This design comes from an exercise in tuning for small area and a short achievable clock period on the open sky130 flow, not from production work. At most, simulation tests tie the RTL to the original design; equivalence was not proved. Some runs may be left out. An edit can pass the tests and still lose a function that they never use. No functional check of the RTL was part of runs 5 and 8 to 12.

==> design/flow/design.v <==
module f_front (
    input  [30:0] a,
    input  [30:0] b,
    output        comp,
    output [63:0] q
);
    assign comp = a >= b;
    wire [7:0]  dab = a[30:23] - b[30:23];
    wire [7:0]  dba = b[30:23] - a[30:23];
    wire [30:0] l   = comp ? a : b;
    wire [22:0] s   = comp ? b[22:0] : a[22:0];
    wire        hs  = comp ? |b[30:23] : |a[30:23];
    assign q = {l[30:23], |l[30:23], l[22:0], hs, s, comp ? dab : dba};
endmodule
module f_align (
    input  [63:0] q,
    output [55:0] r
);
    wire [7:0]  d  = q[7:0];
    wire [23:0] ms = q[31:8];
    wire [23:0] sh = (|d[7:5]) ? 24'b0 : (ms >> d[4:0]);
    assign r = {q[63:32], sh};
endmodule
module f_lzc (
    input  [23:0] m,
    output [4:0]  k
);
    reg [4:0] c;
    integer j;
    always @* begin
        c = 5'd24;
        for (j = 0; j < 24; j = j + 1) if (m[j]) c = 23 - j;
    end
    assign k = c;
endmodule
module f_count (
    input  [23:0] ml,
    input  [23:0] ms,
    output [4:0]  ks,
    output [4:0]  kd,
    output        zs,
    output        zd
);
    wire [23:0] t = ml ^ ms;
    wire [23:0] n = ~ml & ms;
    wire [23:0] f = t & ~{n[22:0], 1'b0};
    f_lzc cs (.m(ml), .k(ks));
    f_lzc cd (.m(f),  .k(kd));
    assign zs = ~|ml;
    assign zd = ~|t;
endmodule
module f_norm (
    input         s,
    input  [7:0]  e,
    input  [24:0] m,
    input  [4:0]  k,
    input         z,
    output [31:0] y
);
    wire [24:0] v   = m << k;
    wire [7:0]  ep  = e + 8'd1;
    wire [7:0]  em  = e - 8'd1;
    wire [7:0]  e2  = e + 8'd2;
    wire        fp  = (e2 == {3'b0, k}) | ((e == 8'hff) & (k == 5'd0));
    wire        f0  = (ep == {3'b0, k});
    wire        fm  = (e  == {3'b0, k});
    wire [22:0] mt  = v[24] ? v[23:1] : v[23] ? v[22:0] : {v[21:0], 1'b0};
    wire [7:0]  ex  = v[24] ? ep - {3'b0, k} : v[23] ? e - {3'b0, k} : em - {3'b0, k};
    wire        fl  = z | (v[24] ? fp : v[23] ? f0 : fm);
    assign y = fl ? 32'b0 : {s, ex, mt};
endmodule
module fadd1 #(parameter [3:0] C = 4'b1111) (
    input         clk,
    input  [31:0] a,
    input  [31:0] b,
    output [31:0] y
);
    wire        comp;
    wire [63:0] q0, q1;
    f_front f (.a(a[30:0]), .b(b[30:0]), .comp(comp), .q(q0));
    wire        sg1, x1;
    dly #(66, C[0]) c1 (clk, {comp ? a[31] : b[31], a[31] ^ b[31], q0}, {sg1, x1, q1});
    wire [55:0] r1, r2;
    f_align al (.q(q1), .r(r1));
    wire        sg2, x2;
    dly #(58, C[1]) c2 (clk, {sg1, x1, r1[55:24], r1[23:0] ^ {24{x1}}}, {sg2, x2, r2});
    wire [23:0] ml = r2[47:24], mx = r2[23:0];
    wire [4:0]  ks, kd;
    wire        zs, zd;
    f_count ct (.ml(ml), .ms(~mx), .ks(ks), .kd(kd), .zs(zs), .zd(zd));
    wire [24:0] m = {1'b0, ml} + {x2, mx} + {24'b0, x2};
    wire [24:0] m3;
    wire [7:0]  e3;
    wire [4:0]  k3;
    wire        sg3, z3;
    dly #(40, C[2]) c3 (clk, {sg2, r2[55:48], m, x2 ? kd : ks, x2 ? zd : zs}, {sg3, e3, m3, k3, z3});
    wire [31:0] y0;
    f_norm n (.s(sg3), .e(e3), .m(m3), .k(k3), .z(z3), .y(y0));
    dly #(32, C[3]) c4 (clk, y0, y);
endmodule
module fadd2 #(parameter [3:0] C = 4'b1111) (
    input         clk,
    input  [31:0] a,
    input  [31:0] b,
    output [31:0] ya,
    output [31:0] ys
);
    wire        comp;
    wire [63:0] q0, q1;
    f_front f (.a(a[30:0]), .b(b[30:0]), .comp(comp), .q(q0));
    wire        sa1, ss1, x1;
    dly #(67, C[0]) c1 (clk, {comp ? a[31] : b[31], comp ? a[31] : ~b[31], a[31] ^ b[31], q0},
                             {sa1, ss1, x1, q1});
    wire [55:0] r1, r2;
    f_align al (.q(q1), .r(r1));
    wire        sa2, ss2, x2;
    dly #(59, C[1]) c2 (clk, {sa1, ss1, x1, r1}, {sa2, ss2, x2, r2});
    wire [23:0] ml = r2[47:24], ms = r2[23:0];
    wire [4:0]  ks, kd;
    wire        zs, zd;
    f_count ct (.ml(ml), .ms(ms), .ks(ks), .kd(kd), .zs(zs), .zd(zd));
    wire [24:0] mp = {1'b0, ml} + {1'b0, ms};
    wire [24:0] mm = {1'b0, ml} - {1'b0, ms};
    wire [24:0] ma3, ms3;
    wire [7:0]  e3;
    wire [4:0]  ka3, ks3;
    wire        sa3, ss3, za3, zs3;
    dly #(72, C[2]) c3 (clk, {sa2, ss2, r2[55:48], x2 ? mm : mp, x2 ? mp : mm,
                              x2 ? kd : ks, x2 ? ks : kd, x2 ? zd : zs, x2 ? zs : zd},
                             {sa3, ss3, e3, ma3, ms3, ka3, ks3, za3, zs3});
    wire [31:0] ya0, ys0;
    f_norm na (.s(sa3), .e(e3), .m(ma3), .k(ka3), .z(za3), .y(ya0));
    f_norm ns (.s(ss3), .e(e3), .m(ms3), .k(ks3), .z(zs3), .y(ys0));
    dly #(64, C[3]) c4 (clk, {ya0, ys0}, {ya, ys});
endmodule
module dly #(parameter W = 32, parameter N = 1) (
    input              clk,
    input  [W-1:0]     d,
    output [W-1:0]     q
);
generate
    if (N == 0) begin : g_wire
        assign q = d;
    end else begin : g_regs
        genvar i;
        for (i = 0; i < N; i = i + 1) begin : s
            reg [W-1:0] r;
            if (i == 0) begin : g0
                always @(posedge clk) r <= d;
            end else begin : gn
                always @(posedge clk) r <= s[i-1].r;
            end
        end
        assign q = s[N-1].r;
    end
endgenerate
endmodule
module fmulc #(parameter [23:0] KM = 24'h800000, parameter [7:0] EA = 8'd127,
               parameter [23:0] THR = 24'h800000, parameter TZ = 0,
               parameter [2:0] C = 3'b101) (
    input         clk,
    input  [31:0] b,
    output [31:0] y
);
    wire [23:0] mb  = {1'b1, b[22:0]};
    wire [8:0]  es  = {1'b0, EA} + {1'b0, b[30:23]};    
    wire        p47 = mb >= THR;
    wire        den = es < 9'd127;                      
    wire        inj = p47 & ~den;
    wire        tie = (TZ == 0) ? ~|b[22:0] : (b[21] & ~|b[20:0]);
    wire [48:0] s, c;
    generate
        if (KM == 24'hb50481)      begin : g1 csa_m1 u (b[22:0], inj, s, c); end
        else if (KM == 24'hc3f141) begin : g2 csa_m2 u (b[22:0], inj, s, c); end
        else if (KM == 24'h8a8c15) begin : g3 csa_m3 u (b[22:0], inj, s, c); end
        else                       begin : g4 csa_m4 u (b[22:0], inj, s, c); end
    endgenerate
    wire [47:0] s1, c1;
    wire [8:0]  es1;
    wire        p1, d1, t1, sg1;
    dly #(109, C[0]) k1 (clk, {s[47:0], c[47:0], es, p47, den, tie, b[31]},
                              {s1, c1, es1, p1, d1, t1, sg1});
    wire [47:0] rf = s1 + c1;
    wire [24:0] r1 = rf[47:23];
    wire [24:0] r;
    wire [8:0]  es2;
    wire        p2, d2, t2, sg2;
    dly #(38, C[1]) k2 (clk, {r1, es1, p1, d1, t1, sg1}, {r, es2, p2, d2, t2, sg2});
    wire [7:0]  ex_n = es2[7:0] - 8'd127;
    wire [8:0]  ex_p = es2 - 9'd126;
    wire        inf  = &ex_p[7:0];
    wire [23:0] top  = r[24:1];                          
    wire [23:0] dsh  = es2[0] ? top >> 2 : top >> 1;     
    wire [22:0] mant = d2 ? dsh[22:0] :
                       ~p2 ? r[22:0] :
                       inf ? 23'b0 : {r[23:2], r[1] & ~t2};
    wire [7:0]  ex   = d2 ? 8'h00 : ~p2 ? ex_n : inf ? 8'hFF : ex_p[7:0];
    dly #(32, C[2]) k3 (clk, {sg2, ex, mant}, y);
endmodule
module csa_m1 (
    input  [22:0] b,
    input         inj,
    output [48:0] s,
    output [48:0] c
);
    wire [23:0] mb = {1'b1, b};
    wire w1 = 1'b1 ^ mb[20];
    wire w2 = 1'b1 & mb[20];
    wire w3 = mb[21] ^ mb[14];
    wire w4 = mb[21] & mb[14];
    wire w5 = 1'b1 ^ mb[22] ^ mb[15];
    wire w6 = (1'b1 & mb[22]) | (1'b1 & mb[15]) | (mb[22] & mb[15]);
    wire w7 = mb[12] ^ mb[6];
    wire w8 = mb[12] & mb[6];
    wire w9 = 1'b1 ^ mb[16] ^ mb[13];
    wire w10 = (1'b1 & mb[16]) | (1'b1 & mb[13]) | (mb[16] & mb[13]);
    wire w11 = mb[7] ^ mb[5] ^ ~mb[3];
    wire w12 = (mb[7] & mb[5]) | (mb[7] & ~mb[3]) | (mb[5] & ~mb[3]);
    wire w13 = mb[17] ^ mb[14] ^ mb[8];
    wire w14 = (mb[17] & mb[14]) | (mb[17] & mb[8]) | (mb[14] & mb[8]);
    wire w15 = mb[6] ^ ~mb[4];
    wire w16 = mb[6] & ~mb[4];
    wire w17 = mb[18] ^ mb[15] ^ mb[9];
    wire w18 = (mb[18] & mb[15]) | (mb[18] & mb[9]) | (mb[15] & mb[9]);
    wire w19 = mb[7] ^ ~mb[5];
    wire w20 = mb[7] & ~mb[5];
    wire w21 = mb[19] ^ mb[16] ^ mb[10];
    wire w22 = (mb[19] & mb[16]) | (mb[19] & mb[10]) | (mb[16] & mb[10]);
    wire w23 = mb[8] ^ ~mb[6];
    wire w24 = mb[8] & ~mb[6];
    wire w25 = mb[20] ^ mb[17] ^ mb[11];
    wire w26 = (mb[20] & mb[17]) | (mb[20] & mb[11]) | (mb[17] & mb[11]);
    wire w27 = mb[9] ^ ~mb[7];
    wire w28 = mb[9] & ~mb[7];
    wire w29 = mb[21] ^ mb[18] ^ mb[12];
    wire w30 = (mb[21] & mb[18]) | (mb[21] & mb[12]) | (mb[18] & mb[12]);
    wire w31 = mb[10] ^ ~mb[8];
    wire w32 = mb[10] & ~mb[8];
    wire w33 = mb[22] ^ mb[19] ^ mb[13];
    wire w34 = (mb[22] & mb[19]) | (mb[22] & mb[13]) | (mb[19] & mb[13]);
    wire w35 = mb[11] ^ ~mb[9];
    wire w36 = mb[11] & ~mb[9];
    wire w37 = 1'b1 ^ mb[20] ^ mb[14];
    wire w38 = (1'b1 & mb[20]) | (1'b1 & mb[14]) | (mb[20] & mb[14]);
    wire w39 = mb[12] ^ ~mb[10];
    wire w40 = mb[12] & ~mb[10];
    wire w41 = mb[21] ^ mb[15] ^ mb[13];
    wire w42 = (mb[21] & mb[15]) | (mb[21] & mb[13]) | (mb[15] & mb[13]);
    wire w43 = mb[22] ^ mb[16];
    wire w44 = mb[22] & mb[16];
    wire w45 = 1'b1 ^ mb[17];
    wire w46 = 1'b1 & mb[17];
    wire w47 = mb[18] ^ mb[11];
    wire w48 = mb[18] & mb[11];
    wire w49 = mb[19] ^ mb[12] ^ mb[9];
    wire w50 = (mb[19] & mb[12]) | (mb[19] & mb[9]) | (mb[12] & mb[9]);
    wire w51 = mb[13] ^ mb[10] ^ mb[4];
    wire w52 = (mb[13] & mb[10]) | (mb[13] & mb[4]) | (mb[10] & mb[4]);
    wire w53 = mb[2] ^ ~mb[0];
    wire w54 = mb[2] & ~mb[0];
    wire w55 = mb[11] ^ mb[5] ^ mb[3];
    wire w56 = (mb[11] & mb[5]) | (mb[11] & mb[3]) | (mb[5] & mb[3]);
    wire w57 = ~mb[1] ^ w2 ^ w3;
    wire w58 = (~mb[1] & w2) | (~mb[1] & w3) | (w2 & w3);
    wire w59 = mb[4] ^ ~mb[2] ^ ~mb[0];
    wire w60 = (mb[4] & ~mb[2]) | (mb[4] & ~mb[0]) | (~mb[2] & ~mb[0]);
    wire w61 = w4 ^ w7 ^ w5;
    wire w62 = (w4 & w7) | (w4 & w5) | (w7 & w5);
    wire w63 = ~mb[1] ^ w8 ^ w6;
    wire w64 = (~mb[1] & w8) | (~mb[1] & w6) | (w8 & w6);
    wire w65 = w9 ^ w11 ^ inj;
    wire w66 = (w9 & w11) | (w9 & inj) | (w11 & inj);
    wire w67 = ~mb[2] ^ mb[0] ^ w15;
    wire w68 = (~mb[2] & mb[0]) | (~mb[2] & w15) | (mb[0] & w15);
    wire w69 = w10 ^ w12 ^ w13;
    wire w70 = (w10 & w12) | (w10 & w13) | (w12 & w13);
    wire w71 = ~mb[3] ^ mb[1] ^ w16;
    wire w72 = (~mb[3] & mb[1]) | (~mb[3] & w16) | (mb[1] & w16);
    wire w73 = w19 ^ w14 ^ w17;
    wire w74 = (w19 & w14) | (w19 & w17) | (w14 & w17);
    wire w75 = ~mb[4] ^ mb[2] ^ w20;
    wire w76 = (~mb[4] & mb[2]) | (~mb[4] & w20) | (mb[2] & w20);
    wire w77 = w23 ^ w18 ^ w21;
    wire w78 = (w23 & w18) | (w23 & w21) | (w18 & w21);
    wire w79 = ~mb[5] ^ mb[3] ^ w24;
    wire w80 = (~mb[5] & mb[3]) | (~mb[5] & w24) | (mb[3] & w24);
    wire w81 = w27 ^ w22 ^ w25;
    wire w82 = (w27 & w22) | (w27 & w25) | (w22 & w25);
    wire w83 = ~mb[6] ^ mb[4] ^ w28;
    wire w84 = (~mb[6] & mb[4]) | (~mb[6] & w28) | (mb[4] & w28);
    wire w85 = w31 ^ w26 ^ w29;
    wire w86 = (w31 & w26) | (w31 & w29) | (w26 & w29);
    wire w87 = ~mb[7] ^ mb[5] ^ w32;
    wire w88 = (~mb[7] & mb[5]) | (~mb[7] & w32) | (mb[5] & w32);
    wire w89 = w35 ^ w30 ^ w33;
    wire w90 = (w35 & w30) | (w35 & w33) | (w30 & w33);
    wire w91 = ~mb[8] ^ mb[6] ^ w36;
    wire w92 = (~mb[8] & mb[6]) | (~mb[8] & w36) | (mb[6] & w36);
    wire w93 = w39 ^ w34 ^ w37;
    wire w94 = (w39 & w34) | (w39 & w37) | (w34 & w37);
    wire w95 = ~mb[11] ^ ~mb[9] ^ mb[7];
    wire w96 = (~mb[11] & ~mb[9]) | (~mb[11] & mb[7]) | (~mb[9] & mb[7]);
    wire w97 = w40 ^ w38 ^ w41;
    wire w98 = (w40 & w38) | (w40 & w41) | (w38 & w41);
    wire w99 = mb[14] ^ ~mb[12] ^ ~mb[10];
    wire w100 = (mb[14] & ~mb[12]) | (mb[14] & ~mb[10]) | (~mb[12] & ~mb[10]);
    wire w101 = mb[8] ^ w43 ^ w42;
    wire w102 = (mb[8] & w43) | (mb[8] & w42) | (w43 & w42);
    wire w103 = mb[15] ^ ~mb[13] ^ ~mb[11];
    wire w104 = (mb[15] & ~mb[13]) | (mb[15] & ~mb[11]) | (~mb[13] & ~mb[11]);
    wire w105 = mb[9] ^ w44 ^ w45;
    wire w106 = (mb[9] & w44) | (mb[9] & w45) | (w44 & w45);
    wire w107 = mb[18] ^ mb[16] ^ ~mb[14];
    wire w108 = (mb[18] & mb[16]) | (mb[18] & ~mb[14]) | (mb[16] & ~mb[14]);
    wire w109 = ~mb[12] ^ mb[10] ^ w46;
    wire w110 = (~mb[12] & mb[10]) | (~mb[12] & w46) | (mb[10] & w46);
    wire w111 = mb[19] ^ mb[17] ^ ~mb[15];
    wire w112 = (mb[19] & mb[17]) | (mb[19] & ~mb[15]) | (mb[17] & ~mb[15]);
    wire w113 = ~mb[13] ^ mb[11];
    wire w114 = ~mb[13] & mb[11];
    wire w115 = mb[20] ^ mb[18] ^ ~mb[16];
    wire w116 = (mb[20] & mb[18]) | (mb[20] & ~mb[16]) | (mb[18] & ~mb[16]);
    wire w117 = ~mb[14] ^ mb[12];
    wire w118 = ~mb[14] & mb[12];
    wire w119 = mb[21] ^ mb[19] ^ ~mb[17];
    wire w120 = (mb[21] & mb[19]) | (mb[21] & ~mb[17]) | (mb[19] & ~mb[17]);
    wire w121 = ~mb[15] ^ mb[13];
    wire w122 = ~mb[15] & mb[13];
    wire w123 = mb[22] ^ mb[20] ^ ~mb[18];
    wire w124 = (mb[22] & mb[20]) | (mb[22] & ~mb[18]) | (mb[20] & ~mb[18]);
    wire w125 = ~mb[16] ^ mb[14];
    wire w126 = ~mb[16] & mb[14];
    wire w127 = 1'b1 ^ mb[21] ^ ~mb[19];
    wire w128 = (1'b1 & mb[21]) | (1'b1 & ~mb[19]) | (mb[21] & ~mb[19]);
    wire w129 = ~mb[17] ^ mb[15];
    wire w130 = ~mb[17] & mb[15];
    wire w131 = mb[22] ^ ~mb[20] ^ ~mb[18];
    wire w132 = (mb[22] & ~mb[20]) | (mb[22] & ~mb[18]) | (~mb[20] & ~mb[18]);
    wire w133 = 1'b1 ^ ~mb[21];
    wire w134 = 1'b1 & ~mb[21];
    wire w135 = mb[16] ^ mb[9];
    wire w136 = mb[16] & mb[9];
    wire w137 = mb[17] ^ mb[10] ^ mb[7];
    wire w138 = (mb[17] & mb[10]) | (mb[17] & mb[7]) | (mb[10] & mb[7]);
    wire w139 = mb[8] ^ mb[2] ^ mb[0];
    wire w140 = (mb[8] & mb[2]) | (mb[8] & mb[0]) | (mb[2] & mb[0]);
    wire w141 = mb[3] ^ mb[1] ^ w48;
    wire w142 = (mb[3] & mb[1]) | (mb[3] & w48) | (mb[1] & w48);
    wire w143 = w1 ^ w53 ^ w50;
    wire w144 = (w1 & w53) | (w1 & w50) | (w53 & w50);
    wire w145 = w54 ^ w52 ^ w55;
    wire w146 = (w54 & w52) | (w54 & w55) | (w52 & w55);
    wire w147 = w56 ^ w59 ^ w58;
    wire w148 = (w56 & w59) | (w56 & w58) | (w59 & w58);
    wire w149 = w60 ^ w62 ^ w63;
    wire w150 = (w60 & w62) | (w60 & w63) | (w62 & w63);
    wire w151 = w67 ^ w64 ^ w69;
    wire w152 = (w67 & w64) | (w67 & w69) | (w64 & w69);
    wire w153 = w71 ^ w68 ^ w70;
    wire w154 = (w71 & w68) | (w71 & w70) | (w68 & w70);
    wire w155 = w72 ^ w75 ^ w74;
    wire w156 = (w72 & w75) | (w72 & w74) | (w75 & w74);
    wire w157 = w76 ^ w79 ^ w78;
    wire w158 = (w76 & w79) | (w76 & w78) | (w79 & w78);
    wire w159 = w80 ^ w83 ^ w82;
    wire w160 = (w80 & w83) | (w80 & w82) | (w83 & w82);
    wire w161 = w84 ^ w87 ^ w86;
    wire w162 = (w84 & w87) | (w84 & w86) | (w87 & w86);
    wire w163 = w88 ^ w91 ^ w90;
    wire w164 = (w88 & w91) | (w88 & w90) | (w91 & w90);
    wire w165 = w95 ^ w92 ^ w94;
    wire w166 = (w95 & w92) | (w95 & w94) | (w92 & w94);
    wire w167 = w96 ^ w99 ^ w98;
    wire w168 = (w96 & w99) | (w96 & w98) | (w99 & w98);
    wire w169 = w100 ^ w103 ^ w105;
    wire w170 = (w100 & w103) | (w100 & w105) | (w103 & w105);
    wire w171 = w104 ^ w107 ^ w109;
    wire w172 = (w104 & w107) | (w104 & w109) | (w107 & w109);
    wire w173 = w113 ^ w108 ^ w111;
    wire w174 = (w113 & w108) | (w113 & w111) | (w108 & w111);
    wire w175 = w114 ^ w117 ^ w112;
    wire w176 = (w114 & w117) | (w114 & w112) | (w117 & w112);
    wire w177 = w118 ^ w121 ^ w116;
    wire w178 = (w118 & w121) | (w118 & w116) | (w121 & w116);
    wire w179 = w122 ^ w125 ^ w120;
    wire w180 = (w122 & w125) | (w122 & w120) | (w125 & w120);
    wire w181 = w126 ^ w129 ^ w124;
    wire w182 = (w126 & w129) | (w126 & w124) | (w129 & w124);
    wire w183 = mb[16] ^ w130 ^ w128;
    wire w184 = (mb[16] & w130) | (mb[16] & w128) | (w130 & w128);
    wire w185 = ~mb[19] ^ mb[17] ^ w133;
    wire w186 = (~mb[19] & mb[17]) | (~mb[19] & w133) | (mb[17] & w133);
    wire w187 = ~mb[22] ^ ~mb[20] ^ mb[18];
    wire w188 = (~mb[22] & ~mb[20]) | (~mb[22] & mb[18]) | (~mb[20] & mb[18]);
    wire w189 = mb[10] ^ mb[3];
    wire w190 = mb[10] & mb[3];
    wire w191 = mb[11] ^ mb[4] ^ mb[1];
    wire w192 = (mb[11] & mb[4]) | (mb[11] & mb[1]) | (mb[4] & mb[1]);
    wire w193 = mb[12] ^ mb[5] ^ mb[2];
    wire w194 = (mb[12] & mb[5]) | (mb[12] & mb[2]) | (mb[5] & mb[2]);
    wire w195 = mb[13] ^ mb[6] ^ mb[3];
    wire w196 = (mb[13] & mb[6]) | (mb[13] & mb[3]) | (mb[6] & mb[3]);
    wire w197 = mb[14] ^ mb[7] ^ mb[4];
    wire w198 = (mb[14] & mb[7]) | (mb[14] & mb[4]) | (mb[7] & mb[4]);
    wire w199 = mb[15] ^ mb[8] ^ mb[5];
    wire w200 = (mb[15] & mb[8]) | (mb[15] & mb[5]) | (mb[8] & mb[5]);
    wire w201 = mb[6] ^ mb[0] ^ w135;
    wire w202 = (mb[6] & mb[0]) | (mb[6] & w135) | (mb[0] & w135);
    wire w203 = mb[1] ^ w136 ^ w137;
    wire w204 = (mb[1] & w136) | (mb[1] & w137) | (w136 & w137);
    wire w205 = w47 ^ w138 ^ w139;
    wire w206 = (w47 & w138) | (w47 & w139) | (w138 & w139);
    wire w207 = w140 ^ w49 ^ w141;
    wire w208 = (w140 & w49) | (w140 & w141) | (w49 & w141);
    wire w209 = w51 ^ w142 ^ w143;
    wire w210 = (w51 & w142) | (w51 & w143) | (w142 & w143);
    wire w211 = w57 ^ w144 ^ w145;
    wire w212 = (w57 & w144) | (w57 & w145) | (w144 & w145);
    wire w213 = w146 ^ w61 ^ w147;
    wire w214 = (w146 & w61) | (w146 & w147) | (w61 & w147);
    wire w215 = w148 ^ w65 ^ w149;
    wire w216 = (w148 & w65) | (w148 & w149) | (w65 & w149);
    wire w217 = w66 ^ w150 ^ w151;
    wire w218 = (w66 & w150) | (w66 & w151) | (w150 & w151);
    wire w219 = w73 ^ w152 ^ w153;
    wire w220 = (w73 & w152) | (w73 & w153) | (w152 & w153);
    wire w221 = w77 ^ w154 ^ w155;
    wire w222 = (w77 & w154) | (w77 & w155) | (w154 & w155);
    wire w223 = w81 ^ w156 ^ w157;
    wire w224 = (w81 & w156) | (w81 & w157) | (w156 & w157);
    wire w225 = w85 ^ w158 ^ w159;
    wire w226 = (w85 & w158) | (w85 & w159) | (w158 & w159);
    wire w227 = w89 ^ w160 ^ w161;
    wire w228 = (w89 & w160) | (w89 & w161) | (w160 & w161);
    wire w229 = w93 ^ w162 ^ w163;
    wire w230 = (w93 & w162) | (w93 & w163) | (w162 & w163);
    wire w231 = w97 ^ w164 ^ w165;
    wire w232 = (w97 & w164) | (w97 & w165) | (w164 & w165);
    wire w233 = w101 ^ w166 ^ w167;
    wire w234 = (w101 & w166) | (w101 & w167) | (w166 & w167);
    wire w235 = w102 ^ w169 ^ w168;
    wire w236 = (w102 & w169) | (w102 & w168) | (w169 & w168);
    wire w237 = w106 ^ w171 ^ w170;
    wire w238 = (w106 & w171) | (w106 & w170) | (w171 & w170);
    wire w239 = w110 ^ w173 ^ w172;
    wire w240 = (w110 & w173) | (w110 & w172) | (w173 & w172);
    wire w241 = w115 ^ w174 ^ w175;
    wire w242 = (w115 & w174) | (w115 & w175) | (w174 & w175);
    wire w243 = w119 ^ w176 ^ w177;
    wire w244 = (w119 & w176) | (w119 & w177) | (w176 & w177);
    wire w245 = w123 ^ w178 ^ w179;
    wire w246 = (w123 & w178) | (w123 & w179) | (w178 & w179);
    wire w247 = w127 ^ w180 ^ w181;
    wire w248 = (w127 & w180) | (w127 & w181) | (w180 & w181);
    wire w249 = w131 ^ w182 ^ w183;
    wire w250 = (w131 & w182) | (w131 & w183) | (w182 & w183);
    wire w251 = w132 ^ w185 ^ w184;
    wire w252 = (w132 & w185) | (w132 & w184) | (w185 & w184);
    wire w253 = w134 ^ w187 ^ w186;
    wire w254 = (w134 & w187) | (w134 & w186) | (w187 & w186);
    wire w255 = ~mb[21] ^ mb[19] ^ w188;
    wire w256 = (~mb[21] & mb[19]) | (~mb[21] & w188) | (mb[19] & w188);
    wire w257 = 1'b1 ^ ~mb[22] ^ mb[20];
    wire w258 = (1'b1 & ~mb[22]) | (1'b1 & mb[20]) | (~mb[22] & mb[20]);
    wire w259 = 1'b1 ^ mb[21];
    wire w260 = 1'b1 & mb[21];
    assign s = {1'b0, 1'b0, mb[22], w259, w257, w255, w253, w250, w248, w246, w244, w242, w241, w239, w237, w235, w232, w230, w228, w226, w224, w222, w220, w218, w216, w214, w212, w210, w208, w206, w204, w202, w200, w198, w196, w194, w192, w190, mb[0], mb[9], mb[8], mb[7], mb[6], mb[5], mb[4], mb[3], mb[2], mb[1], mb[0]};
    assign c = {1'b0, 1'b0, w260, w258, w256, w254, w252, w251, w249, w247, w245, w243, w240, w238, w236, w234, w233, w231, w229, w227, w225, w223, w221, w219, w217, w215, w213, w211, w209, w207, w205, w203, w201, w199, w197, w195, w193, w191, w189, mb[2], mb[1], mb[0], 1'b0, 1'b0, 1'b0, 1'b0, 1'b0, 1'b0, 1'b0};
endmodule
module csa_m2 (
    input  [22:0] b,
    input         inj,
    output [48:0] s,
    output [48:0] c
);
    wire [23:0] mb = {1'b1, b};
    wire w1 = 1'b1 ^ mb[22];
    wire w2 = 1'b1 & mb[22];
    wire w3 = 1'b1 ^ mb[17] ^ mb[15];
    wire w4 = (1'b1 & mb[17]) | (1'b1 & mb[15]) | (mb[17] & mb[15]);
    wire w5 = mb[18] ^ mb[16];
    wire w6 = mb[18] & mb[16];
    wire w7 = mb[19] ^ mb[17];
    wire w8 = mb[19] & mb[17];
    wire w9 = mb[20] ^ mb[18];
    wire w10 = mb[20] & mb[18];
    wire w11 = mb[21] ^ mb[19];
    wire w12 = mb[21] & mb[19];
    wire w13 = mb[22] ^ mb[20];
    wire w14 = mb[22] & mb[20];
    wire w15 = 1'b1 ^ mb[21];
    wire w16 = 1'b1 & mb[21];
    wire w17 = 1'b1 ^ mb[12];
    wire w18 = 1'b1 & mb[12];
    wire w19 = mb[13] ^ mb[7];
    wire w20 = mb[13] & mb[7];
    wire w21 = mb[14] ^ mb[8];
    wire w22 = mb[14] & mb[8];
    wire w23 = mb[15] ^ mb[9];
    wire w24 = mb[15] & mb[9];
    wire w25 = mb[16] ^ mb[10];
    wire w26 = mb[16] & mb[10];
    wire w27 = mb[17] ^ mb[11];
    wire w28 = mb[17] & mb[11];
    wire w29 = mb[18] ^ mb[12] ^ mb[10];
    wire w30 = (mb[18] & mb[12]) | (mb[18] & mb[10]) | (mb[12] & mb[10]);
    wire w31 = mb[19] ^ mb[13] ^ mb[11];
    wire w32 = (mb[19] & mb[13]) | (mb[19] & mb[11]) | (mb[13] & mb[11]);
    wire w33 = mb[20] ^ mb[14] ^ mb[12];
    wire w34 = (mb[20] & mb[14]) | (mb[20] & mb[12]) | (mb[14] & mb[12]);
    wire w35 = mb[21] ^ mb[15] ^ mb[13];
    wire w36 = (mb[21] & mb[15]) | (mb[21] & mb[13]) | (mb[15] & mb[13]);
    wire w37 = mb[16] ^ mb[14] ^ ~mb[10];
    wire w38 = (mb[16] & mb[14]) | (mb[16] & ~mb[10]) | (mb[14] & ~mb[10]);
    wire w39 = mb[4] ^ ~mb[0];
    wire w40 = mb[4] & ~mb[0];
    wire w41 = ~mb[11] ^ mb[5] ^ ~mb[1];
    wire w42 = (~mb[11] & mb[5]) | (~mb[11] & ~mb[1]) | (mb[5] & ~mb[1]);
    wire w43 = w2 ^ w3 ^ inj;
    wire w44 = (w2 & w3) | (w2 & inj) | (w3 & inj);
    wire w45 = ~mb[12] ^ mb[6] ^ ~mb[2];
    wire w46 = (~mb[12] & mb[6]) | (~mb[12] & ~mb[2]) | (mb[6] & ~mb[2]);
    wire w47 = mb[0] ^ w5 ^ w4;
    wire w48 = (mb[0] & w5) | (mb[0] & w4) | (w5 & w4);
    wire w49 = ~mb[13] ^ mb[7] ^ ~mb[3];
    wire w50 = (~mb[13] & mb[7]) | (~mb[13] & ~mb[3]) | (mb[7] & ~mb[3]);
    wire w51 = mb[1] ^ w6 ^ w7;
    wire w52 = (mb[1] & w6) | (mb[1] & w7) | (w6 & w7);
    wire w53 = ~mb[14] ^ mb[8] ^ ~mb[4];
    wire w54 = (~mb[14] & mb[8]) | (~mb[14] & ~mb[4]) | (mb[8] & ~mb[4]);
    wire w55 = mb[2] ^ w8 ^ w9;
    wire w56 = (mb[2] & w8) | (mb[2] & w9) | (w8 & w9);
    wire w57 = ~mb[15] ^ mb[9] ^ ~mb[5];
    wire w58 = (~mb[15] & mb[9]) | (~mb[15] & ~mb[5]) | (mb[9] & ~mb[5]);
    wire w59 = mb[3] ^ w10 ^ w11;
    wire w60 = (mb[3] & w10) | (mb[3] & w11) | (w10 & w11);
    wire w61 = ~mb[16] ^ mb[10] ^ ~mb[6];
    wire w62 = (~mb[16] & mb[10]) | (~mb[16] & ~mb[6]) | (mb[10] & ~mb[6]);
    wire w63 = mb[4] ^ w12 ^ w13;
    wire w64 = (mb[4] & w12) | (mb[4] & w13) | (w12 & w13);
    wire w65 = ~mb[17] ^ mb[11] ^ ~mb[7];
    wire w66 = (~mb[17] & mb[11]) | (~mb[17] & ~mb[7]) | (mb[11] & ~mb[7]);
    wire w67 = mb[5] ^ w14 ^ w15;
    wire w68 = (mb[5] & w14) | (mb[5] & w15) | (w14 & w15);
    wire w69 = mb[22] ^ ~mb[18] ^ mb[12];
    wire w70 = (mb[22] & ~mb[18]) | (mb[22] & mb[12]) | (~mb[18] & mb[12]);
    wire w71 = ~mb[8] ^ mb[6] ^ w16;
    wire w72 = (~mb[8] & mb[6]) | (~mb[8] & w16) | (mb[6] & w16);
    wire w73 = 1'b1 ^ ~mb[19] ^ mb[13];
    wire w74 = (1'b1 & ~mb[19]) | (1'b1 & mb[13]) | (~mb[19] & mb[13]);
    wire w75 = ~mb[9] ^ mb[7];
    wire w76 = ~mb[9] & mb[7];
    wire w77 = ~mb[20] ^ mb[14] ^ ~mb[10];
    wire w78 = (~mb[20] & mb[14]) | (~mb[20] & ~mb[10]) | (mb[14] & ~mb[10]);
    wire w79 = ~mb[21] ^ mb[15];
    wire w80 = ~mb[21] & mb[15];
    wire w81 = ~mb[22] ^ mb[16];
    wire w82 = ~mb[22] & mb[16];
    wire w83 = mb[6] ^ mb[4];
    wire w84 = mb[6] & mb[4];
    wire w85 = mb[5] ^ ~mb[1] ^ w18;
    wire w86 = (mb[5] & ~mb[1]) | (mb[5] & w18) | (~mb[1] & w18);
    wire w87 = mb[6] ^ ~mb[2] ^ w20;
    wire w88 = (mb[6] & ~mb[2]) | (mb[6] & w20) | (~mb[2] & w20);
    wire w89 = mb[7] ^ ~mb[3] ^ w22;
    wire w90 = (mb[7] & ~mb[3]) | (mb[7] & w22) | (~mb[3] & w22);
    wire w91 = mb[8] ^ ~mb[4] ^ w24;
    wire w92 = (mb[8] & ~mb[4]) | (mb[8] & w24) | (~mb[4] & w24);
    wire w93 = mb[9] ^ ~mb[5] ^ w26;
    wire w94 = (mb[9] & ~mb[5]) | (mb[9] & w26) | (~mb[5] & w26);
    wire w95 = ~mb[6] ^ mb[0] ^ w28;
    wire w96 = (~mb[6] & mb[0]) | (~mb[6] & w28) | (mb[0] & w28);
    wire w97 = ~mb[7] ^ mb[1] ^ w30;
    wire w98 = (~mb[7] & mb[1]) | (~mb[7] & w30) | (mb[1] & w30);
    wire w99 = ~mb[8] ^ mb[2] ^ w32;
    wire w100 = (~mb[8] & mb[2]) | (~mb[8] & w32) | (mb[2] & w32);
    wire w101 = ~mb[9] ^ mb[3] ^ w34;
    wire w102 = (~mb[9] & mb[3]) | (~mb[9] & w34) | (mb[3] & w34);
    wire w103 = w1 ^ w39 ^ w36;
    wire w104 = (w1 & w39) | (w1 & w36) | (w39 & w36);
    wire w105 = w40 ^ w38 ^ w41;
    wire w106 = (w40 & w38) | (w40 & w41) | (w38 & w41);
    wire w107 = w42 ^ w45 ^ w47;
    wire w108 = (w42 & w45) | (w42 & w47) | (w45 & w47);
    wire w109 = w46 ^ w49 ^ w51;
    wire w110 = (w46 & w49) | (w46 & w51) | (w49 & w51);
    wire w111 = w50 ^ w53 ^ w52;
    wire w112 = (w50 & w53) | (w50 & w52) | (w53 & w52);
    wire w113 = w54 ^ w57 ^ w56;
    wire w114 = (w54 & w57) | (w54 & w56) | (w57 & w56);
    wire w115 = w58 ^ w61 ^ w60;
    wire w116 = (w58 & w61) | (w58 & w60) | (w61 & w60);
    wire w117 = w62 ^ w65 ^ w64;
    wire w118 = (w62 & w65) | (w62 & w64) | (w65 & w64);
    wire w119 = w66 ^ w69 ^ w71;
    wire w120 = (w66 & w69) | (w66 & w71) | (w69 & w71);
    wire w121 = w75 ^ w70 ^ w73;
    wire w122 = (w75 & w70) | (w75 & w73) | (w70 & w73);
    wire w123 = mb[8] ^ w76 ^ w74;
    wire w124 = (mb[8] & w76) | (mb[8] & w74) | (w76 & w74);
    wire w125 = ~mb[11] ^ mb[9] ^ w79;
    wire w126 = (~mb[11] & mb[9]) | (~mb[11] & w79) | (mb[9] & w79);
    wire w127 = ~mb[12] ^ mb[10] ^ w80;
    wire w128 = (~mb[12] & mb[10]) | (~mb[12] & w80) | (mb[10] & w80);
    wire w129 = mb[17] ^ ~mb[13] ^ mb[11];
    wire w130 = (mb[17] & ~mb[13]) | (mb[17] & mb[11]) | (~mb[13] & mb[11]);
    wire w131 = 1'b1 ^ mb[18] ^ ~mb[14];
    wire w132 = (1'b1 & mb[18]) | (1'b1 & ~mb[14]) | (mb[18] & ~mb[14]);
    wire w133 = 1'b1 ^ mb[19] ^ ~mb[15];
    wire w134 = (1'b1 & mb[19]) | (1'b1 & ~mb[15]) | (mb[19] & ~mb[15]);
    wire w135 = 1'b1 ^ mb[20] ^ ~mb[16];
    wire w136 = (1'b1 & mb[20]) | (1'b1 & ~mb[16]) | (mb[20] & ~mb[16]);
    wire w137 = 1'b1 ^ mb[21] ^ ~mb[17];
    wire w138 = (1'b1 & mb[21]) | (1'b1 & ~mb[17]) | (mb[21] & ~mb[17]);
    wire w139 = 1'b1 ^ mb[22] ^ ~mb[18];
    wire w140 = (1'b1 & mb[22]) | (1'b1 & ~mb[18]) | (mb[22] & ~mb[18]);
    wire w141 = mb[8] ^ mb[2];
    wire w142 = mb[8] & mb[2];
    wire w143 = mb[9] ^ mb[3] ^ mb[1];
    wire w144 = (mb[9] & mb[3]) | (mb[9] & mb[1]) | (mb[3] & mb[1]);
    wire w145 = mb[10] ^ mb[4] ^ mb[2];
    wire w146 = (mb[10] & mb[4]) | (mb[10] & mb[2]) | (mb[4] & mb[2]);
    wire w147 = mb[11] ^ mb[5] ^ mb[3];
    wire w148 = (mb[11] & mb[5]) | (mb[11] & mb[3]) | (mb[5] & mb[3]);
    wire w149 = ~mb[0] ^ w17 ^ w83;
    wire w150 = (~mb[0] & w17) | (~mb[0] & w83) | (w17 & w83);
    wire w151 = w84 ^ w19 ^ w85;
    wire w152 = (w84 & w19) | (w84 & w85) | (w19 & w85);
    wire w153 = w21 ^ w86 ^ w87;
    wire w154 = (w21 & w86) | (w21 & w87) | (w86 & w87);
    wire w155 = w23 ^ w88 ^ w89;
    wire w156 = (w23 & w88) | (w23 & w89) | (w88 & w89);
    wire w157 = w25 ^ w90 ^ w91;
    wire w158 = (w25 & w90) | (w25 & w91) | (w90 & w91);
    wire w159 = w27 ^ w92 ^ w93;
    wire w160 = (w27 & w92) | (w27 & w93) | (w92 & w93);
    wire w161 = w29 ^ w94 ^ w95;
    wire w162 = (w29 & w94) | (w29 & w95) | (w94 & w95);
    wire w163 = w31 ^ w96 ^ w97;
    wire w164 = (w31 & w96) | (w31 & w97) | (w96 & w97);
    wire w165 = w33 ^ w98 ^ w99;
    wire w166 = (w33 & w98) | (w33 & w99) | (w98 & w99);
    wire w167 = w35 ^ w100 ^ w101;
    wire w168 = (w35 & w100) | (w35 & w101) | (w100 & w101);
    wire w169 = w37 ^ w102 ^ w103;
    wire w170 = (w37 & w102) | (w37 & w103) | (w102 & w103);
    wire w171 = w104 ^ w105 ^ w43;
    wire w172 = (w104 & w105) | (w104 & w43) | (w105 & w43);
    wire w173 = w106 ^ w44 ^ w107;
    wire w174 = (w106 & w44) | (w106 & w107) | (w44 & w107);
    wire w175 = w48 ^ w109 ^ w108;
    wire w176 = (w48 & w109) | (w48 & w108) | (w109 & w108);
    wire w177 = w55 ^ w110 ^ w111;
    wire w178 = (w55 & w110) | (w55 & w111) | (w110 & w111);
    wire w179 = w59 ^ w112 ^ w113;
    wire w180 = (w59 & w112) | (w59 & w113) | (w112 & w113);
    wire w181 = w63 ^ w114 ^ w115;
    wire w182 = (w63 & w114) | (w63 & w115) | (w114 & w115);
    wire w183 = w67 ^ w116 ^ w117;
    wire w184 = (w67 & w116) | (w67 & w117) | (w116 & w117);
    wire w185 = w68 ^ w118 ^ w119;
    wire w186 = (w68 & w118) | (w68 & w119) | (w118 & w119);
    wire w187 = w72 ^ w121 ^ w120;
    wire w188 = (w72 & w121) | (w72 & w120) | (w121 & w120);
    wire w189 = w77 ^ w122 ^ w123;
    wire w190 = (w77 & w122) | (w77 & w123) | (w122 & w123);
    wire w191 = w78 ^ w125 ^ w124;
    wire w192 = (w78 & w125) | (w78 & w124) | (w125 & w124);
    wire w193 = w81 ^ w127 ^ w126;
    wire w194 = (w81 & w127) | (w81 & w126) | (w127 & w126);
    wire w195 = w82 ^ w129 ^ w128;
    wire w196 = (w82 & w129) | (w82 & w128) | (w129 & w128);
    wire w197 = mb[12] ^ w130 ^ w131;
    wire w198 = (mb[12] & w130) | (mb[12] & w131) | (w130 & w131);
    wire w199 = mb[13] ^ w132 ^ w133;
    wire w200 = (mb[13] & w132) | (mb[13] & w133) | (w132 & w133);
    wire w201 = mb[14] ^ w134 ^ w135;
    wire w202 = (mb[14] & w134) | (mb[14] & w135) | (w134 & w135);
    wire w203 = mb[15] ^ w136 ^ w137;
    wire w204 = (mb[15] & w136) | (mb[15] & w137) | (w136 & w137);
    wire w205 = mb[16] ^ w138 ^ w139;
    wire w206 = (mb[16] & w138) | (mb[16] & w139) | (w138 & w139);
    wire w207 = ~mb[19] ^ mb[17] ^ w140;
    wire w208 = (~mb[19] & mb[17]) | (~mb[19] & w140) | (mb[17] & w140);
    wire w209 = ~mb[20] ^ mb[18];
    wire w210 = ~mb[20] & mb[18];
    wire w211 = ~mb[21] ^ mb[19];
    wire w212 = ~mb[21] & mb[19];
    wire w213 = ~mb[22] ^ mb[20];
    wire w214 = ~mb[22] & mb[20];
    assign s = {1'b0, 1'b0, 1'b1, mb[21], w212, w210, w209, w206, w204, w202, w200, w198, w197, w195, w193, w190, w189, w186, w184, w182, w180, w178, w177, w175, w172, w170, w168, w166, w164, w162, w160, w158, w156, w154, w152, w150, w148, w146, w144, w142, mb[0], mb[7], mb[6], mb[5], mb[4], mb[3], mb[2], mb[1], mb[0]};
    assign c = {1'b0, 1'b0, mb[22], w214, w213, w211, w208, w207, w205, w203, w201, w199, w196, w194, w192, w191, w188, w187, w185, w183, w181, w179, w176, w174, w173, w171, w169, w167, w165, w163, w161, w159, w157, w155, w153, w151, w149, w147, w145, w143, w141, mb[1], mb[0], 1'b0, 1'b0, 1'b0, 1'b0, 1'b0, 1'b0};
endmodule
module csa_m3 (
    input  [22:0] b,
    input         inj,
    output [48:0] s,
    output [48:0] c
);
    wire [23:0] mb = {1'b1, b};
    wire w1 = 1'b1 ^ mb[21];
    wire w2 = 1'b1 & mb[21];
    wire w3 = mb[17] ^ mb[15];
    wire w4 = mb[17] & mb[15];
    wire w5 = mb[18] ^ mb[16] ^ mb[14];
    wire w6 = (mb[18] & mb[16]) | (mb[18] & mb[14]) | (mb[16] & mb[14]);
    wire w7 = mb[19] ^ mb[17] ^ mb[15];
    wire w8 = (mb[19] & mb[17]) | (mb[19] & mb[15]) | (mb[17] & mb[15]);
    wire w9 = ~mb[9] ^ mb[7];
    wire w10 = ~mb[9] & mb[7];
    wire w11 = mb[20] ^ mb[18] ^ mb[16];
    wire w12 = (mb[20] & mb[18]) | (mb[20] & mb[16]) | (mb[18] & mb[16]);
    wire w13 = ~mb[10] ^ mb[8] ^ mb[5];
    wire w14 = (~mb[10] & mb[8]) | (~mb[10] & mb[5]) | (mb[8] & mb[5]);
    wire w15 = mb[21] ^ mb[19] ^ mb[17];
    wire w16 = (mb[21] & mb[19]) | (mb[21] & mb[17]) | (mb[19] & mb[17]);
    wire w17 = ~mb[11] ^ mb[9] ^ mb[6];
    wire w18 = (~mb[11] & mb[9]) | (~mb[11] & mb[6]) | (mb[9] & mb[6]);
    wire w19 = mb[22] ^ mb[20] ^ mb[18];
    wire w20 = (mb[22] & mb[20]) | (mb[22] & mb[18]) | (mb[20] & mb[18]);
    wire w21 = ~mb[12] ^ mb[10] ^ mb[7];
    wire w22 = (~mb[12] & mb[10]) | (~mb[12] & mb[7]) | (mb[10] & mb[7]);
    wire w23 = mb[19] ^ ~mb[13] ^ mb[11];
    wire w24 = (mb[19] & ~mb[13]) | (mb[19] & mb[11]) | (~mb[13] & mb[11]);
    wire w25 = mb[8] ^ mb[6] ^ mb[4];
    wire w26 = (mb[8] & mb[6]) | (mb[8] & mb[4]) | (mb[6] & mb[4]);
    wire w27 = mb[0] ^ w1;
    wire w28 = mb[0] & w1;
    wire w29 = mb[22] ^ mb[20] ^ ~mb[14];
    wire w30 = (mb[22] & mb[20]) | (mb[22] & ~mb[14]) | (mb[20] & ~mb[14]);
    wire w31 = mb[12] ^ mb[9] ^ mb[7];
    wire w32 = (mb[12] & mb[9]) | (mb[12] & mb[7]) | (mb[9] & mb[7]);
    wire w33 = mb[5] ^ mb[1] ^ w2;
    wire w34 = (mb[5] & mb[1]) | (mb[5] & w2) | (mb[1] & w2);
    wire w35 = 1'b1 ^ mb[21] ^ ~mb[15];
    wire w36 = (1'b1 & mb[21]) | (1'b1 & ~mb[15]) | (mb[21] & ~mb[15]);
    wire w37 = mb[13] ^ mb[10] ^ mb[8];
    wire w38 = (mb[13] & mb[10]) | (mb[13] & mb[8]) | (mb[10] & mb[8]);
    wire w39 = mb[6] ^ mb[2];
    wire w40 = mb[6] & mb[2];
    wire w41 = mb[22] ^ ~mb[16] ^ mb[14];
    wire w42 = (mb[22] & ~mb[16]) | (mb[22] & mb[14]) | (~mb[16] & mb[14]);
    wire w43 = mb[11] ^ mb[9] ^ mb[7];
    wire w44 = (mb[11] & mb[9]) | (mb[11] & mb[7]) | (mb[9] & mb[7]);
    wire w45 = 1'b1 ^ ~mb[17] ^ mb[15];
    wire w46 = (1'b1 & ~mb[17]) | (1'b1 & mb[15]) | (~mb[17] & mb[15]);
    wire w47 = mb[12] ^ mb[10];
    wire w48 = mb[12] & mb[10];
    wire w49 = ~mb[18] ^ mb[16] ^ mb[13];
    wire w50 = (~mb[18] & mb[16]) | (~mb[18] & mb[13]) | (mb[16] & mb[13]);
    wire w51 = ~mb[19] ^ mb[17];
    wire w52 = ~mb[19] & mb[17];
    wire w53 = ~mb[20] ^ mb[18];
    wire w54 = ~mb[20] & mb[18];
    wire w55 = ~mb[21] ^ mb[19];
    wire w56 = ~mb[21] & mb[19];
    wire w57 = ~mb[22] ^ mb[20];
    wire w58 = ~mb[22] & mb[20];
    wire w59 = 1'b1 ^ mb[10];
    wire w60 = 1'b1 & mb[10];
    wire w61 = mb[11] ^ mb[9];
    wire w62 = mb[11] & mb[9];
    wire w63 = mb[12] ^ mb[10] ^ mb[8];
    wire w64 = (mb[12] & mb[10]) | (mb[12] & mb[8]) | (mb[10] & mb[8]);
    wire w65 = mb[13] ^ mb[11] ^ mb[9];
    wire w66 = (mb[13] & mb[11]) | (mb[13] & mb[9]) | (mb[11] & mb[9]);
    wire w67 = mb[14] ^ mb[12] ^ mb[10];
    wire w68 = (mb[14] & mb[12]) | (mb[14] & mb[10]) | (mb[12] & mb[10]);
    wire w69 = mb[15] ^ mb[13] ^ mb[11];
    wire w70 = (mb[15] & mb[13]) | (mb[15] & mb[11]) | (mb[13] & mb[11]);
    wire w71 = ~mb[5] ^ mb[3];
    wire w72 = ~mb[5] & mb[3];
    wire w73 = mb[16] ^ mb[14] ^ mb[12];
    wire w74 = (mb[16] & mb[14]) | (mb[16] & mb[12]) | (mb[14] & mb[12]);
    wire w75 = ~mb[6] ^ mb[4] ^ mb[1];
    wire w76 = (~mb[6] & mb[4]) | (~mb[6] & mb[1]) | (mb[4] & mb[1]);
    wire w77 = mb[13] ^ ~mb[7] ^ mb[5];
    wire w78 = (mb[13] & ~mb[7]) | (mb[13] & mb[5]) | (~mb[7] & mb[5]);
    wire w79 = mb[2] ^ mb[0] ^ w3;
    wire w80 = (mb[2] & mb[0]) | (mb[2] & w3) | (mb[0] & w3);
    wire w81 = ~mb[8] ^ mb[6] ^ mb[3];
    wire w82 = (~mb[8] & mb[6]) | (~mb[8] & mb[3]) | (mb[6] & mb[3]);
    wire w83 = mb[1] ^ w4 ^ w5;
    wire w84 = (mb[1] & w4) | (mb[1] & w5) | (w4 & w5);
    wire w85 = mb[4] ^ mb[2] ^ mb[0];
    wire w86 = (mb[4] & mb[2]) | (mb[4] & mb[0]) | (mb[2] & mb[0]);
    wire w87 = w9 ^ w6 ^ w7;
    wire w88 = (w9 & w6) | (w9 & w7) | (w6 & w7);
    wire w89 = mb[3] ^ mb[1] ^ w10;
    wire w90 = (mb[3] & mb[1]) | (mb[3] & w10) | (mb[1] & w10);
    wire w91 = w8 ^ w11 ^ w13;
    wire w92 = (w8 & w11) | (w8 & w13) | (w11 & w13);
    wire w93 = mb[4] ^ mb[2] ^ w12;
    wire w94 = (mb[4] & mb[2]) | (mb[4] & w12) | (mb[2] & w12);
    wire w95 = w14 ^ w15 ^ w17;
    wire w96 = (w14 & w15) | (w14 & w17) | (w15 & w17);
    wire w97 = mb[5] ^ mb[3] ^ w16;
    wire w98 = (mb[5] & mb[3]) | (mb[5] & w16) | (mb[3] & w16);
    wire w99 = w18 ^ w19 ^ w21;
    wire w100 = (w18 & w19) | (w18 & w21) | (w19 & w21);
    wire w101 = w20 ^ w22 ^ w23;
    wire w102 = (w20 & w22) | (w20 & w23) | (w22 & w23);
    wire w103 = w25 ^ w27 ^ inj;
    wire w104 = (w25 & w27) | (w25 & inj) | (w27 & inj);
    wire w105 = w24 ^ w26 ^ w29;
    wire w106 = (w24 & w26) | (w24 & w29) | (w26 & w29);
    wire w107 = w31 ^ w28 ^ w33;
    wire w108 = (w31 & w28) | (w31 & w33) | (w28 & w33);
    wire w109 = w39 ^ w30 ^ w32;
    wire w110 = (w39 & w30) | (w39 & w32) | (w30 & w32);
    wire w111 = w35 ^ w37 ^ w34;
    wire w112 = (w35 & w37) | (w35 & w34) | (w37 & w34);
    wire w113 = mb[3] ^ w40 ^ w36;
    wire w114 = (mb[3] & w40) | (mb[3] & w36) | (w40 & w36);
    wire w115 = w38 ^ w41 ^ w43;
    wire w116 = (w38 & w41) | (w38 & w43) | (w41 & w43);
    wire w117 = mb[8] ^ mb[4] ^ w47;
    wire w118 = (mb[8] & mb[4]) | (mb[8] & w47) | (mb[4] & w47);
    wire w119 = w42 ^ w44 ^ w45;
    wire w120 = (w42 & w44) | (w42 & w45) | (w44 & w45);
    wire w121 = mb[11] ^ mb[9] ^ mb[5];
    wire w122 = (mb[11] & mb[9]) | (mb[11] & mb[5]) | (mb[9] & mb[5]);
    wire w123 = w48 ^ w46 ^ w49;
    wire w124 = (w48 & w46) | (w48 & w49) | (w46 & w49);
    wire w125 = mb[14] ^ mb[12] ^ mb[10];
    wire w126 = (mb[14] & mb[12]) | (mb[14] & mb[10]) | (mb[12] & mb[10]);
    wire w127 = mb[6] ^ w51 ^ w50;
    wire w128 = (mb[6] & w51) | (mb[6] & w50) | (w51 & w50);
    wire w129 = mb[15] ^ mb[13] ^ mb[11];
    wire w130 = (mb[15] & mb[13]) | (mb[15] & mb[11]) | (mb[13] & mb[11]);
    wire w131 = mb[7] ^ w52 ^ w53;
    wire w132 = (mb[7] & w52) | (mb[7] & w53) | (w52 & w53);
    wire w133 = mb[16] ^ mb[14] ^ mb[12];
    wire w134 = (mb[16] & mb[14]) | (mb[16] & mb[12]) | (mb[14] & mb[12]);
    wire w135 = mb[8] ^ w54 ^ w55;
    wire w136 = (mb[8] & w54) | (mb[8] & w55) | (w54 & w55);
    wire w137 = mb[17] ^ mb[15] ^ mb[13];
    wire w138 = (mb[17] & mb[15]) | (mb[17] & mb[13]) | (mb[15] & mb[13]);
    wire w139 = mb[9] ^ w56 ^ w57;
    wire w140 = (mb[9] & w56) | (mb[9] & w57) | (w56 & w57);
    wire w141 = mb[21] ^ mb[18] ^ mb[16];
    wire w142 = (mb[21] & mb[18]) | (mb[21] & mb[16]) | (mb[18] & mb[16]);
    wire w143 = mb[14] ^ mb[10] ^ w58;
    wire w144 = (mb[14] & mb[10]) | (mb[14] & w58) | (mb[10] & w58);
    wire w145 = 1'b1 ^ mb[22] ^ mb[19];
    wire w146 = (1'b1 & mb[22]) | (1'b1 & mb[19]) | (mb[22] & mb[19]);
    wire w147 = mb[17] ^ mb[15] ^ mb[11];
    wire w148 = (mb[17] & mb[15]) | (mb[17] & mb[11]) | (mb[15] & mb[11]);
    wire w149 = mb[20] ^ mb[18] ^ mb[16];
    wire w150 = (mb[20] & mb[18]) | (mb[20] & mb[16]) | (mb[18] & mb[16]);
    wire w151 = mb[21] ^ mb[19];
    wire w152 = mb[21] & mb[19];
    wire w153 = mb[22] ^ mb[20];
    wire w154 = mb[22] & mb[20];
    wire w155 = 1'b1 ^ mb[21];
    wire w156 = 1'b1 & mb[21];
    wire w157 = mb[8] ^ mb[6];
    wire w158 = mb[8] & mb[6];
    wire w159 = mb[7] ^ ~mb[1] ^ w60;
    wire w160 = (mb[7] & ~mb[1]) | (mb[7] & w60) | (~mb[1] & w60);
    wire w161 = ~mb[2] ^ mb[0] ^ w62;
    wire w162 = (~mb[2] & mb[0]) | (~mb[2] & w62) | (mb[0] & w62);
    wire w163 = ~mb[3] ^ mb[1] ^ w64;
    wire w164 = (~mb[3] & mb[1]) | (~mb[3] & w64) | (mb[1] & w64);
    wire w165 = ~mb[4] ^ mb[2] ^ w66;
    wire w166 = (~mb[4] & mb[2]) | (~mb[4] & w66) | (mb[2] & w66);
    wire w167 = mb[0] ^ w71 ^ w68;
    wire w168 = (mb[0] & w71) | (mb[0] & w68) | (w71 & w68);
    wire w169 = w72 ^ w70 ^ w73;
    wire w170 = (w72 & w70) | (w72 & w73) | (w70 & w73);
    wire w171 = w74 ^ w76 ^ w77;
    wire w172 = (w74 & w76) | (w74 & w77) | (w76 & w77);
    wire w173 = w78 ^ w81 ^ w80;
    wire w174 = (w78 & w81) | (w78 & w80) | (w81 & w80);
    wire w175 = w82 ^ w85 ^ w84;
    wire w176 = (w82 & w85) | (w82 & w84) | (w85 & w84);
    wire w177 = w86 ^ w89 ^ w88;
    wire w178 = (w86 & w89) | (w86 & w88) | (w89 & w88);
    wire w179 = w90 ^ w92 ^ w93;
    wire w180 = (w90 & w92) | (w90 & w93) | (w92 & w93);
    wire w181 = w94 ^ w96 ^ w97;
    wire w182 = (w94 & w96) | (w94 & w97) | (w96 & w97);
    wire w183 = w98 ^ w100 ^ w101;
    wire w184 = (w98 & w100) | (w98 & w101) | (w100 & w101);
    wire w185 = w102 ^ w105 ^ w107;
    wire w186 = (w102 & w105) | (w102 & w107) | (w105 & w107);
    wire w187 = w106 ^ w109 ^ w108;
    wire w188 = (w106 & w109) | (w106 & w108) | (w109 & w108);
    wire w189 = w110 ^ w113 ^ w115;
    wire w190 = (w110 & w113) | (w110 & w115) | (w113 & w115);
    wire w191 = w117 ^ w114 ^ w116;
    wire w192 = (w117 & w114) | (w117 & w116) | (w114 & w116);
    wire w193 = w121 ^ w118 ^ w120;
    wire w194 = (w121 & w118) | (w121 & w120) | (w118 & w120);
    wire w195 = w122 ^ w125 ^ w124;
    wire w196 = (w122 & w125) | (w122 & w124) | (w125 & w124);
    wire w197 = w126 ^ w129 ^ w131;
    wire w198 = (w126 & w129) | (w126 & w131) | (w129 & w131);
    wire w199 = w130 ^ w133 ^ w132;
    wire w200 = (w130 & w133) | (w130 & w132) | (w133 & w132);
    wire w201 = w134 ^ w137 ^ w136;
    wire w202 = (w134 & w137) | (w134 & w136) | (w137 & w136);
    wire w203 = w138 ^ w141 ^ w143;
    wire w204 = (w138 & w141) | (w138 & w143) | (w141 & w143);
    wire w205 = w142 ^ w145 ^ w147;
    wire w206 = (w142 & w145) | (w142 & w147) | (w145 & w147);
    wire w207 = mb[12] ^ w146 ^ w148;
    wire w208 = (mb[12] & w146) | (mb[12] & w148) | (w146 & w148);
    wire w209 = mb[17] ^ mb[13] ^ w151;
    wire w210 = (mb[17] & mb[13]) | (mb[17] & w151) | (mb[13] & w151);
    wire w211 = mb[18] ^ mb[14] ^ w152;
    wire w212 = (mb[18] & mb[14]) | (mb[18] & w152) | (mb[14] & w152);
    wire w213 = mb[19] ^ mb[15] ^ w154;
    wire w214 = (mb[19] & mb[15]) | (mb[19] & w154) | (mb[15] & w154);
    wire w215 = mb[22] ^ mb[20] ^ mb[16];
    wire w216 = (mb[22] & mb[20]) | (mb[22] & mb[16]) | (mb[20] & mb[16]);
    wire w217 = 1'b1 ^ mb[21];
    wire w218 = 1'b1 & mb[21];
    wire w219 = mb[4] ^ mb[2];
    wire w220 = mb[4] & mb[2];
    wire w221 = mb[5] ^ mb[3] ^ mb[1];
    wire w222 = (mb[5] & mb[3]) | (mb[5] & mb[1]) | (mb[3] & mb[1]);
    wire w223 = mb[6] ^ mb[4] ^ mb[2];
    wire w224 = (mb[6] & mb[4]) | (mb[6] & mb[2]) | (mb[4] & mb[2]);
    wire w225 = mb[7] ^ mb[5] ^ mb[3];
    wire w226 = (mb[7] & mb[5]) | (mb[7] & mb[3]) | (mb[5] & mb[3]);
    wire w227 = mb[8] ^ mb[6] ^ mb[4];
    wire w228 = (mb[8] & mb[6]) | (mb[8] & mb[4]) | (mb[6] & mb[4]);
    wire w229 = mb[9] ^ mb[7] ^ mb[5];
    wire w230 = (mb[9] & mb[7]) | (mb[9] & mb[5]) | (mb[7] & mb[5]);
    wire w231 = ~mb[0] ^ w59 ^ w157;
    wire w232 = (~mb[0] & w59) | (~mb[0] & w157) | (w59 & w157);
    wire w233 = w158 ^ w61 ^ w159;
    wire w234 = (w158 & w61) | (w158 & w159) | (w61 & w159);
    wire w235 = w63 ^ w160 ^ w161;
    wire w236 = (w63 & w160) | (w63 & w161) | (w160 & w161);
    wire w237 = w65 ^ w162 ^ w163;
    wire w238 = (w65 & w162) | (w65 & w163) | (w162 & w163);
    wire w239 = w67 ^ w164 ^ w165;
    wire w240 = (w67 & w164) | (w67 & w165) | (w164 & w165);
    wire w241 = w69 ^ w166 ^ w167;
    wire w242 = (w69 & w166) | (w69 & w167) | (w166 & w167);
    wire w243 = w75 ^ w168 ^ w169;
    wire w244 = (w75 & w168) | (w75 & w169) | (w168 & w169);
    wire w245 = w79 ^ w170 ^ w171;
    wire w246 = (w79 & w170) | (w79 & w171) | (w170 & w171);
    wire w247 = w172 ^ w83 ^ w173;
    wire w248 = (w172 & w83) | (w172 & w173) | (w83 & w173);
    wire w249 = w87 ^ w174 ^ w175;
    wire w250 = (w87 & w174) | (w87 & w175) | (w174 & w175);
    wire w251 = w91 ^ w176 ^ w177;
    wire w252 = (w91 & w176) | (w91 & w177) | (w176 & w177);
    wire w253 = w95 ^ w178 ^ w179;
    wire w254 = (w95 & w178) | (w95 & w179) | (w178 & w179);
    wire w255 = w99 ^ w180 ^ w181;
    wire w256 = (w99 & w180) | (w99 & w181) | (w180 & w181);
    wire w257 = w103 ^ w182 ^ w183;
    wire w258 = (w103 & w182) | (w103 & w183) | (w182 & w183);
    wire w259 = w104 ^ w184 ^ w185;
    wire w260 = (w104 & w184) | (w104 & w185) | (w184 & w185);
    wire w261 = w111 ^ w186 ^ w187;
    wire w262 = (w111 & w186) | (w111 & w187) | (w186 & w187);
    wire w263 = w112 ^ w189 ^ w188;
    wire w264 = (w112 & w189) | (w112 & w188) | (w189 & w188);
    wire w265 = w119 ^ w190 ^ w191;
    wire w266 = (w119 & w190) | (w119 & w191) | (w190 & w191);
    wire w267 = w123 ^ w192 ^ w193;
    wire w268 = (w123 & w192) | (w123 & w193) | (w192 & w193);
    wire w269 = w127 ^ w194 ^ w195;
    wire w270 = (w127 & w194) | (w127 & w195) | (w194 & w195);
    wire w271 = w128 ^ w197 ^ w196;
    wire w272 = (w128 & w197) | (w128 & w196) | (w197 & w196);
    wire w273 = w135 ^ w198 ^ w199;
    wire w274 = (w135 & w198) | (w135 & w199) | (w198 & w199);
    wire w275 = w139 ^ w200 ^ w201;
    wire w276 = (w139 & w200) | (w139 & w201) | (w200 & w201);
    wire w277 = w140 ^ w202 ^ w203;
    wire w278 = (w140 & w202) | (w140 & w203) | (w202 & w203);
    wire w279 = w144 ^ w205 ^ w204;
    wire w280 = (w144 & w205) | (w144 & w204) | (w205 & w204);
    wire w281 = w149 ^ w206 ^ w207;
    wire w282 = (w149 & w206) | (w149 & w207) | (w206 & w207);
    wire w283 = w150 ^ w209 ^ w208;
    wire w284 = (w150 & w209) | (w150 & w208) | (w209 & w208);
    wire w285 = w153 ^ w211 ^ w210;
    wire w286 = (w153 & w211) | (w153 & w210) | (w211 & w210);
    wire w287 = w155 ^ w212 ^ w213;
    wire w288 = (w155 & w212) | (w155 & w213) | (w212 & w213);
    wire w289 = w156 ^ w215 ^ w214;
    wire w290 = (w156 & w215) | (w156 & w214) | (w215 & w214);
    wire w291 = mb[17] ^ w217 ^ w216;
    wire w292 = (mb[17] & w217) | (mb[17] & w216) | (w217 & w216);
    wire w293 = mb[22] ^ mb[18] ^ w218;
    wire w294 = (mb[22] & mb[18]) | (mb[22] & w218) | (mb[18] & w218);
    wire w295 = 1'b1 ^ mb[19];
    wire w296 = 1'b1 & mb[19];
    assign s = {1'b0, 1'b0, 1'b1, mb[22], mb[21], mb[20], w295, w293, w291, w288, w286, w285, w282, w281, w278, w276, w274, w273, w271, w268, w266, w265, w262, w261, w258, w256, w254, w252, w250, w248, w246, w244, w242, w240, w238, w236, w234, w232, w230, w228, w226, w224, w222, w220, mb[0], mb[3], mb[2], mb[1], mb[0]};
    assign c = {1'b0, 1'b0, 1'b0, 1'b0, 1'b0, w296, w294, w292, w290, w289, w287, w284, w283, w280, w279, w277, w275, w272, w270, w269, w267, w264, w263, w260, w259, w257, w255, w253, w251, w249, w247, w245, w243, w241, w239, w237, w235, w233, w231, w229, w227, w225, w223, w221, w219, mb[1], mb[0], 1'b0, 1'b0};
endmodule
module csa_m4 (
    input  [22:0] b,
    input         inj,
    output [48:0] s,
    output [48:0] c
);
    wire [23:0] mb = {1'b1, b};
    wire w1 = mb[21] ^ ~mb[18];
    wire w2 = mb[21] & ~mb[18];
    wire w3 = mb[22] ^ ~mb[19];
    wire w4 = mb[22] & ~mb[19];
    wire w5 = 1'b1 ^ ~mb[20];
    wire w6 = 1'b1 & ~mb[20];
    wire w7 = 1'b1 ^ mb[14];
    wire w8 = 1'b1 & mb[14];
    wire w9 = mb[15] ^ ~mb[12];
    wire w10 = mb[15] & ~mb[12];
    wire w11 = mb[16] ^ ~mb[13];
    wire w12 = mb[16] & ~mb[13];
    wire w13 = mb[17] ^ ~mb[14] ^ ~mb[12];
    wire w14 = (mb[17] & ~mb[14]) | (mb[17] & ~mb[12]) | (~mb[14] & ~mb[12]);
    wire w15 = mb[18] ^ ~mb[15] ^ ~mb[13];
    wire w16 = (mb[18] & ~mb[15]) | (mb[18] & ~mb[13]) | (~mb[15] & ~mb[13]);
    wire w17 = mb[19] ^ ~mb[16] ^ ~mb[14];
    wire w18 = (mb[19] & ~mb[16]) | (mb[19] & ~mb[14]) | (~mb[16] & ~mb[14]);
    wire w19 = ~mb[11] ^ mb[7];
    wire w20 = ~mb[11] & mb[7];
    wire w21 = mb[20] ^ ~mb[17] ^ ~mb[15];
    wire w22 = (mb[20] & ~mb[17]) | (mb[20] & ~mb[15]) | (~mb[17] & ~mb[15]);
    wire w23 = ~mb[12] ^ mb[8] ^ ~mb[6];
    wire w24 = (~mb[12] & mb[8]) | (~mb[12] & ~mb[6]) | (mb[8] & ~mb[6]);
    wire w25 = ~mb[16] ^ ~mb[13] ^ mb[9];
    wire w26 = (~mb[16] & ~mb[13]) | (~mb[16] & mb[9]) | (~mb[13] & mb[9]);
    wire w27 = ~mb[7] ^ mb[4] ^ mb[2];
    wire w28 = (~mb[7] & mb[4]) | (~mb[7] & mb[2]) | (mb[4] & mb[2]);
    wire w29 = mb[0] ^ w1;
    wire w30 = mb[0] & w1;
    wire w31 = ~mb[17] ^ ~mb[14] ^ mb[10];
    wire w32 = (~mb[17] & ~mb[14]) | (~mb[17] & mb[10]) | (~mb[14] & mb[10]);
    wire w33 = ~mb[8] ^ mb[5] ^ mb[3];
    wire w34 = (~mb[8] & mb[5]) | (~mb[8] & mb[3]) | (mb[5] & mb[3]);
    wire w35 = mb[1] ^ w2 ^ w3;
    wire w36 = (mb[1] & w2) | (mb[1] & w3) | (w2 & w3);
    wire w37 = ~mb[18] ^ ~mb[15] ^ mb[11];
    wire w38 = (~mb[18] & ~mb[15]) | (~mb[18] & mb[11]) | (~mb[15] & mb[11]);
    wire w39 = ~mb[9] ^ mb[6] ^ mb[4];
    wire w40 = (~mb[9] & mb[6]) | (~mb[9] & mb[4]) | (mb[6] & mb[4]);
    wire w41 = mb[2] ^ w4 ^ w5;
    wire w42 = (mb[2] & w4) | (mb[2] & w5) | (w4 & w5);
    wire w43 = ~mb[21] ^ ~mb[19] ^ ~mb[16];
    wire w44 = (~mb[21] & ~mb[19]) | (~mb[21] & ~mb[16]) | (~mb[19] & ~mb[16]);
    wire w45 = mb[12] ^ ~mb[10] ^ mb[7];
    wire w46 = (mb[12] & ~mb[10]) | (mb[12] & mb[7]) | (~mb[10] & mb[7]);
    wire w47 = mb[5] ^ mb[3] ^ w6;
    wire w48 = (mb[5] & mb[3]) | (mb[5] & w6) | (mb[3] & w6);
    wire w49 = ~mb[22] ^ ~mb[20] ^ ~mb[17];
    wire w50 = (~mb[22] & ~mb[20]) | (~mb[22] & ~mb[17]) | (~mb[20] & ~mb[17]);
    wire w51 = mb[13] ^ ~mb[11] ^ mb[8];
    wire w52 = (mb[13] & ~mb[11]) | (mb[13] & mb[8]) | (~mb[11] & mb[8]);
    wire w53 = mb[6] ^ mb[4];
    wire w54 = mb[6] & mb[4];
    wire w55 = ~mb[21] ^ ~mb[18] ^ mb[14];
    wire w56 = (~mb[21] & ~mb[18]) | (~mb[21] & mb[14]) | (~mb[18] & mb[14]);
    wire w57 = ~mb[12] ^ mb[9] ^ mb[7];
    wire w58 = (~mb[12] & mb[9]) | (~mb[12] & mb[7]) | (mb[9] & mb[7]);
    wire w59 = 1'b1 ^ ~mb[22] ^ ~mb[19];
    wire w60 = (1'b1 & ~mb[22]) | (1'b1 & ~mb[19]) | (~mb[22] & ~mb[19]);
    wire w61 = mb[15] ^ ~mb[13] ^ mb[10];
    wire w62 = (mb[15] & ~mb[13]) | (mb[15] & mb[10]) | (~mb[13] & mb[10]);
    wire w63 = 1'b1 ^ ~mb[20] ^ mb[16];
    wire w64 = (1'b1 & ~mb[20]) | (1'b1 & mb[16]) | (~mb[20] & mb[16]);
    wire w65 = ~mb[14] ^ mb[11];
    wire w66 = ~mb[14] & mb[11];
    wire w67 = ~mb[21] ^ mb[17] ^ ~mb[15];
    wire w68 = (~mb[21] & mb[17]) | (~mb[21] & ~mb[15]) | (mb[17] & ~mb[15]);
    wire w69 = 1'b1 ^ ~mb[22] ^ mb[18];
    wire w70 = (1'b1 & ~mb[22]) | (1'b1 & mb[18]) | (~mb[22] & mb[18]);
    wire w71 = 1'b1 ^ mb[19];
    wire w72 = 1'b1 & mb[19];
    wire w73 = 1'b1 ^ mb[8];
    wire w74 = 1'b1 & mb[8];
    wire w75 = mb[9] ^ ~mb[6];
    wire w76 = mb[9] & ~mb[6];
    wire w77 = mb[10] ^ ~mb[7];
    wire w78 = mb[10] & ~mb[7];
    wire w79 = mb[11] ^ ~mb[8];
    wire w80 = mb[11] & ~mb[8];
    wire w81 = mb[12] ^ ~mb[9] ^ ~mb[7];
    wire w82 = (mb[12] & ~mb[9]) | (mb[12] & ~mb[7]) | (~mb[9] & ~mb[7]);
    wire w83 = mb[13] ^ ~mb[10] ^ ~mb[8];
    wire w84 = (mb[13] & ~mb[10]) | (mb[13] & ~mb[8]) | (~mb[10] & ~mb[8]);
    wire w85 = ~mb[11] ^ ~mb[9] ^ ~mb[6];
    wire w86 = (~mb[11] & ~mb[9]) | (~mb[11] & ~mb[6]) | (~mb[9] & ~mb[6]);
    wire w87 = mb[2] ^ ~mb[0];
    wire w88 = mb[2] & ~mb[0];
    wire w89 = ~mb[10] ^ ~mb[7] ^ mb[3];
    wire w90 = (~mb[10] & ~mb[7]) | (~mb[10] & mb[3]) | (~mb[7] & mb[3]);
    wire w91 = ~mb[1] ^ w8 ^ w9;
    wire w92 = (~mb[1] & w8) | (~mb[1] & w9) | (w8 & w9);
    wire w93 = ~mb[11] ^ ~mb[8] ^ mb[4];
    wire w94 = (~mb[11] & ~mb[8]) | (~mb[11] & mb[4]) | (~mb[8] & mb[4]);
    wire w95 = ~mb[2] ^ w10 ^ w11;
    wire w96 = (~mb[2] & w10) | (~mb[2] & w11) | (w10 & w11);
    wire w97 = ~mb[9] ^ mb[5] ^ ~mb[3];
    wire w98 = (~mb[9] & mb[5]) | (~mb[9] & ~mb[3]) | (mb[5] & ~mb[3]);
    wire w99 = mb[0] ^ w12 ^ w13;
    wire w100 = (mb[0] & w12) | (mb[0] & w13) | (w12 & w13);
    wire w101 = ~mb[10] ^ mb[6] ^ ~mb[4];
    wire w102 = (~mb[10] & mb[6]) | (~mb[10] & ~mb[4]) | (mb[6] & ~mb[4]);
    wire w103 = mb[1] ^ w14 ^ w15;
    wire w104 = (mb[1] & w14) | (mb[1] & w15) | (w14 & w15);
    wire w105 = ~mb[5] ^ mb[2] ^ mb[0];
    wire w106 = (~mb[5] & mb[2]) | (~mb[5] & mb[0]) | (mb[2] & mb[0]);
    wire w107 = w19 ^ w16 ^ w17;
    wire w108 = (w19 & w16) | (w19 & w17) | (w16 & w17);
    wire w109 = mb[3] ^ mb[1] ^ w20;
    wire w110 = (mb[3] & mb[1]) | (mb[3] & w20) | (mb[1] & w20);
    wire w111 = w18 ^ w21 ^ w23;
    wire w112 = (w18 & w21) | (w18 & w23) | (w21 & w23);
    wire w113 = w22 ^ w24 ^ w25;
    wire w114 = (w22 & w24) | (w22 & w25) | (w24 & w25);
    wire w115 = w27 ^ w29 ^ inj;
    wire w116 = (w27 & w29) | (w27 & inj) | (w29 & inj);
    wire w117 = w26 ^ w28 ^ w31;
    wire w118 = (w26 & w28) | (w26 & w31) | (w28 & w31);
    wire w119 = w33 ^ w30 ^ w35;
    wire w120 = (w33 & w30) | (w33 & w35) | (w30 & w35);
    wire w121 = w32 ^ w34 ^ w37;
    wire w122 = (w32 & w34) | (w32 & w37) | (w34 & w37);
    wire w123 = w39 ^ w36 ^ w41;
    wire w124 = (w39 & w36) | (w39 & w41) | (w36 & w41);
    wire w125 = w38 ^ w40 ^ w43;
    wire w126 = (w38 & w40) | (w38 & w43) | (w40 & w43);
    wire w127 = w45 ^ w47 ^ w42;
    wire w128 = (w45 & w47) | (w45 & w42) | (w47 & w42);
    wire w129 = w53 ^ w44 ^ w46;
    wire w130 = (w53 & w44) | (w53 & w46) | (w44 & w46);
    wire w131 = w49 ^ w51 ^ w48;
    wire w132 = (w49 & w51) | (w49 & w48) | (w51 & w48);
    wire w133 = mb[5] ^ w54 ^ w50;
    wire w134 = (mb[5] & w54) | (mb[5] & w50) | (w54 & w50);
    wire w135 = w52 ^ w55 ^ w57;
    wire w136 = (w52 & w55) | (w52 & w57) | (w55 & w57);
    wire w137 = mb[8] ^ mb[6] ^ w56;
    wire w138 = (mb[8] & mb[6]) | (mb[8] & w56) | (mb[6] & w56);
    wire w139 = w58 ^ w59 ^ w61;
    wire w140 = (w58 & w59) | (w58 & w61) | (w59 & w61);
    wire w141 = mb[9] ^ mb[7] ^ w65;
    wire w142 = (mb[9] & mb[7]) | (mb[9] & w65) | (mb[7] & w65);
    wire w143 = w60 ^ w62 ^ w63;
    wire w144 = (w60 & w62) | (w60 & w63) | (w62 & w63);
    wire w145 = mb[12] ^ mb[10] ^ mb[8];
    wire w146 = (mb[12] & mb[10]) | (mb[12] & mb[8]) | (mb[10] & mb[8]);
    wire w147 = w66 ^ w64 ^ w67;
    wire w148 = (w66 & w64) | (w66 & w67) | (w64 & w67);
    wire w149 = ~mb[16] ^ mb[13] ^ mb[11];
    wire w150 = (~mb[16] & mb[13]) | (~mb[16] & mb[11]) | (mb[13] & mb[11]);
    wire w151 = mb[9] ^ w68 ^ w69;
    wire w152 = (mb[9] & w68) | (mb[9] & w69) | (w68 & w69);
    wire w153 = ~mb[17] ^ mb[14] ^ mb[12];
    wire w154 = (~mb[17] & mb[14]) | (~mb[17] & mb[12]) | (mb[14] & mb[12]);
    wire w155 = mb[10] ^ w71 ^ w70;
    wire w156 = (mb[10] & w71) | (mb[10] & w70) | (w71 & w70);
    wire w157 = mb[20] ^ ~mb[18] ^ mb[15];
    wire w158 = (mb[20] & ~mb[18]) | (mb[20] & mb[15]) | (~mb[18] & mb[15]);
    wire w159 = mb[13] ^ mb[11] ^ w72;
    wire w160 = (mb[13] & mb[11]) | (mb[13] & w72) | (mb[11] & w72);
    wire w161 = 1'b1 ^ mb[21] ^ ~mb[19];
    wire w162 = (1'b1 & mb[21]) | (1'b1 & ~mb[19]) | (mb[21] & ~mb[19]);
    wire w163 = mb[16] ^ mb[14] ^ mb[12];
    wire w164 = (mb[16] & mb[14]) | (mb[16] & mb[12]) | (mb[14] & mb[12]);
    wire w165 = 1'b1 ^ mb[22] ^ ~mb[20];
    wire w166 = (1'b1 & mb[22]) | (1'b1 & ~mb[20]) | (mb[22] & ~mb[20]);
    wire w167 = mb[17] ^ mb[15] ^ mb[13];
    wire w168 = (mb[17] & mb[15]) | (mb[17] & mb[13]) | (mb[15] & mb[13]);
    wire w169 = ~mb[21] ^ mb[18] ^ mb[16];
    wire w170 = (~mb[21] & mb[18]) | (~mb[21] & mb[16]) | (mb[18] & mb[16]);
    wire w171 = ~mb[22] ^ mb[19];
    wire w172 = ~mb[22] & mb[19];
    wire w173 = 1'b1 ^ mb[5];
    wire w174 = 1'b1 & mb[5];
    wire w175 = mb[6] ^ ~mb[3];
    wire w176 = mb[6] & ~mb[3];
    wire w177 = mb[7] ^ ~mb[4];
    wire w178 = mb[7] & ~mb[4];
    wire w179 = ~mb[5] ^ ~mb[3] ^ ~mb[0];
    wire w180 = (~mb[5] & ~mb[3]) | (~mb[5] & ~mb[0]) | (~mb[3] & ~mb[0]);
    wire w181 = ~mb[4] ^ ~mb[1] ^ w74;
    wire w182 = (~mb[4] & ~mb[1]) | (~mb[4] & w74) | (~mb[1] & w74);
    wire w183 = ~mb[5] ^ ~mb[2] ^ w76;
    wire w184 = (~mb[5] & ~mb[2]) | (~mb[5] & w76) | (~mb[2] & w76);
    wire w185 = ~mb[6] ^ ~mb[3] ^ w78;
    wire w186 = (~mb[6] & ~mb[3]) | (~mb[6] & w78) | (~mb[3] & w78);
    wire w187 = ~mb[4] ^ mb[0] ^ w80;
    wire w188 = (~mb[4] & mb[0]) | (~mb[4] & w80) | (mb[0] & w80);
    wire w189 = ~mb[5] ^ mb[1] ^ w82;
    wire w190 = (~mb[5] & mb[1]) | (~mb[5] & w82) | (mb[1] & w82);
    wire w191 = w7 ^ w87 ^ w84;
    wire w192 = (w7 & w87) | (w7 & w84) | (w87 & w84);
    wire w193 = w88 ^ w86 ^ w89;
    wire w194 = (w88 & w86) | (w88 & w89) | (w86 & w89);
    wire w195 = w90 ^ w93 ^ w92;
    wire w196 = (w90 & w93) | (w90 & w92) | (w93 & w92);
    wire w197 = w94 ^ w97 ^ w96;
    wire w198 = (w94 & w97) | (w94 & w96) | (w97 & w96);
    wire w199 = w98 ^ w101 ^ w100;
    wire w200 = (w98 & w101) | (w98 & w100) | (w101 & w100);
    wire w201 = w102 ^ w105 ^ w104;
    wire w202 = (w102 & w105) | (w102 & w104) | (w105 & w104);
    wire w203 = w106 ^ w109 ^ w108;
    wire w204 = (w106 & w109) | (w106 & w108) | (w109 & w108);
    wire w205 = w110 ^ w112 ^ w113;
    wire w206 = (w110 & w112) | (w110 & w113) | (w112 & w113);
    wire w207 = w114 ^ w117 ^ w119;
    wire w208 = (w114 & w117) | (w114 & w119) | (w117 & w119);
    wire w209 = w118 ^ w121 ^ w120;
    wire w210 = (w118 & w121) | (w118 & w120) | (w121 & w120);
    wire w211 = w122 ^ w125 ^ w124;
    wire w212 = (w122 & w125) | (w122 & w124) | (w125 & w124);
    wire w213 = w126 ^ w129 ^ w131;
    wire w214 = (w126 & w129) | (w126 & w131) | (w129 & w131);
    wire w215 = w130 ^ w133 ^ w135;
    wire w216 = (w130 & w133) | (w130 & w135) | (w133 & w135);
    wire w217 = w134 ^ w136 ^ w137;
    wire w218 = (w134 & w136) | (w134 & w137) | (w136 & w137);
    wire w219 = w141 ^ w138 ^ w140;
    wire w220 = (w141 & w138) | (w141 & w140) | (w138 & w140);
    wire w221 = w145 ^ w142 ^ w144;
    wire w222 = (w145 & w142) | (w145 & w144) | (w142 & w144);
    wire w223 = w146 ^ w149 ^ w148;
    wire w224 = (w146 & w149) | (w146 & w148) | (w149 & w148);
    wire w225 = w150 ^ w153 ^ w152;
    wire w226 = (w150 & w153) | (w150 & w152) | (w153 & w152);
    wire w227 = w154 ^ w157 ^ w159;
    wire w228 = (w154 & w157) | (w154 & w159) | (w157 & w159);
    wire w229 = w158 ^ w161 ^ w163;
    wire w230 = (w158 & w161) | (w158 & w163) | (w161 & w163);
    wire w231 = w162 ^ w164 ^ w165;
    wire w232 = (w162 & w164) | (w162 & w165) | (w164 & w165);
    wire w233 = mb[14] ^ w166 ^ w168;
    wire w234 = (mb[14] & w166) | (mb[14] & w168) | (w166 & w168);
    wire w235 = mb[17] ^ mb[15] ^ w171;
    wire w236 = (mb[17] & mb[15]) | (mb[17] & w171) | (mb[15] & w171);
    wire w237 = mb[20] ^ mb[18] ^ mb[16];
    wire w238 = (mb[20] & mb[18]) | (mb[20] & mb[16]) | (mb[18] & mb[16]);
    wire w239 = 1'b1 ^ mb[21] ^ mb[19];
    wire w240 = (1'b1 & mb[21]) | (1'b1 & mb[19]) | (mb[21] & mb[19]);
    wire w241 = 1'b1 ^ mb[22] ^ mb[20];
    wire w242 = (1'b1 & mb[22]) | (1'b1 & mb[20]) | (mb[22] & mb[20]);
    wire w243 = 1'b1 ^ mb[3];
    wire w244 = 1'b1 & mb[3];
    wire w245 = mb[4] ^ ~mb[1];
    wire w246 = mb[4] & ~mb[1];
    wire w247 = ~mb[2] ^ ~mb[0] ^ w173;
    wire w248 = (~mb[2] & ~mb[0]) | (~mb[2] & w173) | (~mb[0] & w173);
    wire w249 = ~mb[1] ^ w174 ^ w175;
    wire w250 = (~mb[1] & w174) | (~mb[1] & w175) | (w174 & w175);
    wire w251 = ~mb[2] ^ w176 ^ w177;
    wire w252 = (~mb[2] & w176) | (~mb[2] & w177) | (w176 & w177);
    wire w253 = w178 ^ w73 ^ w179;
    wire w254 = (w178 & w73) | (w178 & w179) | (w73 & w179);
    wire w255 = w75 ^ w180 ^ w181;
    wire w256 = (w75 & w180) | (w75 & w181) | (w180 & w181);
    wire w257 = w77 ^ w182 ^ w183;
    wire w258 = (w77 & w182) | (w77 & w183) | (w182 & w183);
    wire w259 = w79 ^ w184 ^ w185;
    wire w260 = (w79 & w184) | (w79 & w185) | (w184 & w185);
    wire w261 = w81 ^ w186 ^ w187;
    wire w262 = (w81 & w186) | (w81 & w187) | (w186 & w187);
    wire w263 = w83 ^ w188 ^ w189;
    wire w264 = (w83 & w188) | (w83 & w189) | (w188 & w189);
    wire w265 = w85 ^ w190 ^ w191;
    wire w266 = (w85 & w190) | (w85 & w191) | (w190 & w191);
    wire w267 = w91 ^ w192 ^ w193;
    wire w268 = (w91 & w192) | (w91 & w193) | (w192 & w193);
    wire w269 = w95 ^ w194 ^ w195;
    wire w270 = (w95 & w194) | (w95 & w195) | (w194 & w195);
    wire w271 = w99 ^ w196 ^ w197;
    wire w272 = (w99 & w196) | (w99 & w197) | (w196 & w197);
    wire w273 = w103 ^ w198 ^ w199;
    wire w274 = (w103 & w198) | (w103 & w199) | (w198 & w199);
    wire w275 = w107 ^ w200 ^ w201;
    wire w276 = (w107 & w200) | (w107 & w201) | (w200 & w201);
    wire w277 = w111 ^ w202 ^ w203;
    wire w278 = (w111 & w202) | (w111 & w203) | (w202 & w203);
    wire w279 = w115 ^ w204 ^ w205;
    wire w280 = (w115 & w204) | (w115 & w205) | (w204 & w205);
    wire w281 = w116 ^ w206 ^ w207;
    wire w282 = (w116 & w206) | (w116 & w207) | (w206 & w207);
    wire w283 = w123 ^ w209 ^ w208;
    wire w284 = (w123 & w209) | (w123 & w208) | (w209 & w208);
    wire w285 = w127 ^ w210 ^ w211;
    wire w286 = (w127 & w210) | (w127 & w211) | (w210 & w211);
    wire w287 = w128 ^ w213 ^ w212;
    wire w288 = (w128 & w213) | (w128 & w212) | (w213 & w212);
    wire w289 = w132 ^ w215 ^ w214;
    wire w290 = (w132 & w215) | (w132 & w214) | (w215 & w214);
    wire w291 = w139 ^ w216 ^ w217;
    wire w292 = (w139 & w216) | (w139 & w217) | (w216 & w217);
    wire w293 = w143 ^ w218 ^ w219;
    wire w294 = (w143 & w218) | (w143 & w219) | (w218 & w219);
    wire w295 = w147 ^ w220 ^ w221;
    wire w296 = (w147 & w220) | (w147 & w221) | (w220 & w221);
    wire w297 = w151 ^ w222 ^ w223;
    wire w298 = (w151 & w222) | (w151 & w223) | (w222 & w223);
    wire w299 = w155 ^ w224 ^ w225;
    wire w300 = (w155 & w224) | (w155 & w225) | (w224 & w225);
    wire w301 = w156 ^ w227 ^ w226;
    wire w302 = (w156 & w227) | (w156 & w226) | (w227 & w226);
    wire w303 = w160 ^ w229 ^ w228;
    wire w304 = (w160 & w229) | (w160 & w228) | (w229 & w228);
    wire w305 = w167 ^ w230 ^ w231;
    wire w306 = (w167 & w230) | (w167 & w231) | (w230 & w231);
    wire w307 = w169 ^ w232 ^ w233;
    wire w308 = (w169 & w232) | (w169 & w233) | (w232 & w233);
    wire w309 = w170 ^ w235 ^ w234;
    wire w310 = (w170 & w235) | (w170 & w234) | (w235 & w234);
    wire w311 = w172 ^ w237 ^ w236;
    wire w312 = (w172 & w237) | (w172 & w236) | (w237 & w236);
    wire w313 = mb[17] ^ w238 ^ w239;
    wire w314 = (mb[17] & w238) | (mb[17] & w239) | (w238 & w239);
    wire w315 = mb[18] ^ w240 ^ w241;
    wire w316 = (mb[18] & w240) | (mb[18] & w241) | (w240 & w241);
    wire w317 = mb[21] ^ mb[19] ^ w242;
    wire w318 = (mb[21] & mb[19]) | (mb[21] & w242) | (mb[19] & w242);
    wire w319 = mb[22] ^ mb[20];
    wire w320 = mb[22] & mb[20];
    wire w321 = 1'b1 ^ mb[21];
    wire w322 = 1'b1 & mb[21];
    assign s = {1'b0, 1'b0, 1'b1, mb[22], w320, w319, w316, w314, w313, w311, w308, w306, w305, w303, w301, w298, w296, w294, w292, w291, w289, w287, w284, w282, w280, w278, w276, w274, w272, w270, w268, w266, w264, w262, w260, w258, w256, w254, w252, w250, w248, w246, w244, ~mb[0], mb[2], mb[1], mb[0], 1'b0, 1'b0};
    assign c = {1'b0, 1'b0, 1'b0, w322, w321, w318, w317, w315, w312, w310, w309, w307, w304, w302, w300, w299, w297, w295, w293, w290, w288, w286, w285, w283, w281, w279, w277, w275, w273, w271, w269, w267, w265, w263, w261, w259, w257, w255, w253, w251, w249, w247, w245, w243, 1'b0, 1'b0, 1'b0, 1'b0, 1'b0};
endmodule
module dct_core (
    input                clk,
    input                rst_n,
    input                start,
    input signed [255:0] a1,
    output               done,
    output       [255:0] final_output
);
localparam [3:0] CF = 4'b1111;
localparam [3:0] CA = 4'b1111;
localparam [2:0] CM = 3'b101;
function integer ones(input [3:0] c);
    ones = c[0] + c[1] + c[2] + c[3];
endfunction
localparam LF = ones(CF);
localparam LA = ones(CA);
localparam LM = ones({1'b0, CM});
localparam T1 = LF;           
localparam T2 = T1 + LA;      
localparam T3 = T2 + LA;      
localparam T4 = T3 + LM;      
localparam T5 = T4 + LA;      
localparam T6 = T5 + LA;      
localparam NEG = 32'h80000000;
wire [31:0] x0 = a1[255:224], x1 = a1[223:192], x2 = a1[191:160], x3 = a1[159:128];
wire [31:0] x4 = a1[127:96],  x5 = a1[95:64],   x6 = a1[63:32],   x7 = a1[31:0];
wire [31:0] b0, b1, b2, b3, b4, b5, b6, b7;
fadd2 #(CF) u_b07 (clk, x0, x7, b0, b7);
fadd2 #(CF) u_b13 (clk, x1, x6, b1, b3);
fadd2 #(CF) u_b46 (clk, x2, x5, b4, b6);
fadd2 #(CF) u_b52 (clk, x3, x4, b5, b2);
wire [31:0] c0, c1, c2, c3, c4, c5, c6;
fadd2 #(CA) u_c04 (clk, b0, b5, c0, c4);
fadd2 #(CA) u_c31 (clk, b1, b4, c3, c1);
fadd1 #(CA) u_c2  (clk, b2, b6, c2);
fadd1 #(CA) u_c5  (clk, b3, b7, c5);
fadd1 #(CA) u_c6  (clk, b3, b6, c6);
wire [31:0] d0, d1, d3, d4;
fadd2 #(CA) u_d01 (clk, c0, c3, d0, d1);
fadd1 #(CA) u_d3  (clk, c1, c4, d3);
fadd1 #(CA) u_d4  (clk, c2, c5 ^ NEG, d4);
wire [31:0] e2, e3, e4, e6, e7, e2i, e3i, e4i;
fmulc #(24'h8a8c15, 8'd126, 24'hec82f0, 0, CM) u_e2 (clk, c2, e2i);
fmulc #(24'hb50481, 8'd126, 24'hb50566, 0, CM) u_e3 (clk, c6, e3i);
fmulc #(24'ha73b64, 8'd127, 24'hc3f181, 2, CM) u_e4 (clk, c5, e4i);
fmulc #(24'hb50481, 8'd126, 24'hb50566, 0, CM) u_e6 (clk, d3, e6);
fmulc #(24'hc3f141, 8'd125, 24'ha73b9b, 0, CM) u_e7 (clk, d4, e7);
dly #(96, T4 - T2 - LM) dl_e (clk, {e2i, e3i, e4i}, {e2, e3, e4});
wire [31:0] b7d, c4d;
dly #(32, T4 - T1) dl_b7 (clk, b7, b7d);
dly #(32, T4 - T2) dl_c4 (clk, c4, c4d);
wire [31:0] f2, f3, f4, f5, f6, f7;
fadd2 #(CA) u_f23 (clk, c4d, e6, f2, f3);
fadd2 #(CA) u_f45 (clk, b7d, e3, f4, f5);
fadd1 #(CA) u_f6  (clk, e2, e7, f6);
fadd1 #(CA) u_f7  (clk, e4, e7, f7);
wire [31:0] y0, y1, y2, y3, y4, y5, y6, y7;
fadd2 #(CA) u_y17 (clk, f4, f7, y1, y7);
fadd2 #(CA) u_y53 (clk, f5, f6, y5, y3);
dly #(64, T6 - T3) dl_d (clk, {d0, d1}, {y0, y4});
dly #(64, T6 - T5) dl_f (clk, {f2, f3}, {y2, y6});
assign final_output = {y0, y1, y2, y3, y4, y5, y6, y7};
reg [T6-1:0] vld;
always @(posedge clk) begin
    if (rst_n) vld <= {T6{1'b0}};
    else       vld <= {vld[T6-2:0], start};
end
assign done = vld[T6-1];
endmodule
==> design/flow/flow/run.sh <==
#!/bin/bash
# Standard ORFS flow (standard.sh, standard synthesis) with two
# changes to how the layout is made: the ports are buffered with buf_4
# instead of the default pick, the core is 60% utilised, and timing repair aims at a 3.7 ns period
# (setup margin 6.3 ns against the 10 ns clock). Constraints are unchanged.
set -e
bash standard.sh BUFFER_PORTS_ARGS="-buffer_cell sky130_fd_sc_hd__buf_4" \
    SETUP_SLACK_MARGIN=6.3 CORE_UTILIZATION=60 PLACE_DENSITY=0.72 finish > flow.log 2>&1
==> design/flow/standard.sh <==
#!/bin/bash
# synth_recipe.tcl (not shown) runs the flow's synth.tcl, then flattens the netlist and writes it again
# the make line also repeats each setting of config.mk as NAME=value (left out here)
make -C /OpenROAD-flow-scripts/flow DESIGN_CONFIG=/design/flow/config.mk WORK_HOME=/design/flow/orfs CLKGATE_MAP_FILE= SYNTH_SCRIPT=/design/flow/synth_recipe.tcl "${@:-finish}"
==> design/flow/config.mk <==
export PLATFORM = sky130hd
export DESIGN_NAME = dct_core
export DESIGN_NICKNAME = dct_core
export VERILOG_FILES = /design/flow/design.v
export SDC_FILE = /design/flow/constraint.sdc
export NUM_CORES = 8
export LEC_CHECK = 0
export CAP_MARGIN = 20
export CORE_MARGIN = 2
export CORE_UTILIZATION = 40
export SLEW_MARGIN = 40
==> design/flow/constraint.sdc <==
create_clock -name core_clock -period 10.0 [get_ports {clk}]
set_input_delay 2.0000 -clock core_clock [delete_from_list [all_inputs] [get_ports {clk}]]
set_output_delay 2.0000 -clock core_clock [all_outputs]
set_load 0.01 [all_outputs]
==> reports/metrics.yaml, run 1 <==
yosys.area.top_type: "dfxtp_1"
clock-sinks: 6682
layout.nonclk_buf_share_pct: 2.45
clk_share_pct: 6.17
dp_slack_ps: 4520
die_x_microns: 767
final_max_slew_viol_count: 0
crit_cells: 16
cts_resized: 570
initial_core_util_pct: 60.1
yosys_most_used_dff: "dfxtp_1"
finalCriticalPeriod_ps: 3720
drt-initial-drc-count: 20900
grt_pass1_wl_mm: 1520
synthMuxAreaShare_pct: 9.97
synth-xor-area-share_pct: 4.49
synthTopCellsByArea: "dfxtp_1 (38%), ha_1 (9.4%), mux2i_1 (4.4%), fa_1 (3.9%), nor2_1 (3.8%)"
worst_slack_ps: 6280
r2r_slack_ps: 6280
inv_count: 2981
run_status: "complete, no violations"
wl_met1_mm: 413
synth_cell_type_count: 94
seq_share_pct: 34.4
path_buf_inv: 3
grt_max_degree: 100
finalSetupViolCount: 0
cts_max_level: 6
io_buffers: 515
hold-path-cell-count: 0
place_congestion: 0.995
met2_length_mm: 466
wl_met3_mm: 50.6
critPathArrivalTime_ps: 4780
syn_to_final_growth_pct: 11.6
clk_path_buf_depth: 4
synthesis.nets: 41800
worstPathMaxFanout: 8
synth_top_cell_area_share_pct: 38.3
critPathKind: "in -> reg"
largestRegisters: "dl_d.g_regs.s.r x640, dl_e.g_regs.s.r x384, dl_b7.g_regs.s.r x320"
clock_buffers: 856
synth_seq_cells: 6682
core-area_sq_um: 581000
synthMostInstantiatedCell: "dfxtp_1"
critPathTopFamily: "compound AO/OA/AOI/OAI gates"
min_from: "u_y17.c1.g_regs.s[0].r[32]"
clkLatencyLatePin_ps: 1240
avgSynthCellArea_sq_um: 9.13
final_cells: 46400
hp-class: "reg -> reg"
seq_area_sq_um: 134000
finish.utilization_pct: 67.1
worstSetupStartpoint: "a1[87]"
synth_compound_gate_area_share_pct: 15.6
multi_input_gates: 26600
use_met2_pct: 54.3
rsz0062_at_grt: "true"
cts_hold_buffers: 0
syn_inst: 38200
design.seq.count: 6682
drt_wl_total_mm: 999
largest_reg_flops: 640
synth-edff-count: 0
insertedDiodeCount: 27
r2r_cells: 14
whs_ps: 246
r2r-end: "u_d3.c1.g_regs.s[0].r[55]"
path_cells: "buf_12, inv_12, ha_4, fa_2, a21oi_2, o21bai_1, a21oi_1, o21bai_1, a211oi_2, o21ai_2, o31ai_4, buf_6, mux2_4, o21ai_2, a21oi_2, xnor2_1"
slowest_delay_ps: 360
num-fill-cells: 46800
cp-end-kind: "flip-flop"
most-common-layout-cells: "dfxtp_1 (6439), nor2_1 (3549), nand2_1 (2847)"
top_usage_layer: "met2"
largest_class: "multi-input combinational cells"
vias: 272000
num_tap_cells: 7755
final_area_sq_um: 389000
largest-register: "dl_d.g_regs.s.r"
slew_headroom_pct: 33.2
postPlaceCellArea_sq_um: 359000
vias_per_cell: 5.86
r2r-start: "u_c04.c4.g_regs.s[0].r[19]"
multi_input_area_share_pct: 51.5
tightestPinTransition_ps: 996
crit_required_ps: 11060
top_level_ports: 516
synth_seq_area_share_pct: 38.3
tns_ps: 0
synth_top_family_by_area: "compound AO/OA/AOI/OAI gates"
clk_pin_slew_ps: 70
cts_setup_buffers: 58
drc: 0
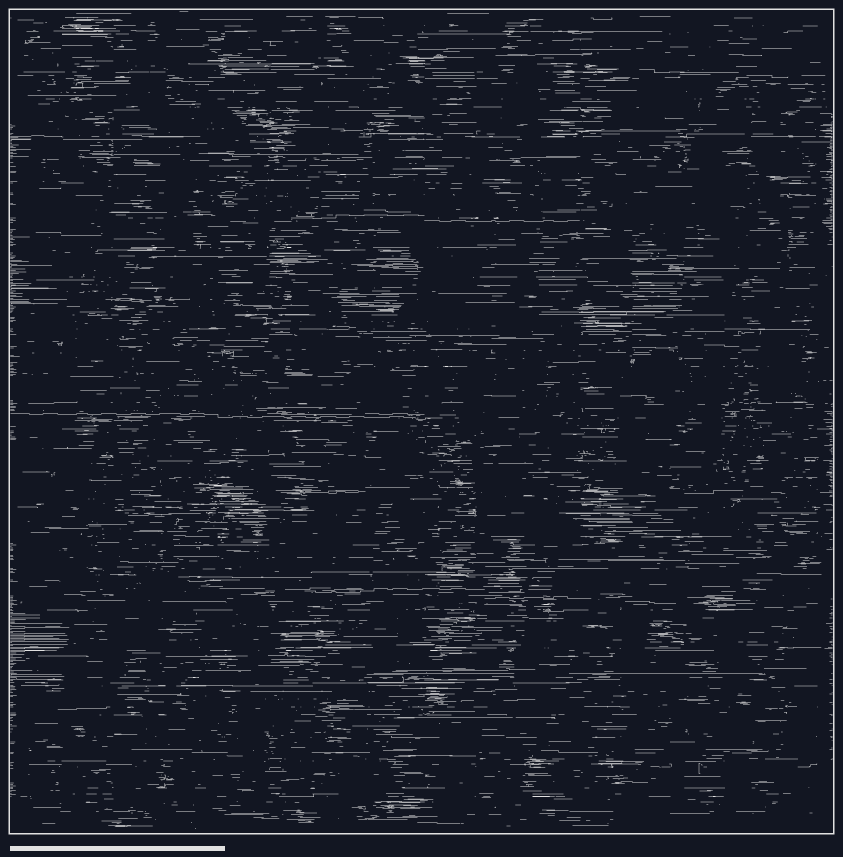
(run_1/layer_met3.png)
Scale bar: 200 microns.
longest straight run: 180 microns
nets with wire on the layer: 3511
share of all routed wire: 5.1%
wire length on this layer: 50.6 mm
main direction: horizontal

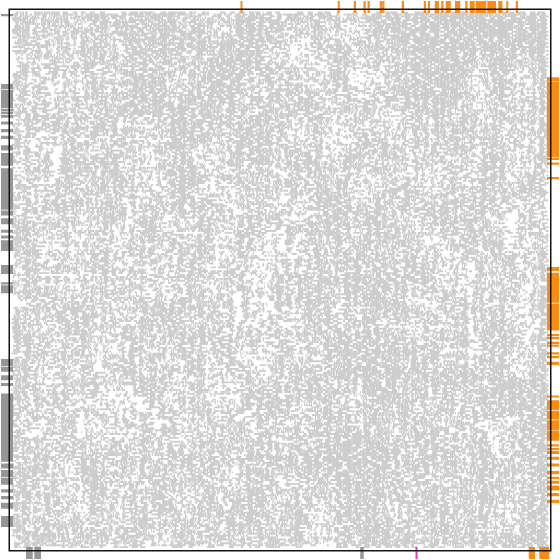
(run_1/io_placement.png)
Pins as bars across the die edge, other pins in gray.
| color | port | pins | direction | edge |
|---|---|---|---|---|
| orange | final_output | 256 | output | 193 right, 47 top, 16 bottom |
| magenta | done | 1 | output | bottom |
all pins by edge: 245 left, 193 right, 47 top, 31 bottom

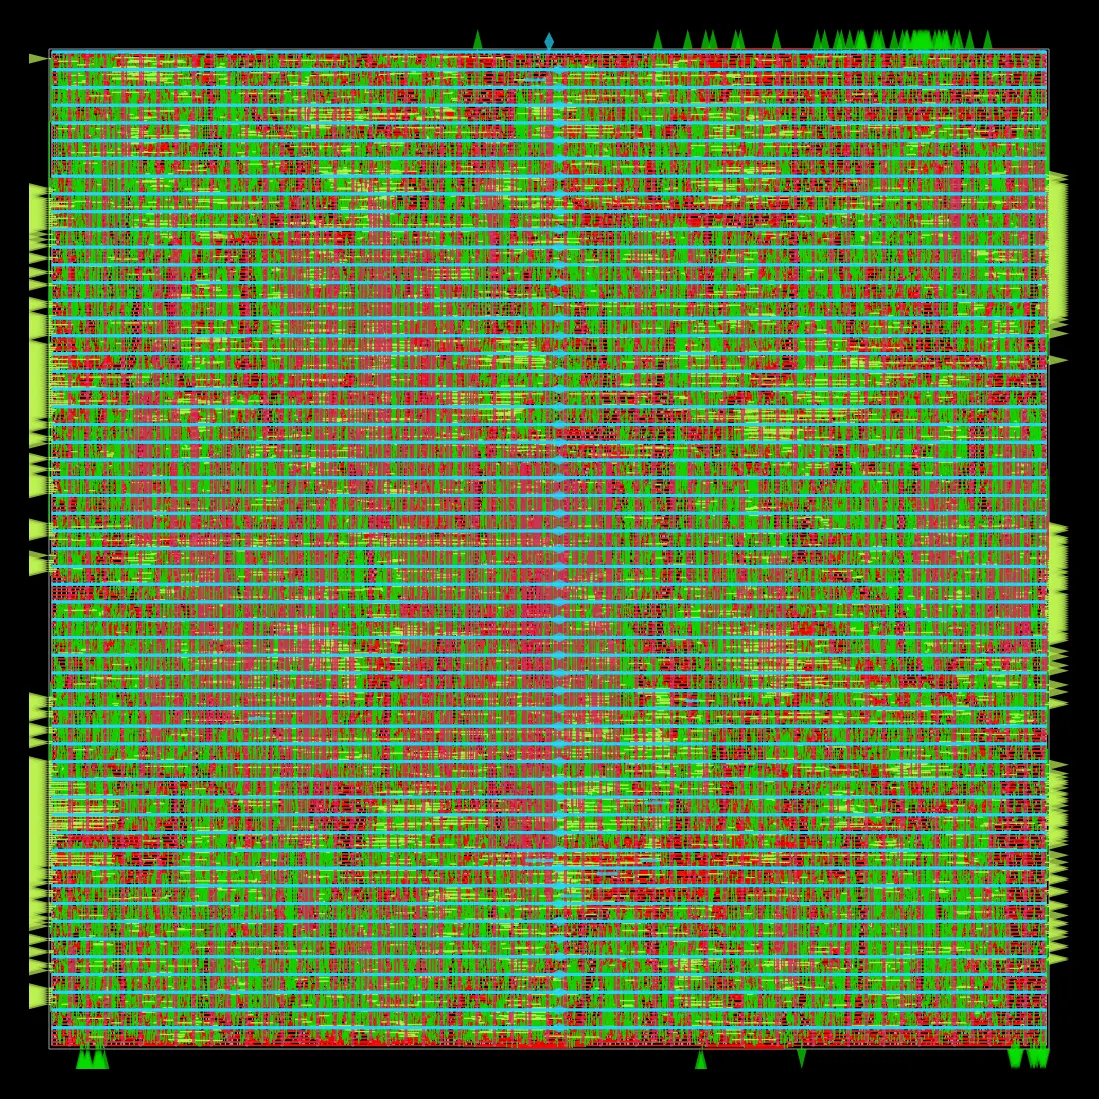
(run_1/chip.png)
die height: 767 microns
Rows: 280
die area: 588000 sq um

==> run_1/congestion.png <==
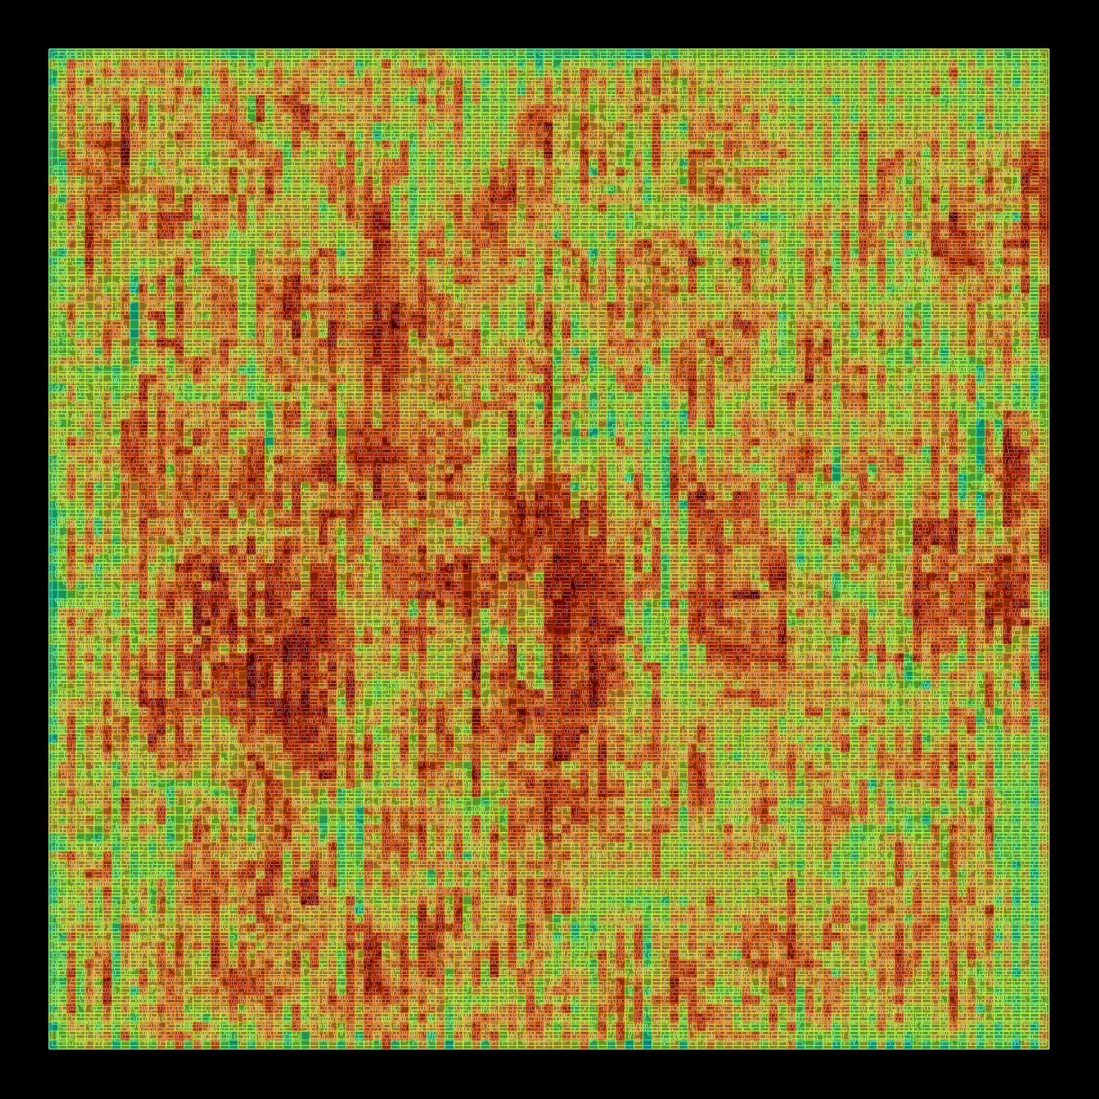

==> inputs of run 2 (changes only) <==
==> design/flow/flow/run.sh (replaced) <==
#!/bin/bash
# Standard ORFS flow (standard.sh, standard synthesis) with two
# changes to how the layout is made: the ports are buffered with buf_4
# instead of the default pick, and timing repair aims at a 3.7 ns period
# (setup margin 6.3 ns against the 10 ns clock). Constraints are unchanged.
set -e
bash standard.sh BUFFER_PORTS_ARGS="-buffer_cell sky130_fd_sc_hd__buf_4" \
    SETUP_SLACK_MARGIN=6.3 finish > flow.log 2>&1
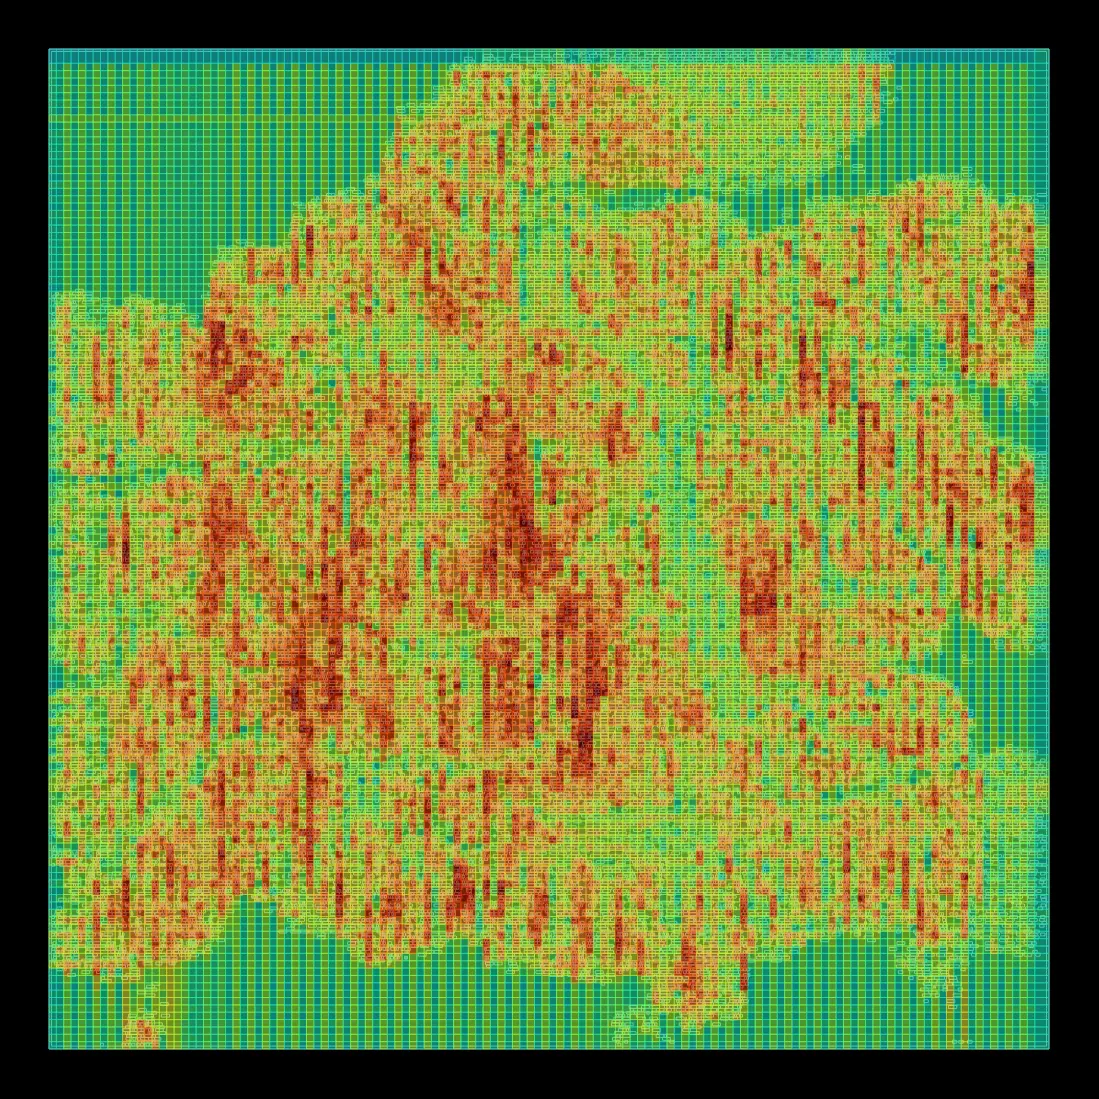
(run_2/congestion.png)
fin util: 45.5%
met1 Resource Use GR: 28.9%
WL/cell: 20.0 microns
GR Util met3: 2.19%

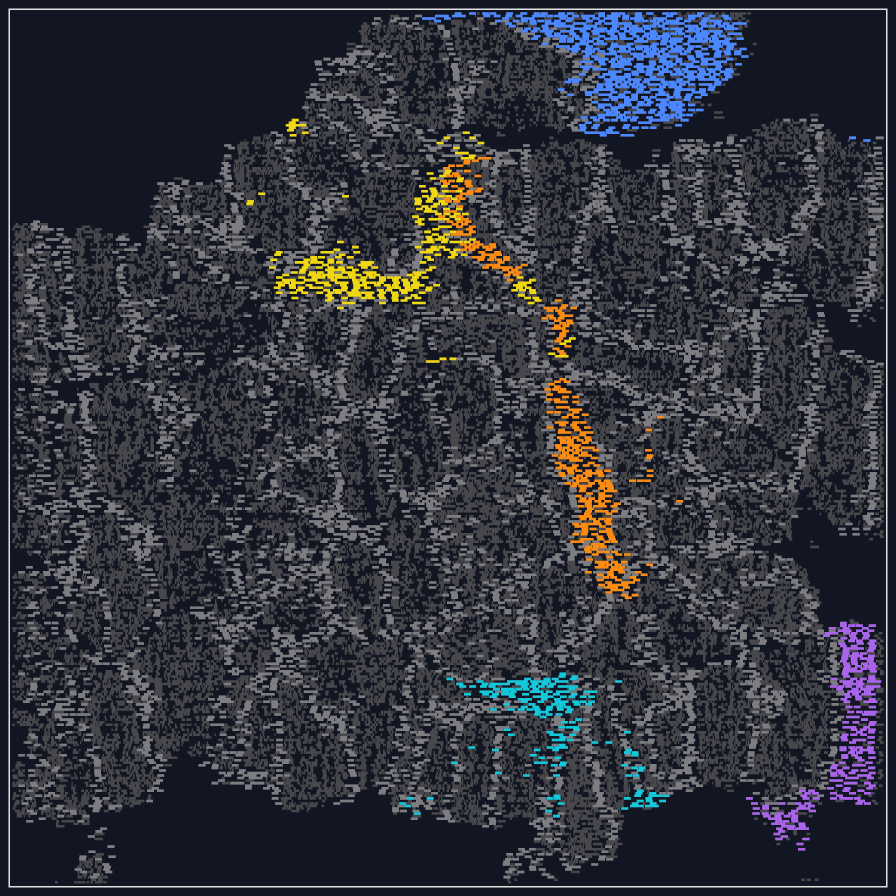
(run_2/flops_by_reg.png)
Other sequential cells in the stronger gray, the rest of the logic in the fainter gray.
| color | name in the netlist | sequential cells |
|---|---|---|
| yellow | dl_b7.g_regs.s.r | 320 |
| cyan | dl_c4.g_regs.s.r | 192 |
| purple | dl_f.g_regs.s.r | 256 |
| blue | dl_d.g_regs.s.r | 640 |
| orange | dl_e.g_regs.s.r | 384 |
not colored: 4890

==> run 2 against run 1 <==
  * Non-clock buffer count fell by 43
  * Clock skew shrank 8.7 ps
  * Sequential share of layout area decreased by 0.49 points
  * Global-route usage down 11 points
  * Utilization fell by 22 points
  * Setup slack gained 15 ps
  * Flip-flop and latch count did not move
  * First-iteration DRC count shrank 13%
  * Count of clock-buffer cells in the layout rose by 48
  * Register-to-register slack improved by 70 ps
  * Largest cell class unchanged
==> reports/metrics.yaml, run 2 <==
dp_slack_ps: 4060
r2r_cells: 12
use_met2_pct: 35.3
critPathTopFamily: "compound AO/OA/AOI/OAI gates"
insertedDiodeCount: 5
tightestPinTransition_ps: 995
io_buffers: 515
r2r-end: "u_b46.c4.g_regs.s[0].r[2]"
seq_area_sq_um: 134000
cts_hold_buffers: 0
synth_compound_gate_area_share_pct: 15.6
clock-sinks: 6682
run_status: "complete, no violations"
met2_length_mm: 451
die_y_microns: 938
path_buf_inv: 3
r2r_slack_ps: 6350
largest_reg_flops: 640
slowest_delay_ps: 330
clock_buffers: 904
vias_per_cell: 5.32
vias: 267000
wl_met1_mm: 452
hp-class: "reg -> reg"
critPathKind: "in -> reg"
largest_class: "multi-input combinational cells"
synthMostInstantiatedCell: "dfxtp_1"
cts_setup_buffers: 83
synthesis.nets: 41800
most-common-layout-cells: "dfxtp_1 (6248), nor2_1 (3549), nand2_1 (2845)"
synthMuxAreaShare_pct: 9.97
crit_required_ps: 11000
crit_cells: 16
synth-edff-count: 0
cts_resized: 916
wl_met3_mm: 41.9
top_level_ports: 516
largest-register: "dl_d.g_regs.s.r"
layout.nonclk_buf_share_pct: 2.50
drc: 0
synthTopCellsByArea: "dfxtp_1 (38%), ha_1 (9.4%), mux2i_1 (4.4%), fa_1 (3.9%), nor2_1 (3.8%)"
path_cells: "buf_4, inv_12, ha_4, nor2b_1, o21a_1, o21a_1, o21ai_1, a211o_1, a31oi_4, nor3_4, o31ai_4, buf_6, mux2_4, o21ai_1, a21oi_1, xnor2_1"
inv_count: 2986
r2r-start: "u_b46.c3.g_regs.s[0].r[2]"
grt_pass1_wl_mm: 1540
core-area_sq_um: 871000
initial_core_util_pct: 40.1
clk_path_buf_depth: 4
cts_max_level: 6
worstSetupStartpoint: "a1[1]"
rsz0062_at_grt: "true"
synth_seq_area_share_pct: 38.3
cp-end-kind: "flip-flop"
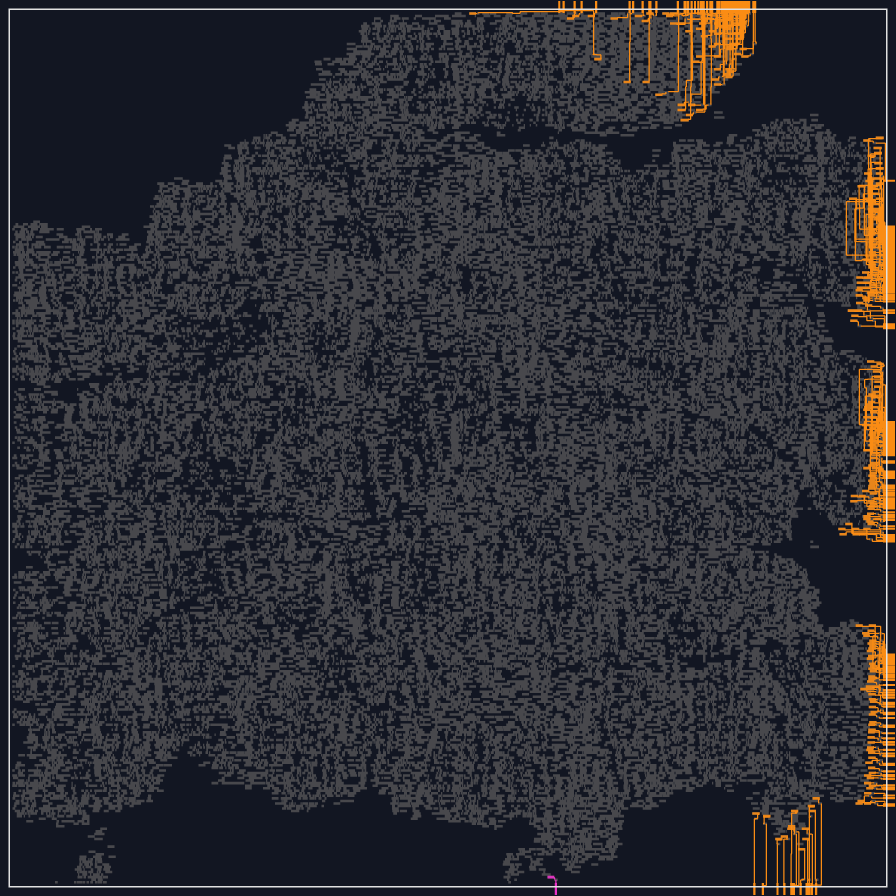
(run_2/io_fan.png)
| color | port | direction | edge | end cells | wire |
|---|---|---|---|---|---|
| orange | final_output | output | 180 right, 63 top, 13 bottom | 256 | 10700 microns |
| magenta | done | output | bottom | 1 | 8.40 microns |

==> run_2/layer_met3.png <==
Scale bar: 200 microns.
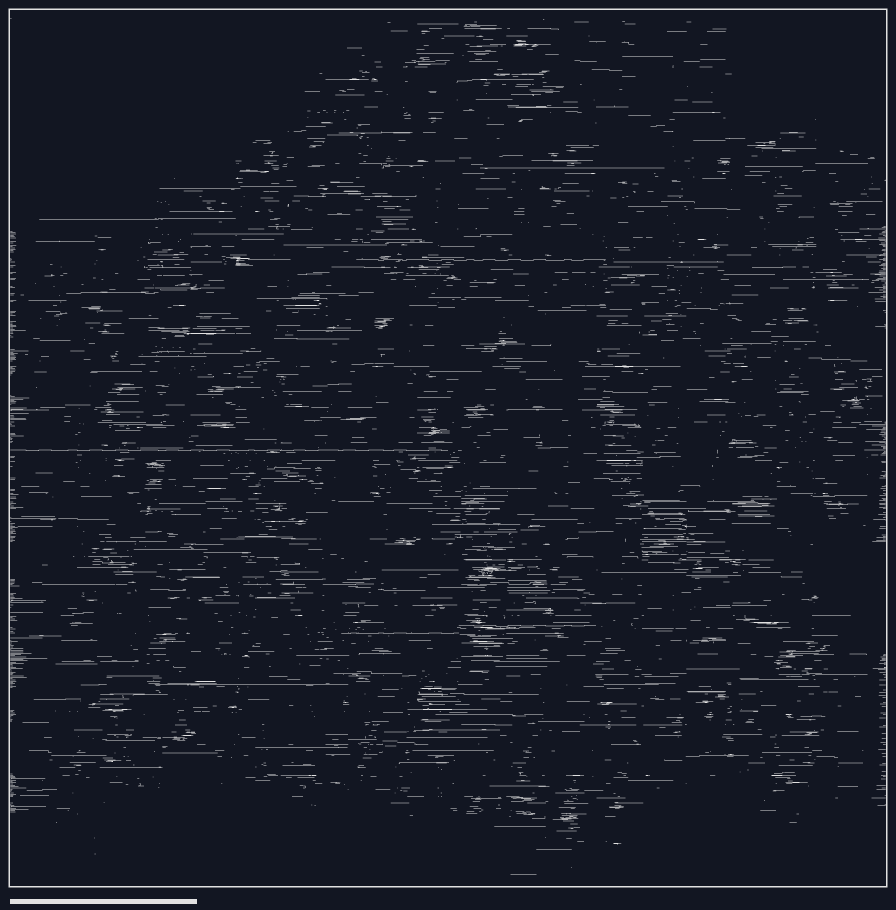

==> inputs of run 3 (changes only) <==
==> design/flow/flow/run.sh (replaced) <==
#!/bin/bash
# Standard ORFS flow (standard.sh, standard synthesis) with two
# changes to how the layout is made: the ports are buffered with buf_4
# instead of the default pick, the core is 60% utilised, and timing repair aims at a 3.3 ns period
# (setup margin 6.7 ns against the 10 ns clock). Constraints are unchanged.
set -e
bash standard.sh BUFFER_PORTS_ARGS="-buffer_cell sky130_fd_sc_hd__buf_4" \
    SETUP_SLACK_MARGIN=6.7 CORE_UTILIZATION=60 PLACE_DENSITY=0.72 finish > flow.log 2>&1
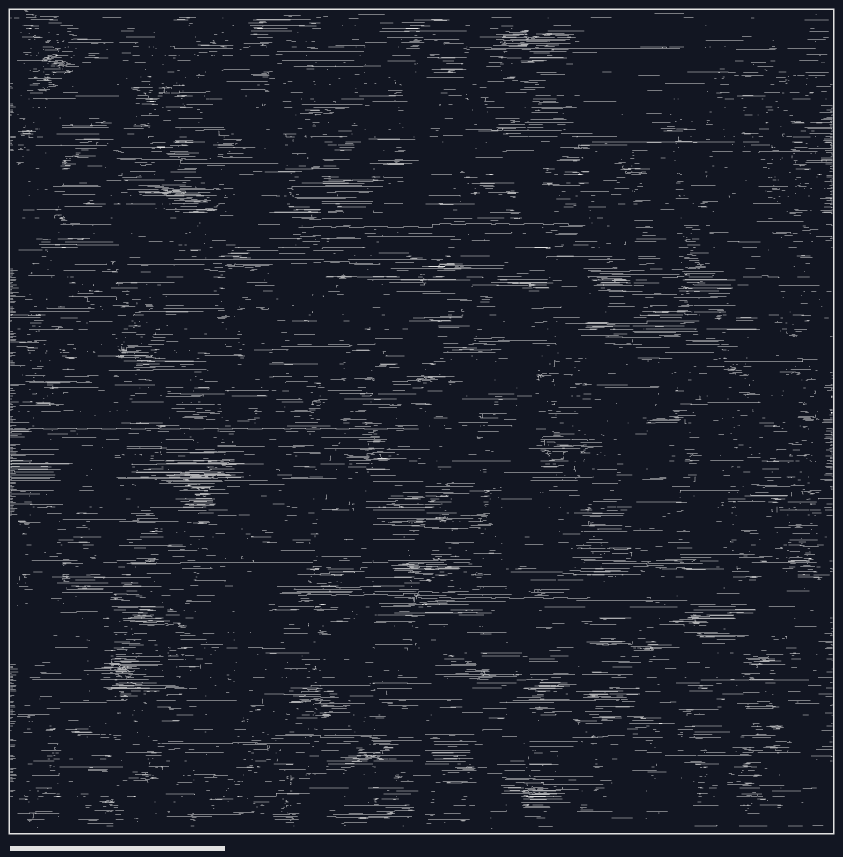
(run_3/layer_met3.png)
Scale bar: 200 microns.
main direction: horizontal
longest straight run: 139 microns
wire length on this layer: 56.8 mm

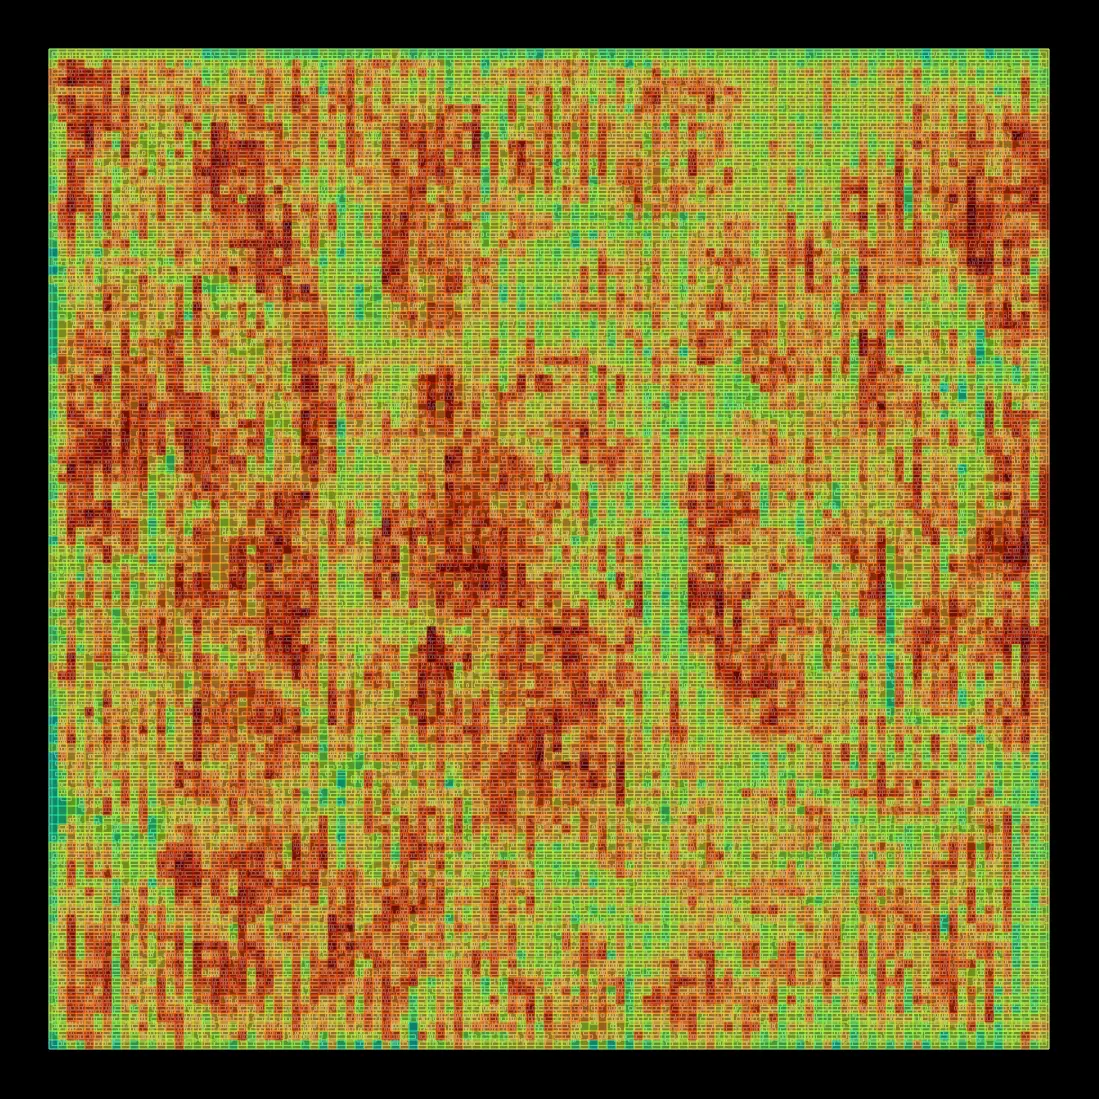
(run_3/congestion.png)
grt peak-use layer: met2
met2 usage: 55.6%

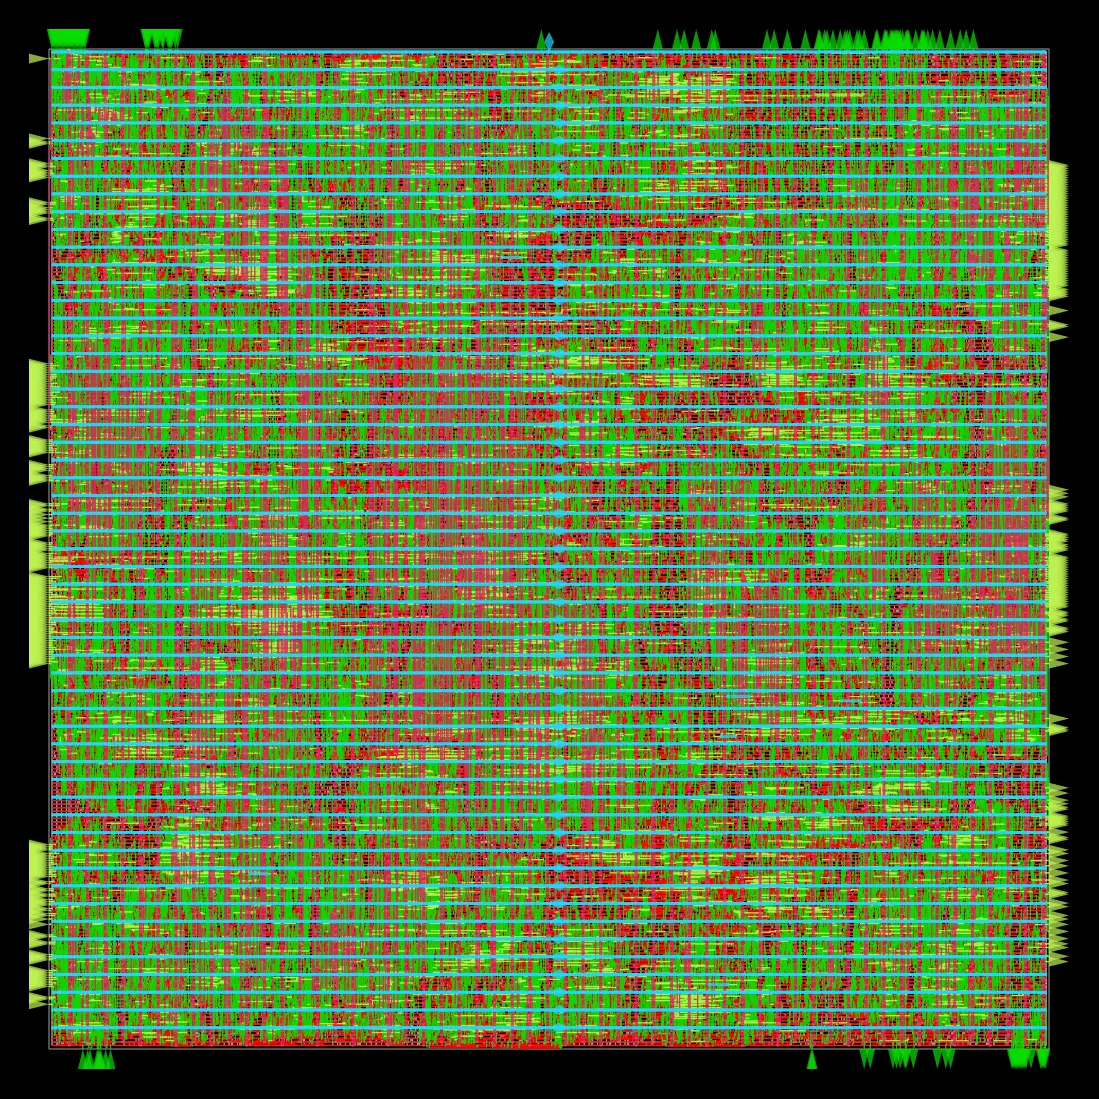
(run_3/chip.png)
fin util: 70.0%
post-route insts no fill: 47200
Post-Layout Inst Area: 407000 sq um

==> run 3 against run 2 <==
  * Count of clock-buffer cells in the layout decreased by 34
  * Non-clock buffer count increased by 777
  * Largest cell class unchanged
  * Still clean
  * Critical endpoint is now u_b46.c1.g_regs.s[0].r[5]
  * Flip-flop and latch count unchanged
  * Via count increased by 4.4%
  * Critical path depth decreased by 2
==> reports/metrics.yaml, run 3 <==
syn_to_final_growth_pct: 16.5
clk_share_pct: 5.87
postPlaceCellArea_sq_um: 358000
slowest_delay_ps: 400
clock-sinks: 6682
whs_ps: 266
clk_path_buf_depth: 4
avgSynthCellArea_sq_um: 9.13
largest_reg_flops: 640
seq_area_sq_um: 135000
wl_met3_mm: 56.8
multi_input_gates: 26700
critPathKind: "in -> reg"
run_status: "complete, no violations"
cts_max_level: 6
synth_top_family_by_area: "compound AO/OA/AOI/OAI gates"
grt_use_met1_pct: 41.0
vias_per_cell: 5.91
critPathArrivalTime_ps: 4840
largest_class: "multi-input combinational cells"
final_max_slew_viol_count: 0
finalCriticalPeriod_ps: 3830
min_from: "dl_b7.g_regs.s[7].r[20]"
initial_core_util_pct: 60.1
syn_inst: 38200
met2_length_mm: 486
seq_share_pct: 33.2
synth_top_cell_area_share_pct: 38.3
synth_seq_cells: 6682
r2r_slack_ps: 6340
num-fill-cells: 44300
synthesis.nets: 41800
place_congestion: 0.992
tightestPinTransition_ps: 954
r2r-start: "u_e7.k1.g_regs.s[0].r[69]"
layout.nonclk_buf_share_pct: 4.87
cts_hold_buffers: 0
top_level_ports: 516
synth-edff-count: 0
yosys.area.top_type: "dfxtp_1"
hold-path-cell-count: 0
clkLatencyLatePin_ps: 1180
drt-initial-drc-count: 22700
synthMuxAreaShare_pct: 9.97
dp_slack_ps: 4310
synth_cell_type_count: 94
path_buf_inv: 3
r2r_cells: 15
grt_pass1_wl_mm: 1550
core-area_sq_um: 581000
core.rowCount: 280
vias: 279000
multi_input_area_share_pct: 50.8
io_buffers: 515
cp-end-kind: "flip-flop"
insertedDiodeCount: 41
design.seq.count: 6682
r2r-end: "u_e7.k3.g_regs.s[0].r[20]"
largestRegisters: "dl_d.g_regs.s.r x640, dl_e.g_regs.s.r x384, dl_b7.g_regs.s.r x320"
wl_per_cell_microns: 21.9
num_tap_cells: 7755
grt_pass1_vias: 268000
synth_seq_area_share_pct: 38.3
multi_input_area_sq_um: 206000
drc: 0
slew_headroom_pct: 35.5
cts_setup_buffers: 420
cap_violations: 0
critPathTopFamily: "compound AO/OA/AOI/OAI gates"
hp-class: "reg -> reg"
synth-xor-area-share_pct: 4.49
clk_pin_slew_ps: 60
worstPathMaxFanout: 4
crit_required_ps: 11010
cts_resized: 2098
crit_cells: 14
grt_max_degree: 81
clock_buffers: 870
most-common-layout-cells: "dfxtp_1 (5983), nor2_1 (3516), nand2_1 (2758)"
worstSetupStartpoint: "a1[76]"
drt_wl_total_mm: 1030
synthMostInstantiatedCell: "dfxtp_1"
synth_compound_gate_area_share_pct: 15.6
tns_ps: 0
die_y_microns: 767
path_cells: "buf_4, inv_1, ha_1, a21oi_1, nor2b_1, o21ai_0, o41ai_1, o31a_1, o31ai_4, buf_12, mux2_4, o21ai_2, a21oi_2, xnor2_1"
gr-usage-met3_pct: 3.94
cts-buffers-inserted: 672
finalSetupViolCount: 0
wl_met1_mm: 418
synthTopCellsByArea: "dfxtp_1 (38%), ha_1 (9.4%), mux2i_1 (4.4%), fa_1 (3.9%), nor2_1 (3.8%)"
largest-register: "dl_d.g_regs.s.r"
yosys_most_used_dff: "dfxtp_1"
inv_count: 2984
worst_slack_ps: 6170
finalCritPeriodShare_pct: 38.3
hold_violations: 0
die-area_sq_um: 588000
rsz0062_at_grt: "true"
==> run_3/io_fan.png <==
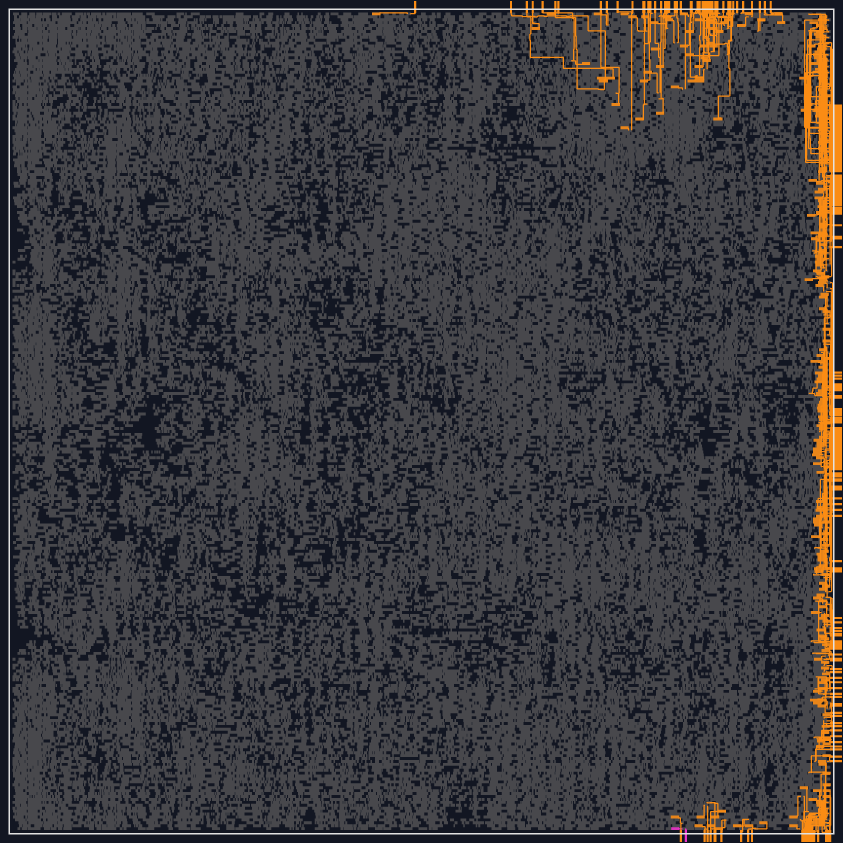

==> inputs of run 4 (changes only) <==
==> design/flow/flow/run.sh (replaced) <==
#!/bin/bash
set -e
bash standard.sh BUFFER_PORTS_ARGS="-buffer_cell sky130_fd_sc_hd__buf_4" \
    SETUP_SLACK_MARGIN=6.4 finish > flow.log 2>&1
--- a/design/flow/config.mk
+++ b/design/flow/config.mk
@@ -6,6 +6,10 @@
 export NUM_CORES = 8
 export LEC_CHECK = 0
+export ABC_AREA = 1
 export CAP_MARGIN = 20
 export CORE_MARGIN = 2
-export CORE_UTILIZATION = 40
+export CORE_UTILIZATION = 60
+export CTS_CLUSTER_DIAMETER = 70
+export CTS_CLUSTER_SIZE = 30
+export PLACE_DENSITY = 0.72
 export SLEW_MARGIN = 40
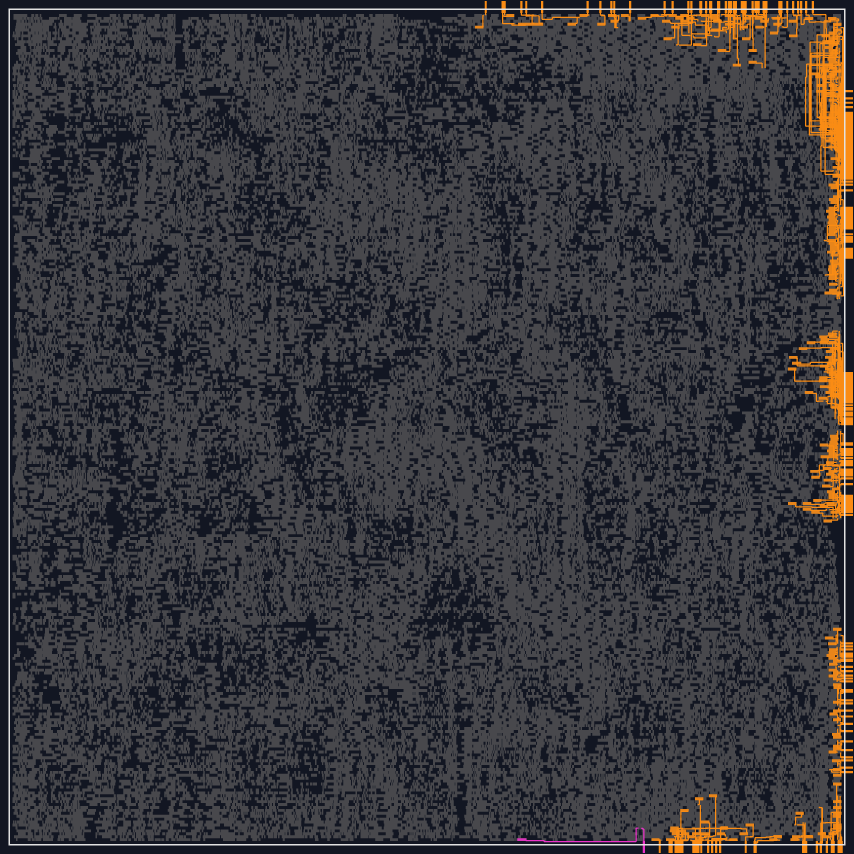
(run_4/io_fan.png)
| color | port | direction | edge | end cells | wire |
|---|---|---|---|---|---|
| magenta | done | output | bottom | 1 | 135 microns |
| orange | final_output | output | 171 right, 48 top, 37 bottom | 256 | 9350 microns |

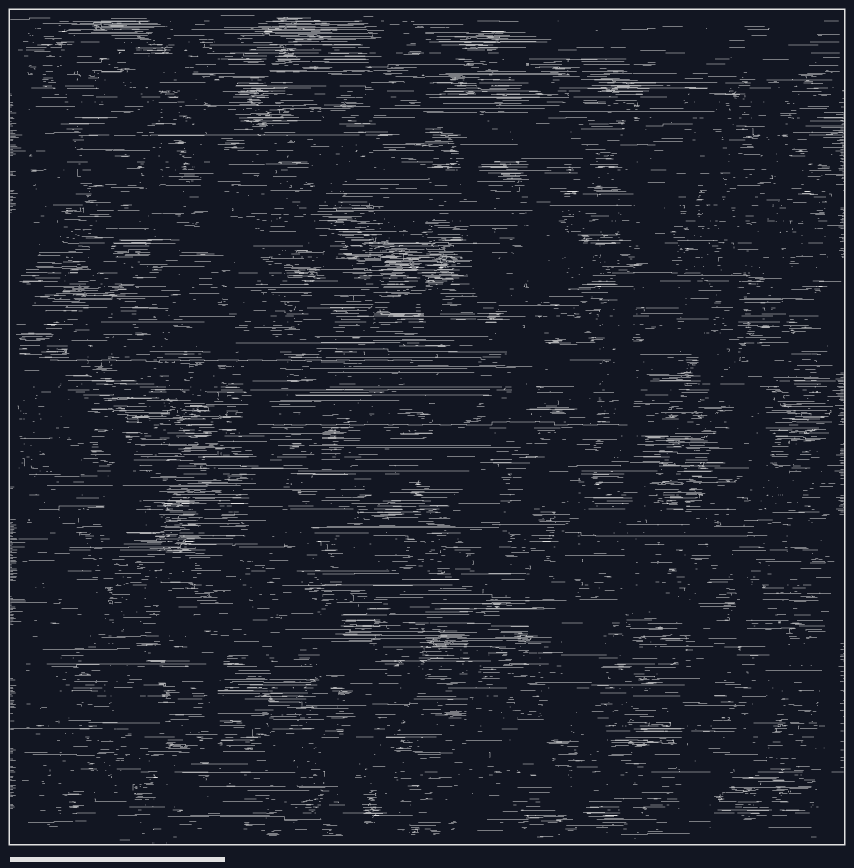
(run_4/layer_met3.png)
Scale bar: 200 microns.
share of all routed wire: 6.6%
main direction: horizontal
nets with wire on the layer: 4710

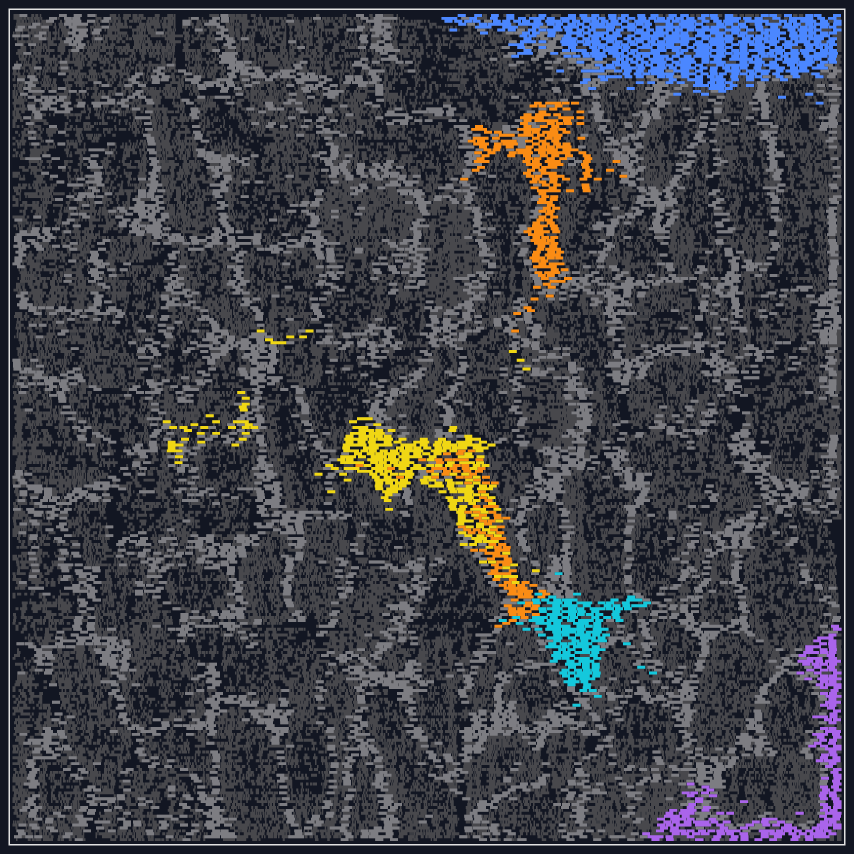
(run_4/flops_by_reg.png)
Other sequential cells in the stronger gray, the rest of the logic in the fainter gray.
| color | name in the netlist | sequential cells |
|---|---|---|
| yellow | dl_b7.g_regs.s.r | 320 |
| orange | dl_e.g_regs.s.r | 384 |
| cyan | dl_c4.g_regs.s.r | 192 |
| blue | dl_d.g_regs.s.r | 640 |
| purple | dl_f.g_regs.s.r | 256 |
not colored: 4890

==> run 4 against run 3 <==
  * Register-to-register slack improved by 70 ps
  * Global-route usage increased by 0.93 points
  * Sequential share of layout area is 1.6 points higher
  * Worst hold slack improved by 39 ps
  * Critical path type is now reg -> out
==> reports/metrics.yaml, run 4 <==
top_level_ports: 516
clock_buffers: 423
synthMostInstantiatedCell: "nand2_1"
synthesis.nets: 51000
synthTopCellsByArea: "dfxtp_1 (37%), nand2_1 (11%), ha_1 (9.2%), o21ai_0 (6.1%), inv_1 (5.7%)"
die-area_sq_um: 602000
clock-sinks: 6682
initial_core_util_pct: 60.2
yosys.area.top_type: "dfxtp_1"
final_cells: 55100
drt_wl_total_mm: 1080
run_status: "complete, no violations"
final_area_sq_um: 386000
path_cells: "buf_6"
wl_met1_mm: 435
synth-edff-count: 0
clk_pin_slew_ps: 100
largest_reg_flops: 640
critPathArrivalTime_ps: 1600
cts_resized: 617
design.seq.count: 6682
most-common-layout-cells: "nand2_1 (10200), dfxtp_1 (6324), inv_1 (5354)"
use_met2_pct: 57.1
seq_area_sq_um: 134000
postPlaceCellArea_sq_um: 366000
syn_to_final_growth_pct: 7.87
final_max_slew_viol_count: 0
critPathTopFamily: "flip-flops"
multi_input_area_share_pct: 50.9
cap_violations: 0
hold-path-cell-count: 0
r2r-end: "u_c5.c1.g_regs.s[0].r[36]"
top_usage_layer: "met2"
synth_cell_type_count: 100
worst_slack_ps: 6400
multi_input_gates: 33200
multi_input_area_sq_um: 196000
hp-class: "reg -> reg"
num_tap_cells: 7837
synth-xor-area-share_pct: 3.69
finalCritPeriodShare_pct: 36.0
met2_length_mm: 496
slew_headroom_pct: 27.5
synth_compound_gate_area_share_pct: 16.3
seq_share_pct: 34.8
synthMuxAreaShare_pct: 0.882
r2r_cells: 8
grt_max_degree: 121
worstSetupStartpoint: "u_y53.c4.g_regs.s[0].r[49]"
largest-register: "dl_d.g_regs.s.r"
tightestPinTransition_ps: 1080
==> run_4/io_placement.png <==
Pins as bars across the die edge, other pins in gray.
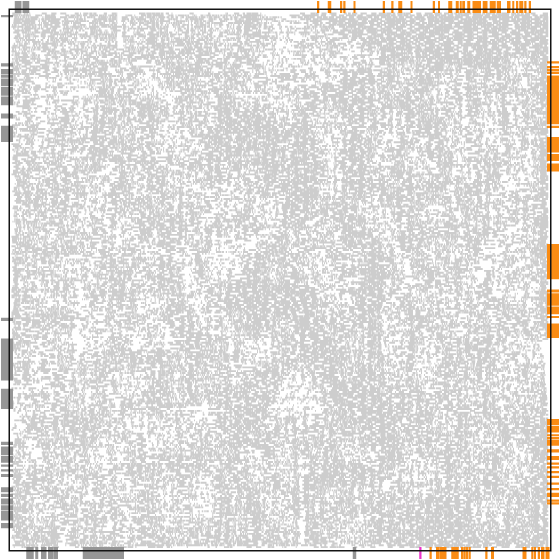

==> inputs of run 5 (changes only) <==
--- a/design/flow/design.v
+++ b/design/flow/design.v
@@ -13,12 +13,21 @@
     assign q = {l[30:23], |l[30:23], l[22:0], hs, s, comp ? dab : dba};
 endmodule
-module f_align (
+module f_align1 (
     input  [63:0] q,
-    output [55:0] r
+    input         x,
+    output [56:0] r
 );
     wire [7:0]  d  = q[7:0];
     wire [23:0] ms = q[31:8];
-    wire [23:0] sh = (|d[7:5]) ? 24'b0 : (ms >> d[4:0]);
-    assign r = {q[63:32], sh};
+    wire [23:0] s1 = (|d[7:5] | (&d[4:3])) ? 24'b0 : (ms >> {d[4:1], 1'b0});
+    assign r = {q[63:32], s1 ^ {24{x}}, d[0]};
+endmodule
+module f_align2 (
+    input  [56:0] q,
+    input         x,
+    output [55:0] r
+);
+    wire [23:0] s1 = q[24:1];
+    assign r = {q[56:25], q[0] ? {x, s1[23:1]} : s1};
 endmodule
 module f_lzc (
@@ -26,27 +35,36 @@
     output [4:0]  k
 );
-    reg [4:0] c;
-    integer j;
-    always @* begin
-        c = 5'd24;
-        for (j = 0; j < 24; j = j + 1) if (m[j]) c = 23 - j;
+    wire [31:0] x = {m, 8'b0};
+    genvar i;
+    wire [15:0] z1, p1;
+    for (i = 0; i < 16; i = i + 1) begin : l1
+        assign z1[i] = ~(x[2*i+1] | x[2*i]);
+        assign p1[i] = ~x[2*i+1];
+    end
+    wire [7:0] z2; wire [15:0] p2;
+    for (i = 0; i < 8; i = i + 1) begin : l2
+        assign z2[i] = z1[2*i+1] & z1[2*i];
+        assign p2[2*i+1:2*i] = z1[2*i+1] ? {1'b1, p1[2*i]} : {1'b0, p1[2*i+1]};
+    end
+    wire [3:0] z3; wire [11:0] p3;
+    for (i = 0; i < 4; i = i + 1) begin : l3
+        assign z3[i] = z2[2*i+1] & z2[2*i];
+        assign p3[3*i+2:3*i] = z2[2*i+1] ? {1'b1, p2[4*i+1:4*i]} : {1'b0, p2[4*i+3:4*i+2]};
+    end
+    wire [1:0] z4; wire [7:0] p4;
+    for (i = 0; i < 2; i = i + 1) begin : l4
+        assign z4[i] = z3[2*i+1] & z3[2*i];
+        assign p4[4*i+3:4*i] = z3[2*i+1] ? {1'b1, p3[6*i+2:6*i]} : {1'b0, p3[6*i+5:6*i+3]};
     end
-    assign k = c;
+    assign k = z4[1] ? {1'b1, p4[3:0]} : {1'b0, p4[7:4]};
 endmodule
-module f_count (
-    input  [23:0] ml,
-    input  [23:0] ms,
-    output [4:0]  ks,
-    output [4:0]  kd,
-    output        zs,
-    output        zd
+module f_esub (
+    input  [7:0] e,
+    input  [4:0] k,
+    output [7:0] d
 );
-    wire [23:0] t = ml ^ ms;
-    wire [23:0] n = ~ml & ms;
-    wire [23:0] f = t & ~{n[22:0], 1'b0};
-    f_lzc cs (.m(ml), .k(ks));
-    f_lzc cd (.m(f),  .k(kd));
-    assign zs = ~|ml;
-    assign zd = ~|t;
+    wire [5:0] lo  = {1'b1, e[4:0]} - {1'b0, k};
+    wire [2:0] hi1 = e[7:5] - 3'd1;
+    assign d = {lo[5] ? e[7:5] : hi1, lo[4:0]};
 endmodule
 module f_norm (
@@ -54,21 +72,17 @@
     input  [7:0]  e,
     input  [24:0] m,
-    input  [4:0]  k,
-    input         z,
     output [31:0] y
 );
-    wire [24:0] v   = m << k;
-    wire [7:0]  ep  = e + 8'd1;
-    wire [7:0]  em  = e - 8'd1;
-    wire [7:0]  e2  = e + 8'd2;
-    wire        fp  = (e2 == {3'b0, k}) | ((e == 8'hff) & (k == 5'd0));
-    wire        f0  = (ep == {3'b0, k});
-    wire        fm  = (e  == {3'b0, k});
-    wire [22:0] mt  = v[24] ? v[23:1] : v[23] ? v[22:0] : {v[21:0], 1'b0};
-    wire [7:0]  ex  = v[24] ? ep - {3'b0, k} : v[23] ? e - {3'b0, k} : em - {3'b0, k};
-    wire        fl  = z | (v[24] ? fp : v[23] ? f0 : fm);
-    assign y = fl ? 32'b0 : {s, ex, mt};
+    wire [4:0]  k;
+    f_lzc z (.m(m[23:0]), .k(k));
+    wire [23:0] ms   = m[23:0] << k;
+    wire [7:0]  en;
+    f_esub xn (.e(e), .k(k), .d(en));
+    wire [7:0]  e1   = e + 8'd1;
+    wire        zero = ~|m[23:0];
+    wire        fl   = m[24] ? (e[7:1] == 7'h7f) : (zero | (e1 == {3'b0, k}));
+    assign y = fl ? 32'b0 : m[24] ? {s, e1, m[23:1]} : {s, en, ms[22:0]};
 endmodule
-module fadd1 #(parameter [3:0] C = 4'b1111) (
+module fadd1 #(parameter [2:0] C = 3'b111) (
     input         clk,
     input  [31:0] a,
@@ -77,27 +91,23 @@
 );
     wire        comp;
-    wire [63:0] q0, q1;
+    wire [63:0] q0;
+    wire [56:0] r0, r1;
     f_front f (.a(a[30:0]), .b(b[30:0]), .comp(comp), .q(q0));
+    wire        x0 = a[31] ^ b[31];
+    f_align1 a1 (.q(q0), .x(x0), .r(r0));
     wire        sg1, x1;
-    dly #(66, C[0]) c1 (clk, {comp ? a[31] : b[31], a[31] ^ b[31], q0}, {sg1, x1, q1});
-    wire [55:0] r1, r2;
-    f_align al (.q(q1), .r(r1));
-    wire        sg2, x2;
-    dly #(58, C[1]) c2 (clk, {sg1, x1, r1[55:24], r1[23:0] ^ {24{x1}}}, {sg2, x2, r2});
-    wire [23:0] ml = r2[47:24], mx = r2[23:0];
-    wire [4:0]  ks, kd;
-    wire        zs, zd;
-    f_count ct (.ml(ml), .ms(~mx), .ks(ks), .kd(kd), .zs(zs), .zd(zd));
-    wire [24:0] m = {1'b0, ml} + {x2, mx} + {24'b0, x2};
-    wire [24:0] m3;
-    wire [7:0]  e3;
-    wire [4:0]  k3;
-    wire        sg3, z3;
-    dly #(40, C[2]) c3 (clk, {sg2, r2[55:48], m, x2 ? kd : ks, x2 ? zd : zs}, {sg3, e3, m3, k3, z3});
+    dly #(59, C[0]) c1 (clk, {comp ? a[31] : b[31], x0, r0}, {sg1, x1, r1});
+    wire [55:0] t1;
+    f_align2 a2 (.q(r1), .x(x1), .r(t1));
+    wire [24:0] m = {1'b0, t1[47:24]} + {x1, t1[23:0]} + {24'b0, x1};
+    wire [24:0] m2;
+    wire [7:0]  e2;
+    wire        sg2;
+    dly #(34, C[1]) c2 (clk, {sg1, t1[55:48], m}, {sg2, e2, m2});
     wire [31:0] y0;
-    f_norm n (.s(sg3), .e(e3), .m(m3), .k(k3), .z(z3), .y(y0));
-    dly #(32, C[3]) c4 (clk, y0, y);
+    f_norm n (.s(sg2), .e(e2), .m(m2), .y(y0));
+    dly #(32, C[2]) c3 (clk, y0, y);
 endmodule
-module fadd2 #(parameter [3:0] C = 4'b1111) (
+module fadd2 #(parameter [2:0] C = 3'b111) (
     input         clk,
     input  [31:0] a,
@@ -107,30 +117,25 @@
 );
     wire        comp;
-    wire [63:0] q0, q1;
+    wire [63:0] q0;
+    wire [56:0] r0, r1;
     f_front f (.a(a[30:0]), .b(b[30:0]), .comp(comp), .q(q0));
+    f_align1 a1 (.q(q0), .x(1'b0), .r(r0));
     wire        sa1, ss1, x1;
-    dly #(67, C[0]) c1 (clk, {comp ? a[31] : b[31], comp ? a[31] : ~b[31], a[31] ^ b[31], q0},
-                             {sa1, ss1, x1, q1});
-    wire [55:0] r1, r2;
-    f_align al (.q(q1), .r(r1));
-    wire        sa2, ss2, x2;
-    dly #(59, C[1]) c2 (clk, {sa1, ss1, x1, r1}, {sa2, ss2, x2, r2});
-    wire [23:0] ml = r2[47:24], ms = r2[23:0];
-    wire [4:0]  ks, kd;
-    wire        zs, zd;
-    f_count ct (.ml(ml), .ms(ms), .ks(ks), .kd(kd), .zs(zs), .zd(zd));
+    dly #(60, C[0]) c1 (clk, {comp ? a[31] : b[31], comp ? a[31] : ~b[31], a[31] ^ b[31], r0},
+                             {sa1, ss1, x1, r1});
+    wire [55:0] t1;
+    f_align2 a2 (.q(r1), .x(1'b0), .r(t1));
+    wire [23:0] ml = t1[47:24], ms = t1[23:0];
     wire [24:0] mp = {1'b0, ml} + {1'b0, ms};
     wire [24:0] mm = {1'b0, ml} - {1'b0, ms};
-    wire [24:0] ma3, ms3;
-    wire [7:0]  e3;
-    wire [4:0]  ka3, ks3;
-    wire        sa3, ss3, za3, zs3;
-    dly #(72, C[2]) c3 (clk, {sa2, ss2, r2[55:48], x2 ? mm : mp, x2 ? mp : mm,
-                              x2 ? kd : ks, x2 ? ks : kd, x2 ? zd : zs, x2 ? zs : zd},
-                             {sa3, ss3, e3, ma3, ms3, ka3, ks3, za3, zs3});
+    wire [24:0] ma2, ms2;
+    wire [7:0]  e2;
+    wire        sa2, ss2;
+    dly #(60, C[1]) c2 (clk, {sa1, ss1, t1[55:48], x1 ? mm : mp, x1 ? mp : mm},
+                             {sa2, ss2, e2, ma2, ms2});
     wire [31:0] ya0, ys0;
-    f_norm na (.s(sa3), .e(e3), .m(ma3), .k(ka3), .z(za3), .y(ya0));
-    f_norm ns (.s(ss3), .e(e3), .m(ms3), .k(ks3), .z(zs3), .y(ys0));
-    dly #(64, C[3]) c4 (clk, {ya0, ys0}, {ya, ys});
+    f_norm na (.s(sa2), .e(e2), .m(ma2), .y(ya0));
+    f_norm ns (.s(ss2), .e(e2), .m(ms2), .y(ys0));
+    dly #(64, C[2]) c3 (clk, {ya0, ys0}, {ya, ys});
 endmodule
 module dly #(parameter W = 32, parameter N = 1) (
@@ -1338,13 +1343,13 @@
     output       [255:0] final_output
 );
-localparam [3:0] CF = 4'b1111;
-localparam [3:0] CA = 4'b1111;
+localparam [2:0] CF = 3'b111;
+localparam [2:0] CA = 3'b111;
 localparam [2:0] CM = 3'b101;
-function integer ones(input [3:0] c);
-    ones = c[0] + c[1] + c[2] + c[3];
+function integer ones(input [2:0] c);
+    ones = c[0] + c[1] + c[2];
 endfunction
 localparam LF = ones(CF);
 localparam LA = ones(CA);
-localparam LM = ones({1'b0, CM});
+localparam LM = ones(CM);
 localparam T1 = LF;           
 localparam T2 = T1 + LA;      
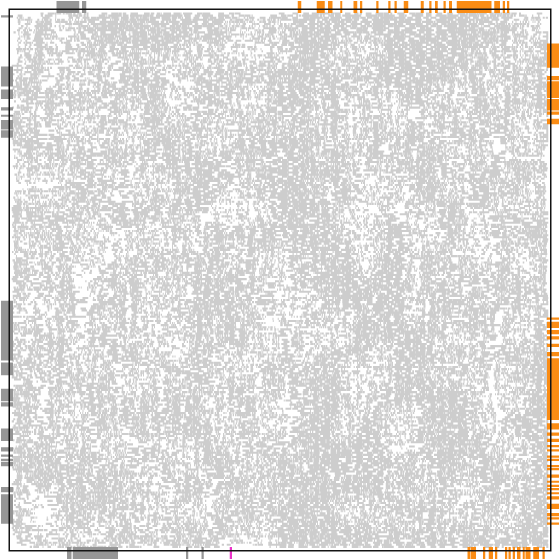
(run_5/io_placement.png)
Pins as bars across the die edge, other pins in gray.
| color | port | pins | direction | edge |
|---|---|---|---|---|
| magenta | done | 1 | output | bottom |
| orange | final_output | 256 | output | 152 right, 79 top, 25 bottom |
all pins by edge: 169 left, 152 right, 101 top, 94 bottom

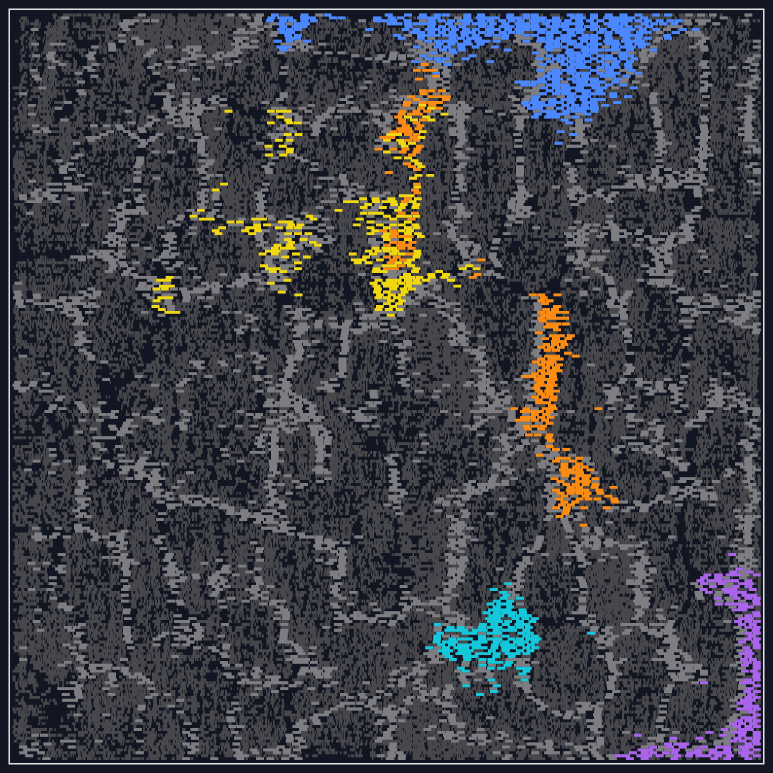
(run_5/flops_by_reg.png)
Other sequential cells in the stronger gray, the rest of the logic in the fainter gray.
| color | name in the netlist | sequential cells |
|---|---|---|
| purple | dl_f.g_regs.s.r | 192 |
| yellow | dl_b7.g_regs.s.r | 256 |
| blue | dl_d.g_regs.s.r | 512 |
| cyan | dl_c4.g_regs.s.r | 160 |
| orange | dl_e.g_regs.s.r | 288 |

==> run 5 against run 4 <==
  * Setup slack got worse by 100 ps
  * Register-to-register slack gained 30 ps
  * Clock skew up 6.7 ps
  * Maximum frequency down 2.8%
  * Flip-flop and latch count down 1744
  * Critical path depth is 19 higher
  * Non-clock buffer count grew 344
  * First-iteration DRC count is 18% higher
==> reports/metrics.yaml, run 5 <==
finalCritPeriodShare_pct: 37.0
gr-usage-met3_pct: 5.40
synth_top_cell_area_share_pct: 33.8
r2r-start: "u_b46.c3.g_regs.s[0].r[20]"
tns_ps: 0
critPathTopFamily: "simple AND/OR/NAND/NOR gates"
r2r-end: "u_c6.c1.g_regs.s[0].r[7]"
multi_input_area_share_pct: 54.0
core-area_sq_um: 486000
drt_wl_total_mm: 975
synth_seq_area_share_pct: 33.8
clk_path_buf_depth: 4
layout.nonclk_buf_share_pct: 3.27
synth_seq_cells: 4938
r2r_cells: 21
top_level_ports: 516
run_status: "complete, no violations"
clk_pin_slew_ps: 100
grt_max_degree: 81
drc: 0
postPlaceCellArea_sq_um: 300000
critPathKind: "in -> reg"
clk_share_pct: 3.74
place_congestion: 1.05
clock_buffers: 341
worstPathMaxFanout: 7
grt_pass1_wl_mm: 1470
synth_cell_type_count: 80
multi_input_gates: 30300
largest-register: "dl_d.g_regs.s.r"
synthMostInstantiatedCell: "nand2_1"
slowest_delay_ps: 260
die_x_microns: 702
synth_top_family_by_area: "simple AND/OR/NAND/NOR gates"
path_cells: "buf_6, inv_12, ha_4, a21oi_4, nor2_1, nor2_1, nand3_2, a21oi_4, nand3_4, buf_16, buf_8, buf_4, o21ai_2, nand2_1, nand2_1, nand2_1, nand3_1, nand3_1, nand2_1, inv_1"
largestRegisters: "dl_d.g_regs.s.r x512, dl_e.g_regs.s.r x288, dl_b7.g_regs.s.r x256"
r2r_slack_ps: 6440
slew_headroom_pct: 23.9
num_tap_cells: 6450
multi_input_area_sq_um: 175000
final_nets: 44400
core.rowCount: 256
finalCriticalPeriod_ps: 3700
largest_class: "multi-input combinational cells"
wl_met3_mm: 84.4
worstSetupStartpoint: "a1[92]"
met2_length_mm: 428
synthesis.nets: 44400
grt_use_met1_pct: 47.9
cts_resized: 829
initial_core_util_pct: 60.2
yosys_most_used_dff: "dfxtp_1"
wl_per_cell_microns: 20.2
seq_area_sq_um: 99100
clkLatencyLatePin_ps: 1060
syn_inst: 41600
seq_share_pct: 30.6
cts_hold_buffers: 0
worst_slack_ps: 6300
rsz0062_at_grt: "true"
clock-sinks: 4938
inv_count: 4826
most-common-layout-cells: "nand2_1 (11000), dfxtp_1 (4793), inv_1 (4525)"
critPathArrivalTime_ps: 4610
crit_cells: 20
cts_max_level: 5
hold-path-cell-count: 0
top_usage_layer: "met2"
synth-edff-count: 0
cap_violations: 0
cp-end-kind: "flip-flop"
yosys.area.top_type: "dfxtp_1"
synthMuxAreaShare_pct: 0.252
syn_to_final_growth_pct: 10.8
io_buffers: 515
hold_end: "dl_e.g_regs.s[0].r[14]"
largest_reg_flops: 512
num-fill-cells: 42500
dp_slack_ps: 3470
min_from: "u_e4.k3.g_regs.s[0].r[14]"
wl_met1_mm: 390
final_max_slew_viol_count: 0
hold_violations: 0
drt-initial-drc-count: 31800
design.seq.count: 4938
finish.utilization_pct: 66.7
synth_compound_gate_area_share_pct: 13.8
hp-class: "reg -> reg"
crit_required_ps: 10910
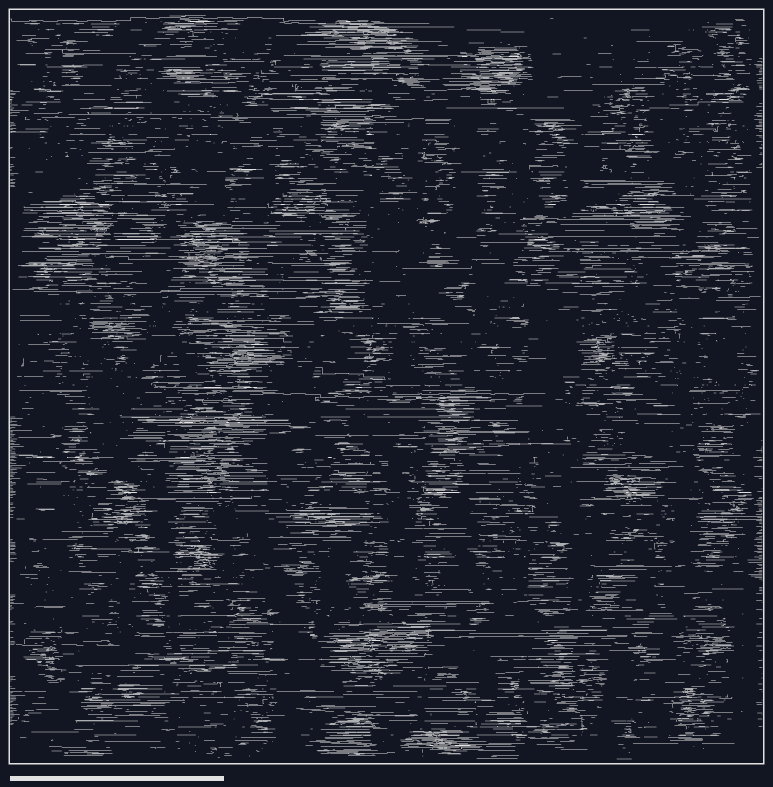
(run_5/layer_met3.png)
Scale bar: 200 microns.
wire length on this layer: 84.4 mm
share of all routed wire: 8.7%
longest straight run: 156 microns
main direction: horizontal

==> run_5/io_fan.png <==
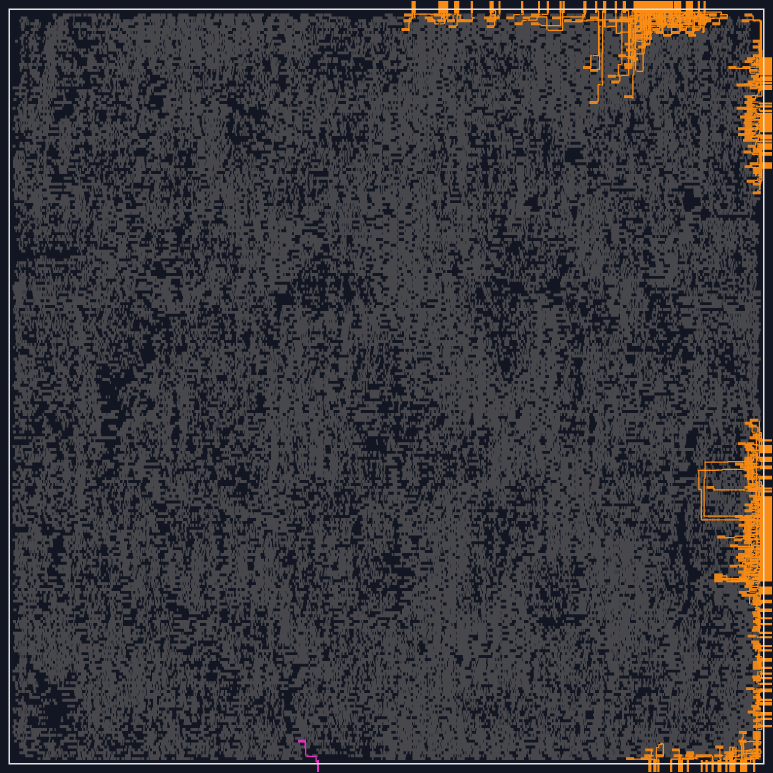

==> inputs of run 6 (changes only) <==
--- a/design/flow/design.v
+++ b/design/flow/design.v
@@ -84,5 +84,5 @@
     assign y = fl ? 32'b0 : m[24] ? {s, e1, m[23:1]} : {s, en, ms[22:0]};
 endmodule
-module fadd1 #(parameter [2:0] C = 3'b111) (
+module fadd1 #(parameter [3:0] C = 4'b1110) (
     input         clk,
     input  [31:0] a,
@@ -91,23 +91,24 @@
 );
     wire        comp;
-    wire [63:0] q0;
-    wire [56:0] r0, r1;
+    wire [63:0] q0, q1;
+    wire [56:0] r1, r2;
     f_front f (.a(a[30:0]), .b(b[30:0]), .comp(comp), .q(q0));
-    wire        x0 = a[31] ^ b[31];
-    f_align1 a1 (.q(q0), .x(x0), .r(r0));
     wire        sg1, x1;
-    dly #(59, C[0]) c1 (clk, {comp ? a[31] : b[31], x0, r0}, {sg1, x1, r1});
-    wire [55:0] t1;
-    f_align2 a2 (.q(r1), .x(x1), .r(t1));
-    wire [24:0] m = {1'b0, t1[47:24]} + {x1, t1[23:0]} + {24'b0, x1};
-    wire [24:0] m2;
-    wire [7:0]  e2;
-    wire        sg2;
-    dly #(34, C[1]) c2 (clk, {sg1, t1[55:48], m}, {sg2, e2, m2});
+    dly #(66, C[0]) c0 (clk, {comp ? a[31] : b[31], a[31] ^ b[31], q0}, {sg1, x1, q1});
+    f_align1 a1 (.q(q1), .x(x1), .r(r1));
+    wire        sg2, x2;
+    dly #(59, C[1]) c1 (clk, {sg1, x1, r1}, {sg2, x2, r2});
+    wire [55:0] t2;
+    f_align2 a2 (.q(r2), .x(x2), .r(t2));
+    wire [24:0] m = {1'b0, t2[47:24]} + {x2, t2[23:0]} + {24'b0, x2};
+    wire [24:0] m3;
+    wire [7:0]  e3;
+    wire        sg3;
+    dly #(34, C[2]) c2 (clk, {sg2, t2[55:48], m}, {sg3, e3, m3});
     wire [31:0] y0;
-    f_norm n (.s(sg2), .e(e2), .m(m2), .y(y0));
-    dly #(32, C[2]) c3 (clk, y0, y);
+    f_norm n (.s(sg3), .e(e3), .m(m3), .y(y0));
+    dly #(32, C[3]) c3 (clk, y0, y);
 endmodule
-module fadd2 #(parameter [2:0] C = 3'b111) (
+module fadd2 #(parameter [3:0] C = 4'b1110) (
     input         clk,
     input  [31:0] a,
@@ -117,25 +118,27 @@
 );
     wire        comp;
-    wire [63:0] q0;
-    wire [56:0] r0, r1;
+    wire [63:0] q0, q1;
+    wire [56:0] r1, r2;
     f_front f (.a(a[30:0]), .b(b[30:0]), .comp(comp), .q(q0));
-    f_align1 a1 (.q(q0), .x(1'b0), .r(r0));
     wire        sa1, ss1, x1;
-    dly #(60, C[0]) c1 (clk, {comp ? a[31] : b[31], comp ? a[31] : ~b[31], a[31] ^ b[31], r0},
-                             {sa1, ss1, x1, r1});
-    wire [55:0] t1;
-    f_align2 a2 (.q(r1), .x(1'b0), .r(t1));
-    wire [23:0] ml = t1[47:24], ms = t1[23:0];
+    dly #(67, C[0]) c0 (clk, {comp ? a[31] : b[31], comp ? a[31] : ~b[31], a[31] ^ b[31], q0},
+                             {sa1, ss1, x1, q1});
+    f_align1 a1 (.q(q1), .x(1'b0), .r(r1));
+    wire        sa2, ss2, x2;
+    dly #(60, C[1]) c1 (clk, {sa1, ss1, x1, r1}, {sa2, ss2, x2, r2});
+    wire [55:0] t2;
+    f_align2 a2 (.q(r2), .x(1'b0), .r(t2));
+    wire [23:0] ml = t2[47:24], ms = t2[23:0];
     wire [24:0] mp = {1'b0, ml} + {1'b0, ms};
     wire [24:0] mm = {1'b0, ml} - {1'b0, ms};
-    wire [24:0] ma2, ms2;
-    wire [7:0]  e2;
-    wire        sa2, ss2;
-    dly #(60, C[1]) c2 (clk, {sa1, ss1, t1[55:48], x1 ? mm : mp, x1 ? mp : mm},
-                             {sa2, ss2, e2, ma2, ms2});
+    wire [24:0] ma3, ms3;
+    wire [7:0]  e3;
+    wire        sa3, ss3;
+    dly #(60, C[2]) c2 (clk, {sa2, ss2, t2[55:48], x2 ? mm : mp, x2 ? mp : mm},
+                             {sa3, ss3, e3, ma3, ms3});
     wire [31:0] ya0, ys0;
-    f_norm na (.s(sa2), .e(e2), .m(ma2), .y(ya0));
-    f_norm ns (.s(ss2), .e(e2), .m(ms2), .y(ys0));
-    dly #(64, C[2]) c3 (clk, {ya0, ys0}, {ya, ys});
+    f_norm na (.s(sa3), .e(e3), .m(ma3), .y(ya0));
+    f_norm ns (.s(ss3), .e(e3), .m(ms3), .y(ys0));
+    dly #(64, C[3]) c3 (clk, {ya0, ys0}, {ya, ys});
 endmodule
 module dly #(parameter W = 32, parameter N = 1) (
@@ -1343,13 +1346,13 @@
     output       [255:0] final_output
 );
-localparam [2:0] CF = 3'b111;
-localparam [2:0] CA = 3'b111;
+localparam [3:0] CF = 4'b1111;
+localparam [3:0] CA = 4'b1110;
 localparam [2:0] CM = 3'b101;
-function integer ones(input [2:0] c);
-    ones = c[0] + c[1] + c[2];
+function integer ones(input [3:0] c);
+    ones = c[0] + c[1] + c[2] + c[3];
 endfunction
 localparam LF = ones(CF);
 localparam LA = ones(CA);
-localparam LM = ones(CM);
+localparam LM = ones({1'b0, CM});
 localparam T1 = LF;           
 localparam T2 = T1 + LA;      
==> design/flow/flow/run.sh (replaced) <==
#!/bin/bash
set -e
bash standard.sh BUFFER_PORTS_ARGS="-buffer_cell sky130_fd_sc_hd__buf_4" \
    SETUP_SLACK_MARGIN=6.5 finish > flow.log 2>&1
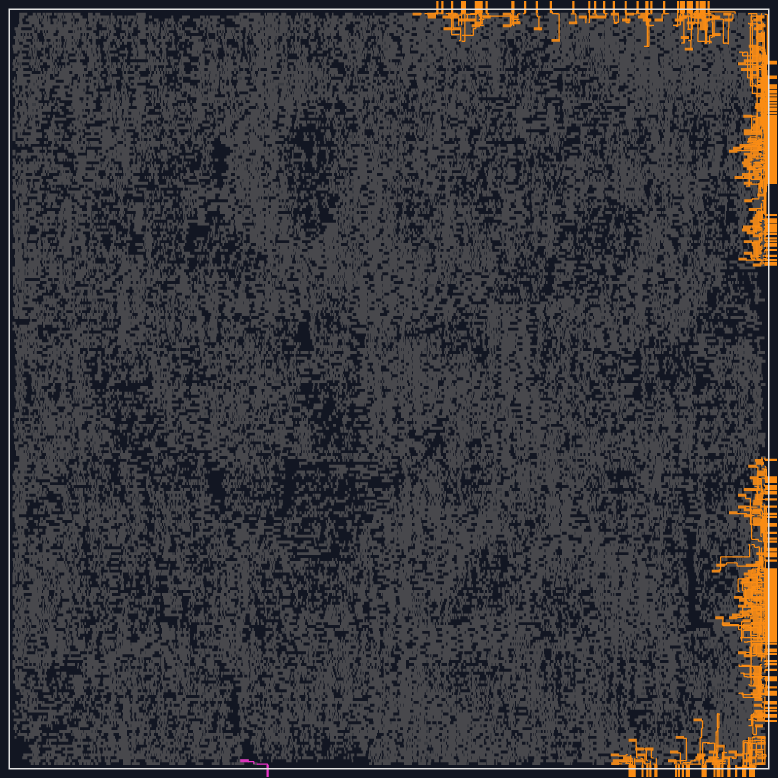
(run_6/io_fan.png)
| color | port | direction | edge | end cells | wire |
|---|---|---|---|---|---|
| magenta | done | output | bottom | 1 | 20.9 microns |
| orange | final_output | output | 179 right, 45 top, 32 bottom | 256 | 7620 microns |

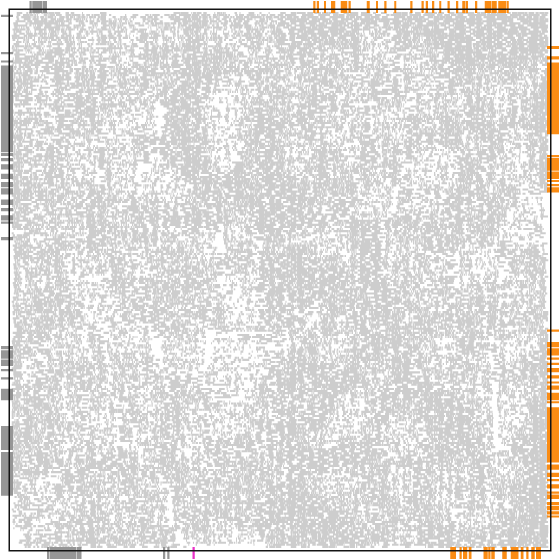
(run_6/io_placement.png)
Pins as bars across the die edge, other pins in gray.
| color | port | pins | direction | edge |
|---|---|---|---|---|
| magenta | done | 1 | output | bottom |
| orange | final_output | 256 | output | 179 right, 45 top, 32 bottom |

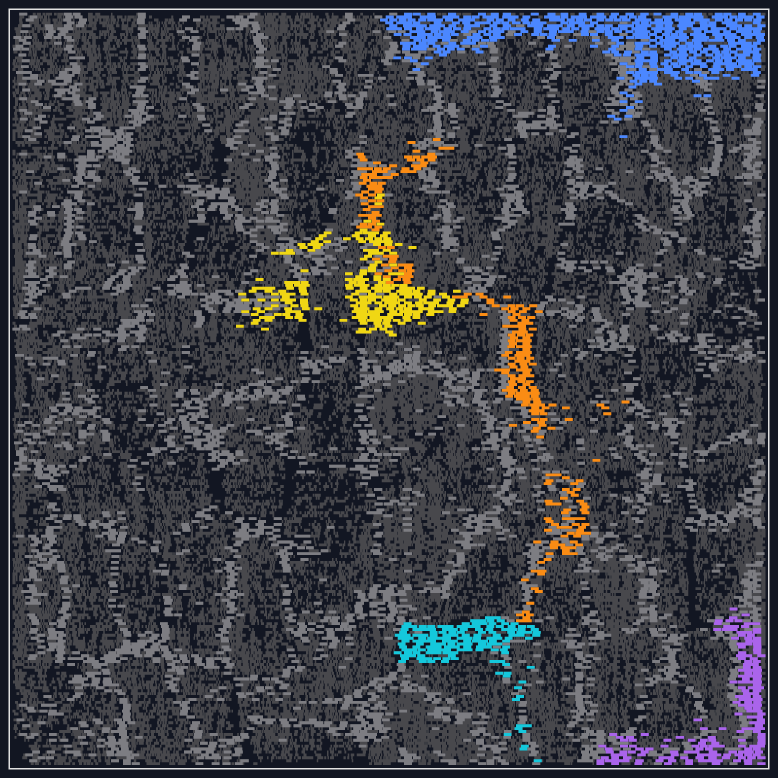
(run_6/flops_by_reg.png)
Other sequential cells in the stronger gray, the rest of the logic in the fainter gray.
| color | name in the netlist | sequential cells |
|---|---|---|
| yellow | dl_b7.g_regs.s.r | 256 |
| purple | dl_f.g_regs.s.r | 192 |
| blue | dl_d.g_regs.s.r | 512 |
| cyan | dl_c4.g_regs.s.r | 160 |
| orange | dl_e.g_regs.s.r | 288 |
not colored: 3799

==> run 6 against run 5 <==
  * Cell count down 0.16%
  * Still clean on timing, DRC and antenna
  * Synthesized area rose by 1.4%
==> reports/metrics.yaml, run 6 <==
cts_resized: 1170
clk_pin_slew_ps: 100
critPathArrivalTime_ps: 1530
path_cells: "buf_6"
cts_setup_buffers: 126
die_y_microns: 707
synthMostInstantiatedCell: "nand2_1"
vias_per_cell: 5.81
use_met2_pct: 58.7
die_x_microns: 707
multi_input_area_share_pct: 52.6
run_status: "complete, no violations"
grt_pass1_vias: 258000
r2r_slack_ps: 6500
worstSetupStartpoint: "u_y53.c3.g_regs.s[0].r[29]"
layout.nonclk_buf_share_pct: 3.16
met2_length_mm: 433
inv_count: 4904
synthesis.nets: 44300
final_nets: 44200
r2r-start: "u_y53.c2.g_regs.s[0].r[22]"
multi_input_area_sq_um: 172000
largestRegisters: "dl_d.g_regs.s.r x512, dl_e.g_regs.s.r x288, dl_b7.g_regs.s.r x256"
wl_met3_mm: 85.1
cp-end-kind: "output pin"
tightestPinTransition_ps: 964
cap_violations: 0
largest_reg_flops: 512
slowest_delay_ps: 360
finalCriticalPeriod_ps: 3530
critPathKind: "reg -> out"
place_congestion: 1.07
synth_seq_cells: 5207
initial_core_util_pct: 60.2
grt_max_degree: 113
cts_hold_buffers: 0
synth_top_cell_area_share_pct: 35.2
num_tap_cells: 6500
finalCritPeriodShare_pct: 35.3
syn_to_final_growth_pct: 10.5
syn_inst: 41500
critPathTopFamily: "flip-flops"
final_area_sq_um: 328000
clk_path_buf_depth: 4
hold-path-cell-count: 0
synth-edff-count: 0
rsz0062_at_grt: "true"
insertedDiodeCount: 105
wl_met1_mm: 388
hp-class: "reg -> reg"
gr-usage-met3_pct: 5.81
path_buf_inv: 1
grt_use_met1_pct: 46.8
slew_headroom_pct: 35.1
hold_end: "dl_d.g_regs.s[4].r[50]"
tns_ps: 0
clock-sinks: 5207
min_from: "dl_d.g_regs.s[3].r[50]"
avgSynthCellArea_sq_um: 7.15
synth_cell_type_count: 88
most-common-layout-cells: "nand2_1 (10600), dfxtp_1 (4811), inv_1 (4606)"
num-fill-cells: 42700
multi_input_gates: 29900
yosys.area.top_type: "dfxtp_1"
largest-register: "dl_d.g_regs.s.r"
worstPathMaxFanout: 1
core-area_sq_um: 493000
vias: 280000
final_cells: 48200
drt-initial-drc-count: 32200
drc: 0
r2r-end: "u_y53.c3.g_regs.s[0].r[29]"
largest_class: "multi-input combinational cells"
wl_per_cell_microns: 20.3
top_usage_layer: "met2"
drt_wl_total_mm: 979
synth_seq_area_share_pct: 35.2
clock_buffers: 345
design.seq.count: 5207
postPlaceCellArea_sq_um: 303000
grt_pass1_wl_mm: 1470
cts-buffers-inserted: 329
cts_max_level: 5
seq_area_sq_um: 105000
==> run_6/layer_met3.png <==
Scale bar: 200 microns.
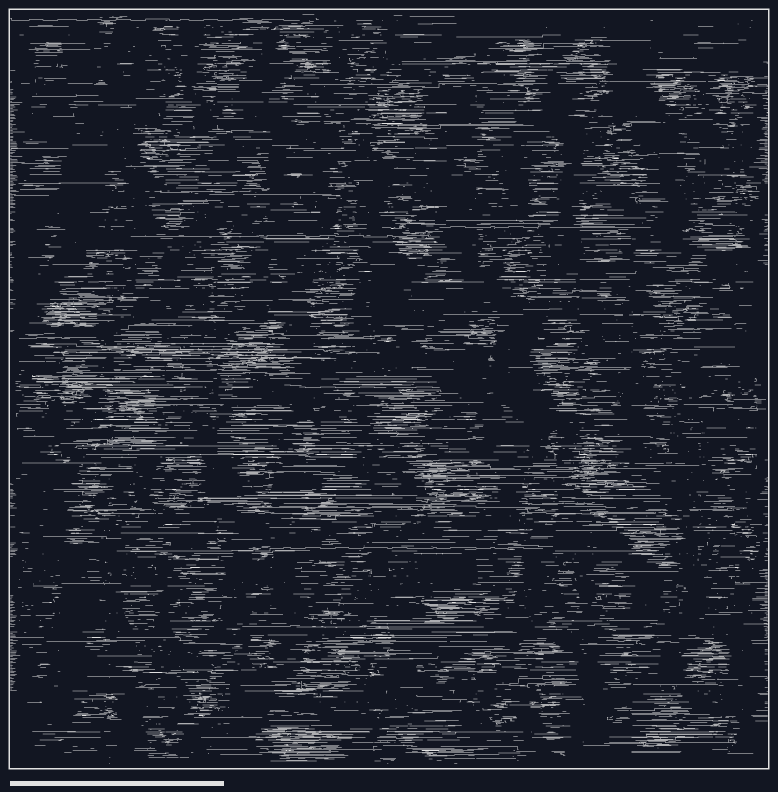

==> inputs of run 7 (changes only) <==
==> design/flow/flow/run.sh (replaced) <==
#!/bin/bash
set -e
bash standard.sh BUFFER_PORTS_ARGS="-buffer_cell sky130_fd_sc_hd__buf_4" \
    SETUP_SLACK_MARGIN=6.4 finish > flow.log 2>&1
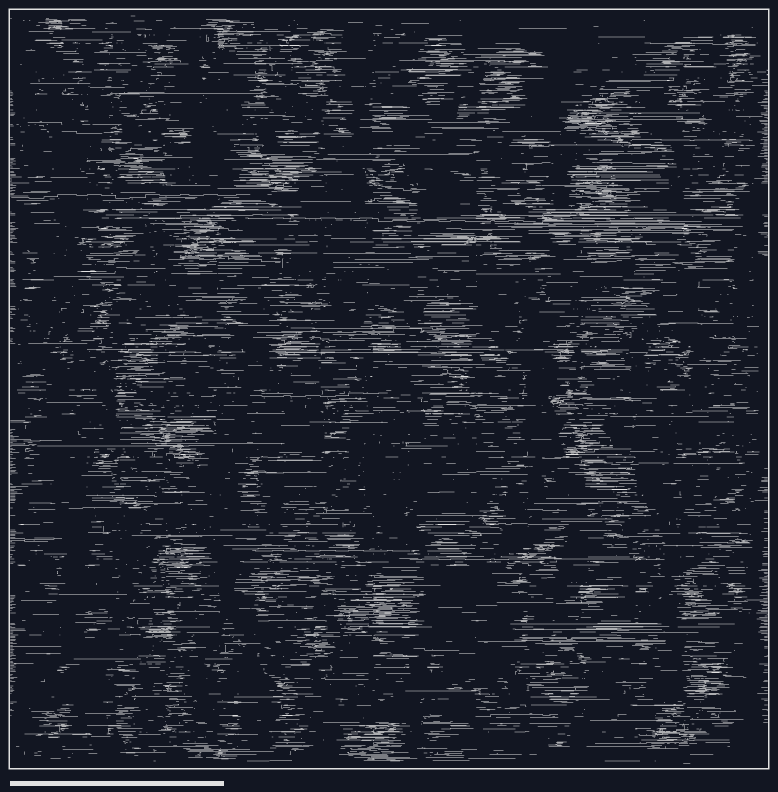
(run_7/layer_met3.png)
Scale bar: 200 microns.
nets with wire on the layer: 5234
longest straight run: 194 microns
share of all routed wire: 8.0%

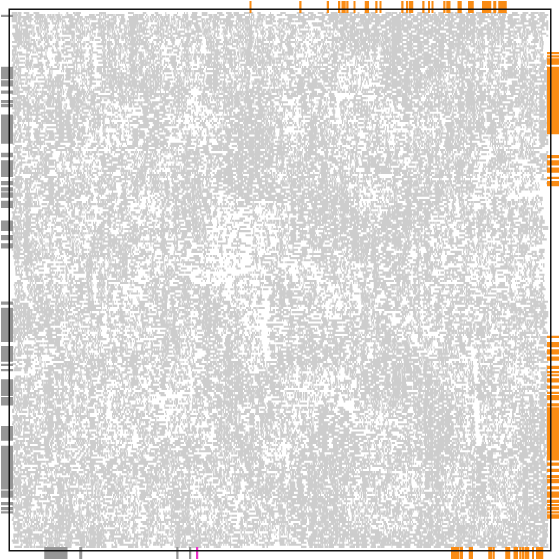
(run_7/io_placement.png)
Pins as bars across the die edge, other pins in gray.
| color | port | pins | direction | edge |
|---|---|---|---|---|
| magenta | done | 1 | output | bottom |
| orange | final_output | 256 | output | 179 right, 46 top, 31 bottom |
all pins by edge: 228 left, 179 right, 63 bottom, 46 top

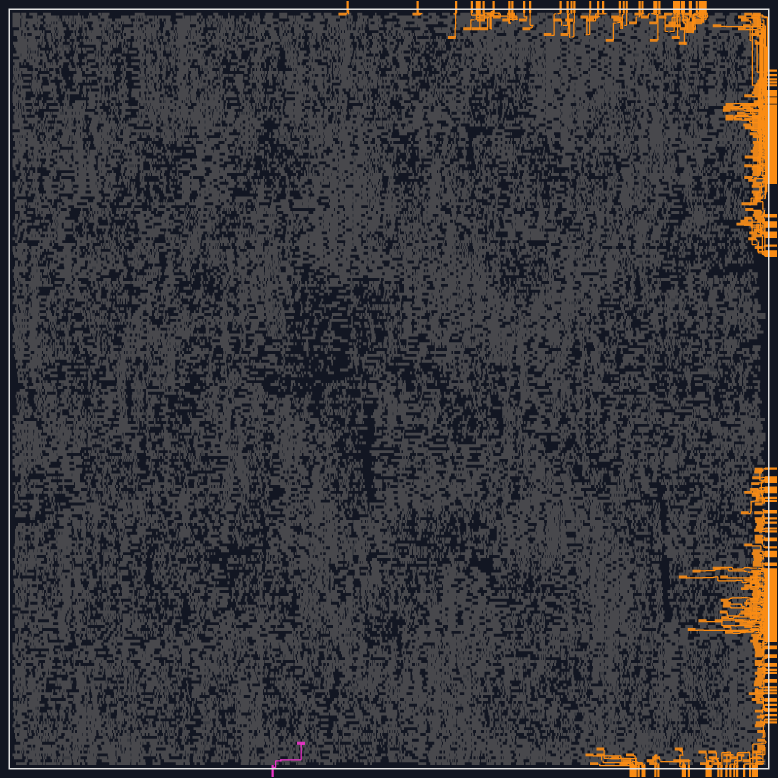
(run_7/io_fan.png)
| color | port | direction | edge | end cells | wire |
|---|---|---|---|---|---|
| orange | final_output | output | 179 right, 46 top, 31 bottom | 256 | 6420 microns |
| magenta | done | output | bottom | 1 | 52.4 microns |

==> run 7 against run 6 <==
  * Still clean on timing, DRC and antenna
  * Utilization is 0.75 points lower
  * Synthesized area stayed put
  * Setup slack worse by 50 ps
  * Via count is 0.48% lower
  * Design area is 1.1% lower
  * First-iteration DRC count is 4.0% lower
  * Clock skew is 3.3 ps lower
  * Sequential share of layout area is 0.25 points higher
  * Count of clock-buffer cells in the layout is 7 lower
  * Flip-flop and latch count stayed put
  * Critical endpoint is now u_c31.c3.g_regs.s[0].r[62]
==> reports/metrics.yaml, run 7 <==
r2r-start: "u_c31.c2.g_regs.s[0].r[47]"
place_congestion: 1.06
use_met2_pct: 59.9
layout.nonclk_buf_share_pct: 2.68
wl_met1_mm: 377
worstSetupStartpoint: "u_c31.c2.g_regs.s[0].r[47]"
syn_to_final_growth_pct: 9.27
r2r_slack_ps: 6410
synthMostInstantiatedCell: "nand2_1"
cp-end-kind: "flip-flop"
cts_resized: 569
largest_class: "multi-input combinational cells"
crit_cells: 17
grt_pass1_wl_mm: 1460
avgSynthCellArea_sq_um: 7.15
clk_pin_slew_ps: 100
clock_buffers: 338
worstPathMaxFanout: 29
vias_per_cell: 5.79
grt_max_degree: 122
final_cells: 48200
die_x_microns: 707
tightestPinTransition_ps: 951
synth_seq_cells: 5207
clock-sinks: 5207
run_status: "complete, no violations"
num_tap_cells: 6500
synthMuxAreaShare_pct: 0.421
critPathArrivalTime_ps: 4470
tns_ps: 0
synth_top_family_by_area: "simple AND/OR/NAND/NOR gates"
seq_share_pct: 32.2
r2r_cells: 17
cts_setup_buffers: 105
hold_end: "dl_f.g_regs.s[0].r[10]"
finalSetupViolCount: 0
hold_violations: 0
final_max_slew_viol_count: 0
core.rowCount: 258
==> run_7/flops_by_reg.png <==
Other sequential cells in the stronger gray, the rest of the logic in the fainter gray.
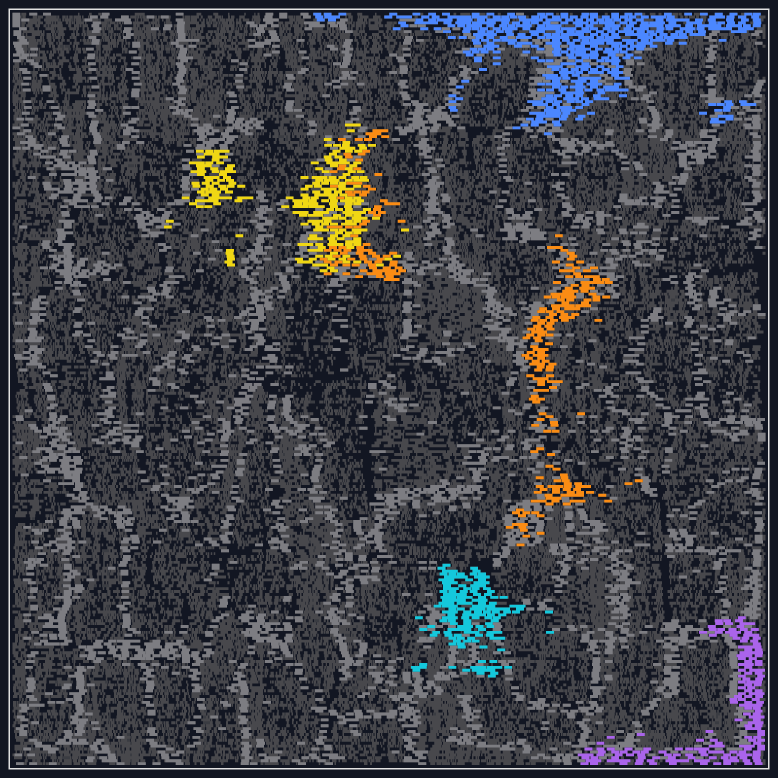

==> inputs of run 8 (changes only) <==
--- a/design/flow/design.v
+++ b/design/flow/design.v
@@ -101,5 +101,6 @@
     wire [55:0] t2;
     f_align2 a2 (.q(r2), .x(x2), .r(t2));
-    wire [24:0] m = {1'b0, t2[47:24]} + {x2, t2[23:0]} + {24'b0, x2};
+    wire [25:0] ms = {1'b0, t2[47:24], 1'b1} + {x2, t2[23:0], x2};
+    wire [24:0] m  = ms[25:1];
     wire [24:0] m3;
     wire [7:0]  e3;
@@ -124,17 +125,18 @@
     dly #(67, C[0]) c0 (clk, {comp ? a[31] : b[31], comp ? a[31] : ~b[31], a[31] ^ b[31], q0},
                              {sa1, ss1, x1, q1});
-    f_align1 a1 (.q(q1), .x(1'b0), .r(r1));
+    f_align1 a1 (.q(q1), .x(x1), .r(r1));
     wire        sa2, ss2, x2;
     dly #(60, C[1]) c1 (clk, {sa1, ss1, x1, r1}, {sa2, ss2, x2, r2});
     wire [55:0] t2;
-    f_align2 a2 (.q(r2), .x(1'b0), .r(t2));
-    wire [23:0] ml = t2[47:24], ms = t2[23:0];
-    wire [24:0] mp = {1'b0, ml} + {1'b0, ms};
-    wire [24:0] mm = {1'b0, ml} - {1'b0, ms};
+    f_align2 a2 (.q(r2), .x(x2), .r(t2));
+    wire [23:0] ml = t2[47:24], mt = t2[23:0];
+    wire [25:0] sa = {1'b0, ml, 1'b1} + {x2, mt, x2};
+    wire [25:0] sz = {1'b0, ml, 1'b1} + {~x2, ~mt, ~x2};
+    wire [24:0] ma = sa[25:1];
+    wire [24:0] mz = sz[25:1];
     wire [24:0] ma3, ms3;
     wire [7:0]  e3;
     wire        sa3, ss3;
-    dly #(60, C[2]) c2 (clk, {sa2, ss2, t2[55:48], x2 ? mm : mp, x2 ? mp : mm},
-                             {sa3, ss3, e3, ma3, ms3});
+    dly #(60, C[2]) c2 (clk, {sa2, ss2, t2[55:48], ma, mz}, {sa3, ss3, e3, ma3, ms3});
     wire [31:0] ya0, ys0;
     f_norm na (.s(sa3), .e(e3), .m(ma3), .y(ya0));
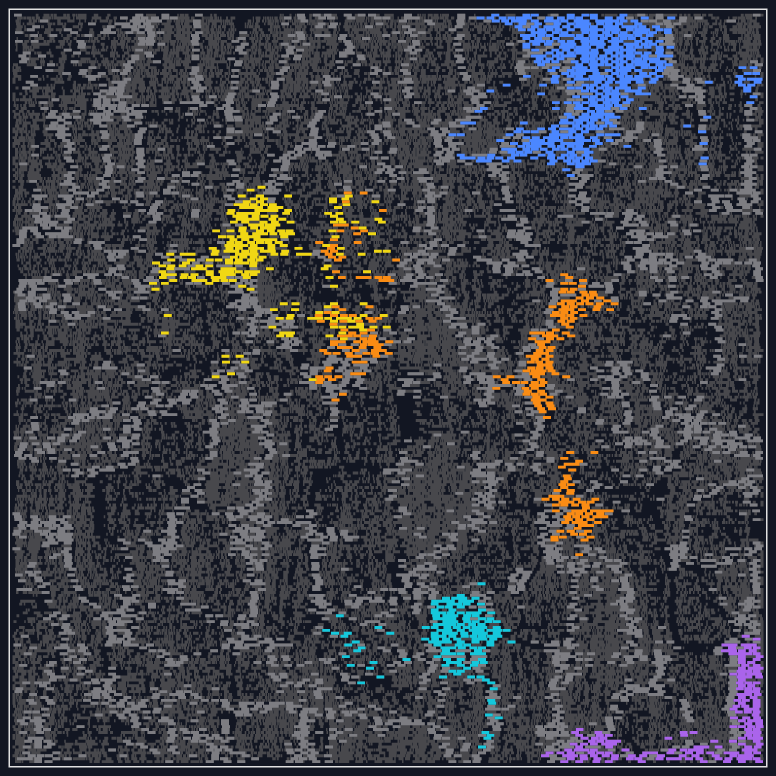
(run_8/flops_by_reg.png)
Other sequential cells in the stronger gray, the rest of the logic in the fainter gray.
| color | name in the netlist | sequential cells |
|---|---|---|
| cyan | dl_c4.g_regs.s.r | 160 |
| blue | dl_d.g_regs.s.r | 512 |
| yellow | dl_b7.g_regs.s.r | 256 |
| purple | dl_f.g_regs.s.r | 192 |
| orange | dl_e.g_regs.s.r | 288 |

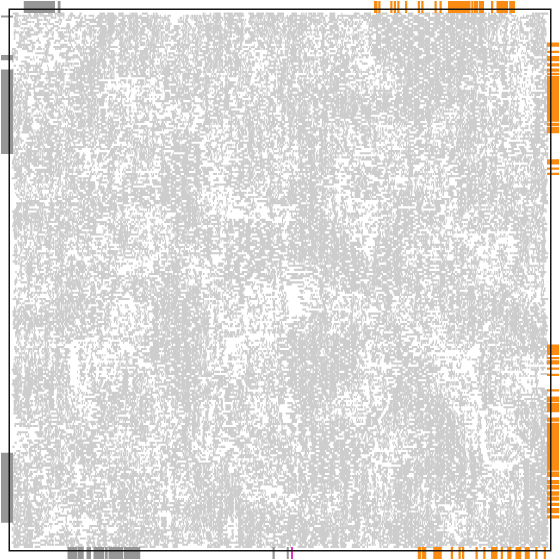
(run_8/io_placement.png)
Pins as bars across the die edge, other pins in gray.
| color | port | pins | direction | edge |
|---|---|---|---|---|
| orange | final_output | 256 | output | 156 right, 63 top, 37 bottom |
| magenta | done | 1 | output | bottom |

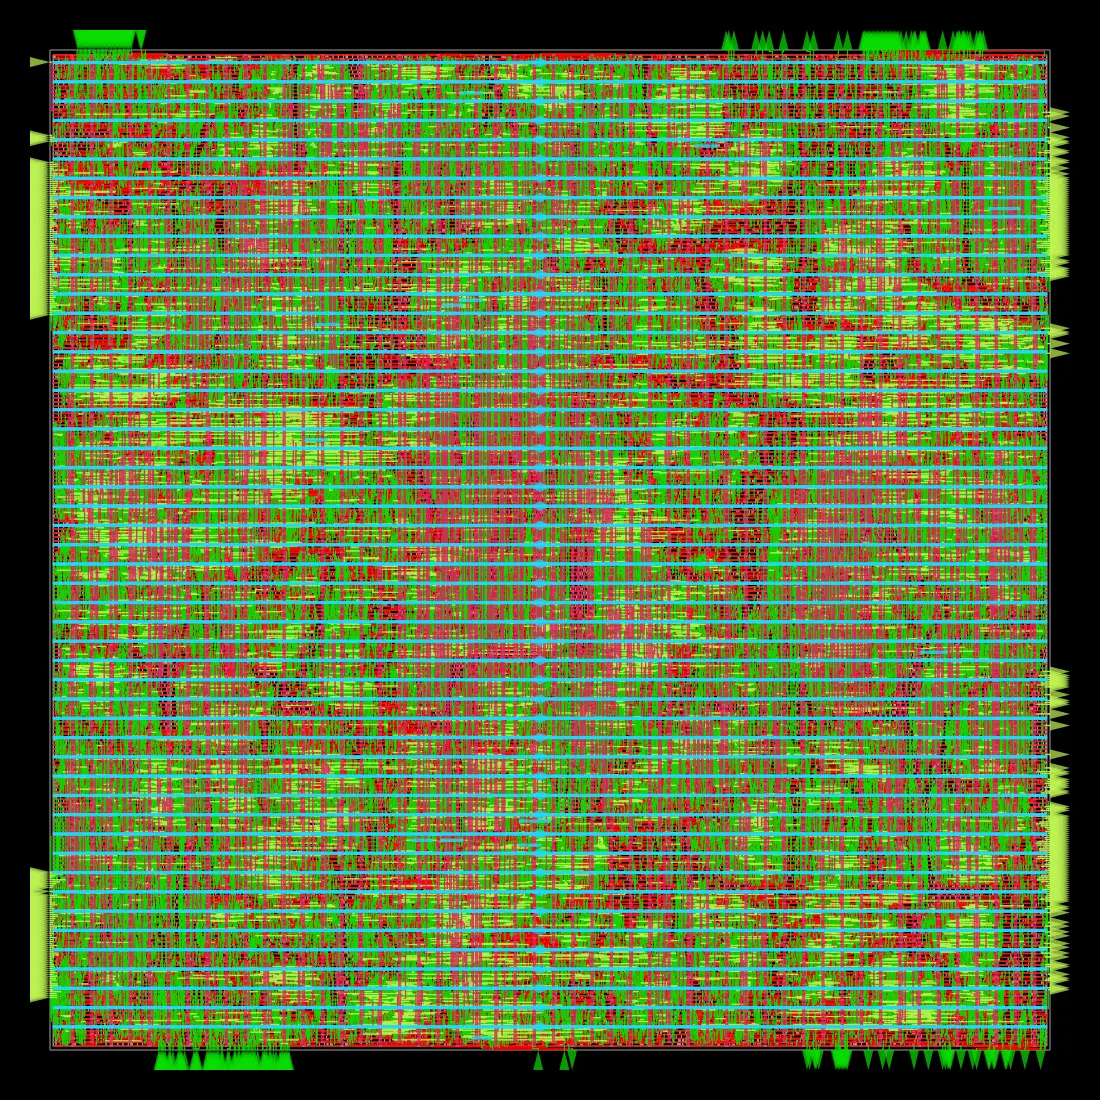
(run_8/chip.png)
die width: 705 microns
Rows: 257
I/O pins: 516
fin util: 66.0%
Post-Layout Inst Area: 323000 sq um

==> run 8 against run 7 <==
  * Largest cell class unchanged
  * Highest routed layer unchanged
  * Cell count is 0.95% lower
  * Synthesized area is 0.51% lower
  * Maximum frequency is 0.30% lower
  * Wire length is 0.20% higher
  * Flip-flop and latch count is 11 higher
  * Clock skew is 3.2 ps higher
  * Setup slack worse by 11 ps
  * Design area is 0.21% lower
  * First-iteration DRC count is 1.5% higher
  * Utilization is 0.29 points higher
==> reports/metrics.yaml, run 8 <==
synth-xor-area-share_pct: 4.20
top_layer: "met5"
core-area_sq_um: 490000
vias: 275000
hp-class: "reg -> reg"
critPathTopFamily: "flip-flops"
clkLatencyLatePin_ps: 1030
crit_required_ps: 8000
synth_compound_gate_area_share_pct: 13.7
clock_buffers: 350
tightestPinTransition_ps: 1010
largest_reg_flops: 512
drc: 0
synthesis.nets: 43700
clock-sinks: 5218
run_status: "complete, no violations"
hold_violations: 0
cap_violations: 0
finalCriticalPeriod_ps: 3600
most-common-layout-cells: "nand2_1 (10500), dfxtp_1 (5137), inv_1 (4695)"
avgSynthCellArea_sq_um: 7.23
crit_cells: 1
hold_end: "dl_e.g_regs.s[2].r[72]"
wl_per_cell_microns: 20.4
use_met2_pct: 58.4
drt_wl_total_mm: 973
vias_per_cell: 5.76
tns_ps: 0
synth_top_cell_area_share_pct: 35.4
wl_met3_mm: 81.5
io_buffers: 515
clk_path_buf_depth: 4
grt_use_met1_pct: 48.1
largestRegisters: "dl_d.g_regs.s.r x512, dl_e.g_regs.s.r x288, dl_b7.g_regs.s.r x256"
worstSetupStartpoint: "dl_d.g_regs.s[7].r[29]"
postPlaceCellArea_sq_um: 302000
slowest_delay_ps: 430
finalSetupViolCount: 0
grt_max_degree: 72
top_usage_layer: "met2"
synth_seq_cells: 5218
r2r_slack_ps: 6440
worstPathMaxFanout: 1
hold-path-cell-count: 0
num-fill-cells: 42700
path_buf_inv: 1
synth_seq_area_share_pct: 35.4
synth_cell_type_count: 89
cts_resized: 482
met2_length_mm: 427
wl_met1_mm: 395
final_cells: 47800
synthMuxAreaShare_pct: 0.355
syn_inst: 40800
multi_input_area_share_pct: 52.3
whs_ps: 295
cp-end-kind: "output pin"
layout.nonclk_buf_share_pct: 2.69
initial_core_util_pct: 60.2
r2r_cells: 15
seq_area_sq_um: 105000
yosys_most_used_dff: "dfxtp_1"
path_cells: "buf_6"
drt-initial-drc-count: 31400
yosys.area.top_type: "dfxtp_1"
gr-usage-met3_pct: 5.20
cts-buffers-inserted: 330
clk_pin_slew_ps: 100
inv_count: 4985
synthTopCellsByArea: "dfxtp_1 (35%), nand2_1 (13%), ha_1 (8.5%), inv_1 (6.1%), o21ai_0 (6.0%)"
die-area_sq_um: 497000
num_tap_cells: 6475
grt_pass1_wl_mm: 1460
cts_hold_buffers: 0
cts_setup_buffers: 106
multi_input_area_sq_um: 169000
final_nets: 43600
largest-register: "dl_d.g_regs.s.r"
slew_headroom_pct: 31.7
critPathArrivalTime_ps: 1600
==> run_8/congestion.png <==
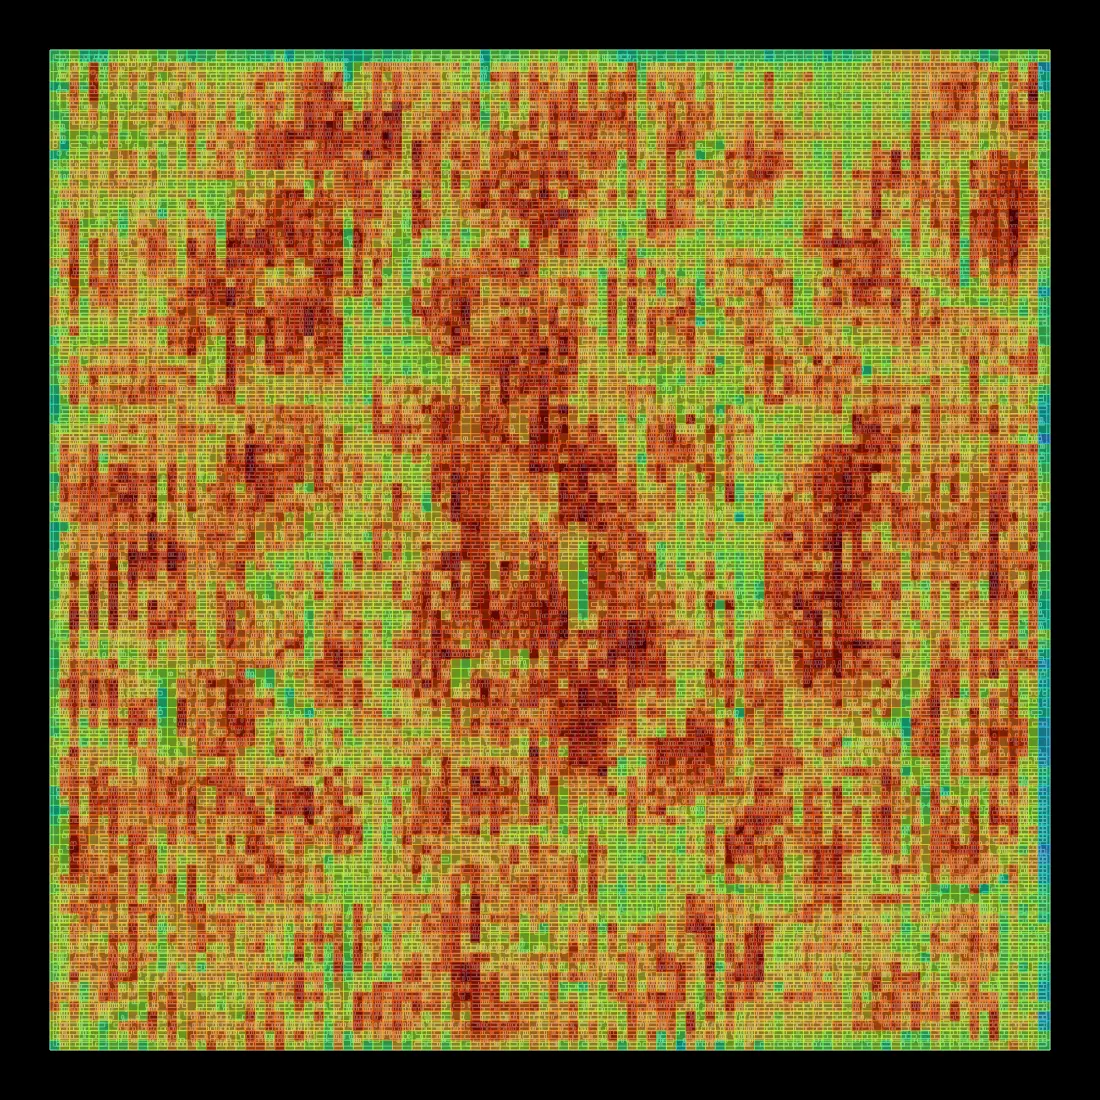

==> inputs of run 9 (changes only) <==
==> design/flow/flow/run.sh (replaced) <==
#!/bin/bash
set -e
bash standard.sh BUFFER_PORTS_ARGS="-buffer_cell sky130_fd_sc_hd__buf_4" \
    SETUP_SLACK_MARGIN=6.5 finish > flow.log 2>&1
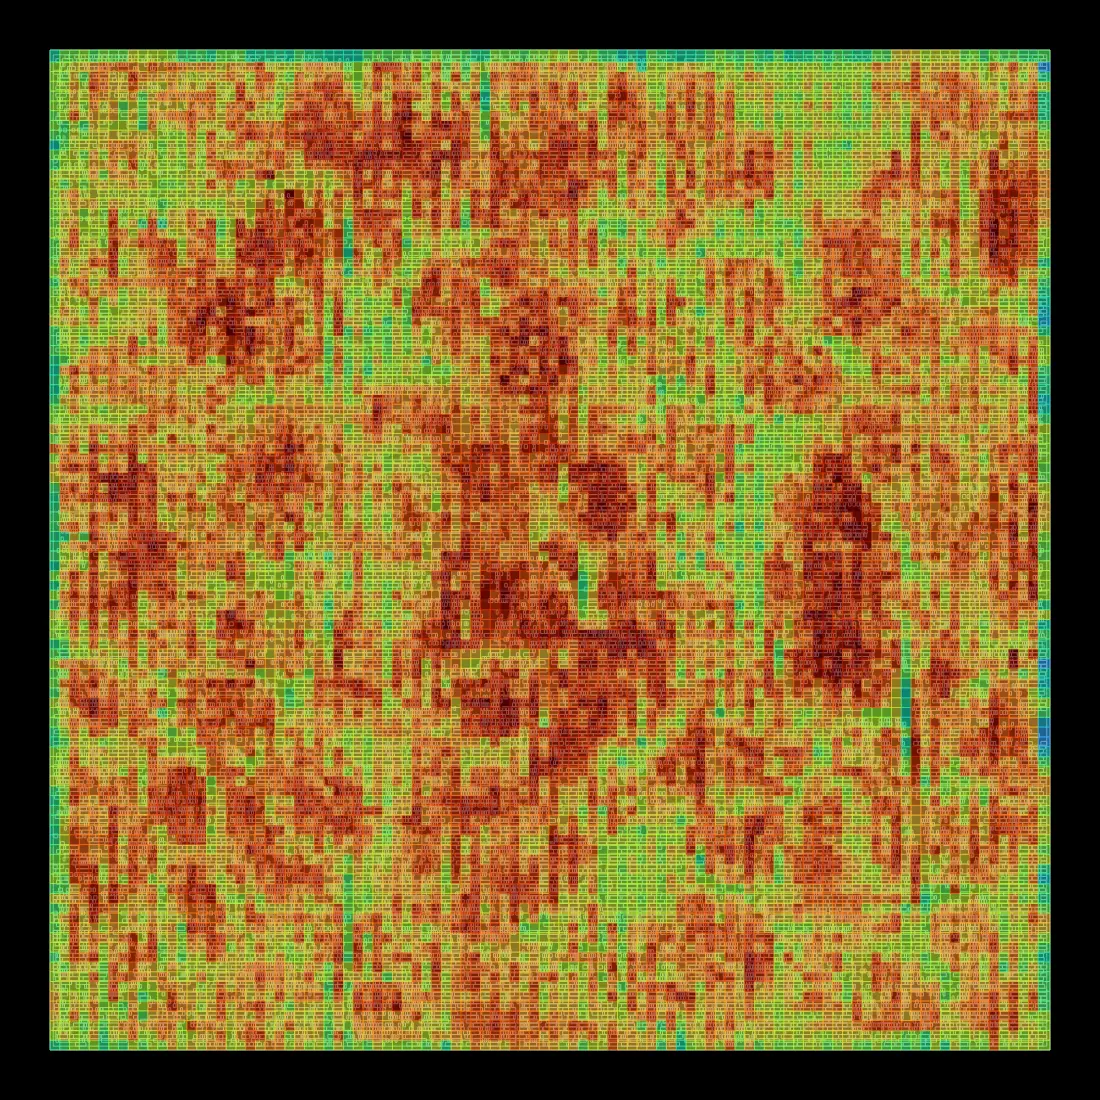
(run_9/congestion.png)
WL/cell: 20.6 microns
GR Util met3: 5.55%
met2 usage: 58.9%

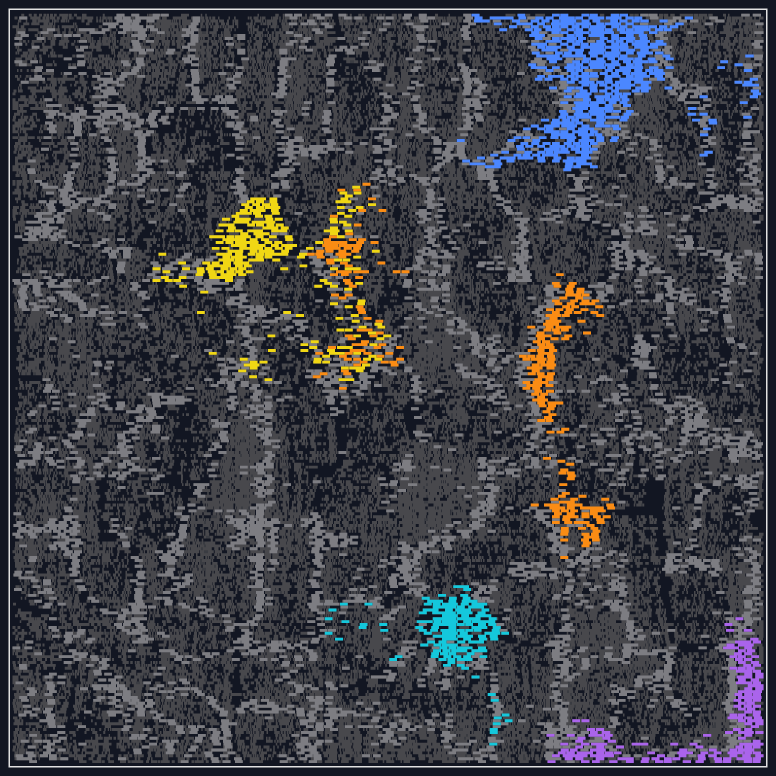
(run_9/flops_by_reg.png)
Other sequential cells in the stronger gray, the rest of the logic in the fainter gray.
| color | name in the netlist | sequential cells |
|---|---|---|
| orange | dl_e.g_regs.s.r | 288 |
| purple | dl_f.g_regs.s.r | 192 |
| yellow | dl_b7.g_regs.s.r | 256 |
| cyan | dl_c4.g_regs.s.r | 160 |
| blue | dl_d.g_regs.s.r | 512 |
not colored: 3810

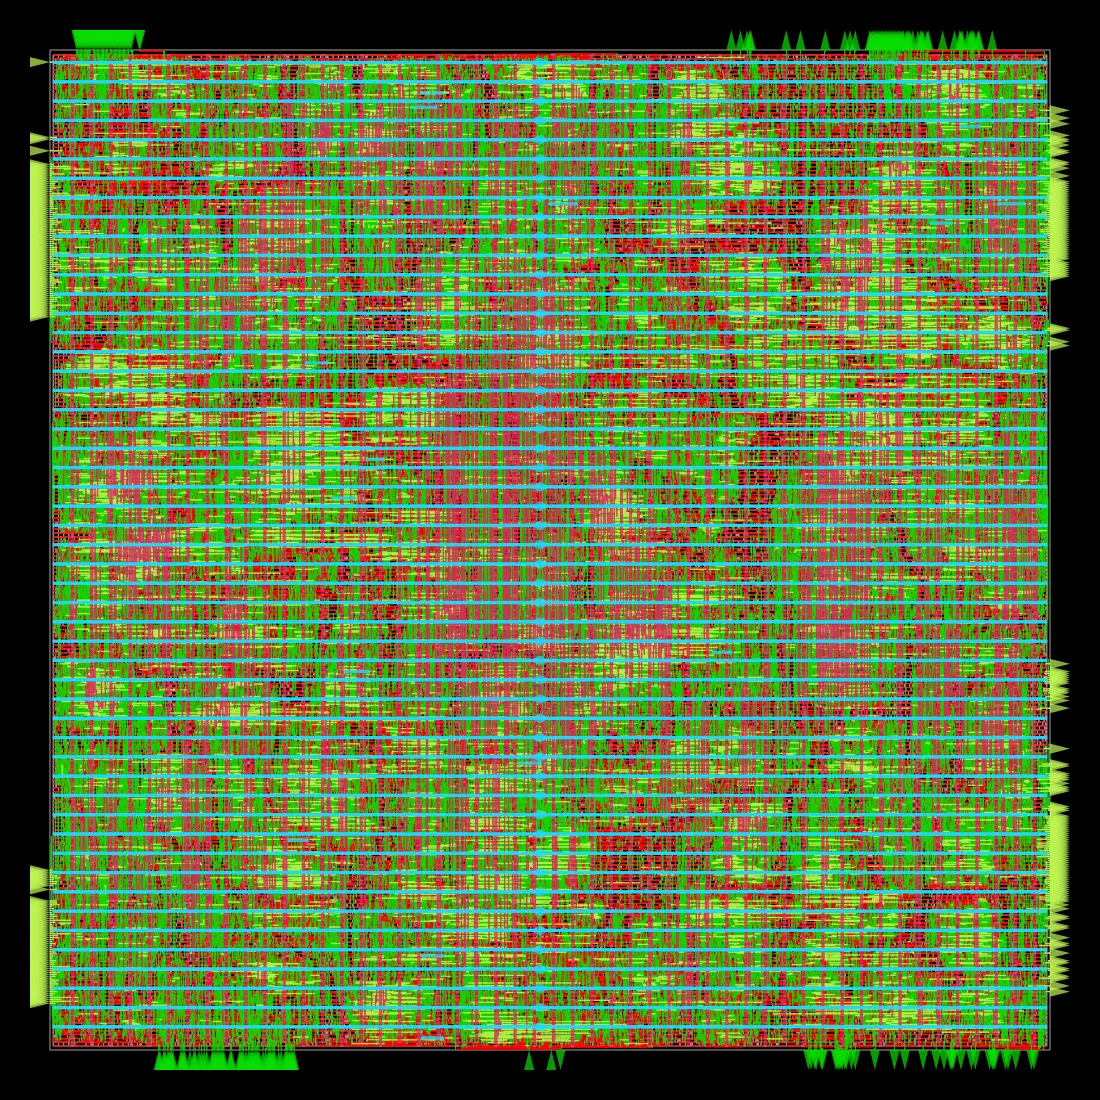
(run_9/chip.png)
Post-Layout Inst Area: 327000 sq um
fin util: 66.8%

==> run 9 against run 8 <==
  * Still clean
  * Design area rose by 1.2%
  * First-iteration DRC count rose by 4.7%
  * Flip-flop and latch count did not move
  * Utilization rose by 0.79 points
  * Sequential share of layout area fell by 0.27 points
  * Worst hold slack improved by 8.6 ps
  * Clock skew fell by 19 ps
  * Via count rose by 0.66%
  * Critical endpoint is now final_output[124]
==> reports/metrics.yaml, run 9 <==
path_buf_inv: 1
synth_cell_type_count: 89
final_nets: 43700
cts_hold_buffers: 0
clock-sinks: 5218
clkLatencyLatePin_ps: 1050
path_cells: "buf_6"
layout.nonclk_buf_share_pct: 3.26
slew_headroom_pct: 27.6
num_tap_cells: 6475
finalCritPeriodShare_pct: 36.1
largestRegisters: "dl_d.g_regs.s.r x512, dl_e.g_regs.s.r x288, dl_b7.g_regs.s.r x256"
largest-register: "dl_d.g_regs.s.r"
run_status: "complete, no violations"
clk_share_pct: 4.01
worstSetupStartpoint: "dl_d.g_regs.s[7].r[28]"
synth_seq_area_share_pct: 35.4
design.seq.count: 5218
top_level_ports: 516
synthesis.nets: 43700
avgSynthCellArea_sq_um: 7.23
grt_pass1_vias: 255000
multi_input_area_share_pct: 52.0
min_from: "dl_d.g_regs.s[4].r[60]"
core-area_sq_um: 490000
synth_seq_cells: 5218
initial_core_util_pct: 60.2
seq_share_pct: 32.1
postPlaceCellArea_sq_um: 302000
die-area_sq_um: 497000
clk_pin_slew_ps: 100
hold_end: "dl_d.g_regs.s[5].r[60]"
most-common-layout-cells: "nand2_1 (10400), dfxtp_1 (4863), inv_1 (4675)"
cap_violations: 0
synth_top_cell_area_share_pct: 35.4
syn_inst: 40800
vias: 277000
worst_slack_ps: 6390
die_y_microns: 705
r2r_slack_ps: 6500
hold-path-cell-count: 0
met2_length_mm: 435
drt-initial-drc-count: 32900
clock_buffers: 360
critPathTopFamily: "flip-flops"
slowest_delay_ps: 430
wl_met1_mm: 395
vias_per_cell: 5.78
r2r-end: "u_c04.c3.g_regs.s[0].r[7]"
synth-edff-count: 0
synthTopCellsByArea: "dfxtp_1 (35%), nand2_1 (13%), ha_1 (8.5%), inv_1 (6.1%), o21ai_0 (6.0%)"
finalCriticalPeriod_ps: 3610
io_buffers: 515
clk_path_buf_depth: 4
critPathKind: "reg -> out"
synth_compound_gate_area_share_pct: 13.7
wl_met3_mm: 85.5
dp_slack_ps: 4840
yosys.area.top_type: "dfxtp_1"
num-fill-cells: 42100
tns_ps: 0
grt_use_met1_pct: 48.3
worstPathMaxFanout: 1
die_x_microns: 705
r2r_cells: 16
cp-end-kind: "output pin"
drc: 0
synthMuxAreaShare_pct: 0.355
top_usage_layer: "met2"
dp_hpwl_mm: 753
drt_wl_total_mm: 985
grt_pass1_wl_mm: 1470
cts-buffers-inserted: 340
inv_count: 4986
multi_input_gates: 29200
final_max_slew_viol_count: 0
r2r-start: "u_c04.c2.g_regs.s[0].r[16]"
syn_to_final_growth_pct: 10.9
whs_ps: 303
critPathArrivalTime_ps: 1610
==> run_9/layer_met3.png <==
Scale bar: 200 microns.
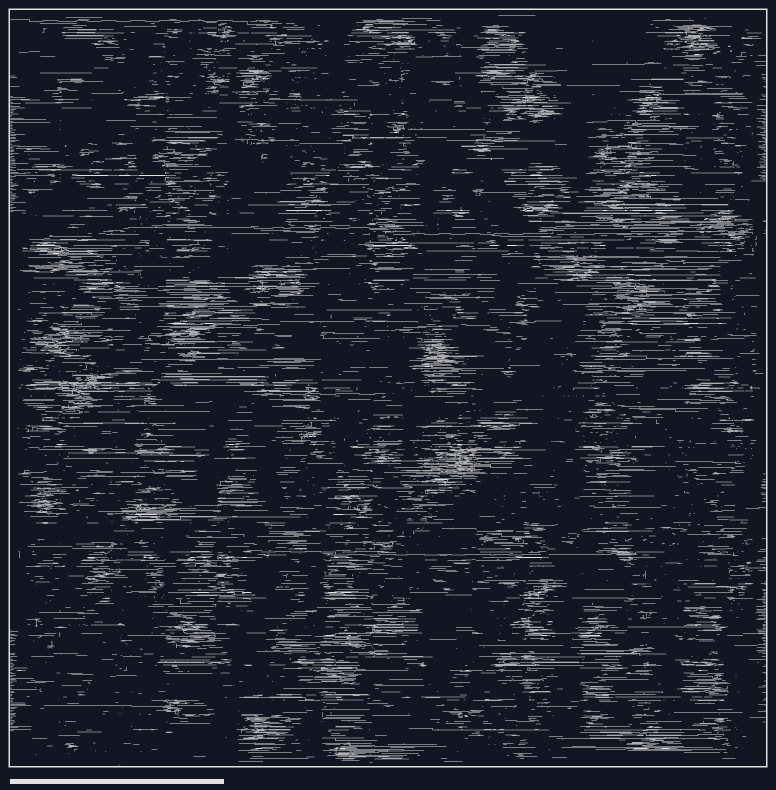

==> inputs of run 10 (changes only) <==
==> design/flow/flow/run.sh (replaced) <==
#!/bin/bash
set -e
bash standard.sh BUFFER_PORTS_ARGS="-buffer_cell sky130_fd_sc_hd__buf_4" \
    SETUP_SLACK_MARGIN=6.6 finish > flow.log 2>&1
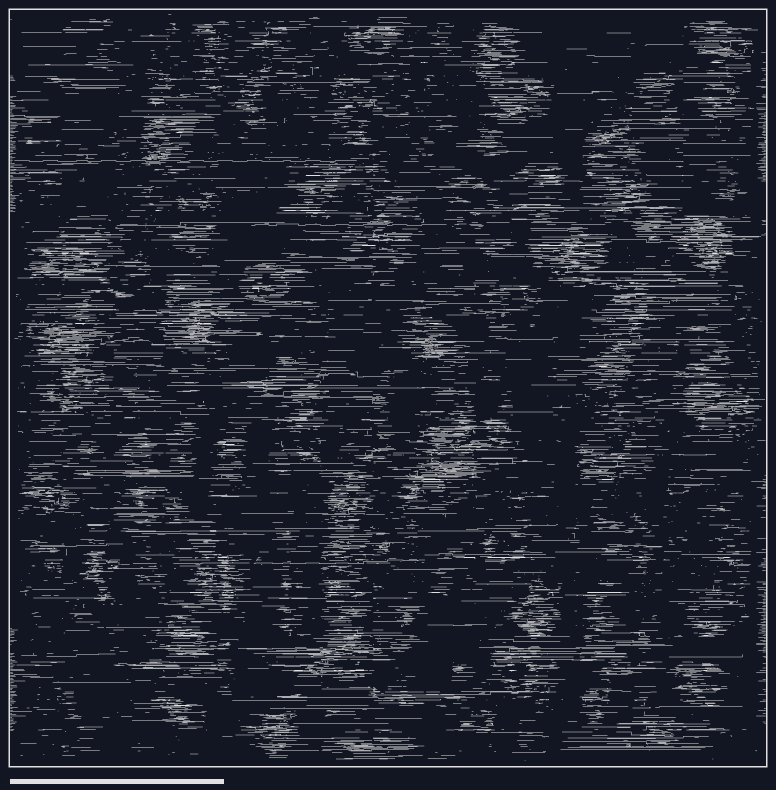
(run_10/layer_met3.png)
Scale bar: 200 microns.
wire length on this layer: 85.7 mm
nets with wire on the layer: 5429
main direction: horizontal

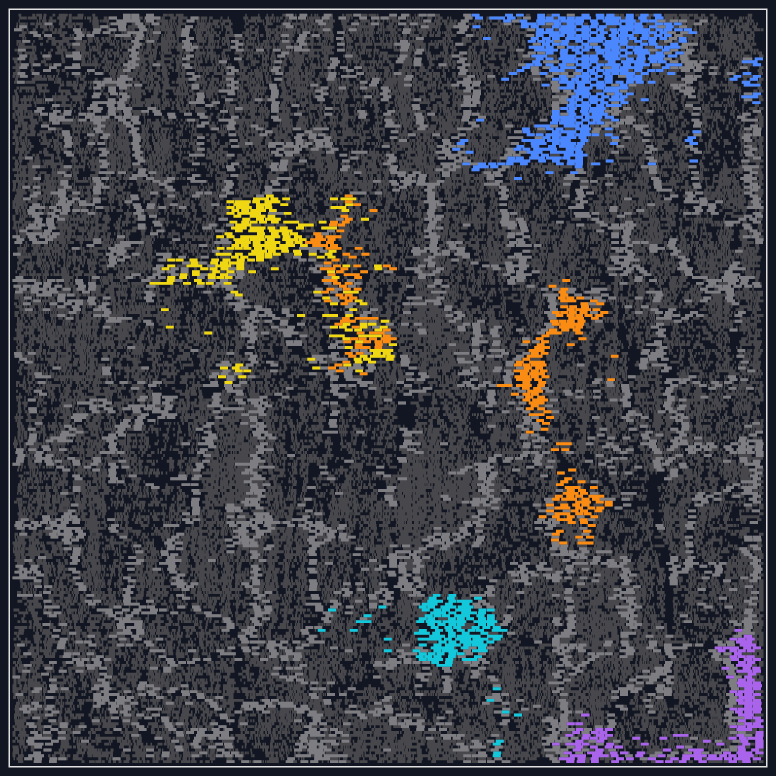
(run_10/flops_by_reg.png)
Other sequential cells in the stronger gray, the rest of the logic in the fainter gray.
| color | name in the netlist | sequential cells |
|---|---|---|
| orange | dl_e.g_regs.s.r | 288 |
| purple | dl_f.g_regs.s.r | 192 |
| cyan | dl_c4.g_regs.s.r | 160 |
| yellow | dl_b7.g_regs.s.r | 256 |
| blue | dl_d.g_regs.s.r | 512 |

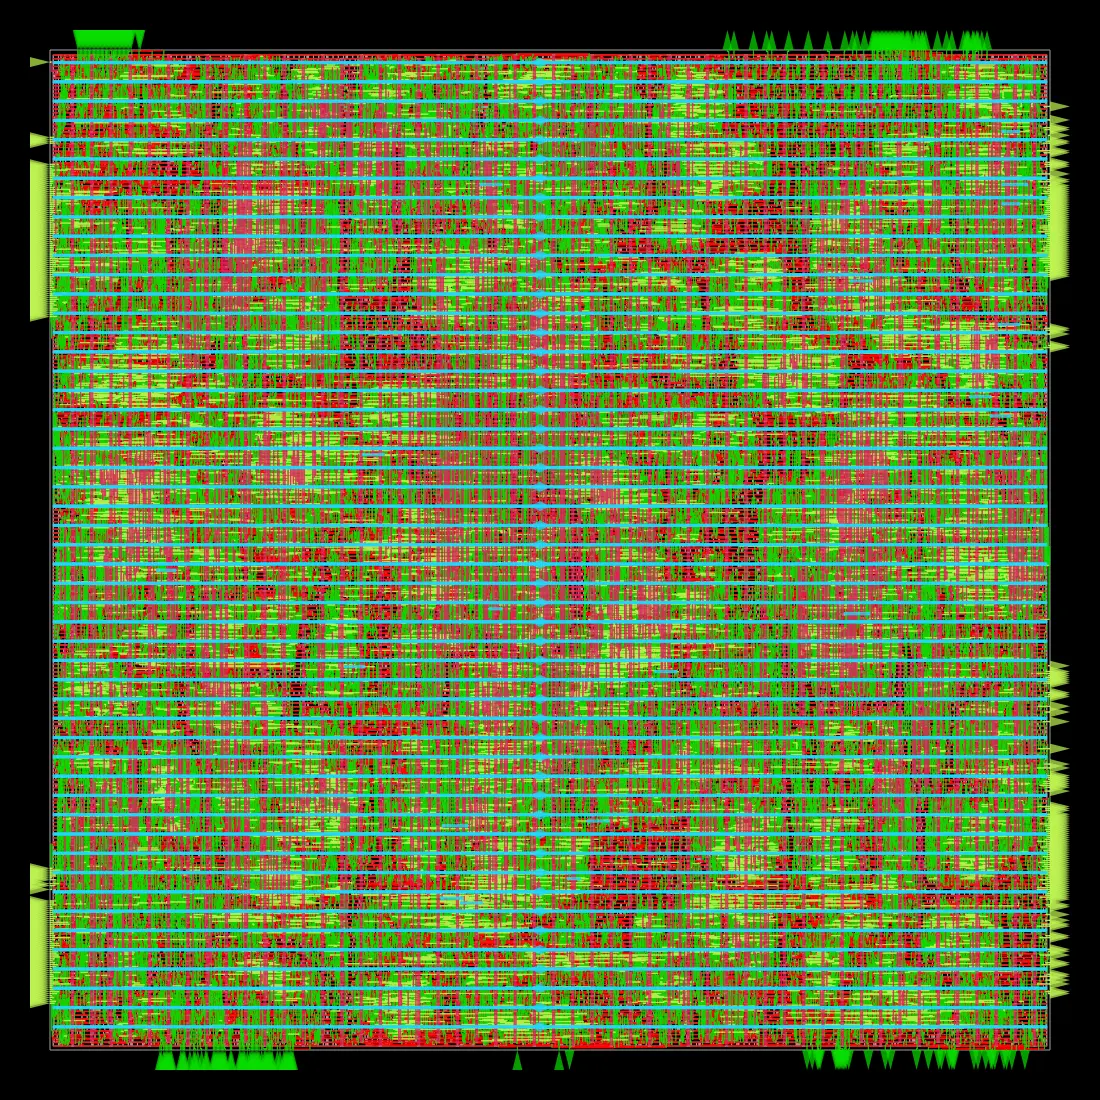
(run_10/chip.png)
die height: 705 microns
total wire length: 976 mm
Post-Layout Inst Area: 330000 sq um
die area: 497000 sq um

==> run 10 against run 9 <==
  * Still clean on timing, DRC and antenna
  * Worst hold slack worse by 18 ps
  * Wire length is 0.87% lower
  * Via count rose by 0.22%
  * Non-clock buffer count rose by 82
  * Clock skew up 12 ps
  * Setup slack worse by 4.7 ps
  * Maximum frequency decreased by 0.13%
  * Critical path type unchanged
  * Critical endpoint is now final_output[252]
  * Largest cell class unchanged
==> reports/metrics.yaml, run 10 <==
run_status: "complete, no violations"
synth_top_family_by_area: "simple AND/OR/NAND/NOR gates"
synth_compound_gate_area_share_pct: 13.7
slowest_delay_ps: 420
synth_seq_area_share_pct: 35.4
synthMuxAreaShare_pct: 0.355
clkLatencyLatePin_ps: 1080
hold_violations: 0
hold_end: "dl_e.g_regs.s[2].r[26]"
synthTopCellsByArea: "dfxtp_1 (35%), nand2_1 (13%), ha_1 (8.5%), inv_1 (6.1%), o21ai_0 (6.0%)"
synth_top_cell_area_share_pct: 35.4
final_cells: 47900
use_met2_pct: 58.5
min_from: "dl_e.g_regs.s[1].r[26]"
layout.nonclk_buf_share_pct: 3.50
clk_share_pct: 4.00
design.seq.count: 5218
cts_resized: 1203
core.rowCount: 257
r2r_slack_ps: 6560
finalCriticalPeriod_ps: 3620
initial_core_util_pct: 60.2
core-area_sq_um: 490000
crit_cells: 1
inv_count: 4989
vias_per_cell: 5.79
r2r_cells: 17
slew_headroom_pct: 31.7
cap_violations: 0
crit_required_ps: 8000
syn_inst: 40800
synth-xor-area-share_pct: 4.20
wl_met1_mm: 393
insertedDiodeCount: 250
path_cells: "buf_6"
multi_input_area_share_pct: 52.1
tns_ps: 0
synthMostInstantiatedCell: "nand2_1"
yosys_most_used_dff: "dfxtp_1"
clk_pin_slew_ps: 100
io_buffers: 515
num_tap_cells: 6475
grt_use_met1_pct: 47.9
synthesis.nets: 43700
met2_length_mm: 431
whs_ps: 285
die_x_microns: 705
dp_slack_ps: 4820
largestRegisters: "dl_d.g_regs.s.r x512, dl_e.g_regs.s.r x288, dl_b7.g_regs.s.r x256"
==> run_10/congestion.png <==
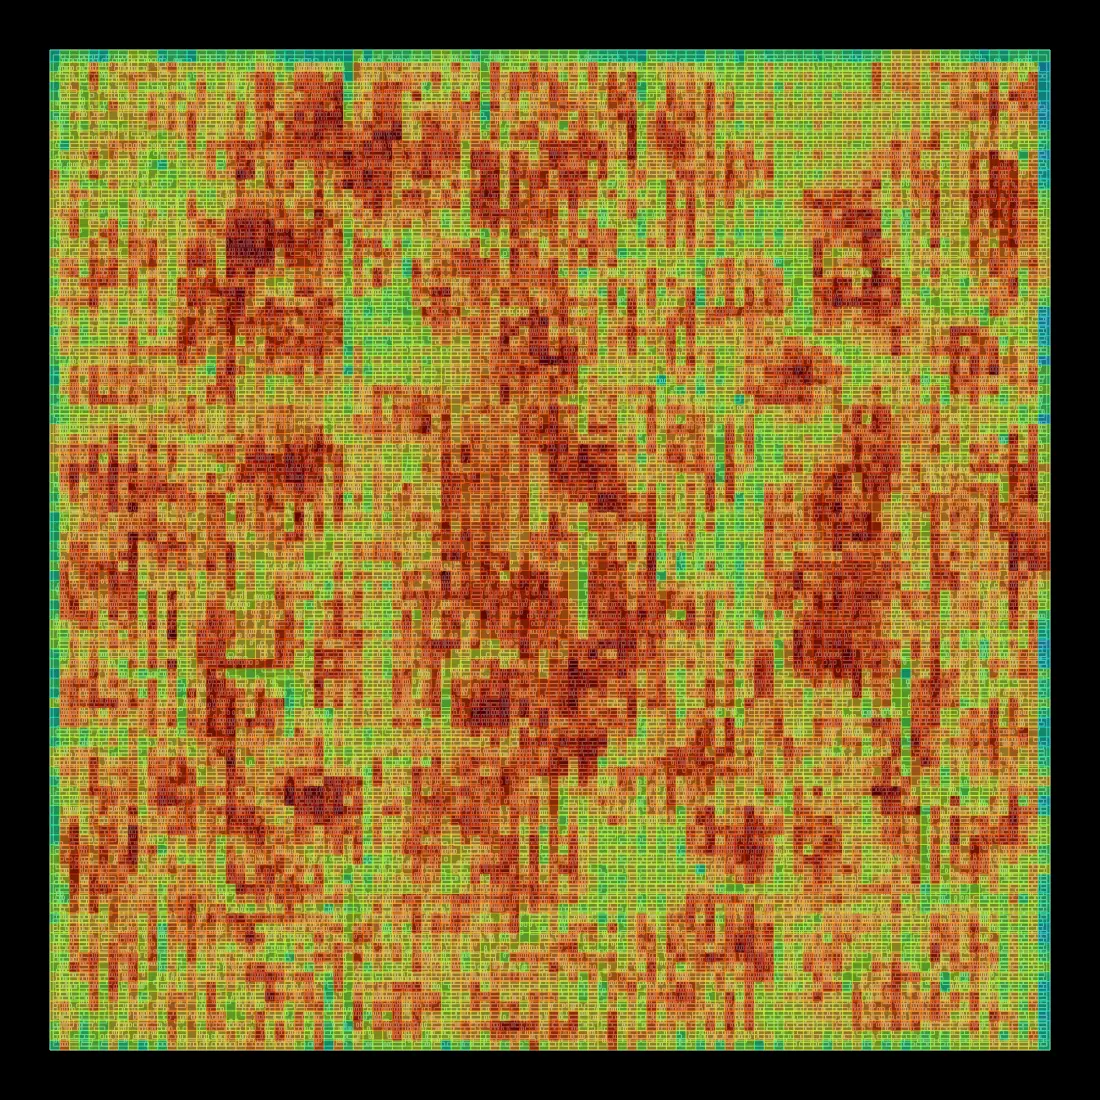

==> inputs of run 11 (changes only) <==
--- a/design/flow/design.v
+++ b/design/flow/design.v
@@ -32,8 +32,8 @@
 endmodule
 module f_lzc (
-    input  [23:0] m,
+    input  [24:0] m,
     output [4:0]  k
 );
-    wire [31:0] x = {m, 8'b0};
+    wire [31:0] x = {m, 7'b0};
     genvar i;
     wire [15:0] z1, p1;
@@ -75,12 +75,13 @@
 );
     wire [4:0]  k;
-    f_lzc z (.m(m[23:0]), .k(k));
-    wire [23:0] ms   = m[23:0] << k;
-    wire [7:0]  en;
-    f_esub xn (.e(e), .k(k), .d(en));
+    f_lzc z (.m(m), .k(k));
+    wire [24:0] v    = m << k;
     wire [7:0]  e1   = e + 8'd1;
-    wire        zero = ~|m[23:0];
-    wire        fl   = m[24] ? (e[7:1] == 7'h7f) : (zero | (e1 == {3'b0, k}));
-    assign y = fl ? 32'b0 : m[24] ? {s, e1, m[23:1]} : {s, en, ms[22:0]};
+    wire [7:0]  e2   = e + 8'd2;
+    wire [7:0]  en;
+    f_esub xn (.e(e1), .k(k), .d(en));
+    wire        zero = ~|m;
+    wire        fl   = zero | (e2 == {3'b0, k}) | ((e == 8'hff) & (k == 5'd0));
+    assign y = fl ? 32'b0 : {s, en, v[23:1]};
 endmodule
 module fadd1 #(parameter [3:0] C = 4'b1110) (
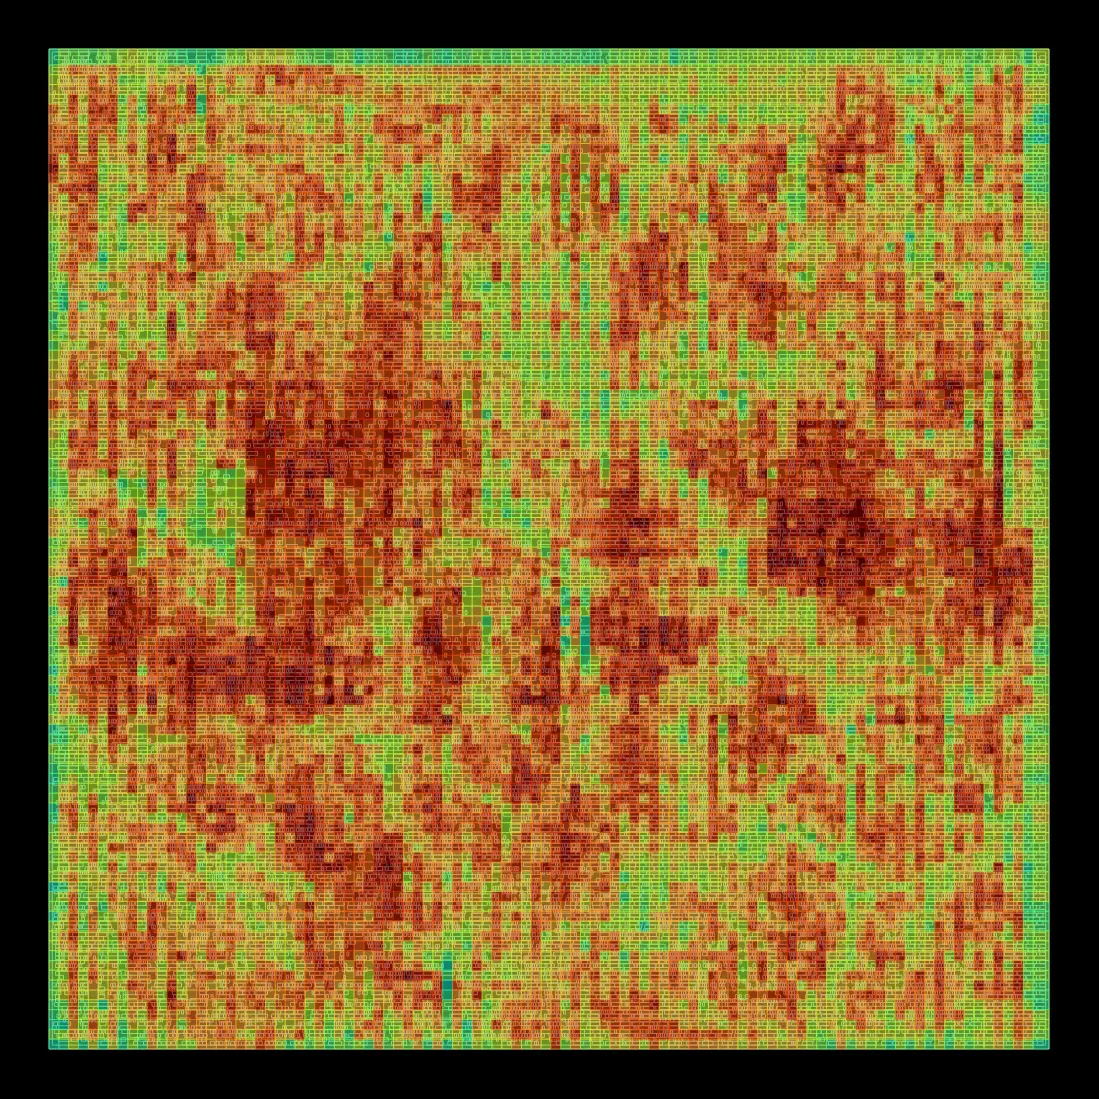
(run_11/congestion.png)
fin util: 67.4%
GR Util met3: 5.28%
met2 usage: 60.8%
met1 Resource Use GR: 45.3%

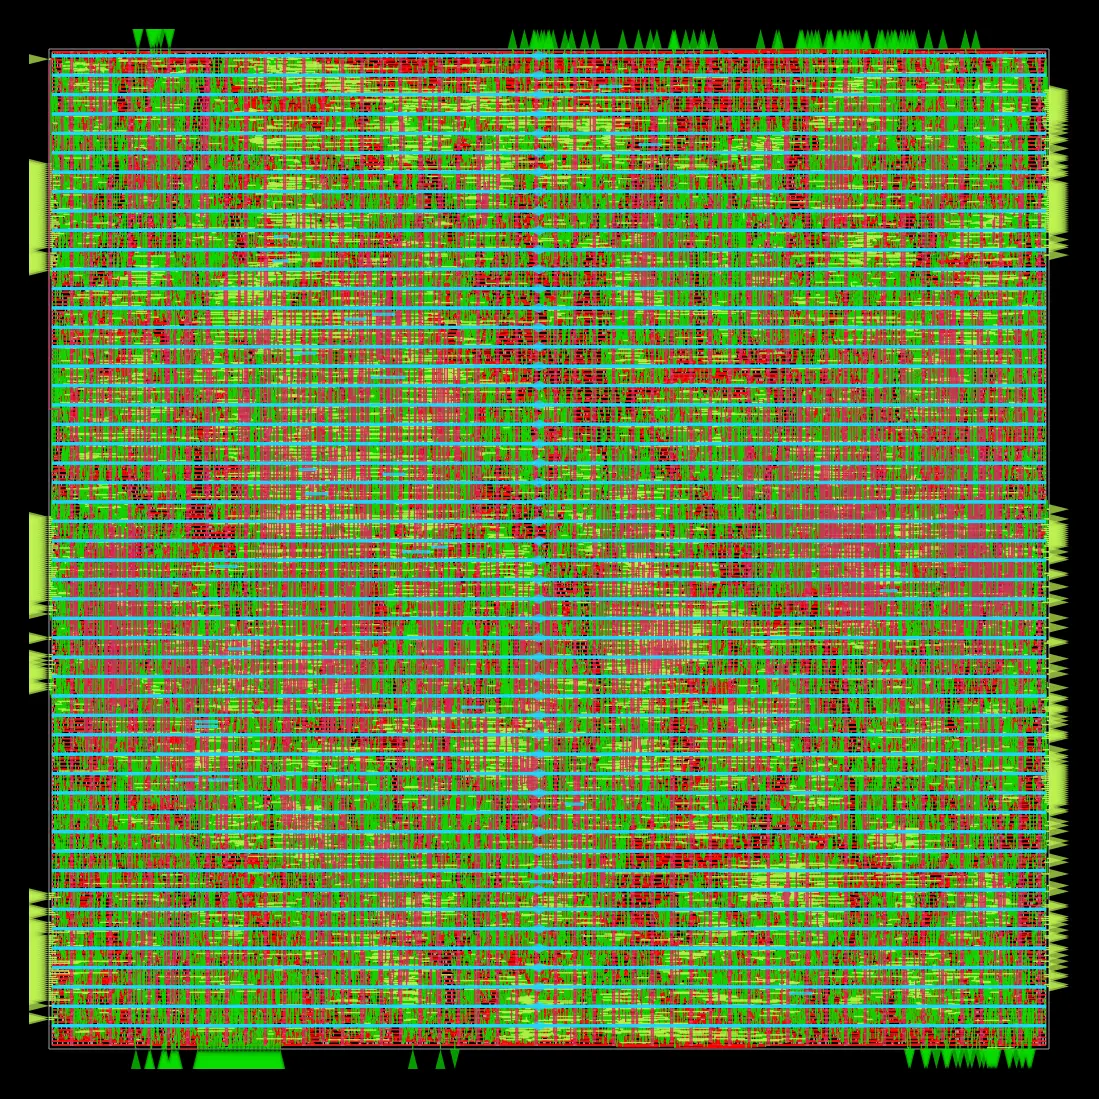
(run_11/chip.png)
total wire length: 957 mm
die width: 701 microns
Rows: 256

==> run 11 against run 10 <==
  * Still clean
  * Design area fell by 0.96%
  * Cell count fell by 1.8%
  * Global-route usage rose by 0.11 points
  * Maximum frequency rose by 2.1%
  * First-iteration DRC count fell by 11%
  * Critical path type unchanged
  * Largest cell class unchanged
==> reports/metrics.yaml, run 11 <==
whs_ps: 300
clock-sinks: 5218
finalCritPeriodShare_pct: 35.4
final_nets: 43200
worst_slack_ps: 6460
dp_slack_ps: 4730
synth_top_cell_area_share_pct: 35.8
die-area_sq_um: 491000
path_cells: "buf_6"
grt_pass1_wl_mm: 1430
dp_hpwl_mm: 735
num_tap_cells: 6450
synth_top_family_by_area: "simple AND/OR/NAND/NOR gates"
largest-register: "dl_d.g_regs.s.r"
r2r-end: "u_d01.c3.g_regs.s[0].r[54]"
inv_count: 4933
clk_pin_slew_ps: 100
largestRegisters: "dl_d.g_regs.s.r x512, dl_e.g_regs.s.r x288, dl_b7.g_regs.s.r x256"
critPathTopFamily: "flip-flops"
crit_cells: 1
num-fill-cells: 41200
yosysWarnings: 13
vias_per_cell: 5.74
rsz0062_at_grt: "true"
clkLatencyLatePin_ps: 1060
synth-xor-area-share_pct: 4.43
cap_violations: 0
seq_area_sq_um: 105000
min_from: "u_e4.k3.g_regs.s[0].r[21]"
cts-buffers-inserted: 337
synth_seq_area_share_pct: 35.8
core-area_sq_um: 485000
clock_buffers: 354
cts_hold_buffers: 0
vias: 270000
multi_input_area_share_pct: 51.9
synthTopCellsByArea: "dfxtp_1 (36%), nand2_1 (13%), ha_1 (8.5%), nand3_1 (6.8%), inv_1 (6.1%)"
r2r_slack_ps: 6590
cts_resized: 1322
io_buffers: 515
cts_max_level: 5
clk_share_pct: 3.94
crit_required_ps: 8000
insertedDiodeCount: 42
hold-path-cell-count: 0
cts_setup_buffers: 226
layout.nonclk_buf_share_pct: 3.58
yosys-top-cells-count: "nand2_1 (10000), dfxtp_1 (5218), inv_1 (4705)"
final_cells: 47100
drc: 0
avgSynthCellArea_sq_um: 7.28
met2_length_mm: 437
worstPathMaxFanout: 1
finalSetupViolCount: 0
run_status: "complete, no violations"
yosys_most_used_dff: "dfxtp_1"
slowest_delay_ps: 380
synth_seq_cells: 5218
synthesis.nets: 42900
final_area_sq_um: 327000
syn_inst: 40100
path_buf_inv: 1
critPathKind: "reg -> out"
synthMostInstantiatedCell: "nand2_1"
multi_input_area_sq_um: 169000
syn_to_final_growth_pct: 12.0
tns_ps: 0
critPathArrivalTime_ps: 1540
synth-edff-count: 0
synth_compound_gate_area_share_pct: 11.5
grt_pass1_vias: 252000
worstSetupStartpoint: "dl_d.g_regs.s[7].r[5]"
final_max_slew_viol_count: 0
r2r_cells: 18
postPlaceCellArea_sq_um: 299000
drt-initial-drc-count: 27900
hold_end: "dl_e.g_regs.s[0].r[21]"
hold_violations: 0
grt_max_degree: 97
largest_reg_flops: 512
wl_met1_mm: 377
wl_per_cell_microns: 20.3
cp-end-kind: "output pin"
largest_class: "multi-input combinational cells"
tightestPinTransition_ps: 1200
place_congestion: 1.06
synth_cell_type_count: 87
yosys.area.top_type: "dfxtp_1"
slew_headroom_pct: 19.3
design.seq.count: 5218
wl_met3_mm: 70.6
hp-class: "reg -> reg"
top_usage_layer: "met2"
most-common-layout-cells: "nand2_1 (9871), dfxtp_1 (4844), inv_1 (4570)"
seq_share_pct: 32.2
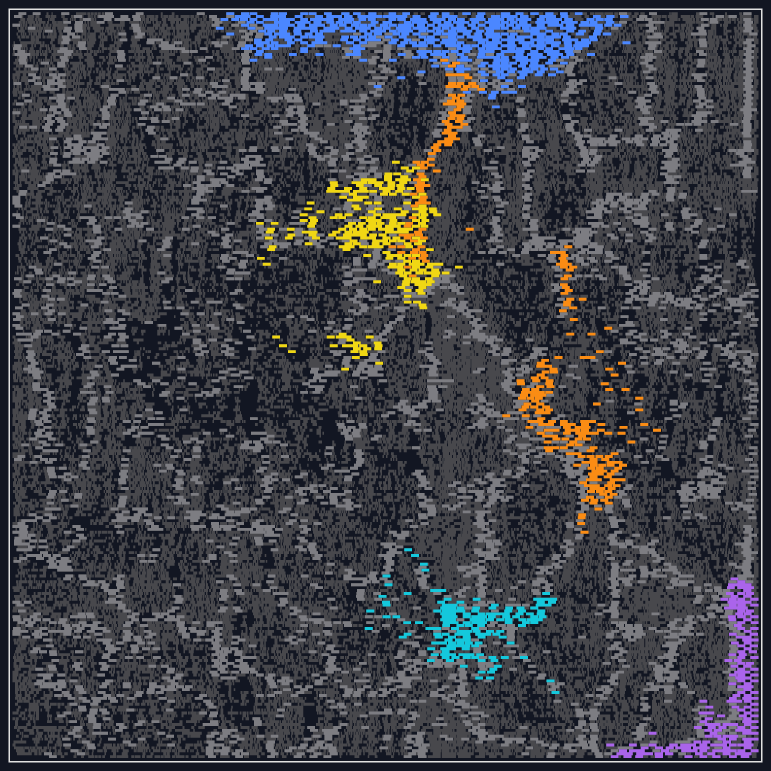
(run_11/flops_by_reg.png)
Other sequential cells in the stronger gray, the rest of the logic in the fainter gray.
| color | name in the netlist | sequential cells |
|---|---|---|
| yellow | dl_b7.g_regs.s.r | 256 |
| blue | dl_d.g_regs.s.r | 512 |
| orange | dl_e.g_regs.s.r | 288 |
| purple | dl_f.g_regs.s.r | 192 |
| cyan | dl_c4.g_regs.s.r | 160 |
not colored: 3810

==> run_11/io_fan.png <==
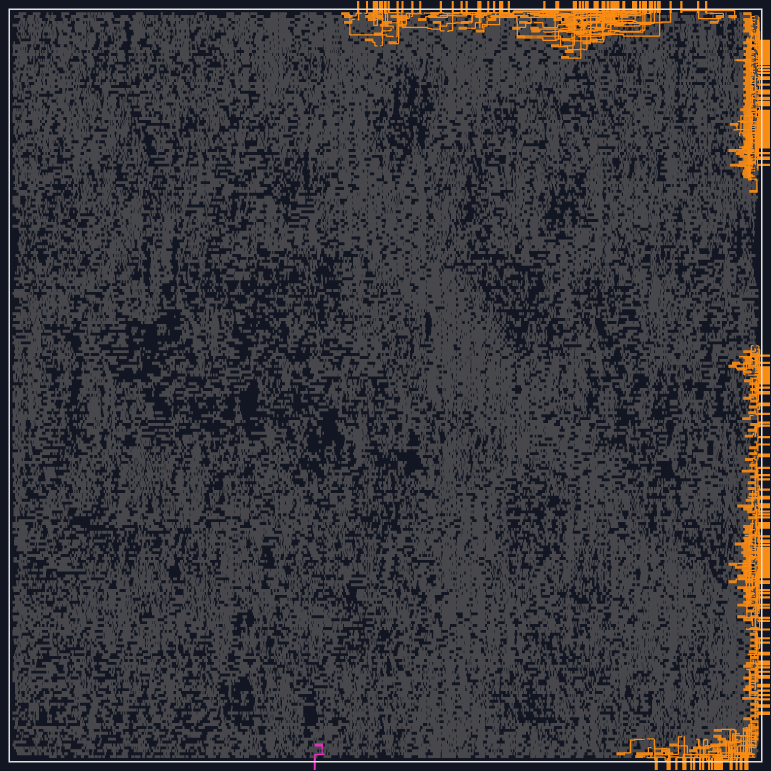

==> inputs of run 12 (changes only) <==
==> design/flow/flow/run.sh (replaced) <==
#!/bin/bash
set -e
bash standard.sh BUFFER_PORTS_ARGS="-buffer_cell sky130_fd_sc_hd__buf_4" \
    SETUP_SLACK_MARGIN=6.5 finish > flow.log 2>&1
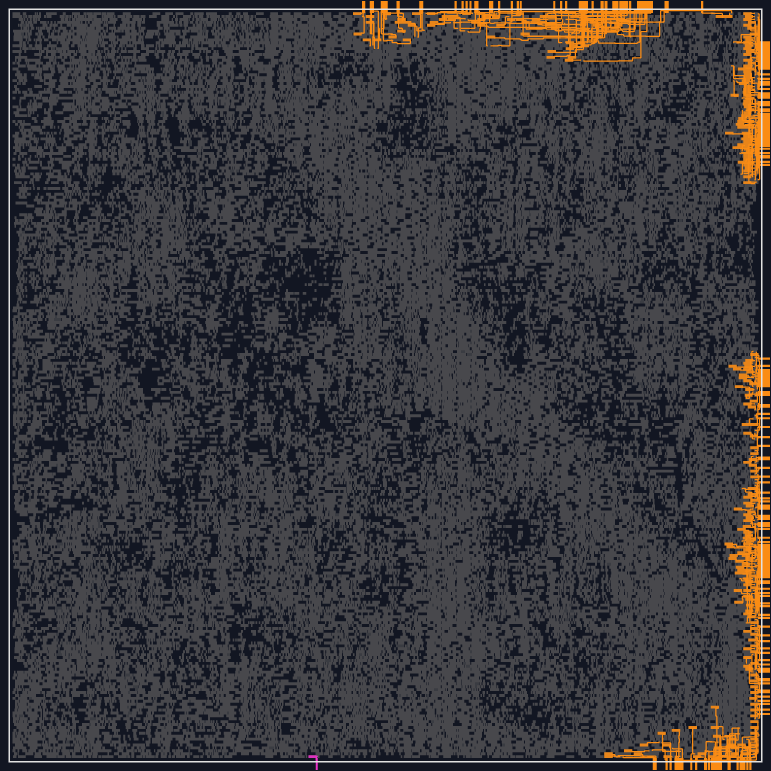
(run_12/io_fan.png)
| color | port | direction | edge | end cells | wire |
|---|---|---|---|---|---|
| magenta | done | output | bottom | 1 | 6.90 microns |
| orange | final_output | output | 159 right, 65 top, 32 bottom | 256 | 9050 microns |

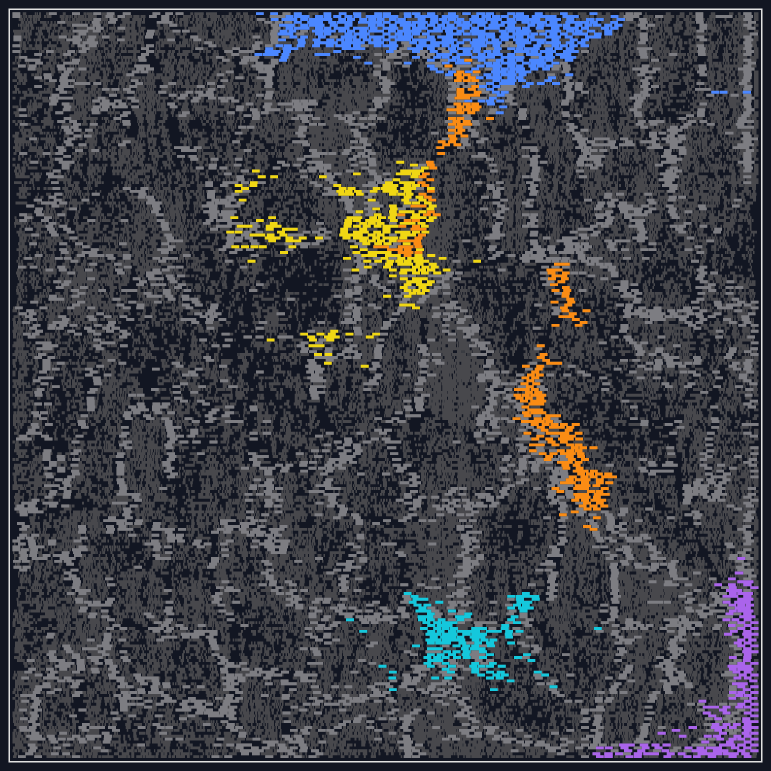
(run_12/flops_by_reg.png)
Other sequential cells in the stronger gray, the rest of the logic in the fainter gray.
| color | name in the netlist | sequential cells |
|---|---|---|
| cyan | dl_c4.g_regs.s.r | 160 |
| blue | dl_d.g_regs.s.r | 512 |
| orange | dl_e.g_regs.s.r | 288 |
| yellow | dl_b7.g_regs.s.r | 256 |
| purple | dl_f.g_regs.s.r | 192 |

==> run 12 against run 11 <==
  * Register-to-register slack worse by 90 ps
  * Utilization is 0.56 points lower
  * Setup slack worse by 6.9 ps
  * Clock skew up 5.4 ps
  * Die area unchanged
  * First-iteration DRC count down 1.2%
  * Cell count decreased by 0.23%
  * Design area down 0.83%
  * Non-clock buffer count decreased by 89
  * Critical path depth unchanged
  * Critical path type unchanged
  * Highest routed layer unchanged
==> reports/metrics.yaml, run 12 <==
insertedDiodeCount: 43
path_cells: "buf_6"
io_buffers: 515
grt_pass1_wl_mm: 1420
cts_resized: 1111
vias: 269000
cap_violations: 0
synth-edff-count: 0
largestRegisters: "dl_d.g_regs.s.r x512, dl_e.g_regs.s.r x288, dl_b7.g_regs.s.r x256"
use_met2_pct: 60.5
finalSetupViolCount: 0
synth_cell_type_count: 87
initial_core_util_pct: 60.1
slew_headroom_pct: 32.0
dp_hpwl_mm: 733
wl_met3_mm: 68.8
inv_count: 4937
synthMostInstantiatedCell: "nand2_1"
cts_setup_buffers: 152
run_status: "complete, no violations"
die_x_microns: 701
grt_pass1_vias: 249000
cts_hold_buffers: 0
cts_max_level: 5
syn_inst: 40100
final_area_sq_um: 324000
vias_per_cell: 5.72
r2r-start: "u_d01.c2.g_regs.s[0].r[40]"
synth_seq_area_share_pct: 35.8
crit_cells: 1
seq_area_sq_um: 105000
clk_path_buf_depth: 4
critPathKind: "reg -> out"
synth-xor-area-share_pct: 4.43
tns_ps: 0
core.rowCount: 256
num-fill-cells: 41300
hp-class: "reg -> reg"
yosys.area.top_type: "dfxtp_1"
r2r_cells: 15
synthesis.nets: 42900
worstPathMaxFanout: 1
worst_slack_ps: 6450
grt_use_met1_pct: 45.2
synth_seq_cells: 5218
wl_met1_mm: 376
clkLatencyLatePin_ps: 1080
place_congestion: 1.04
cp-end-kind: "output pin"
min_from: "u_d01.c1.g_regs.s[0].r[52]"
largest_class: "multi-input combinational cells"
hold_end: "u_d01.c2.g_regs.s[0].r[53]"
most-common-layout-cells: "nand2_1 (9883), dfxtp_1 (4851), inv_1 (4588)"
drt-initial-drc-count: 27500
clk_pin_slew_ps: 110
seq_share_pct: 32.4
synth_top_family_by_area: "simple AND/OR/NAND/NOR gates"
synthMuxAreaShare_pct: 0.232
syn_to_final_growth_pct: 11.1
final_nets: 43100
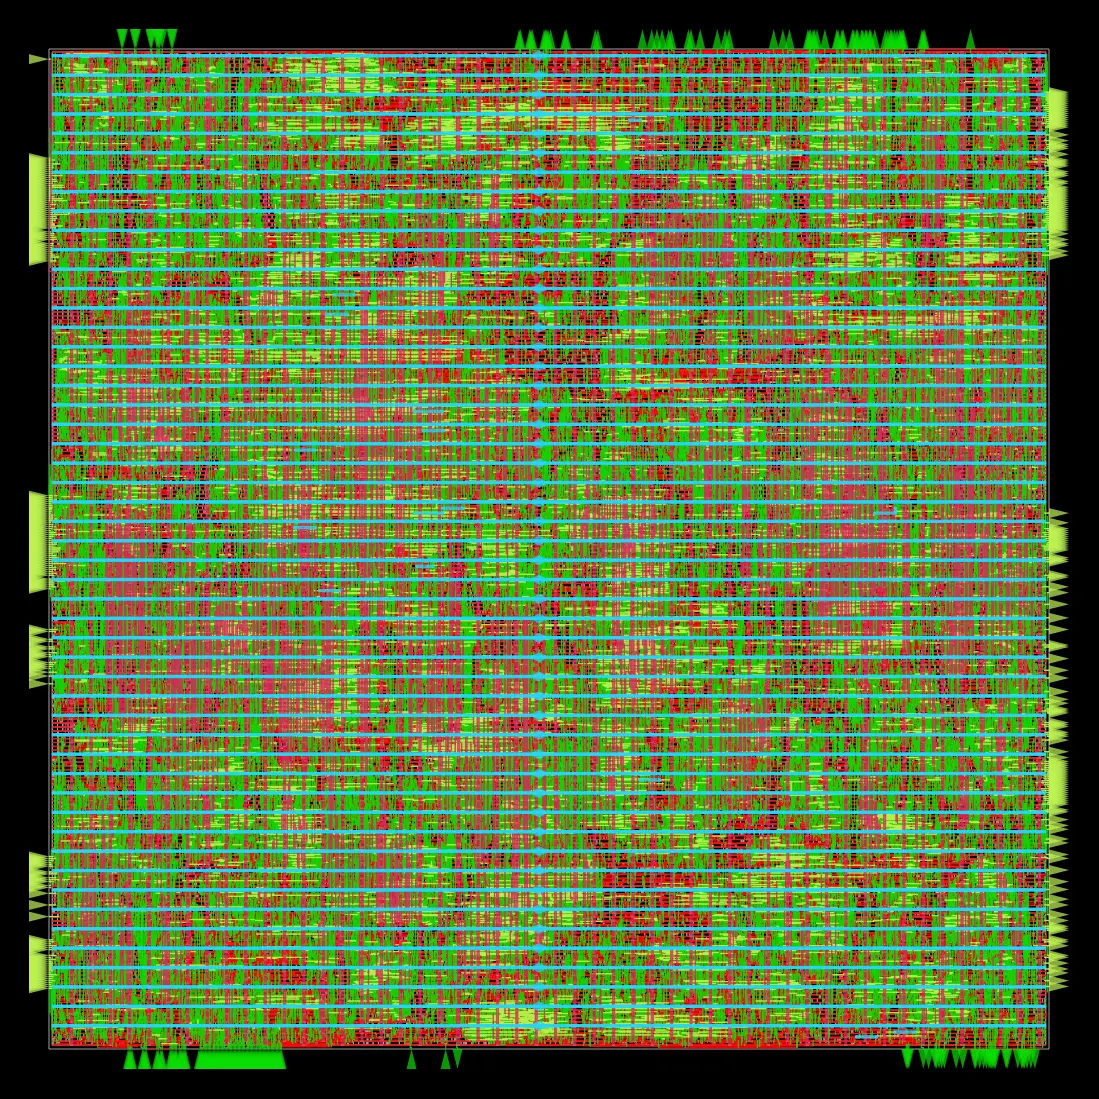
(run_12/chip.png)
fin util: 66.8%
die area: 491000 sq um
post-route insts no fill: 47000


==> layout pictures side by side <==
Signal wires on met3.
Scale bar: 200 microns.
panel A
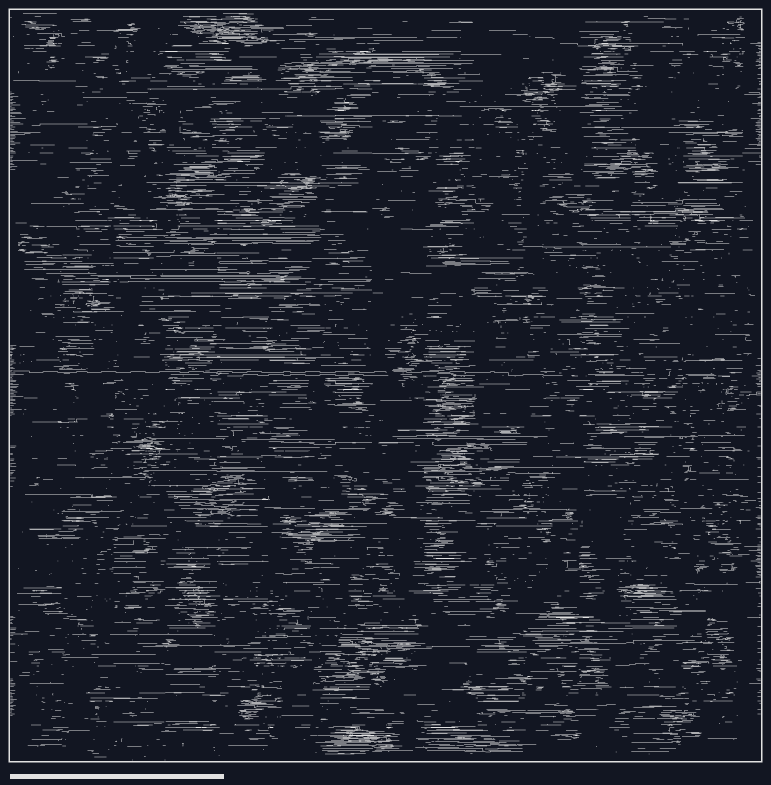
panel B
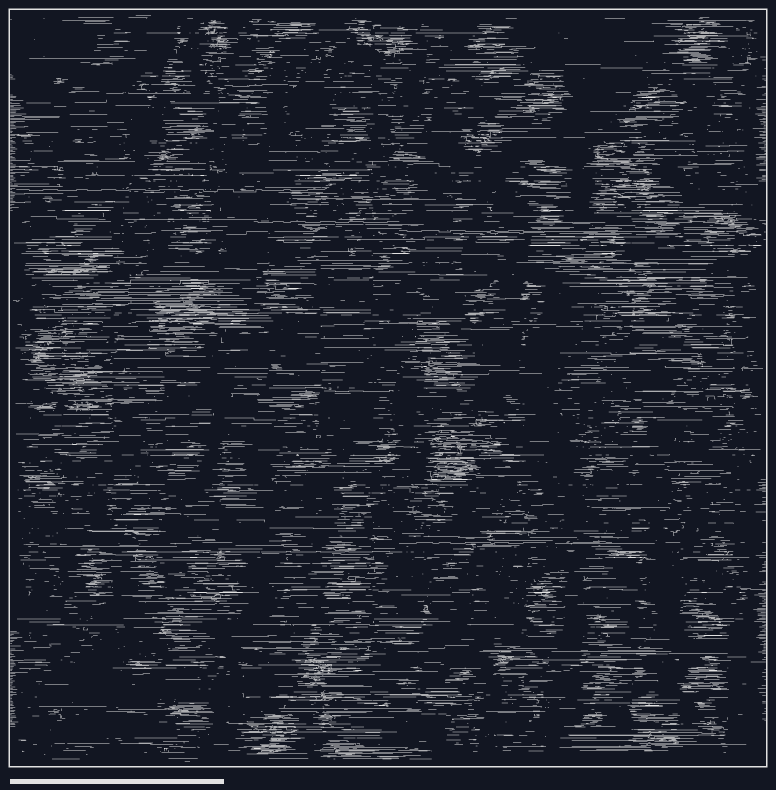
panel B -> run 8
panel A -> run 12

Key to panel A:
main direction: horizontal
nets with wire on the layer: 4833
wire length on this layer: 68.8 mm
share of all routed wire: 7.2%

[re-timing with driven ports]
No port has a modelled driver above. Below, the same layouts with a new extraction and two added sets of constraints.
Step 1, drivers: a clkbuf_16 drives clk and a buf_2 each remaining input, both assumed.
Step 2, shift: input delay + t, output delay - t, t = (earliest + latest rising clock arrival at the registers) / 2. This alone moves slack from input paths to output paths.
a / b / c = ideal / step 1 / step 2; a / b = the first two.
run	shift t [ns]	setup slack, ns	worst setup path after step 2	worst slew at a driven data input, ns
run 1	1.287	6.277 / 6.180 / 5.030	input to register	0.08
run 2	1.292	6.292 / 6.146 / 5.121	input to register	0.11
run 3	1.263	6.165 / 6.198 / 5.017	input to register	0.09
run 4	1.224	6.402 / 6.241 / 5.468	input to register	0.12
run 5	1.158	6.301 / 6.301 / 5.249	input to register	0.09
run 6	1.172	6.465 / 6.322 / 5.639	input to register	0.08
run 7	1.166	6.415 / 6.328 / 5.512	input to register	0.07
run 8	1.161	6.404 / 6.254 / 5.421	input to register	0.10
run 9	1.179	6.388 / 6.241 / 5.624	input to register	0.08
run 10	1.183	6.383 / 6.241 / 5.606	input to register	0.09
run 11	1.159	6.457 / 6.319 / 5.608	input to register	0.08
run 12	1.177	6.450 / 6.313 / 5.553	input to register	0.10
After both steps every run listed still meets setup and hold. The setup slack of run 1, which loses most, moves by -0.097 ns with the drivers and by -1.247 ns with both steps.
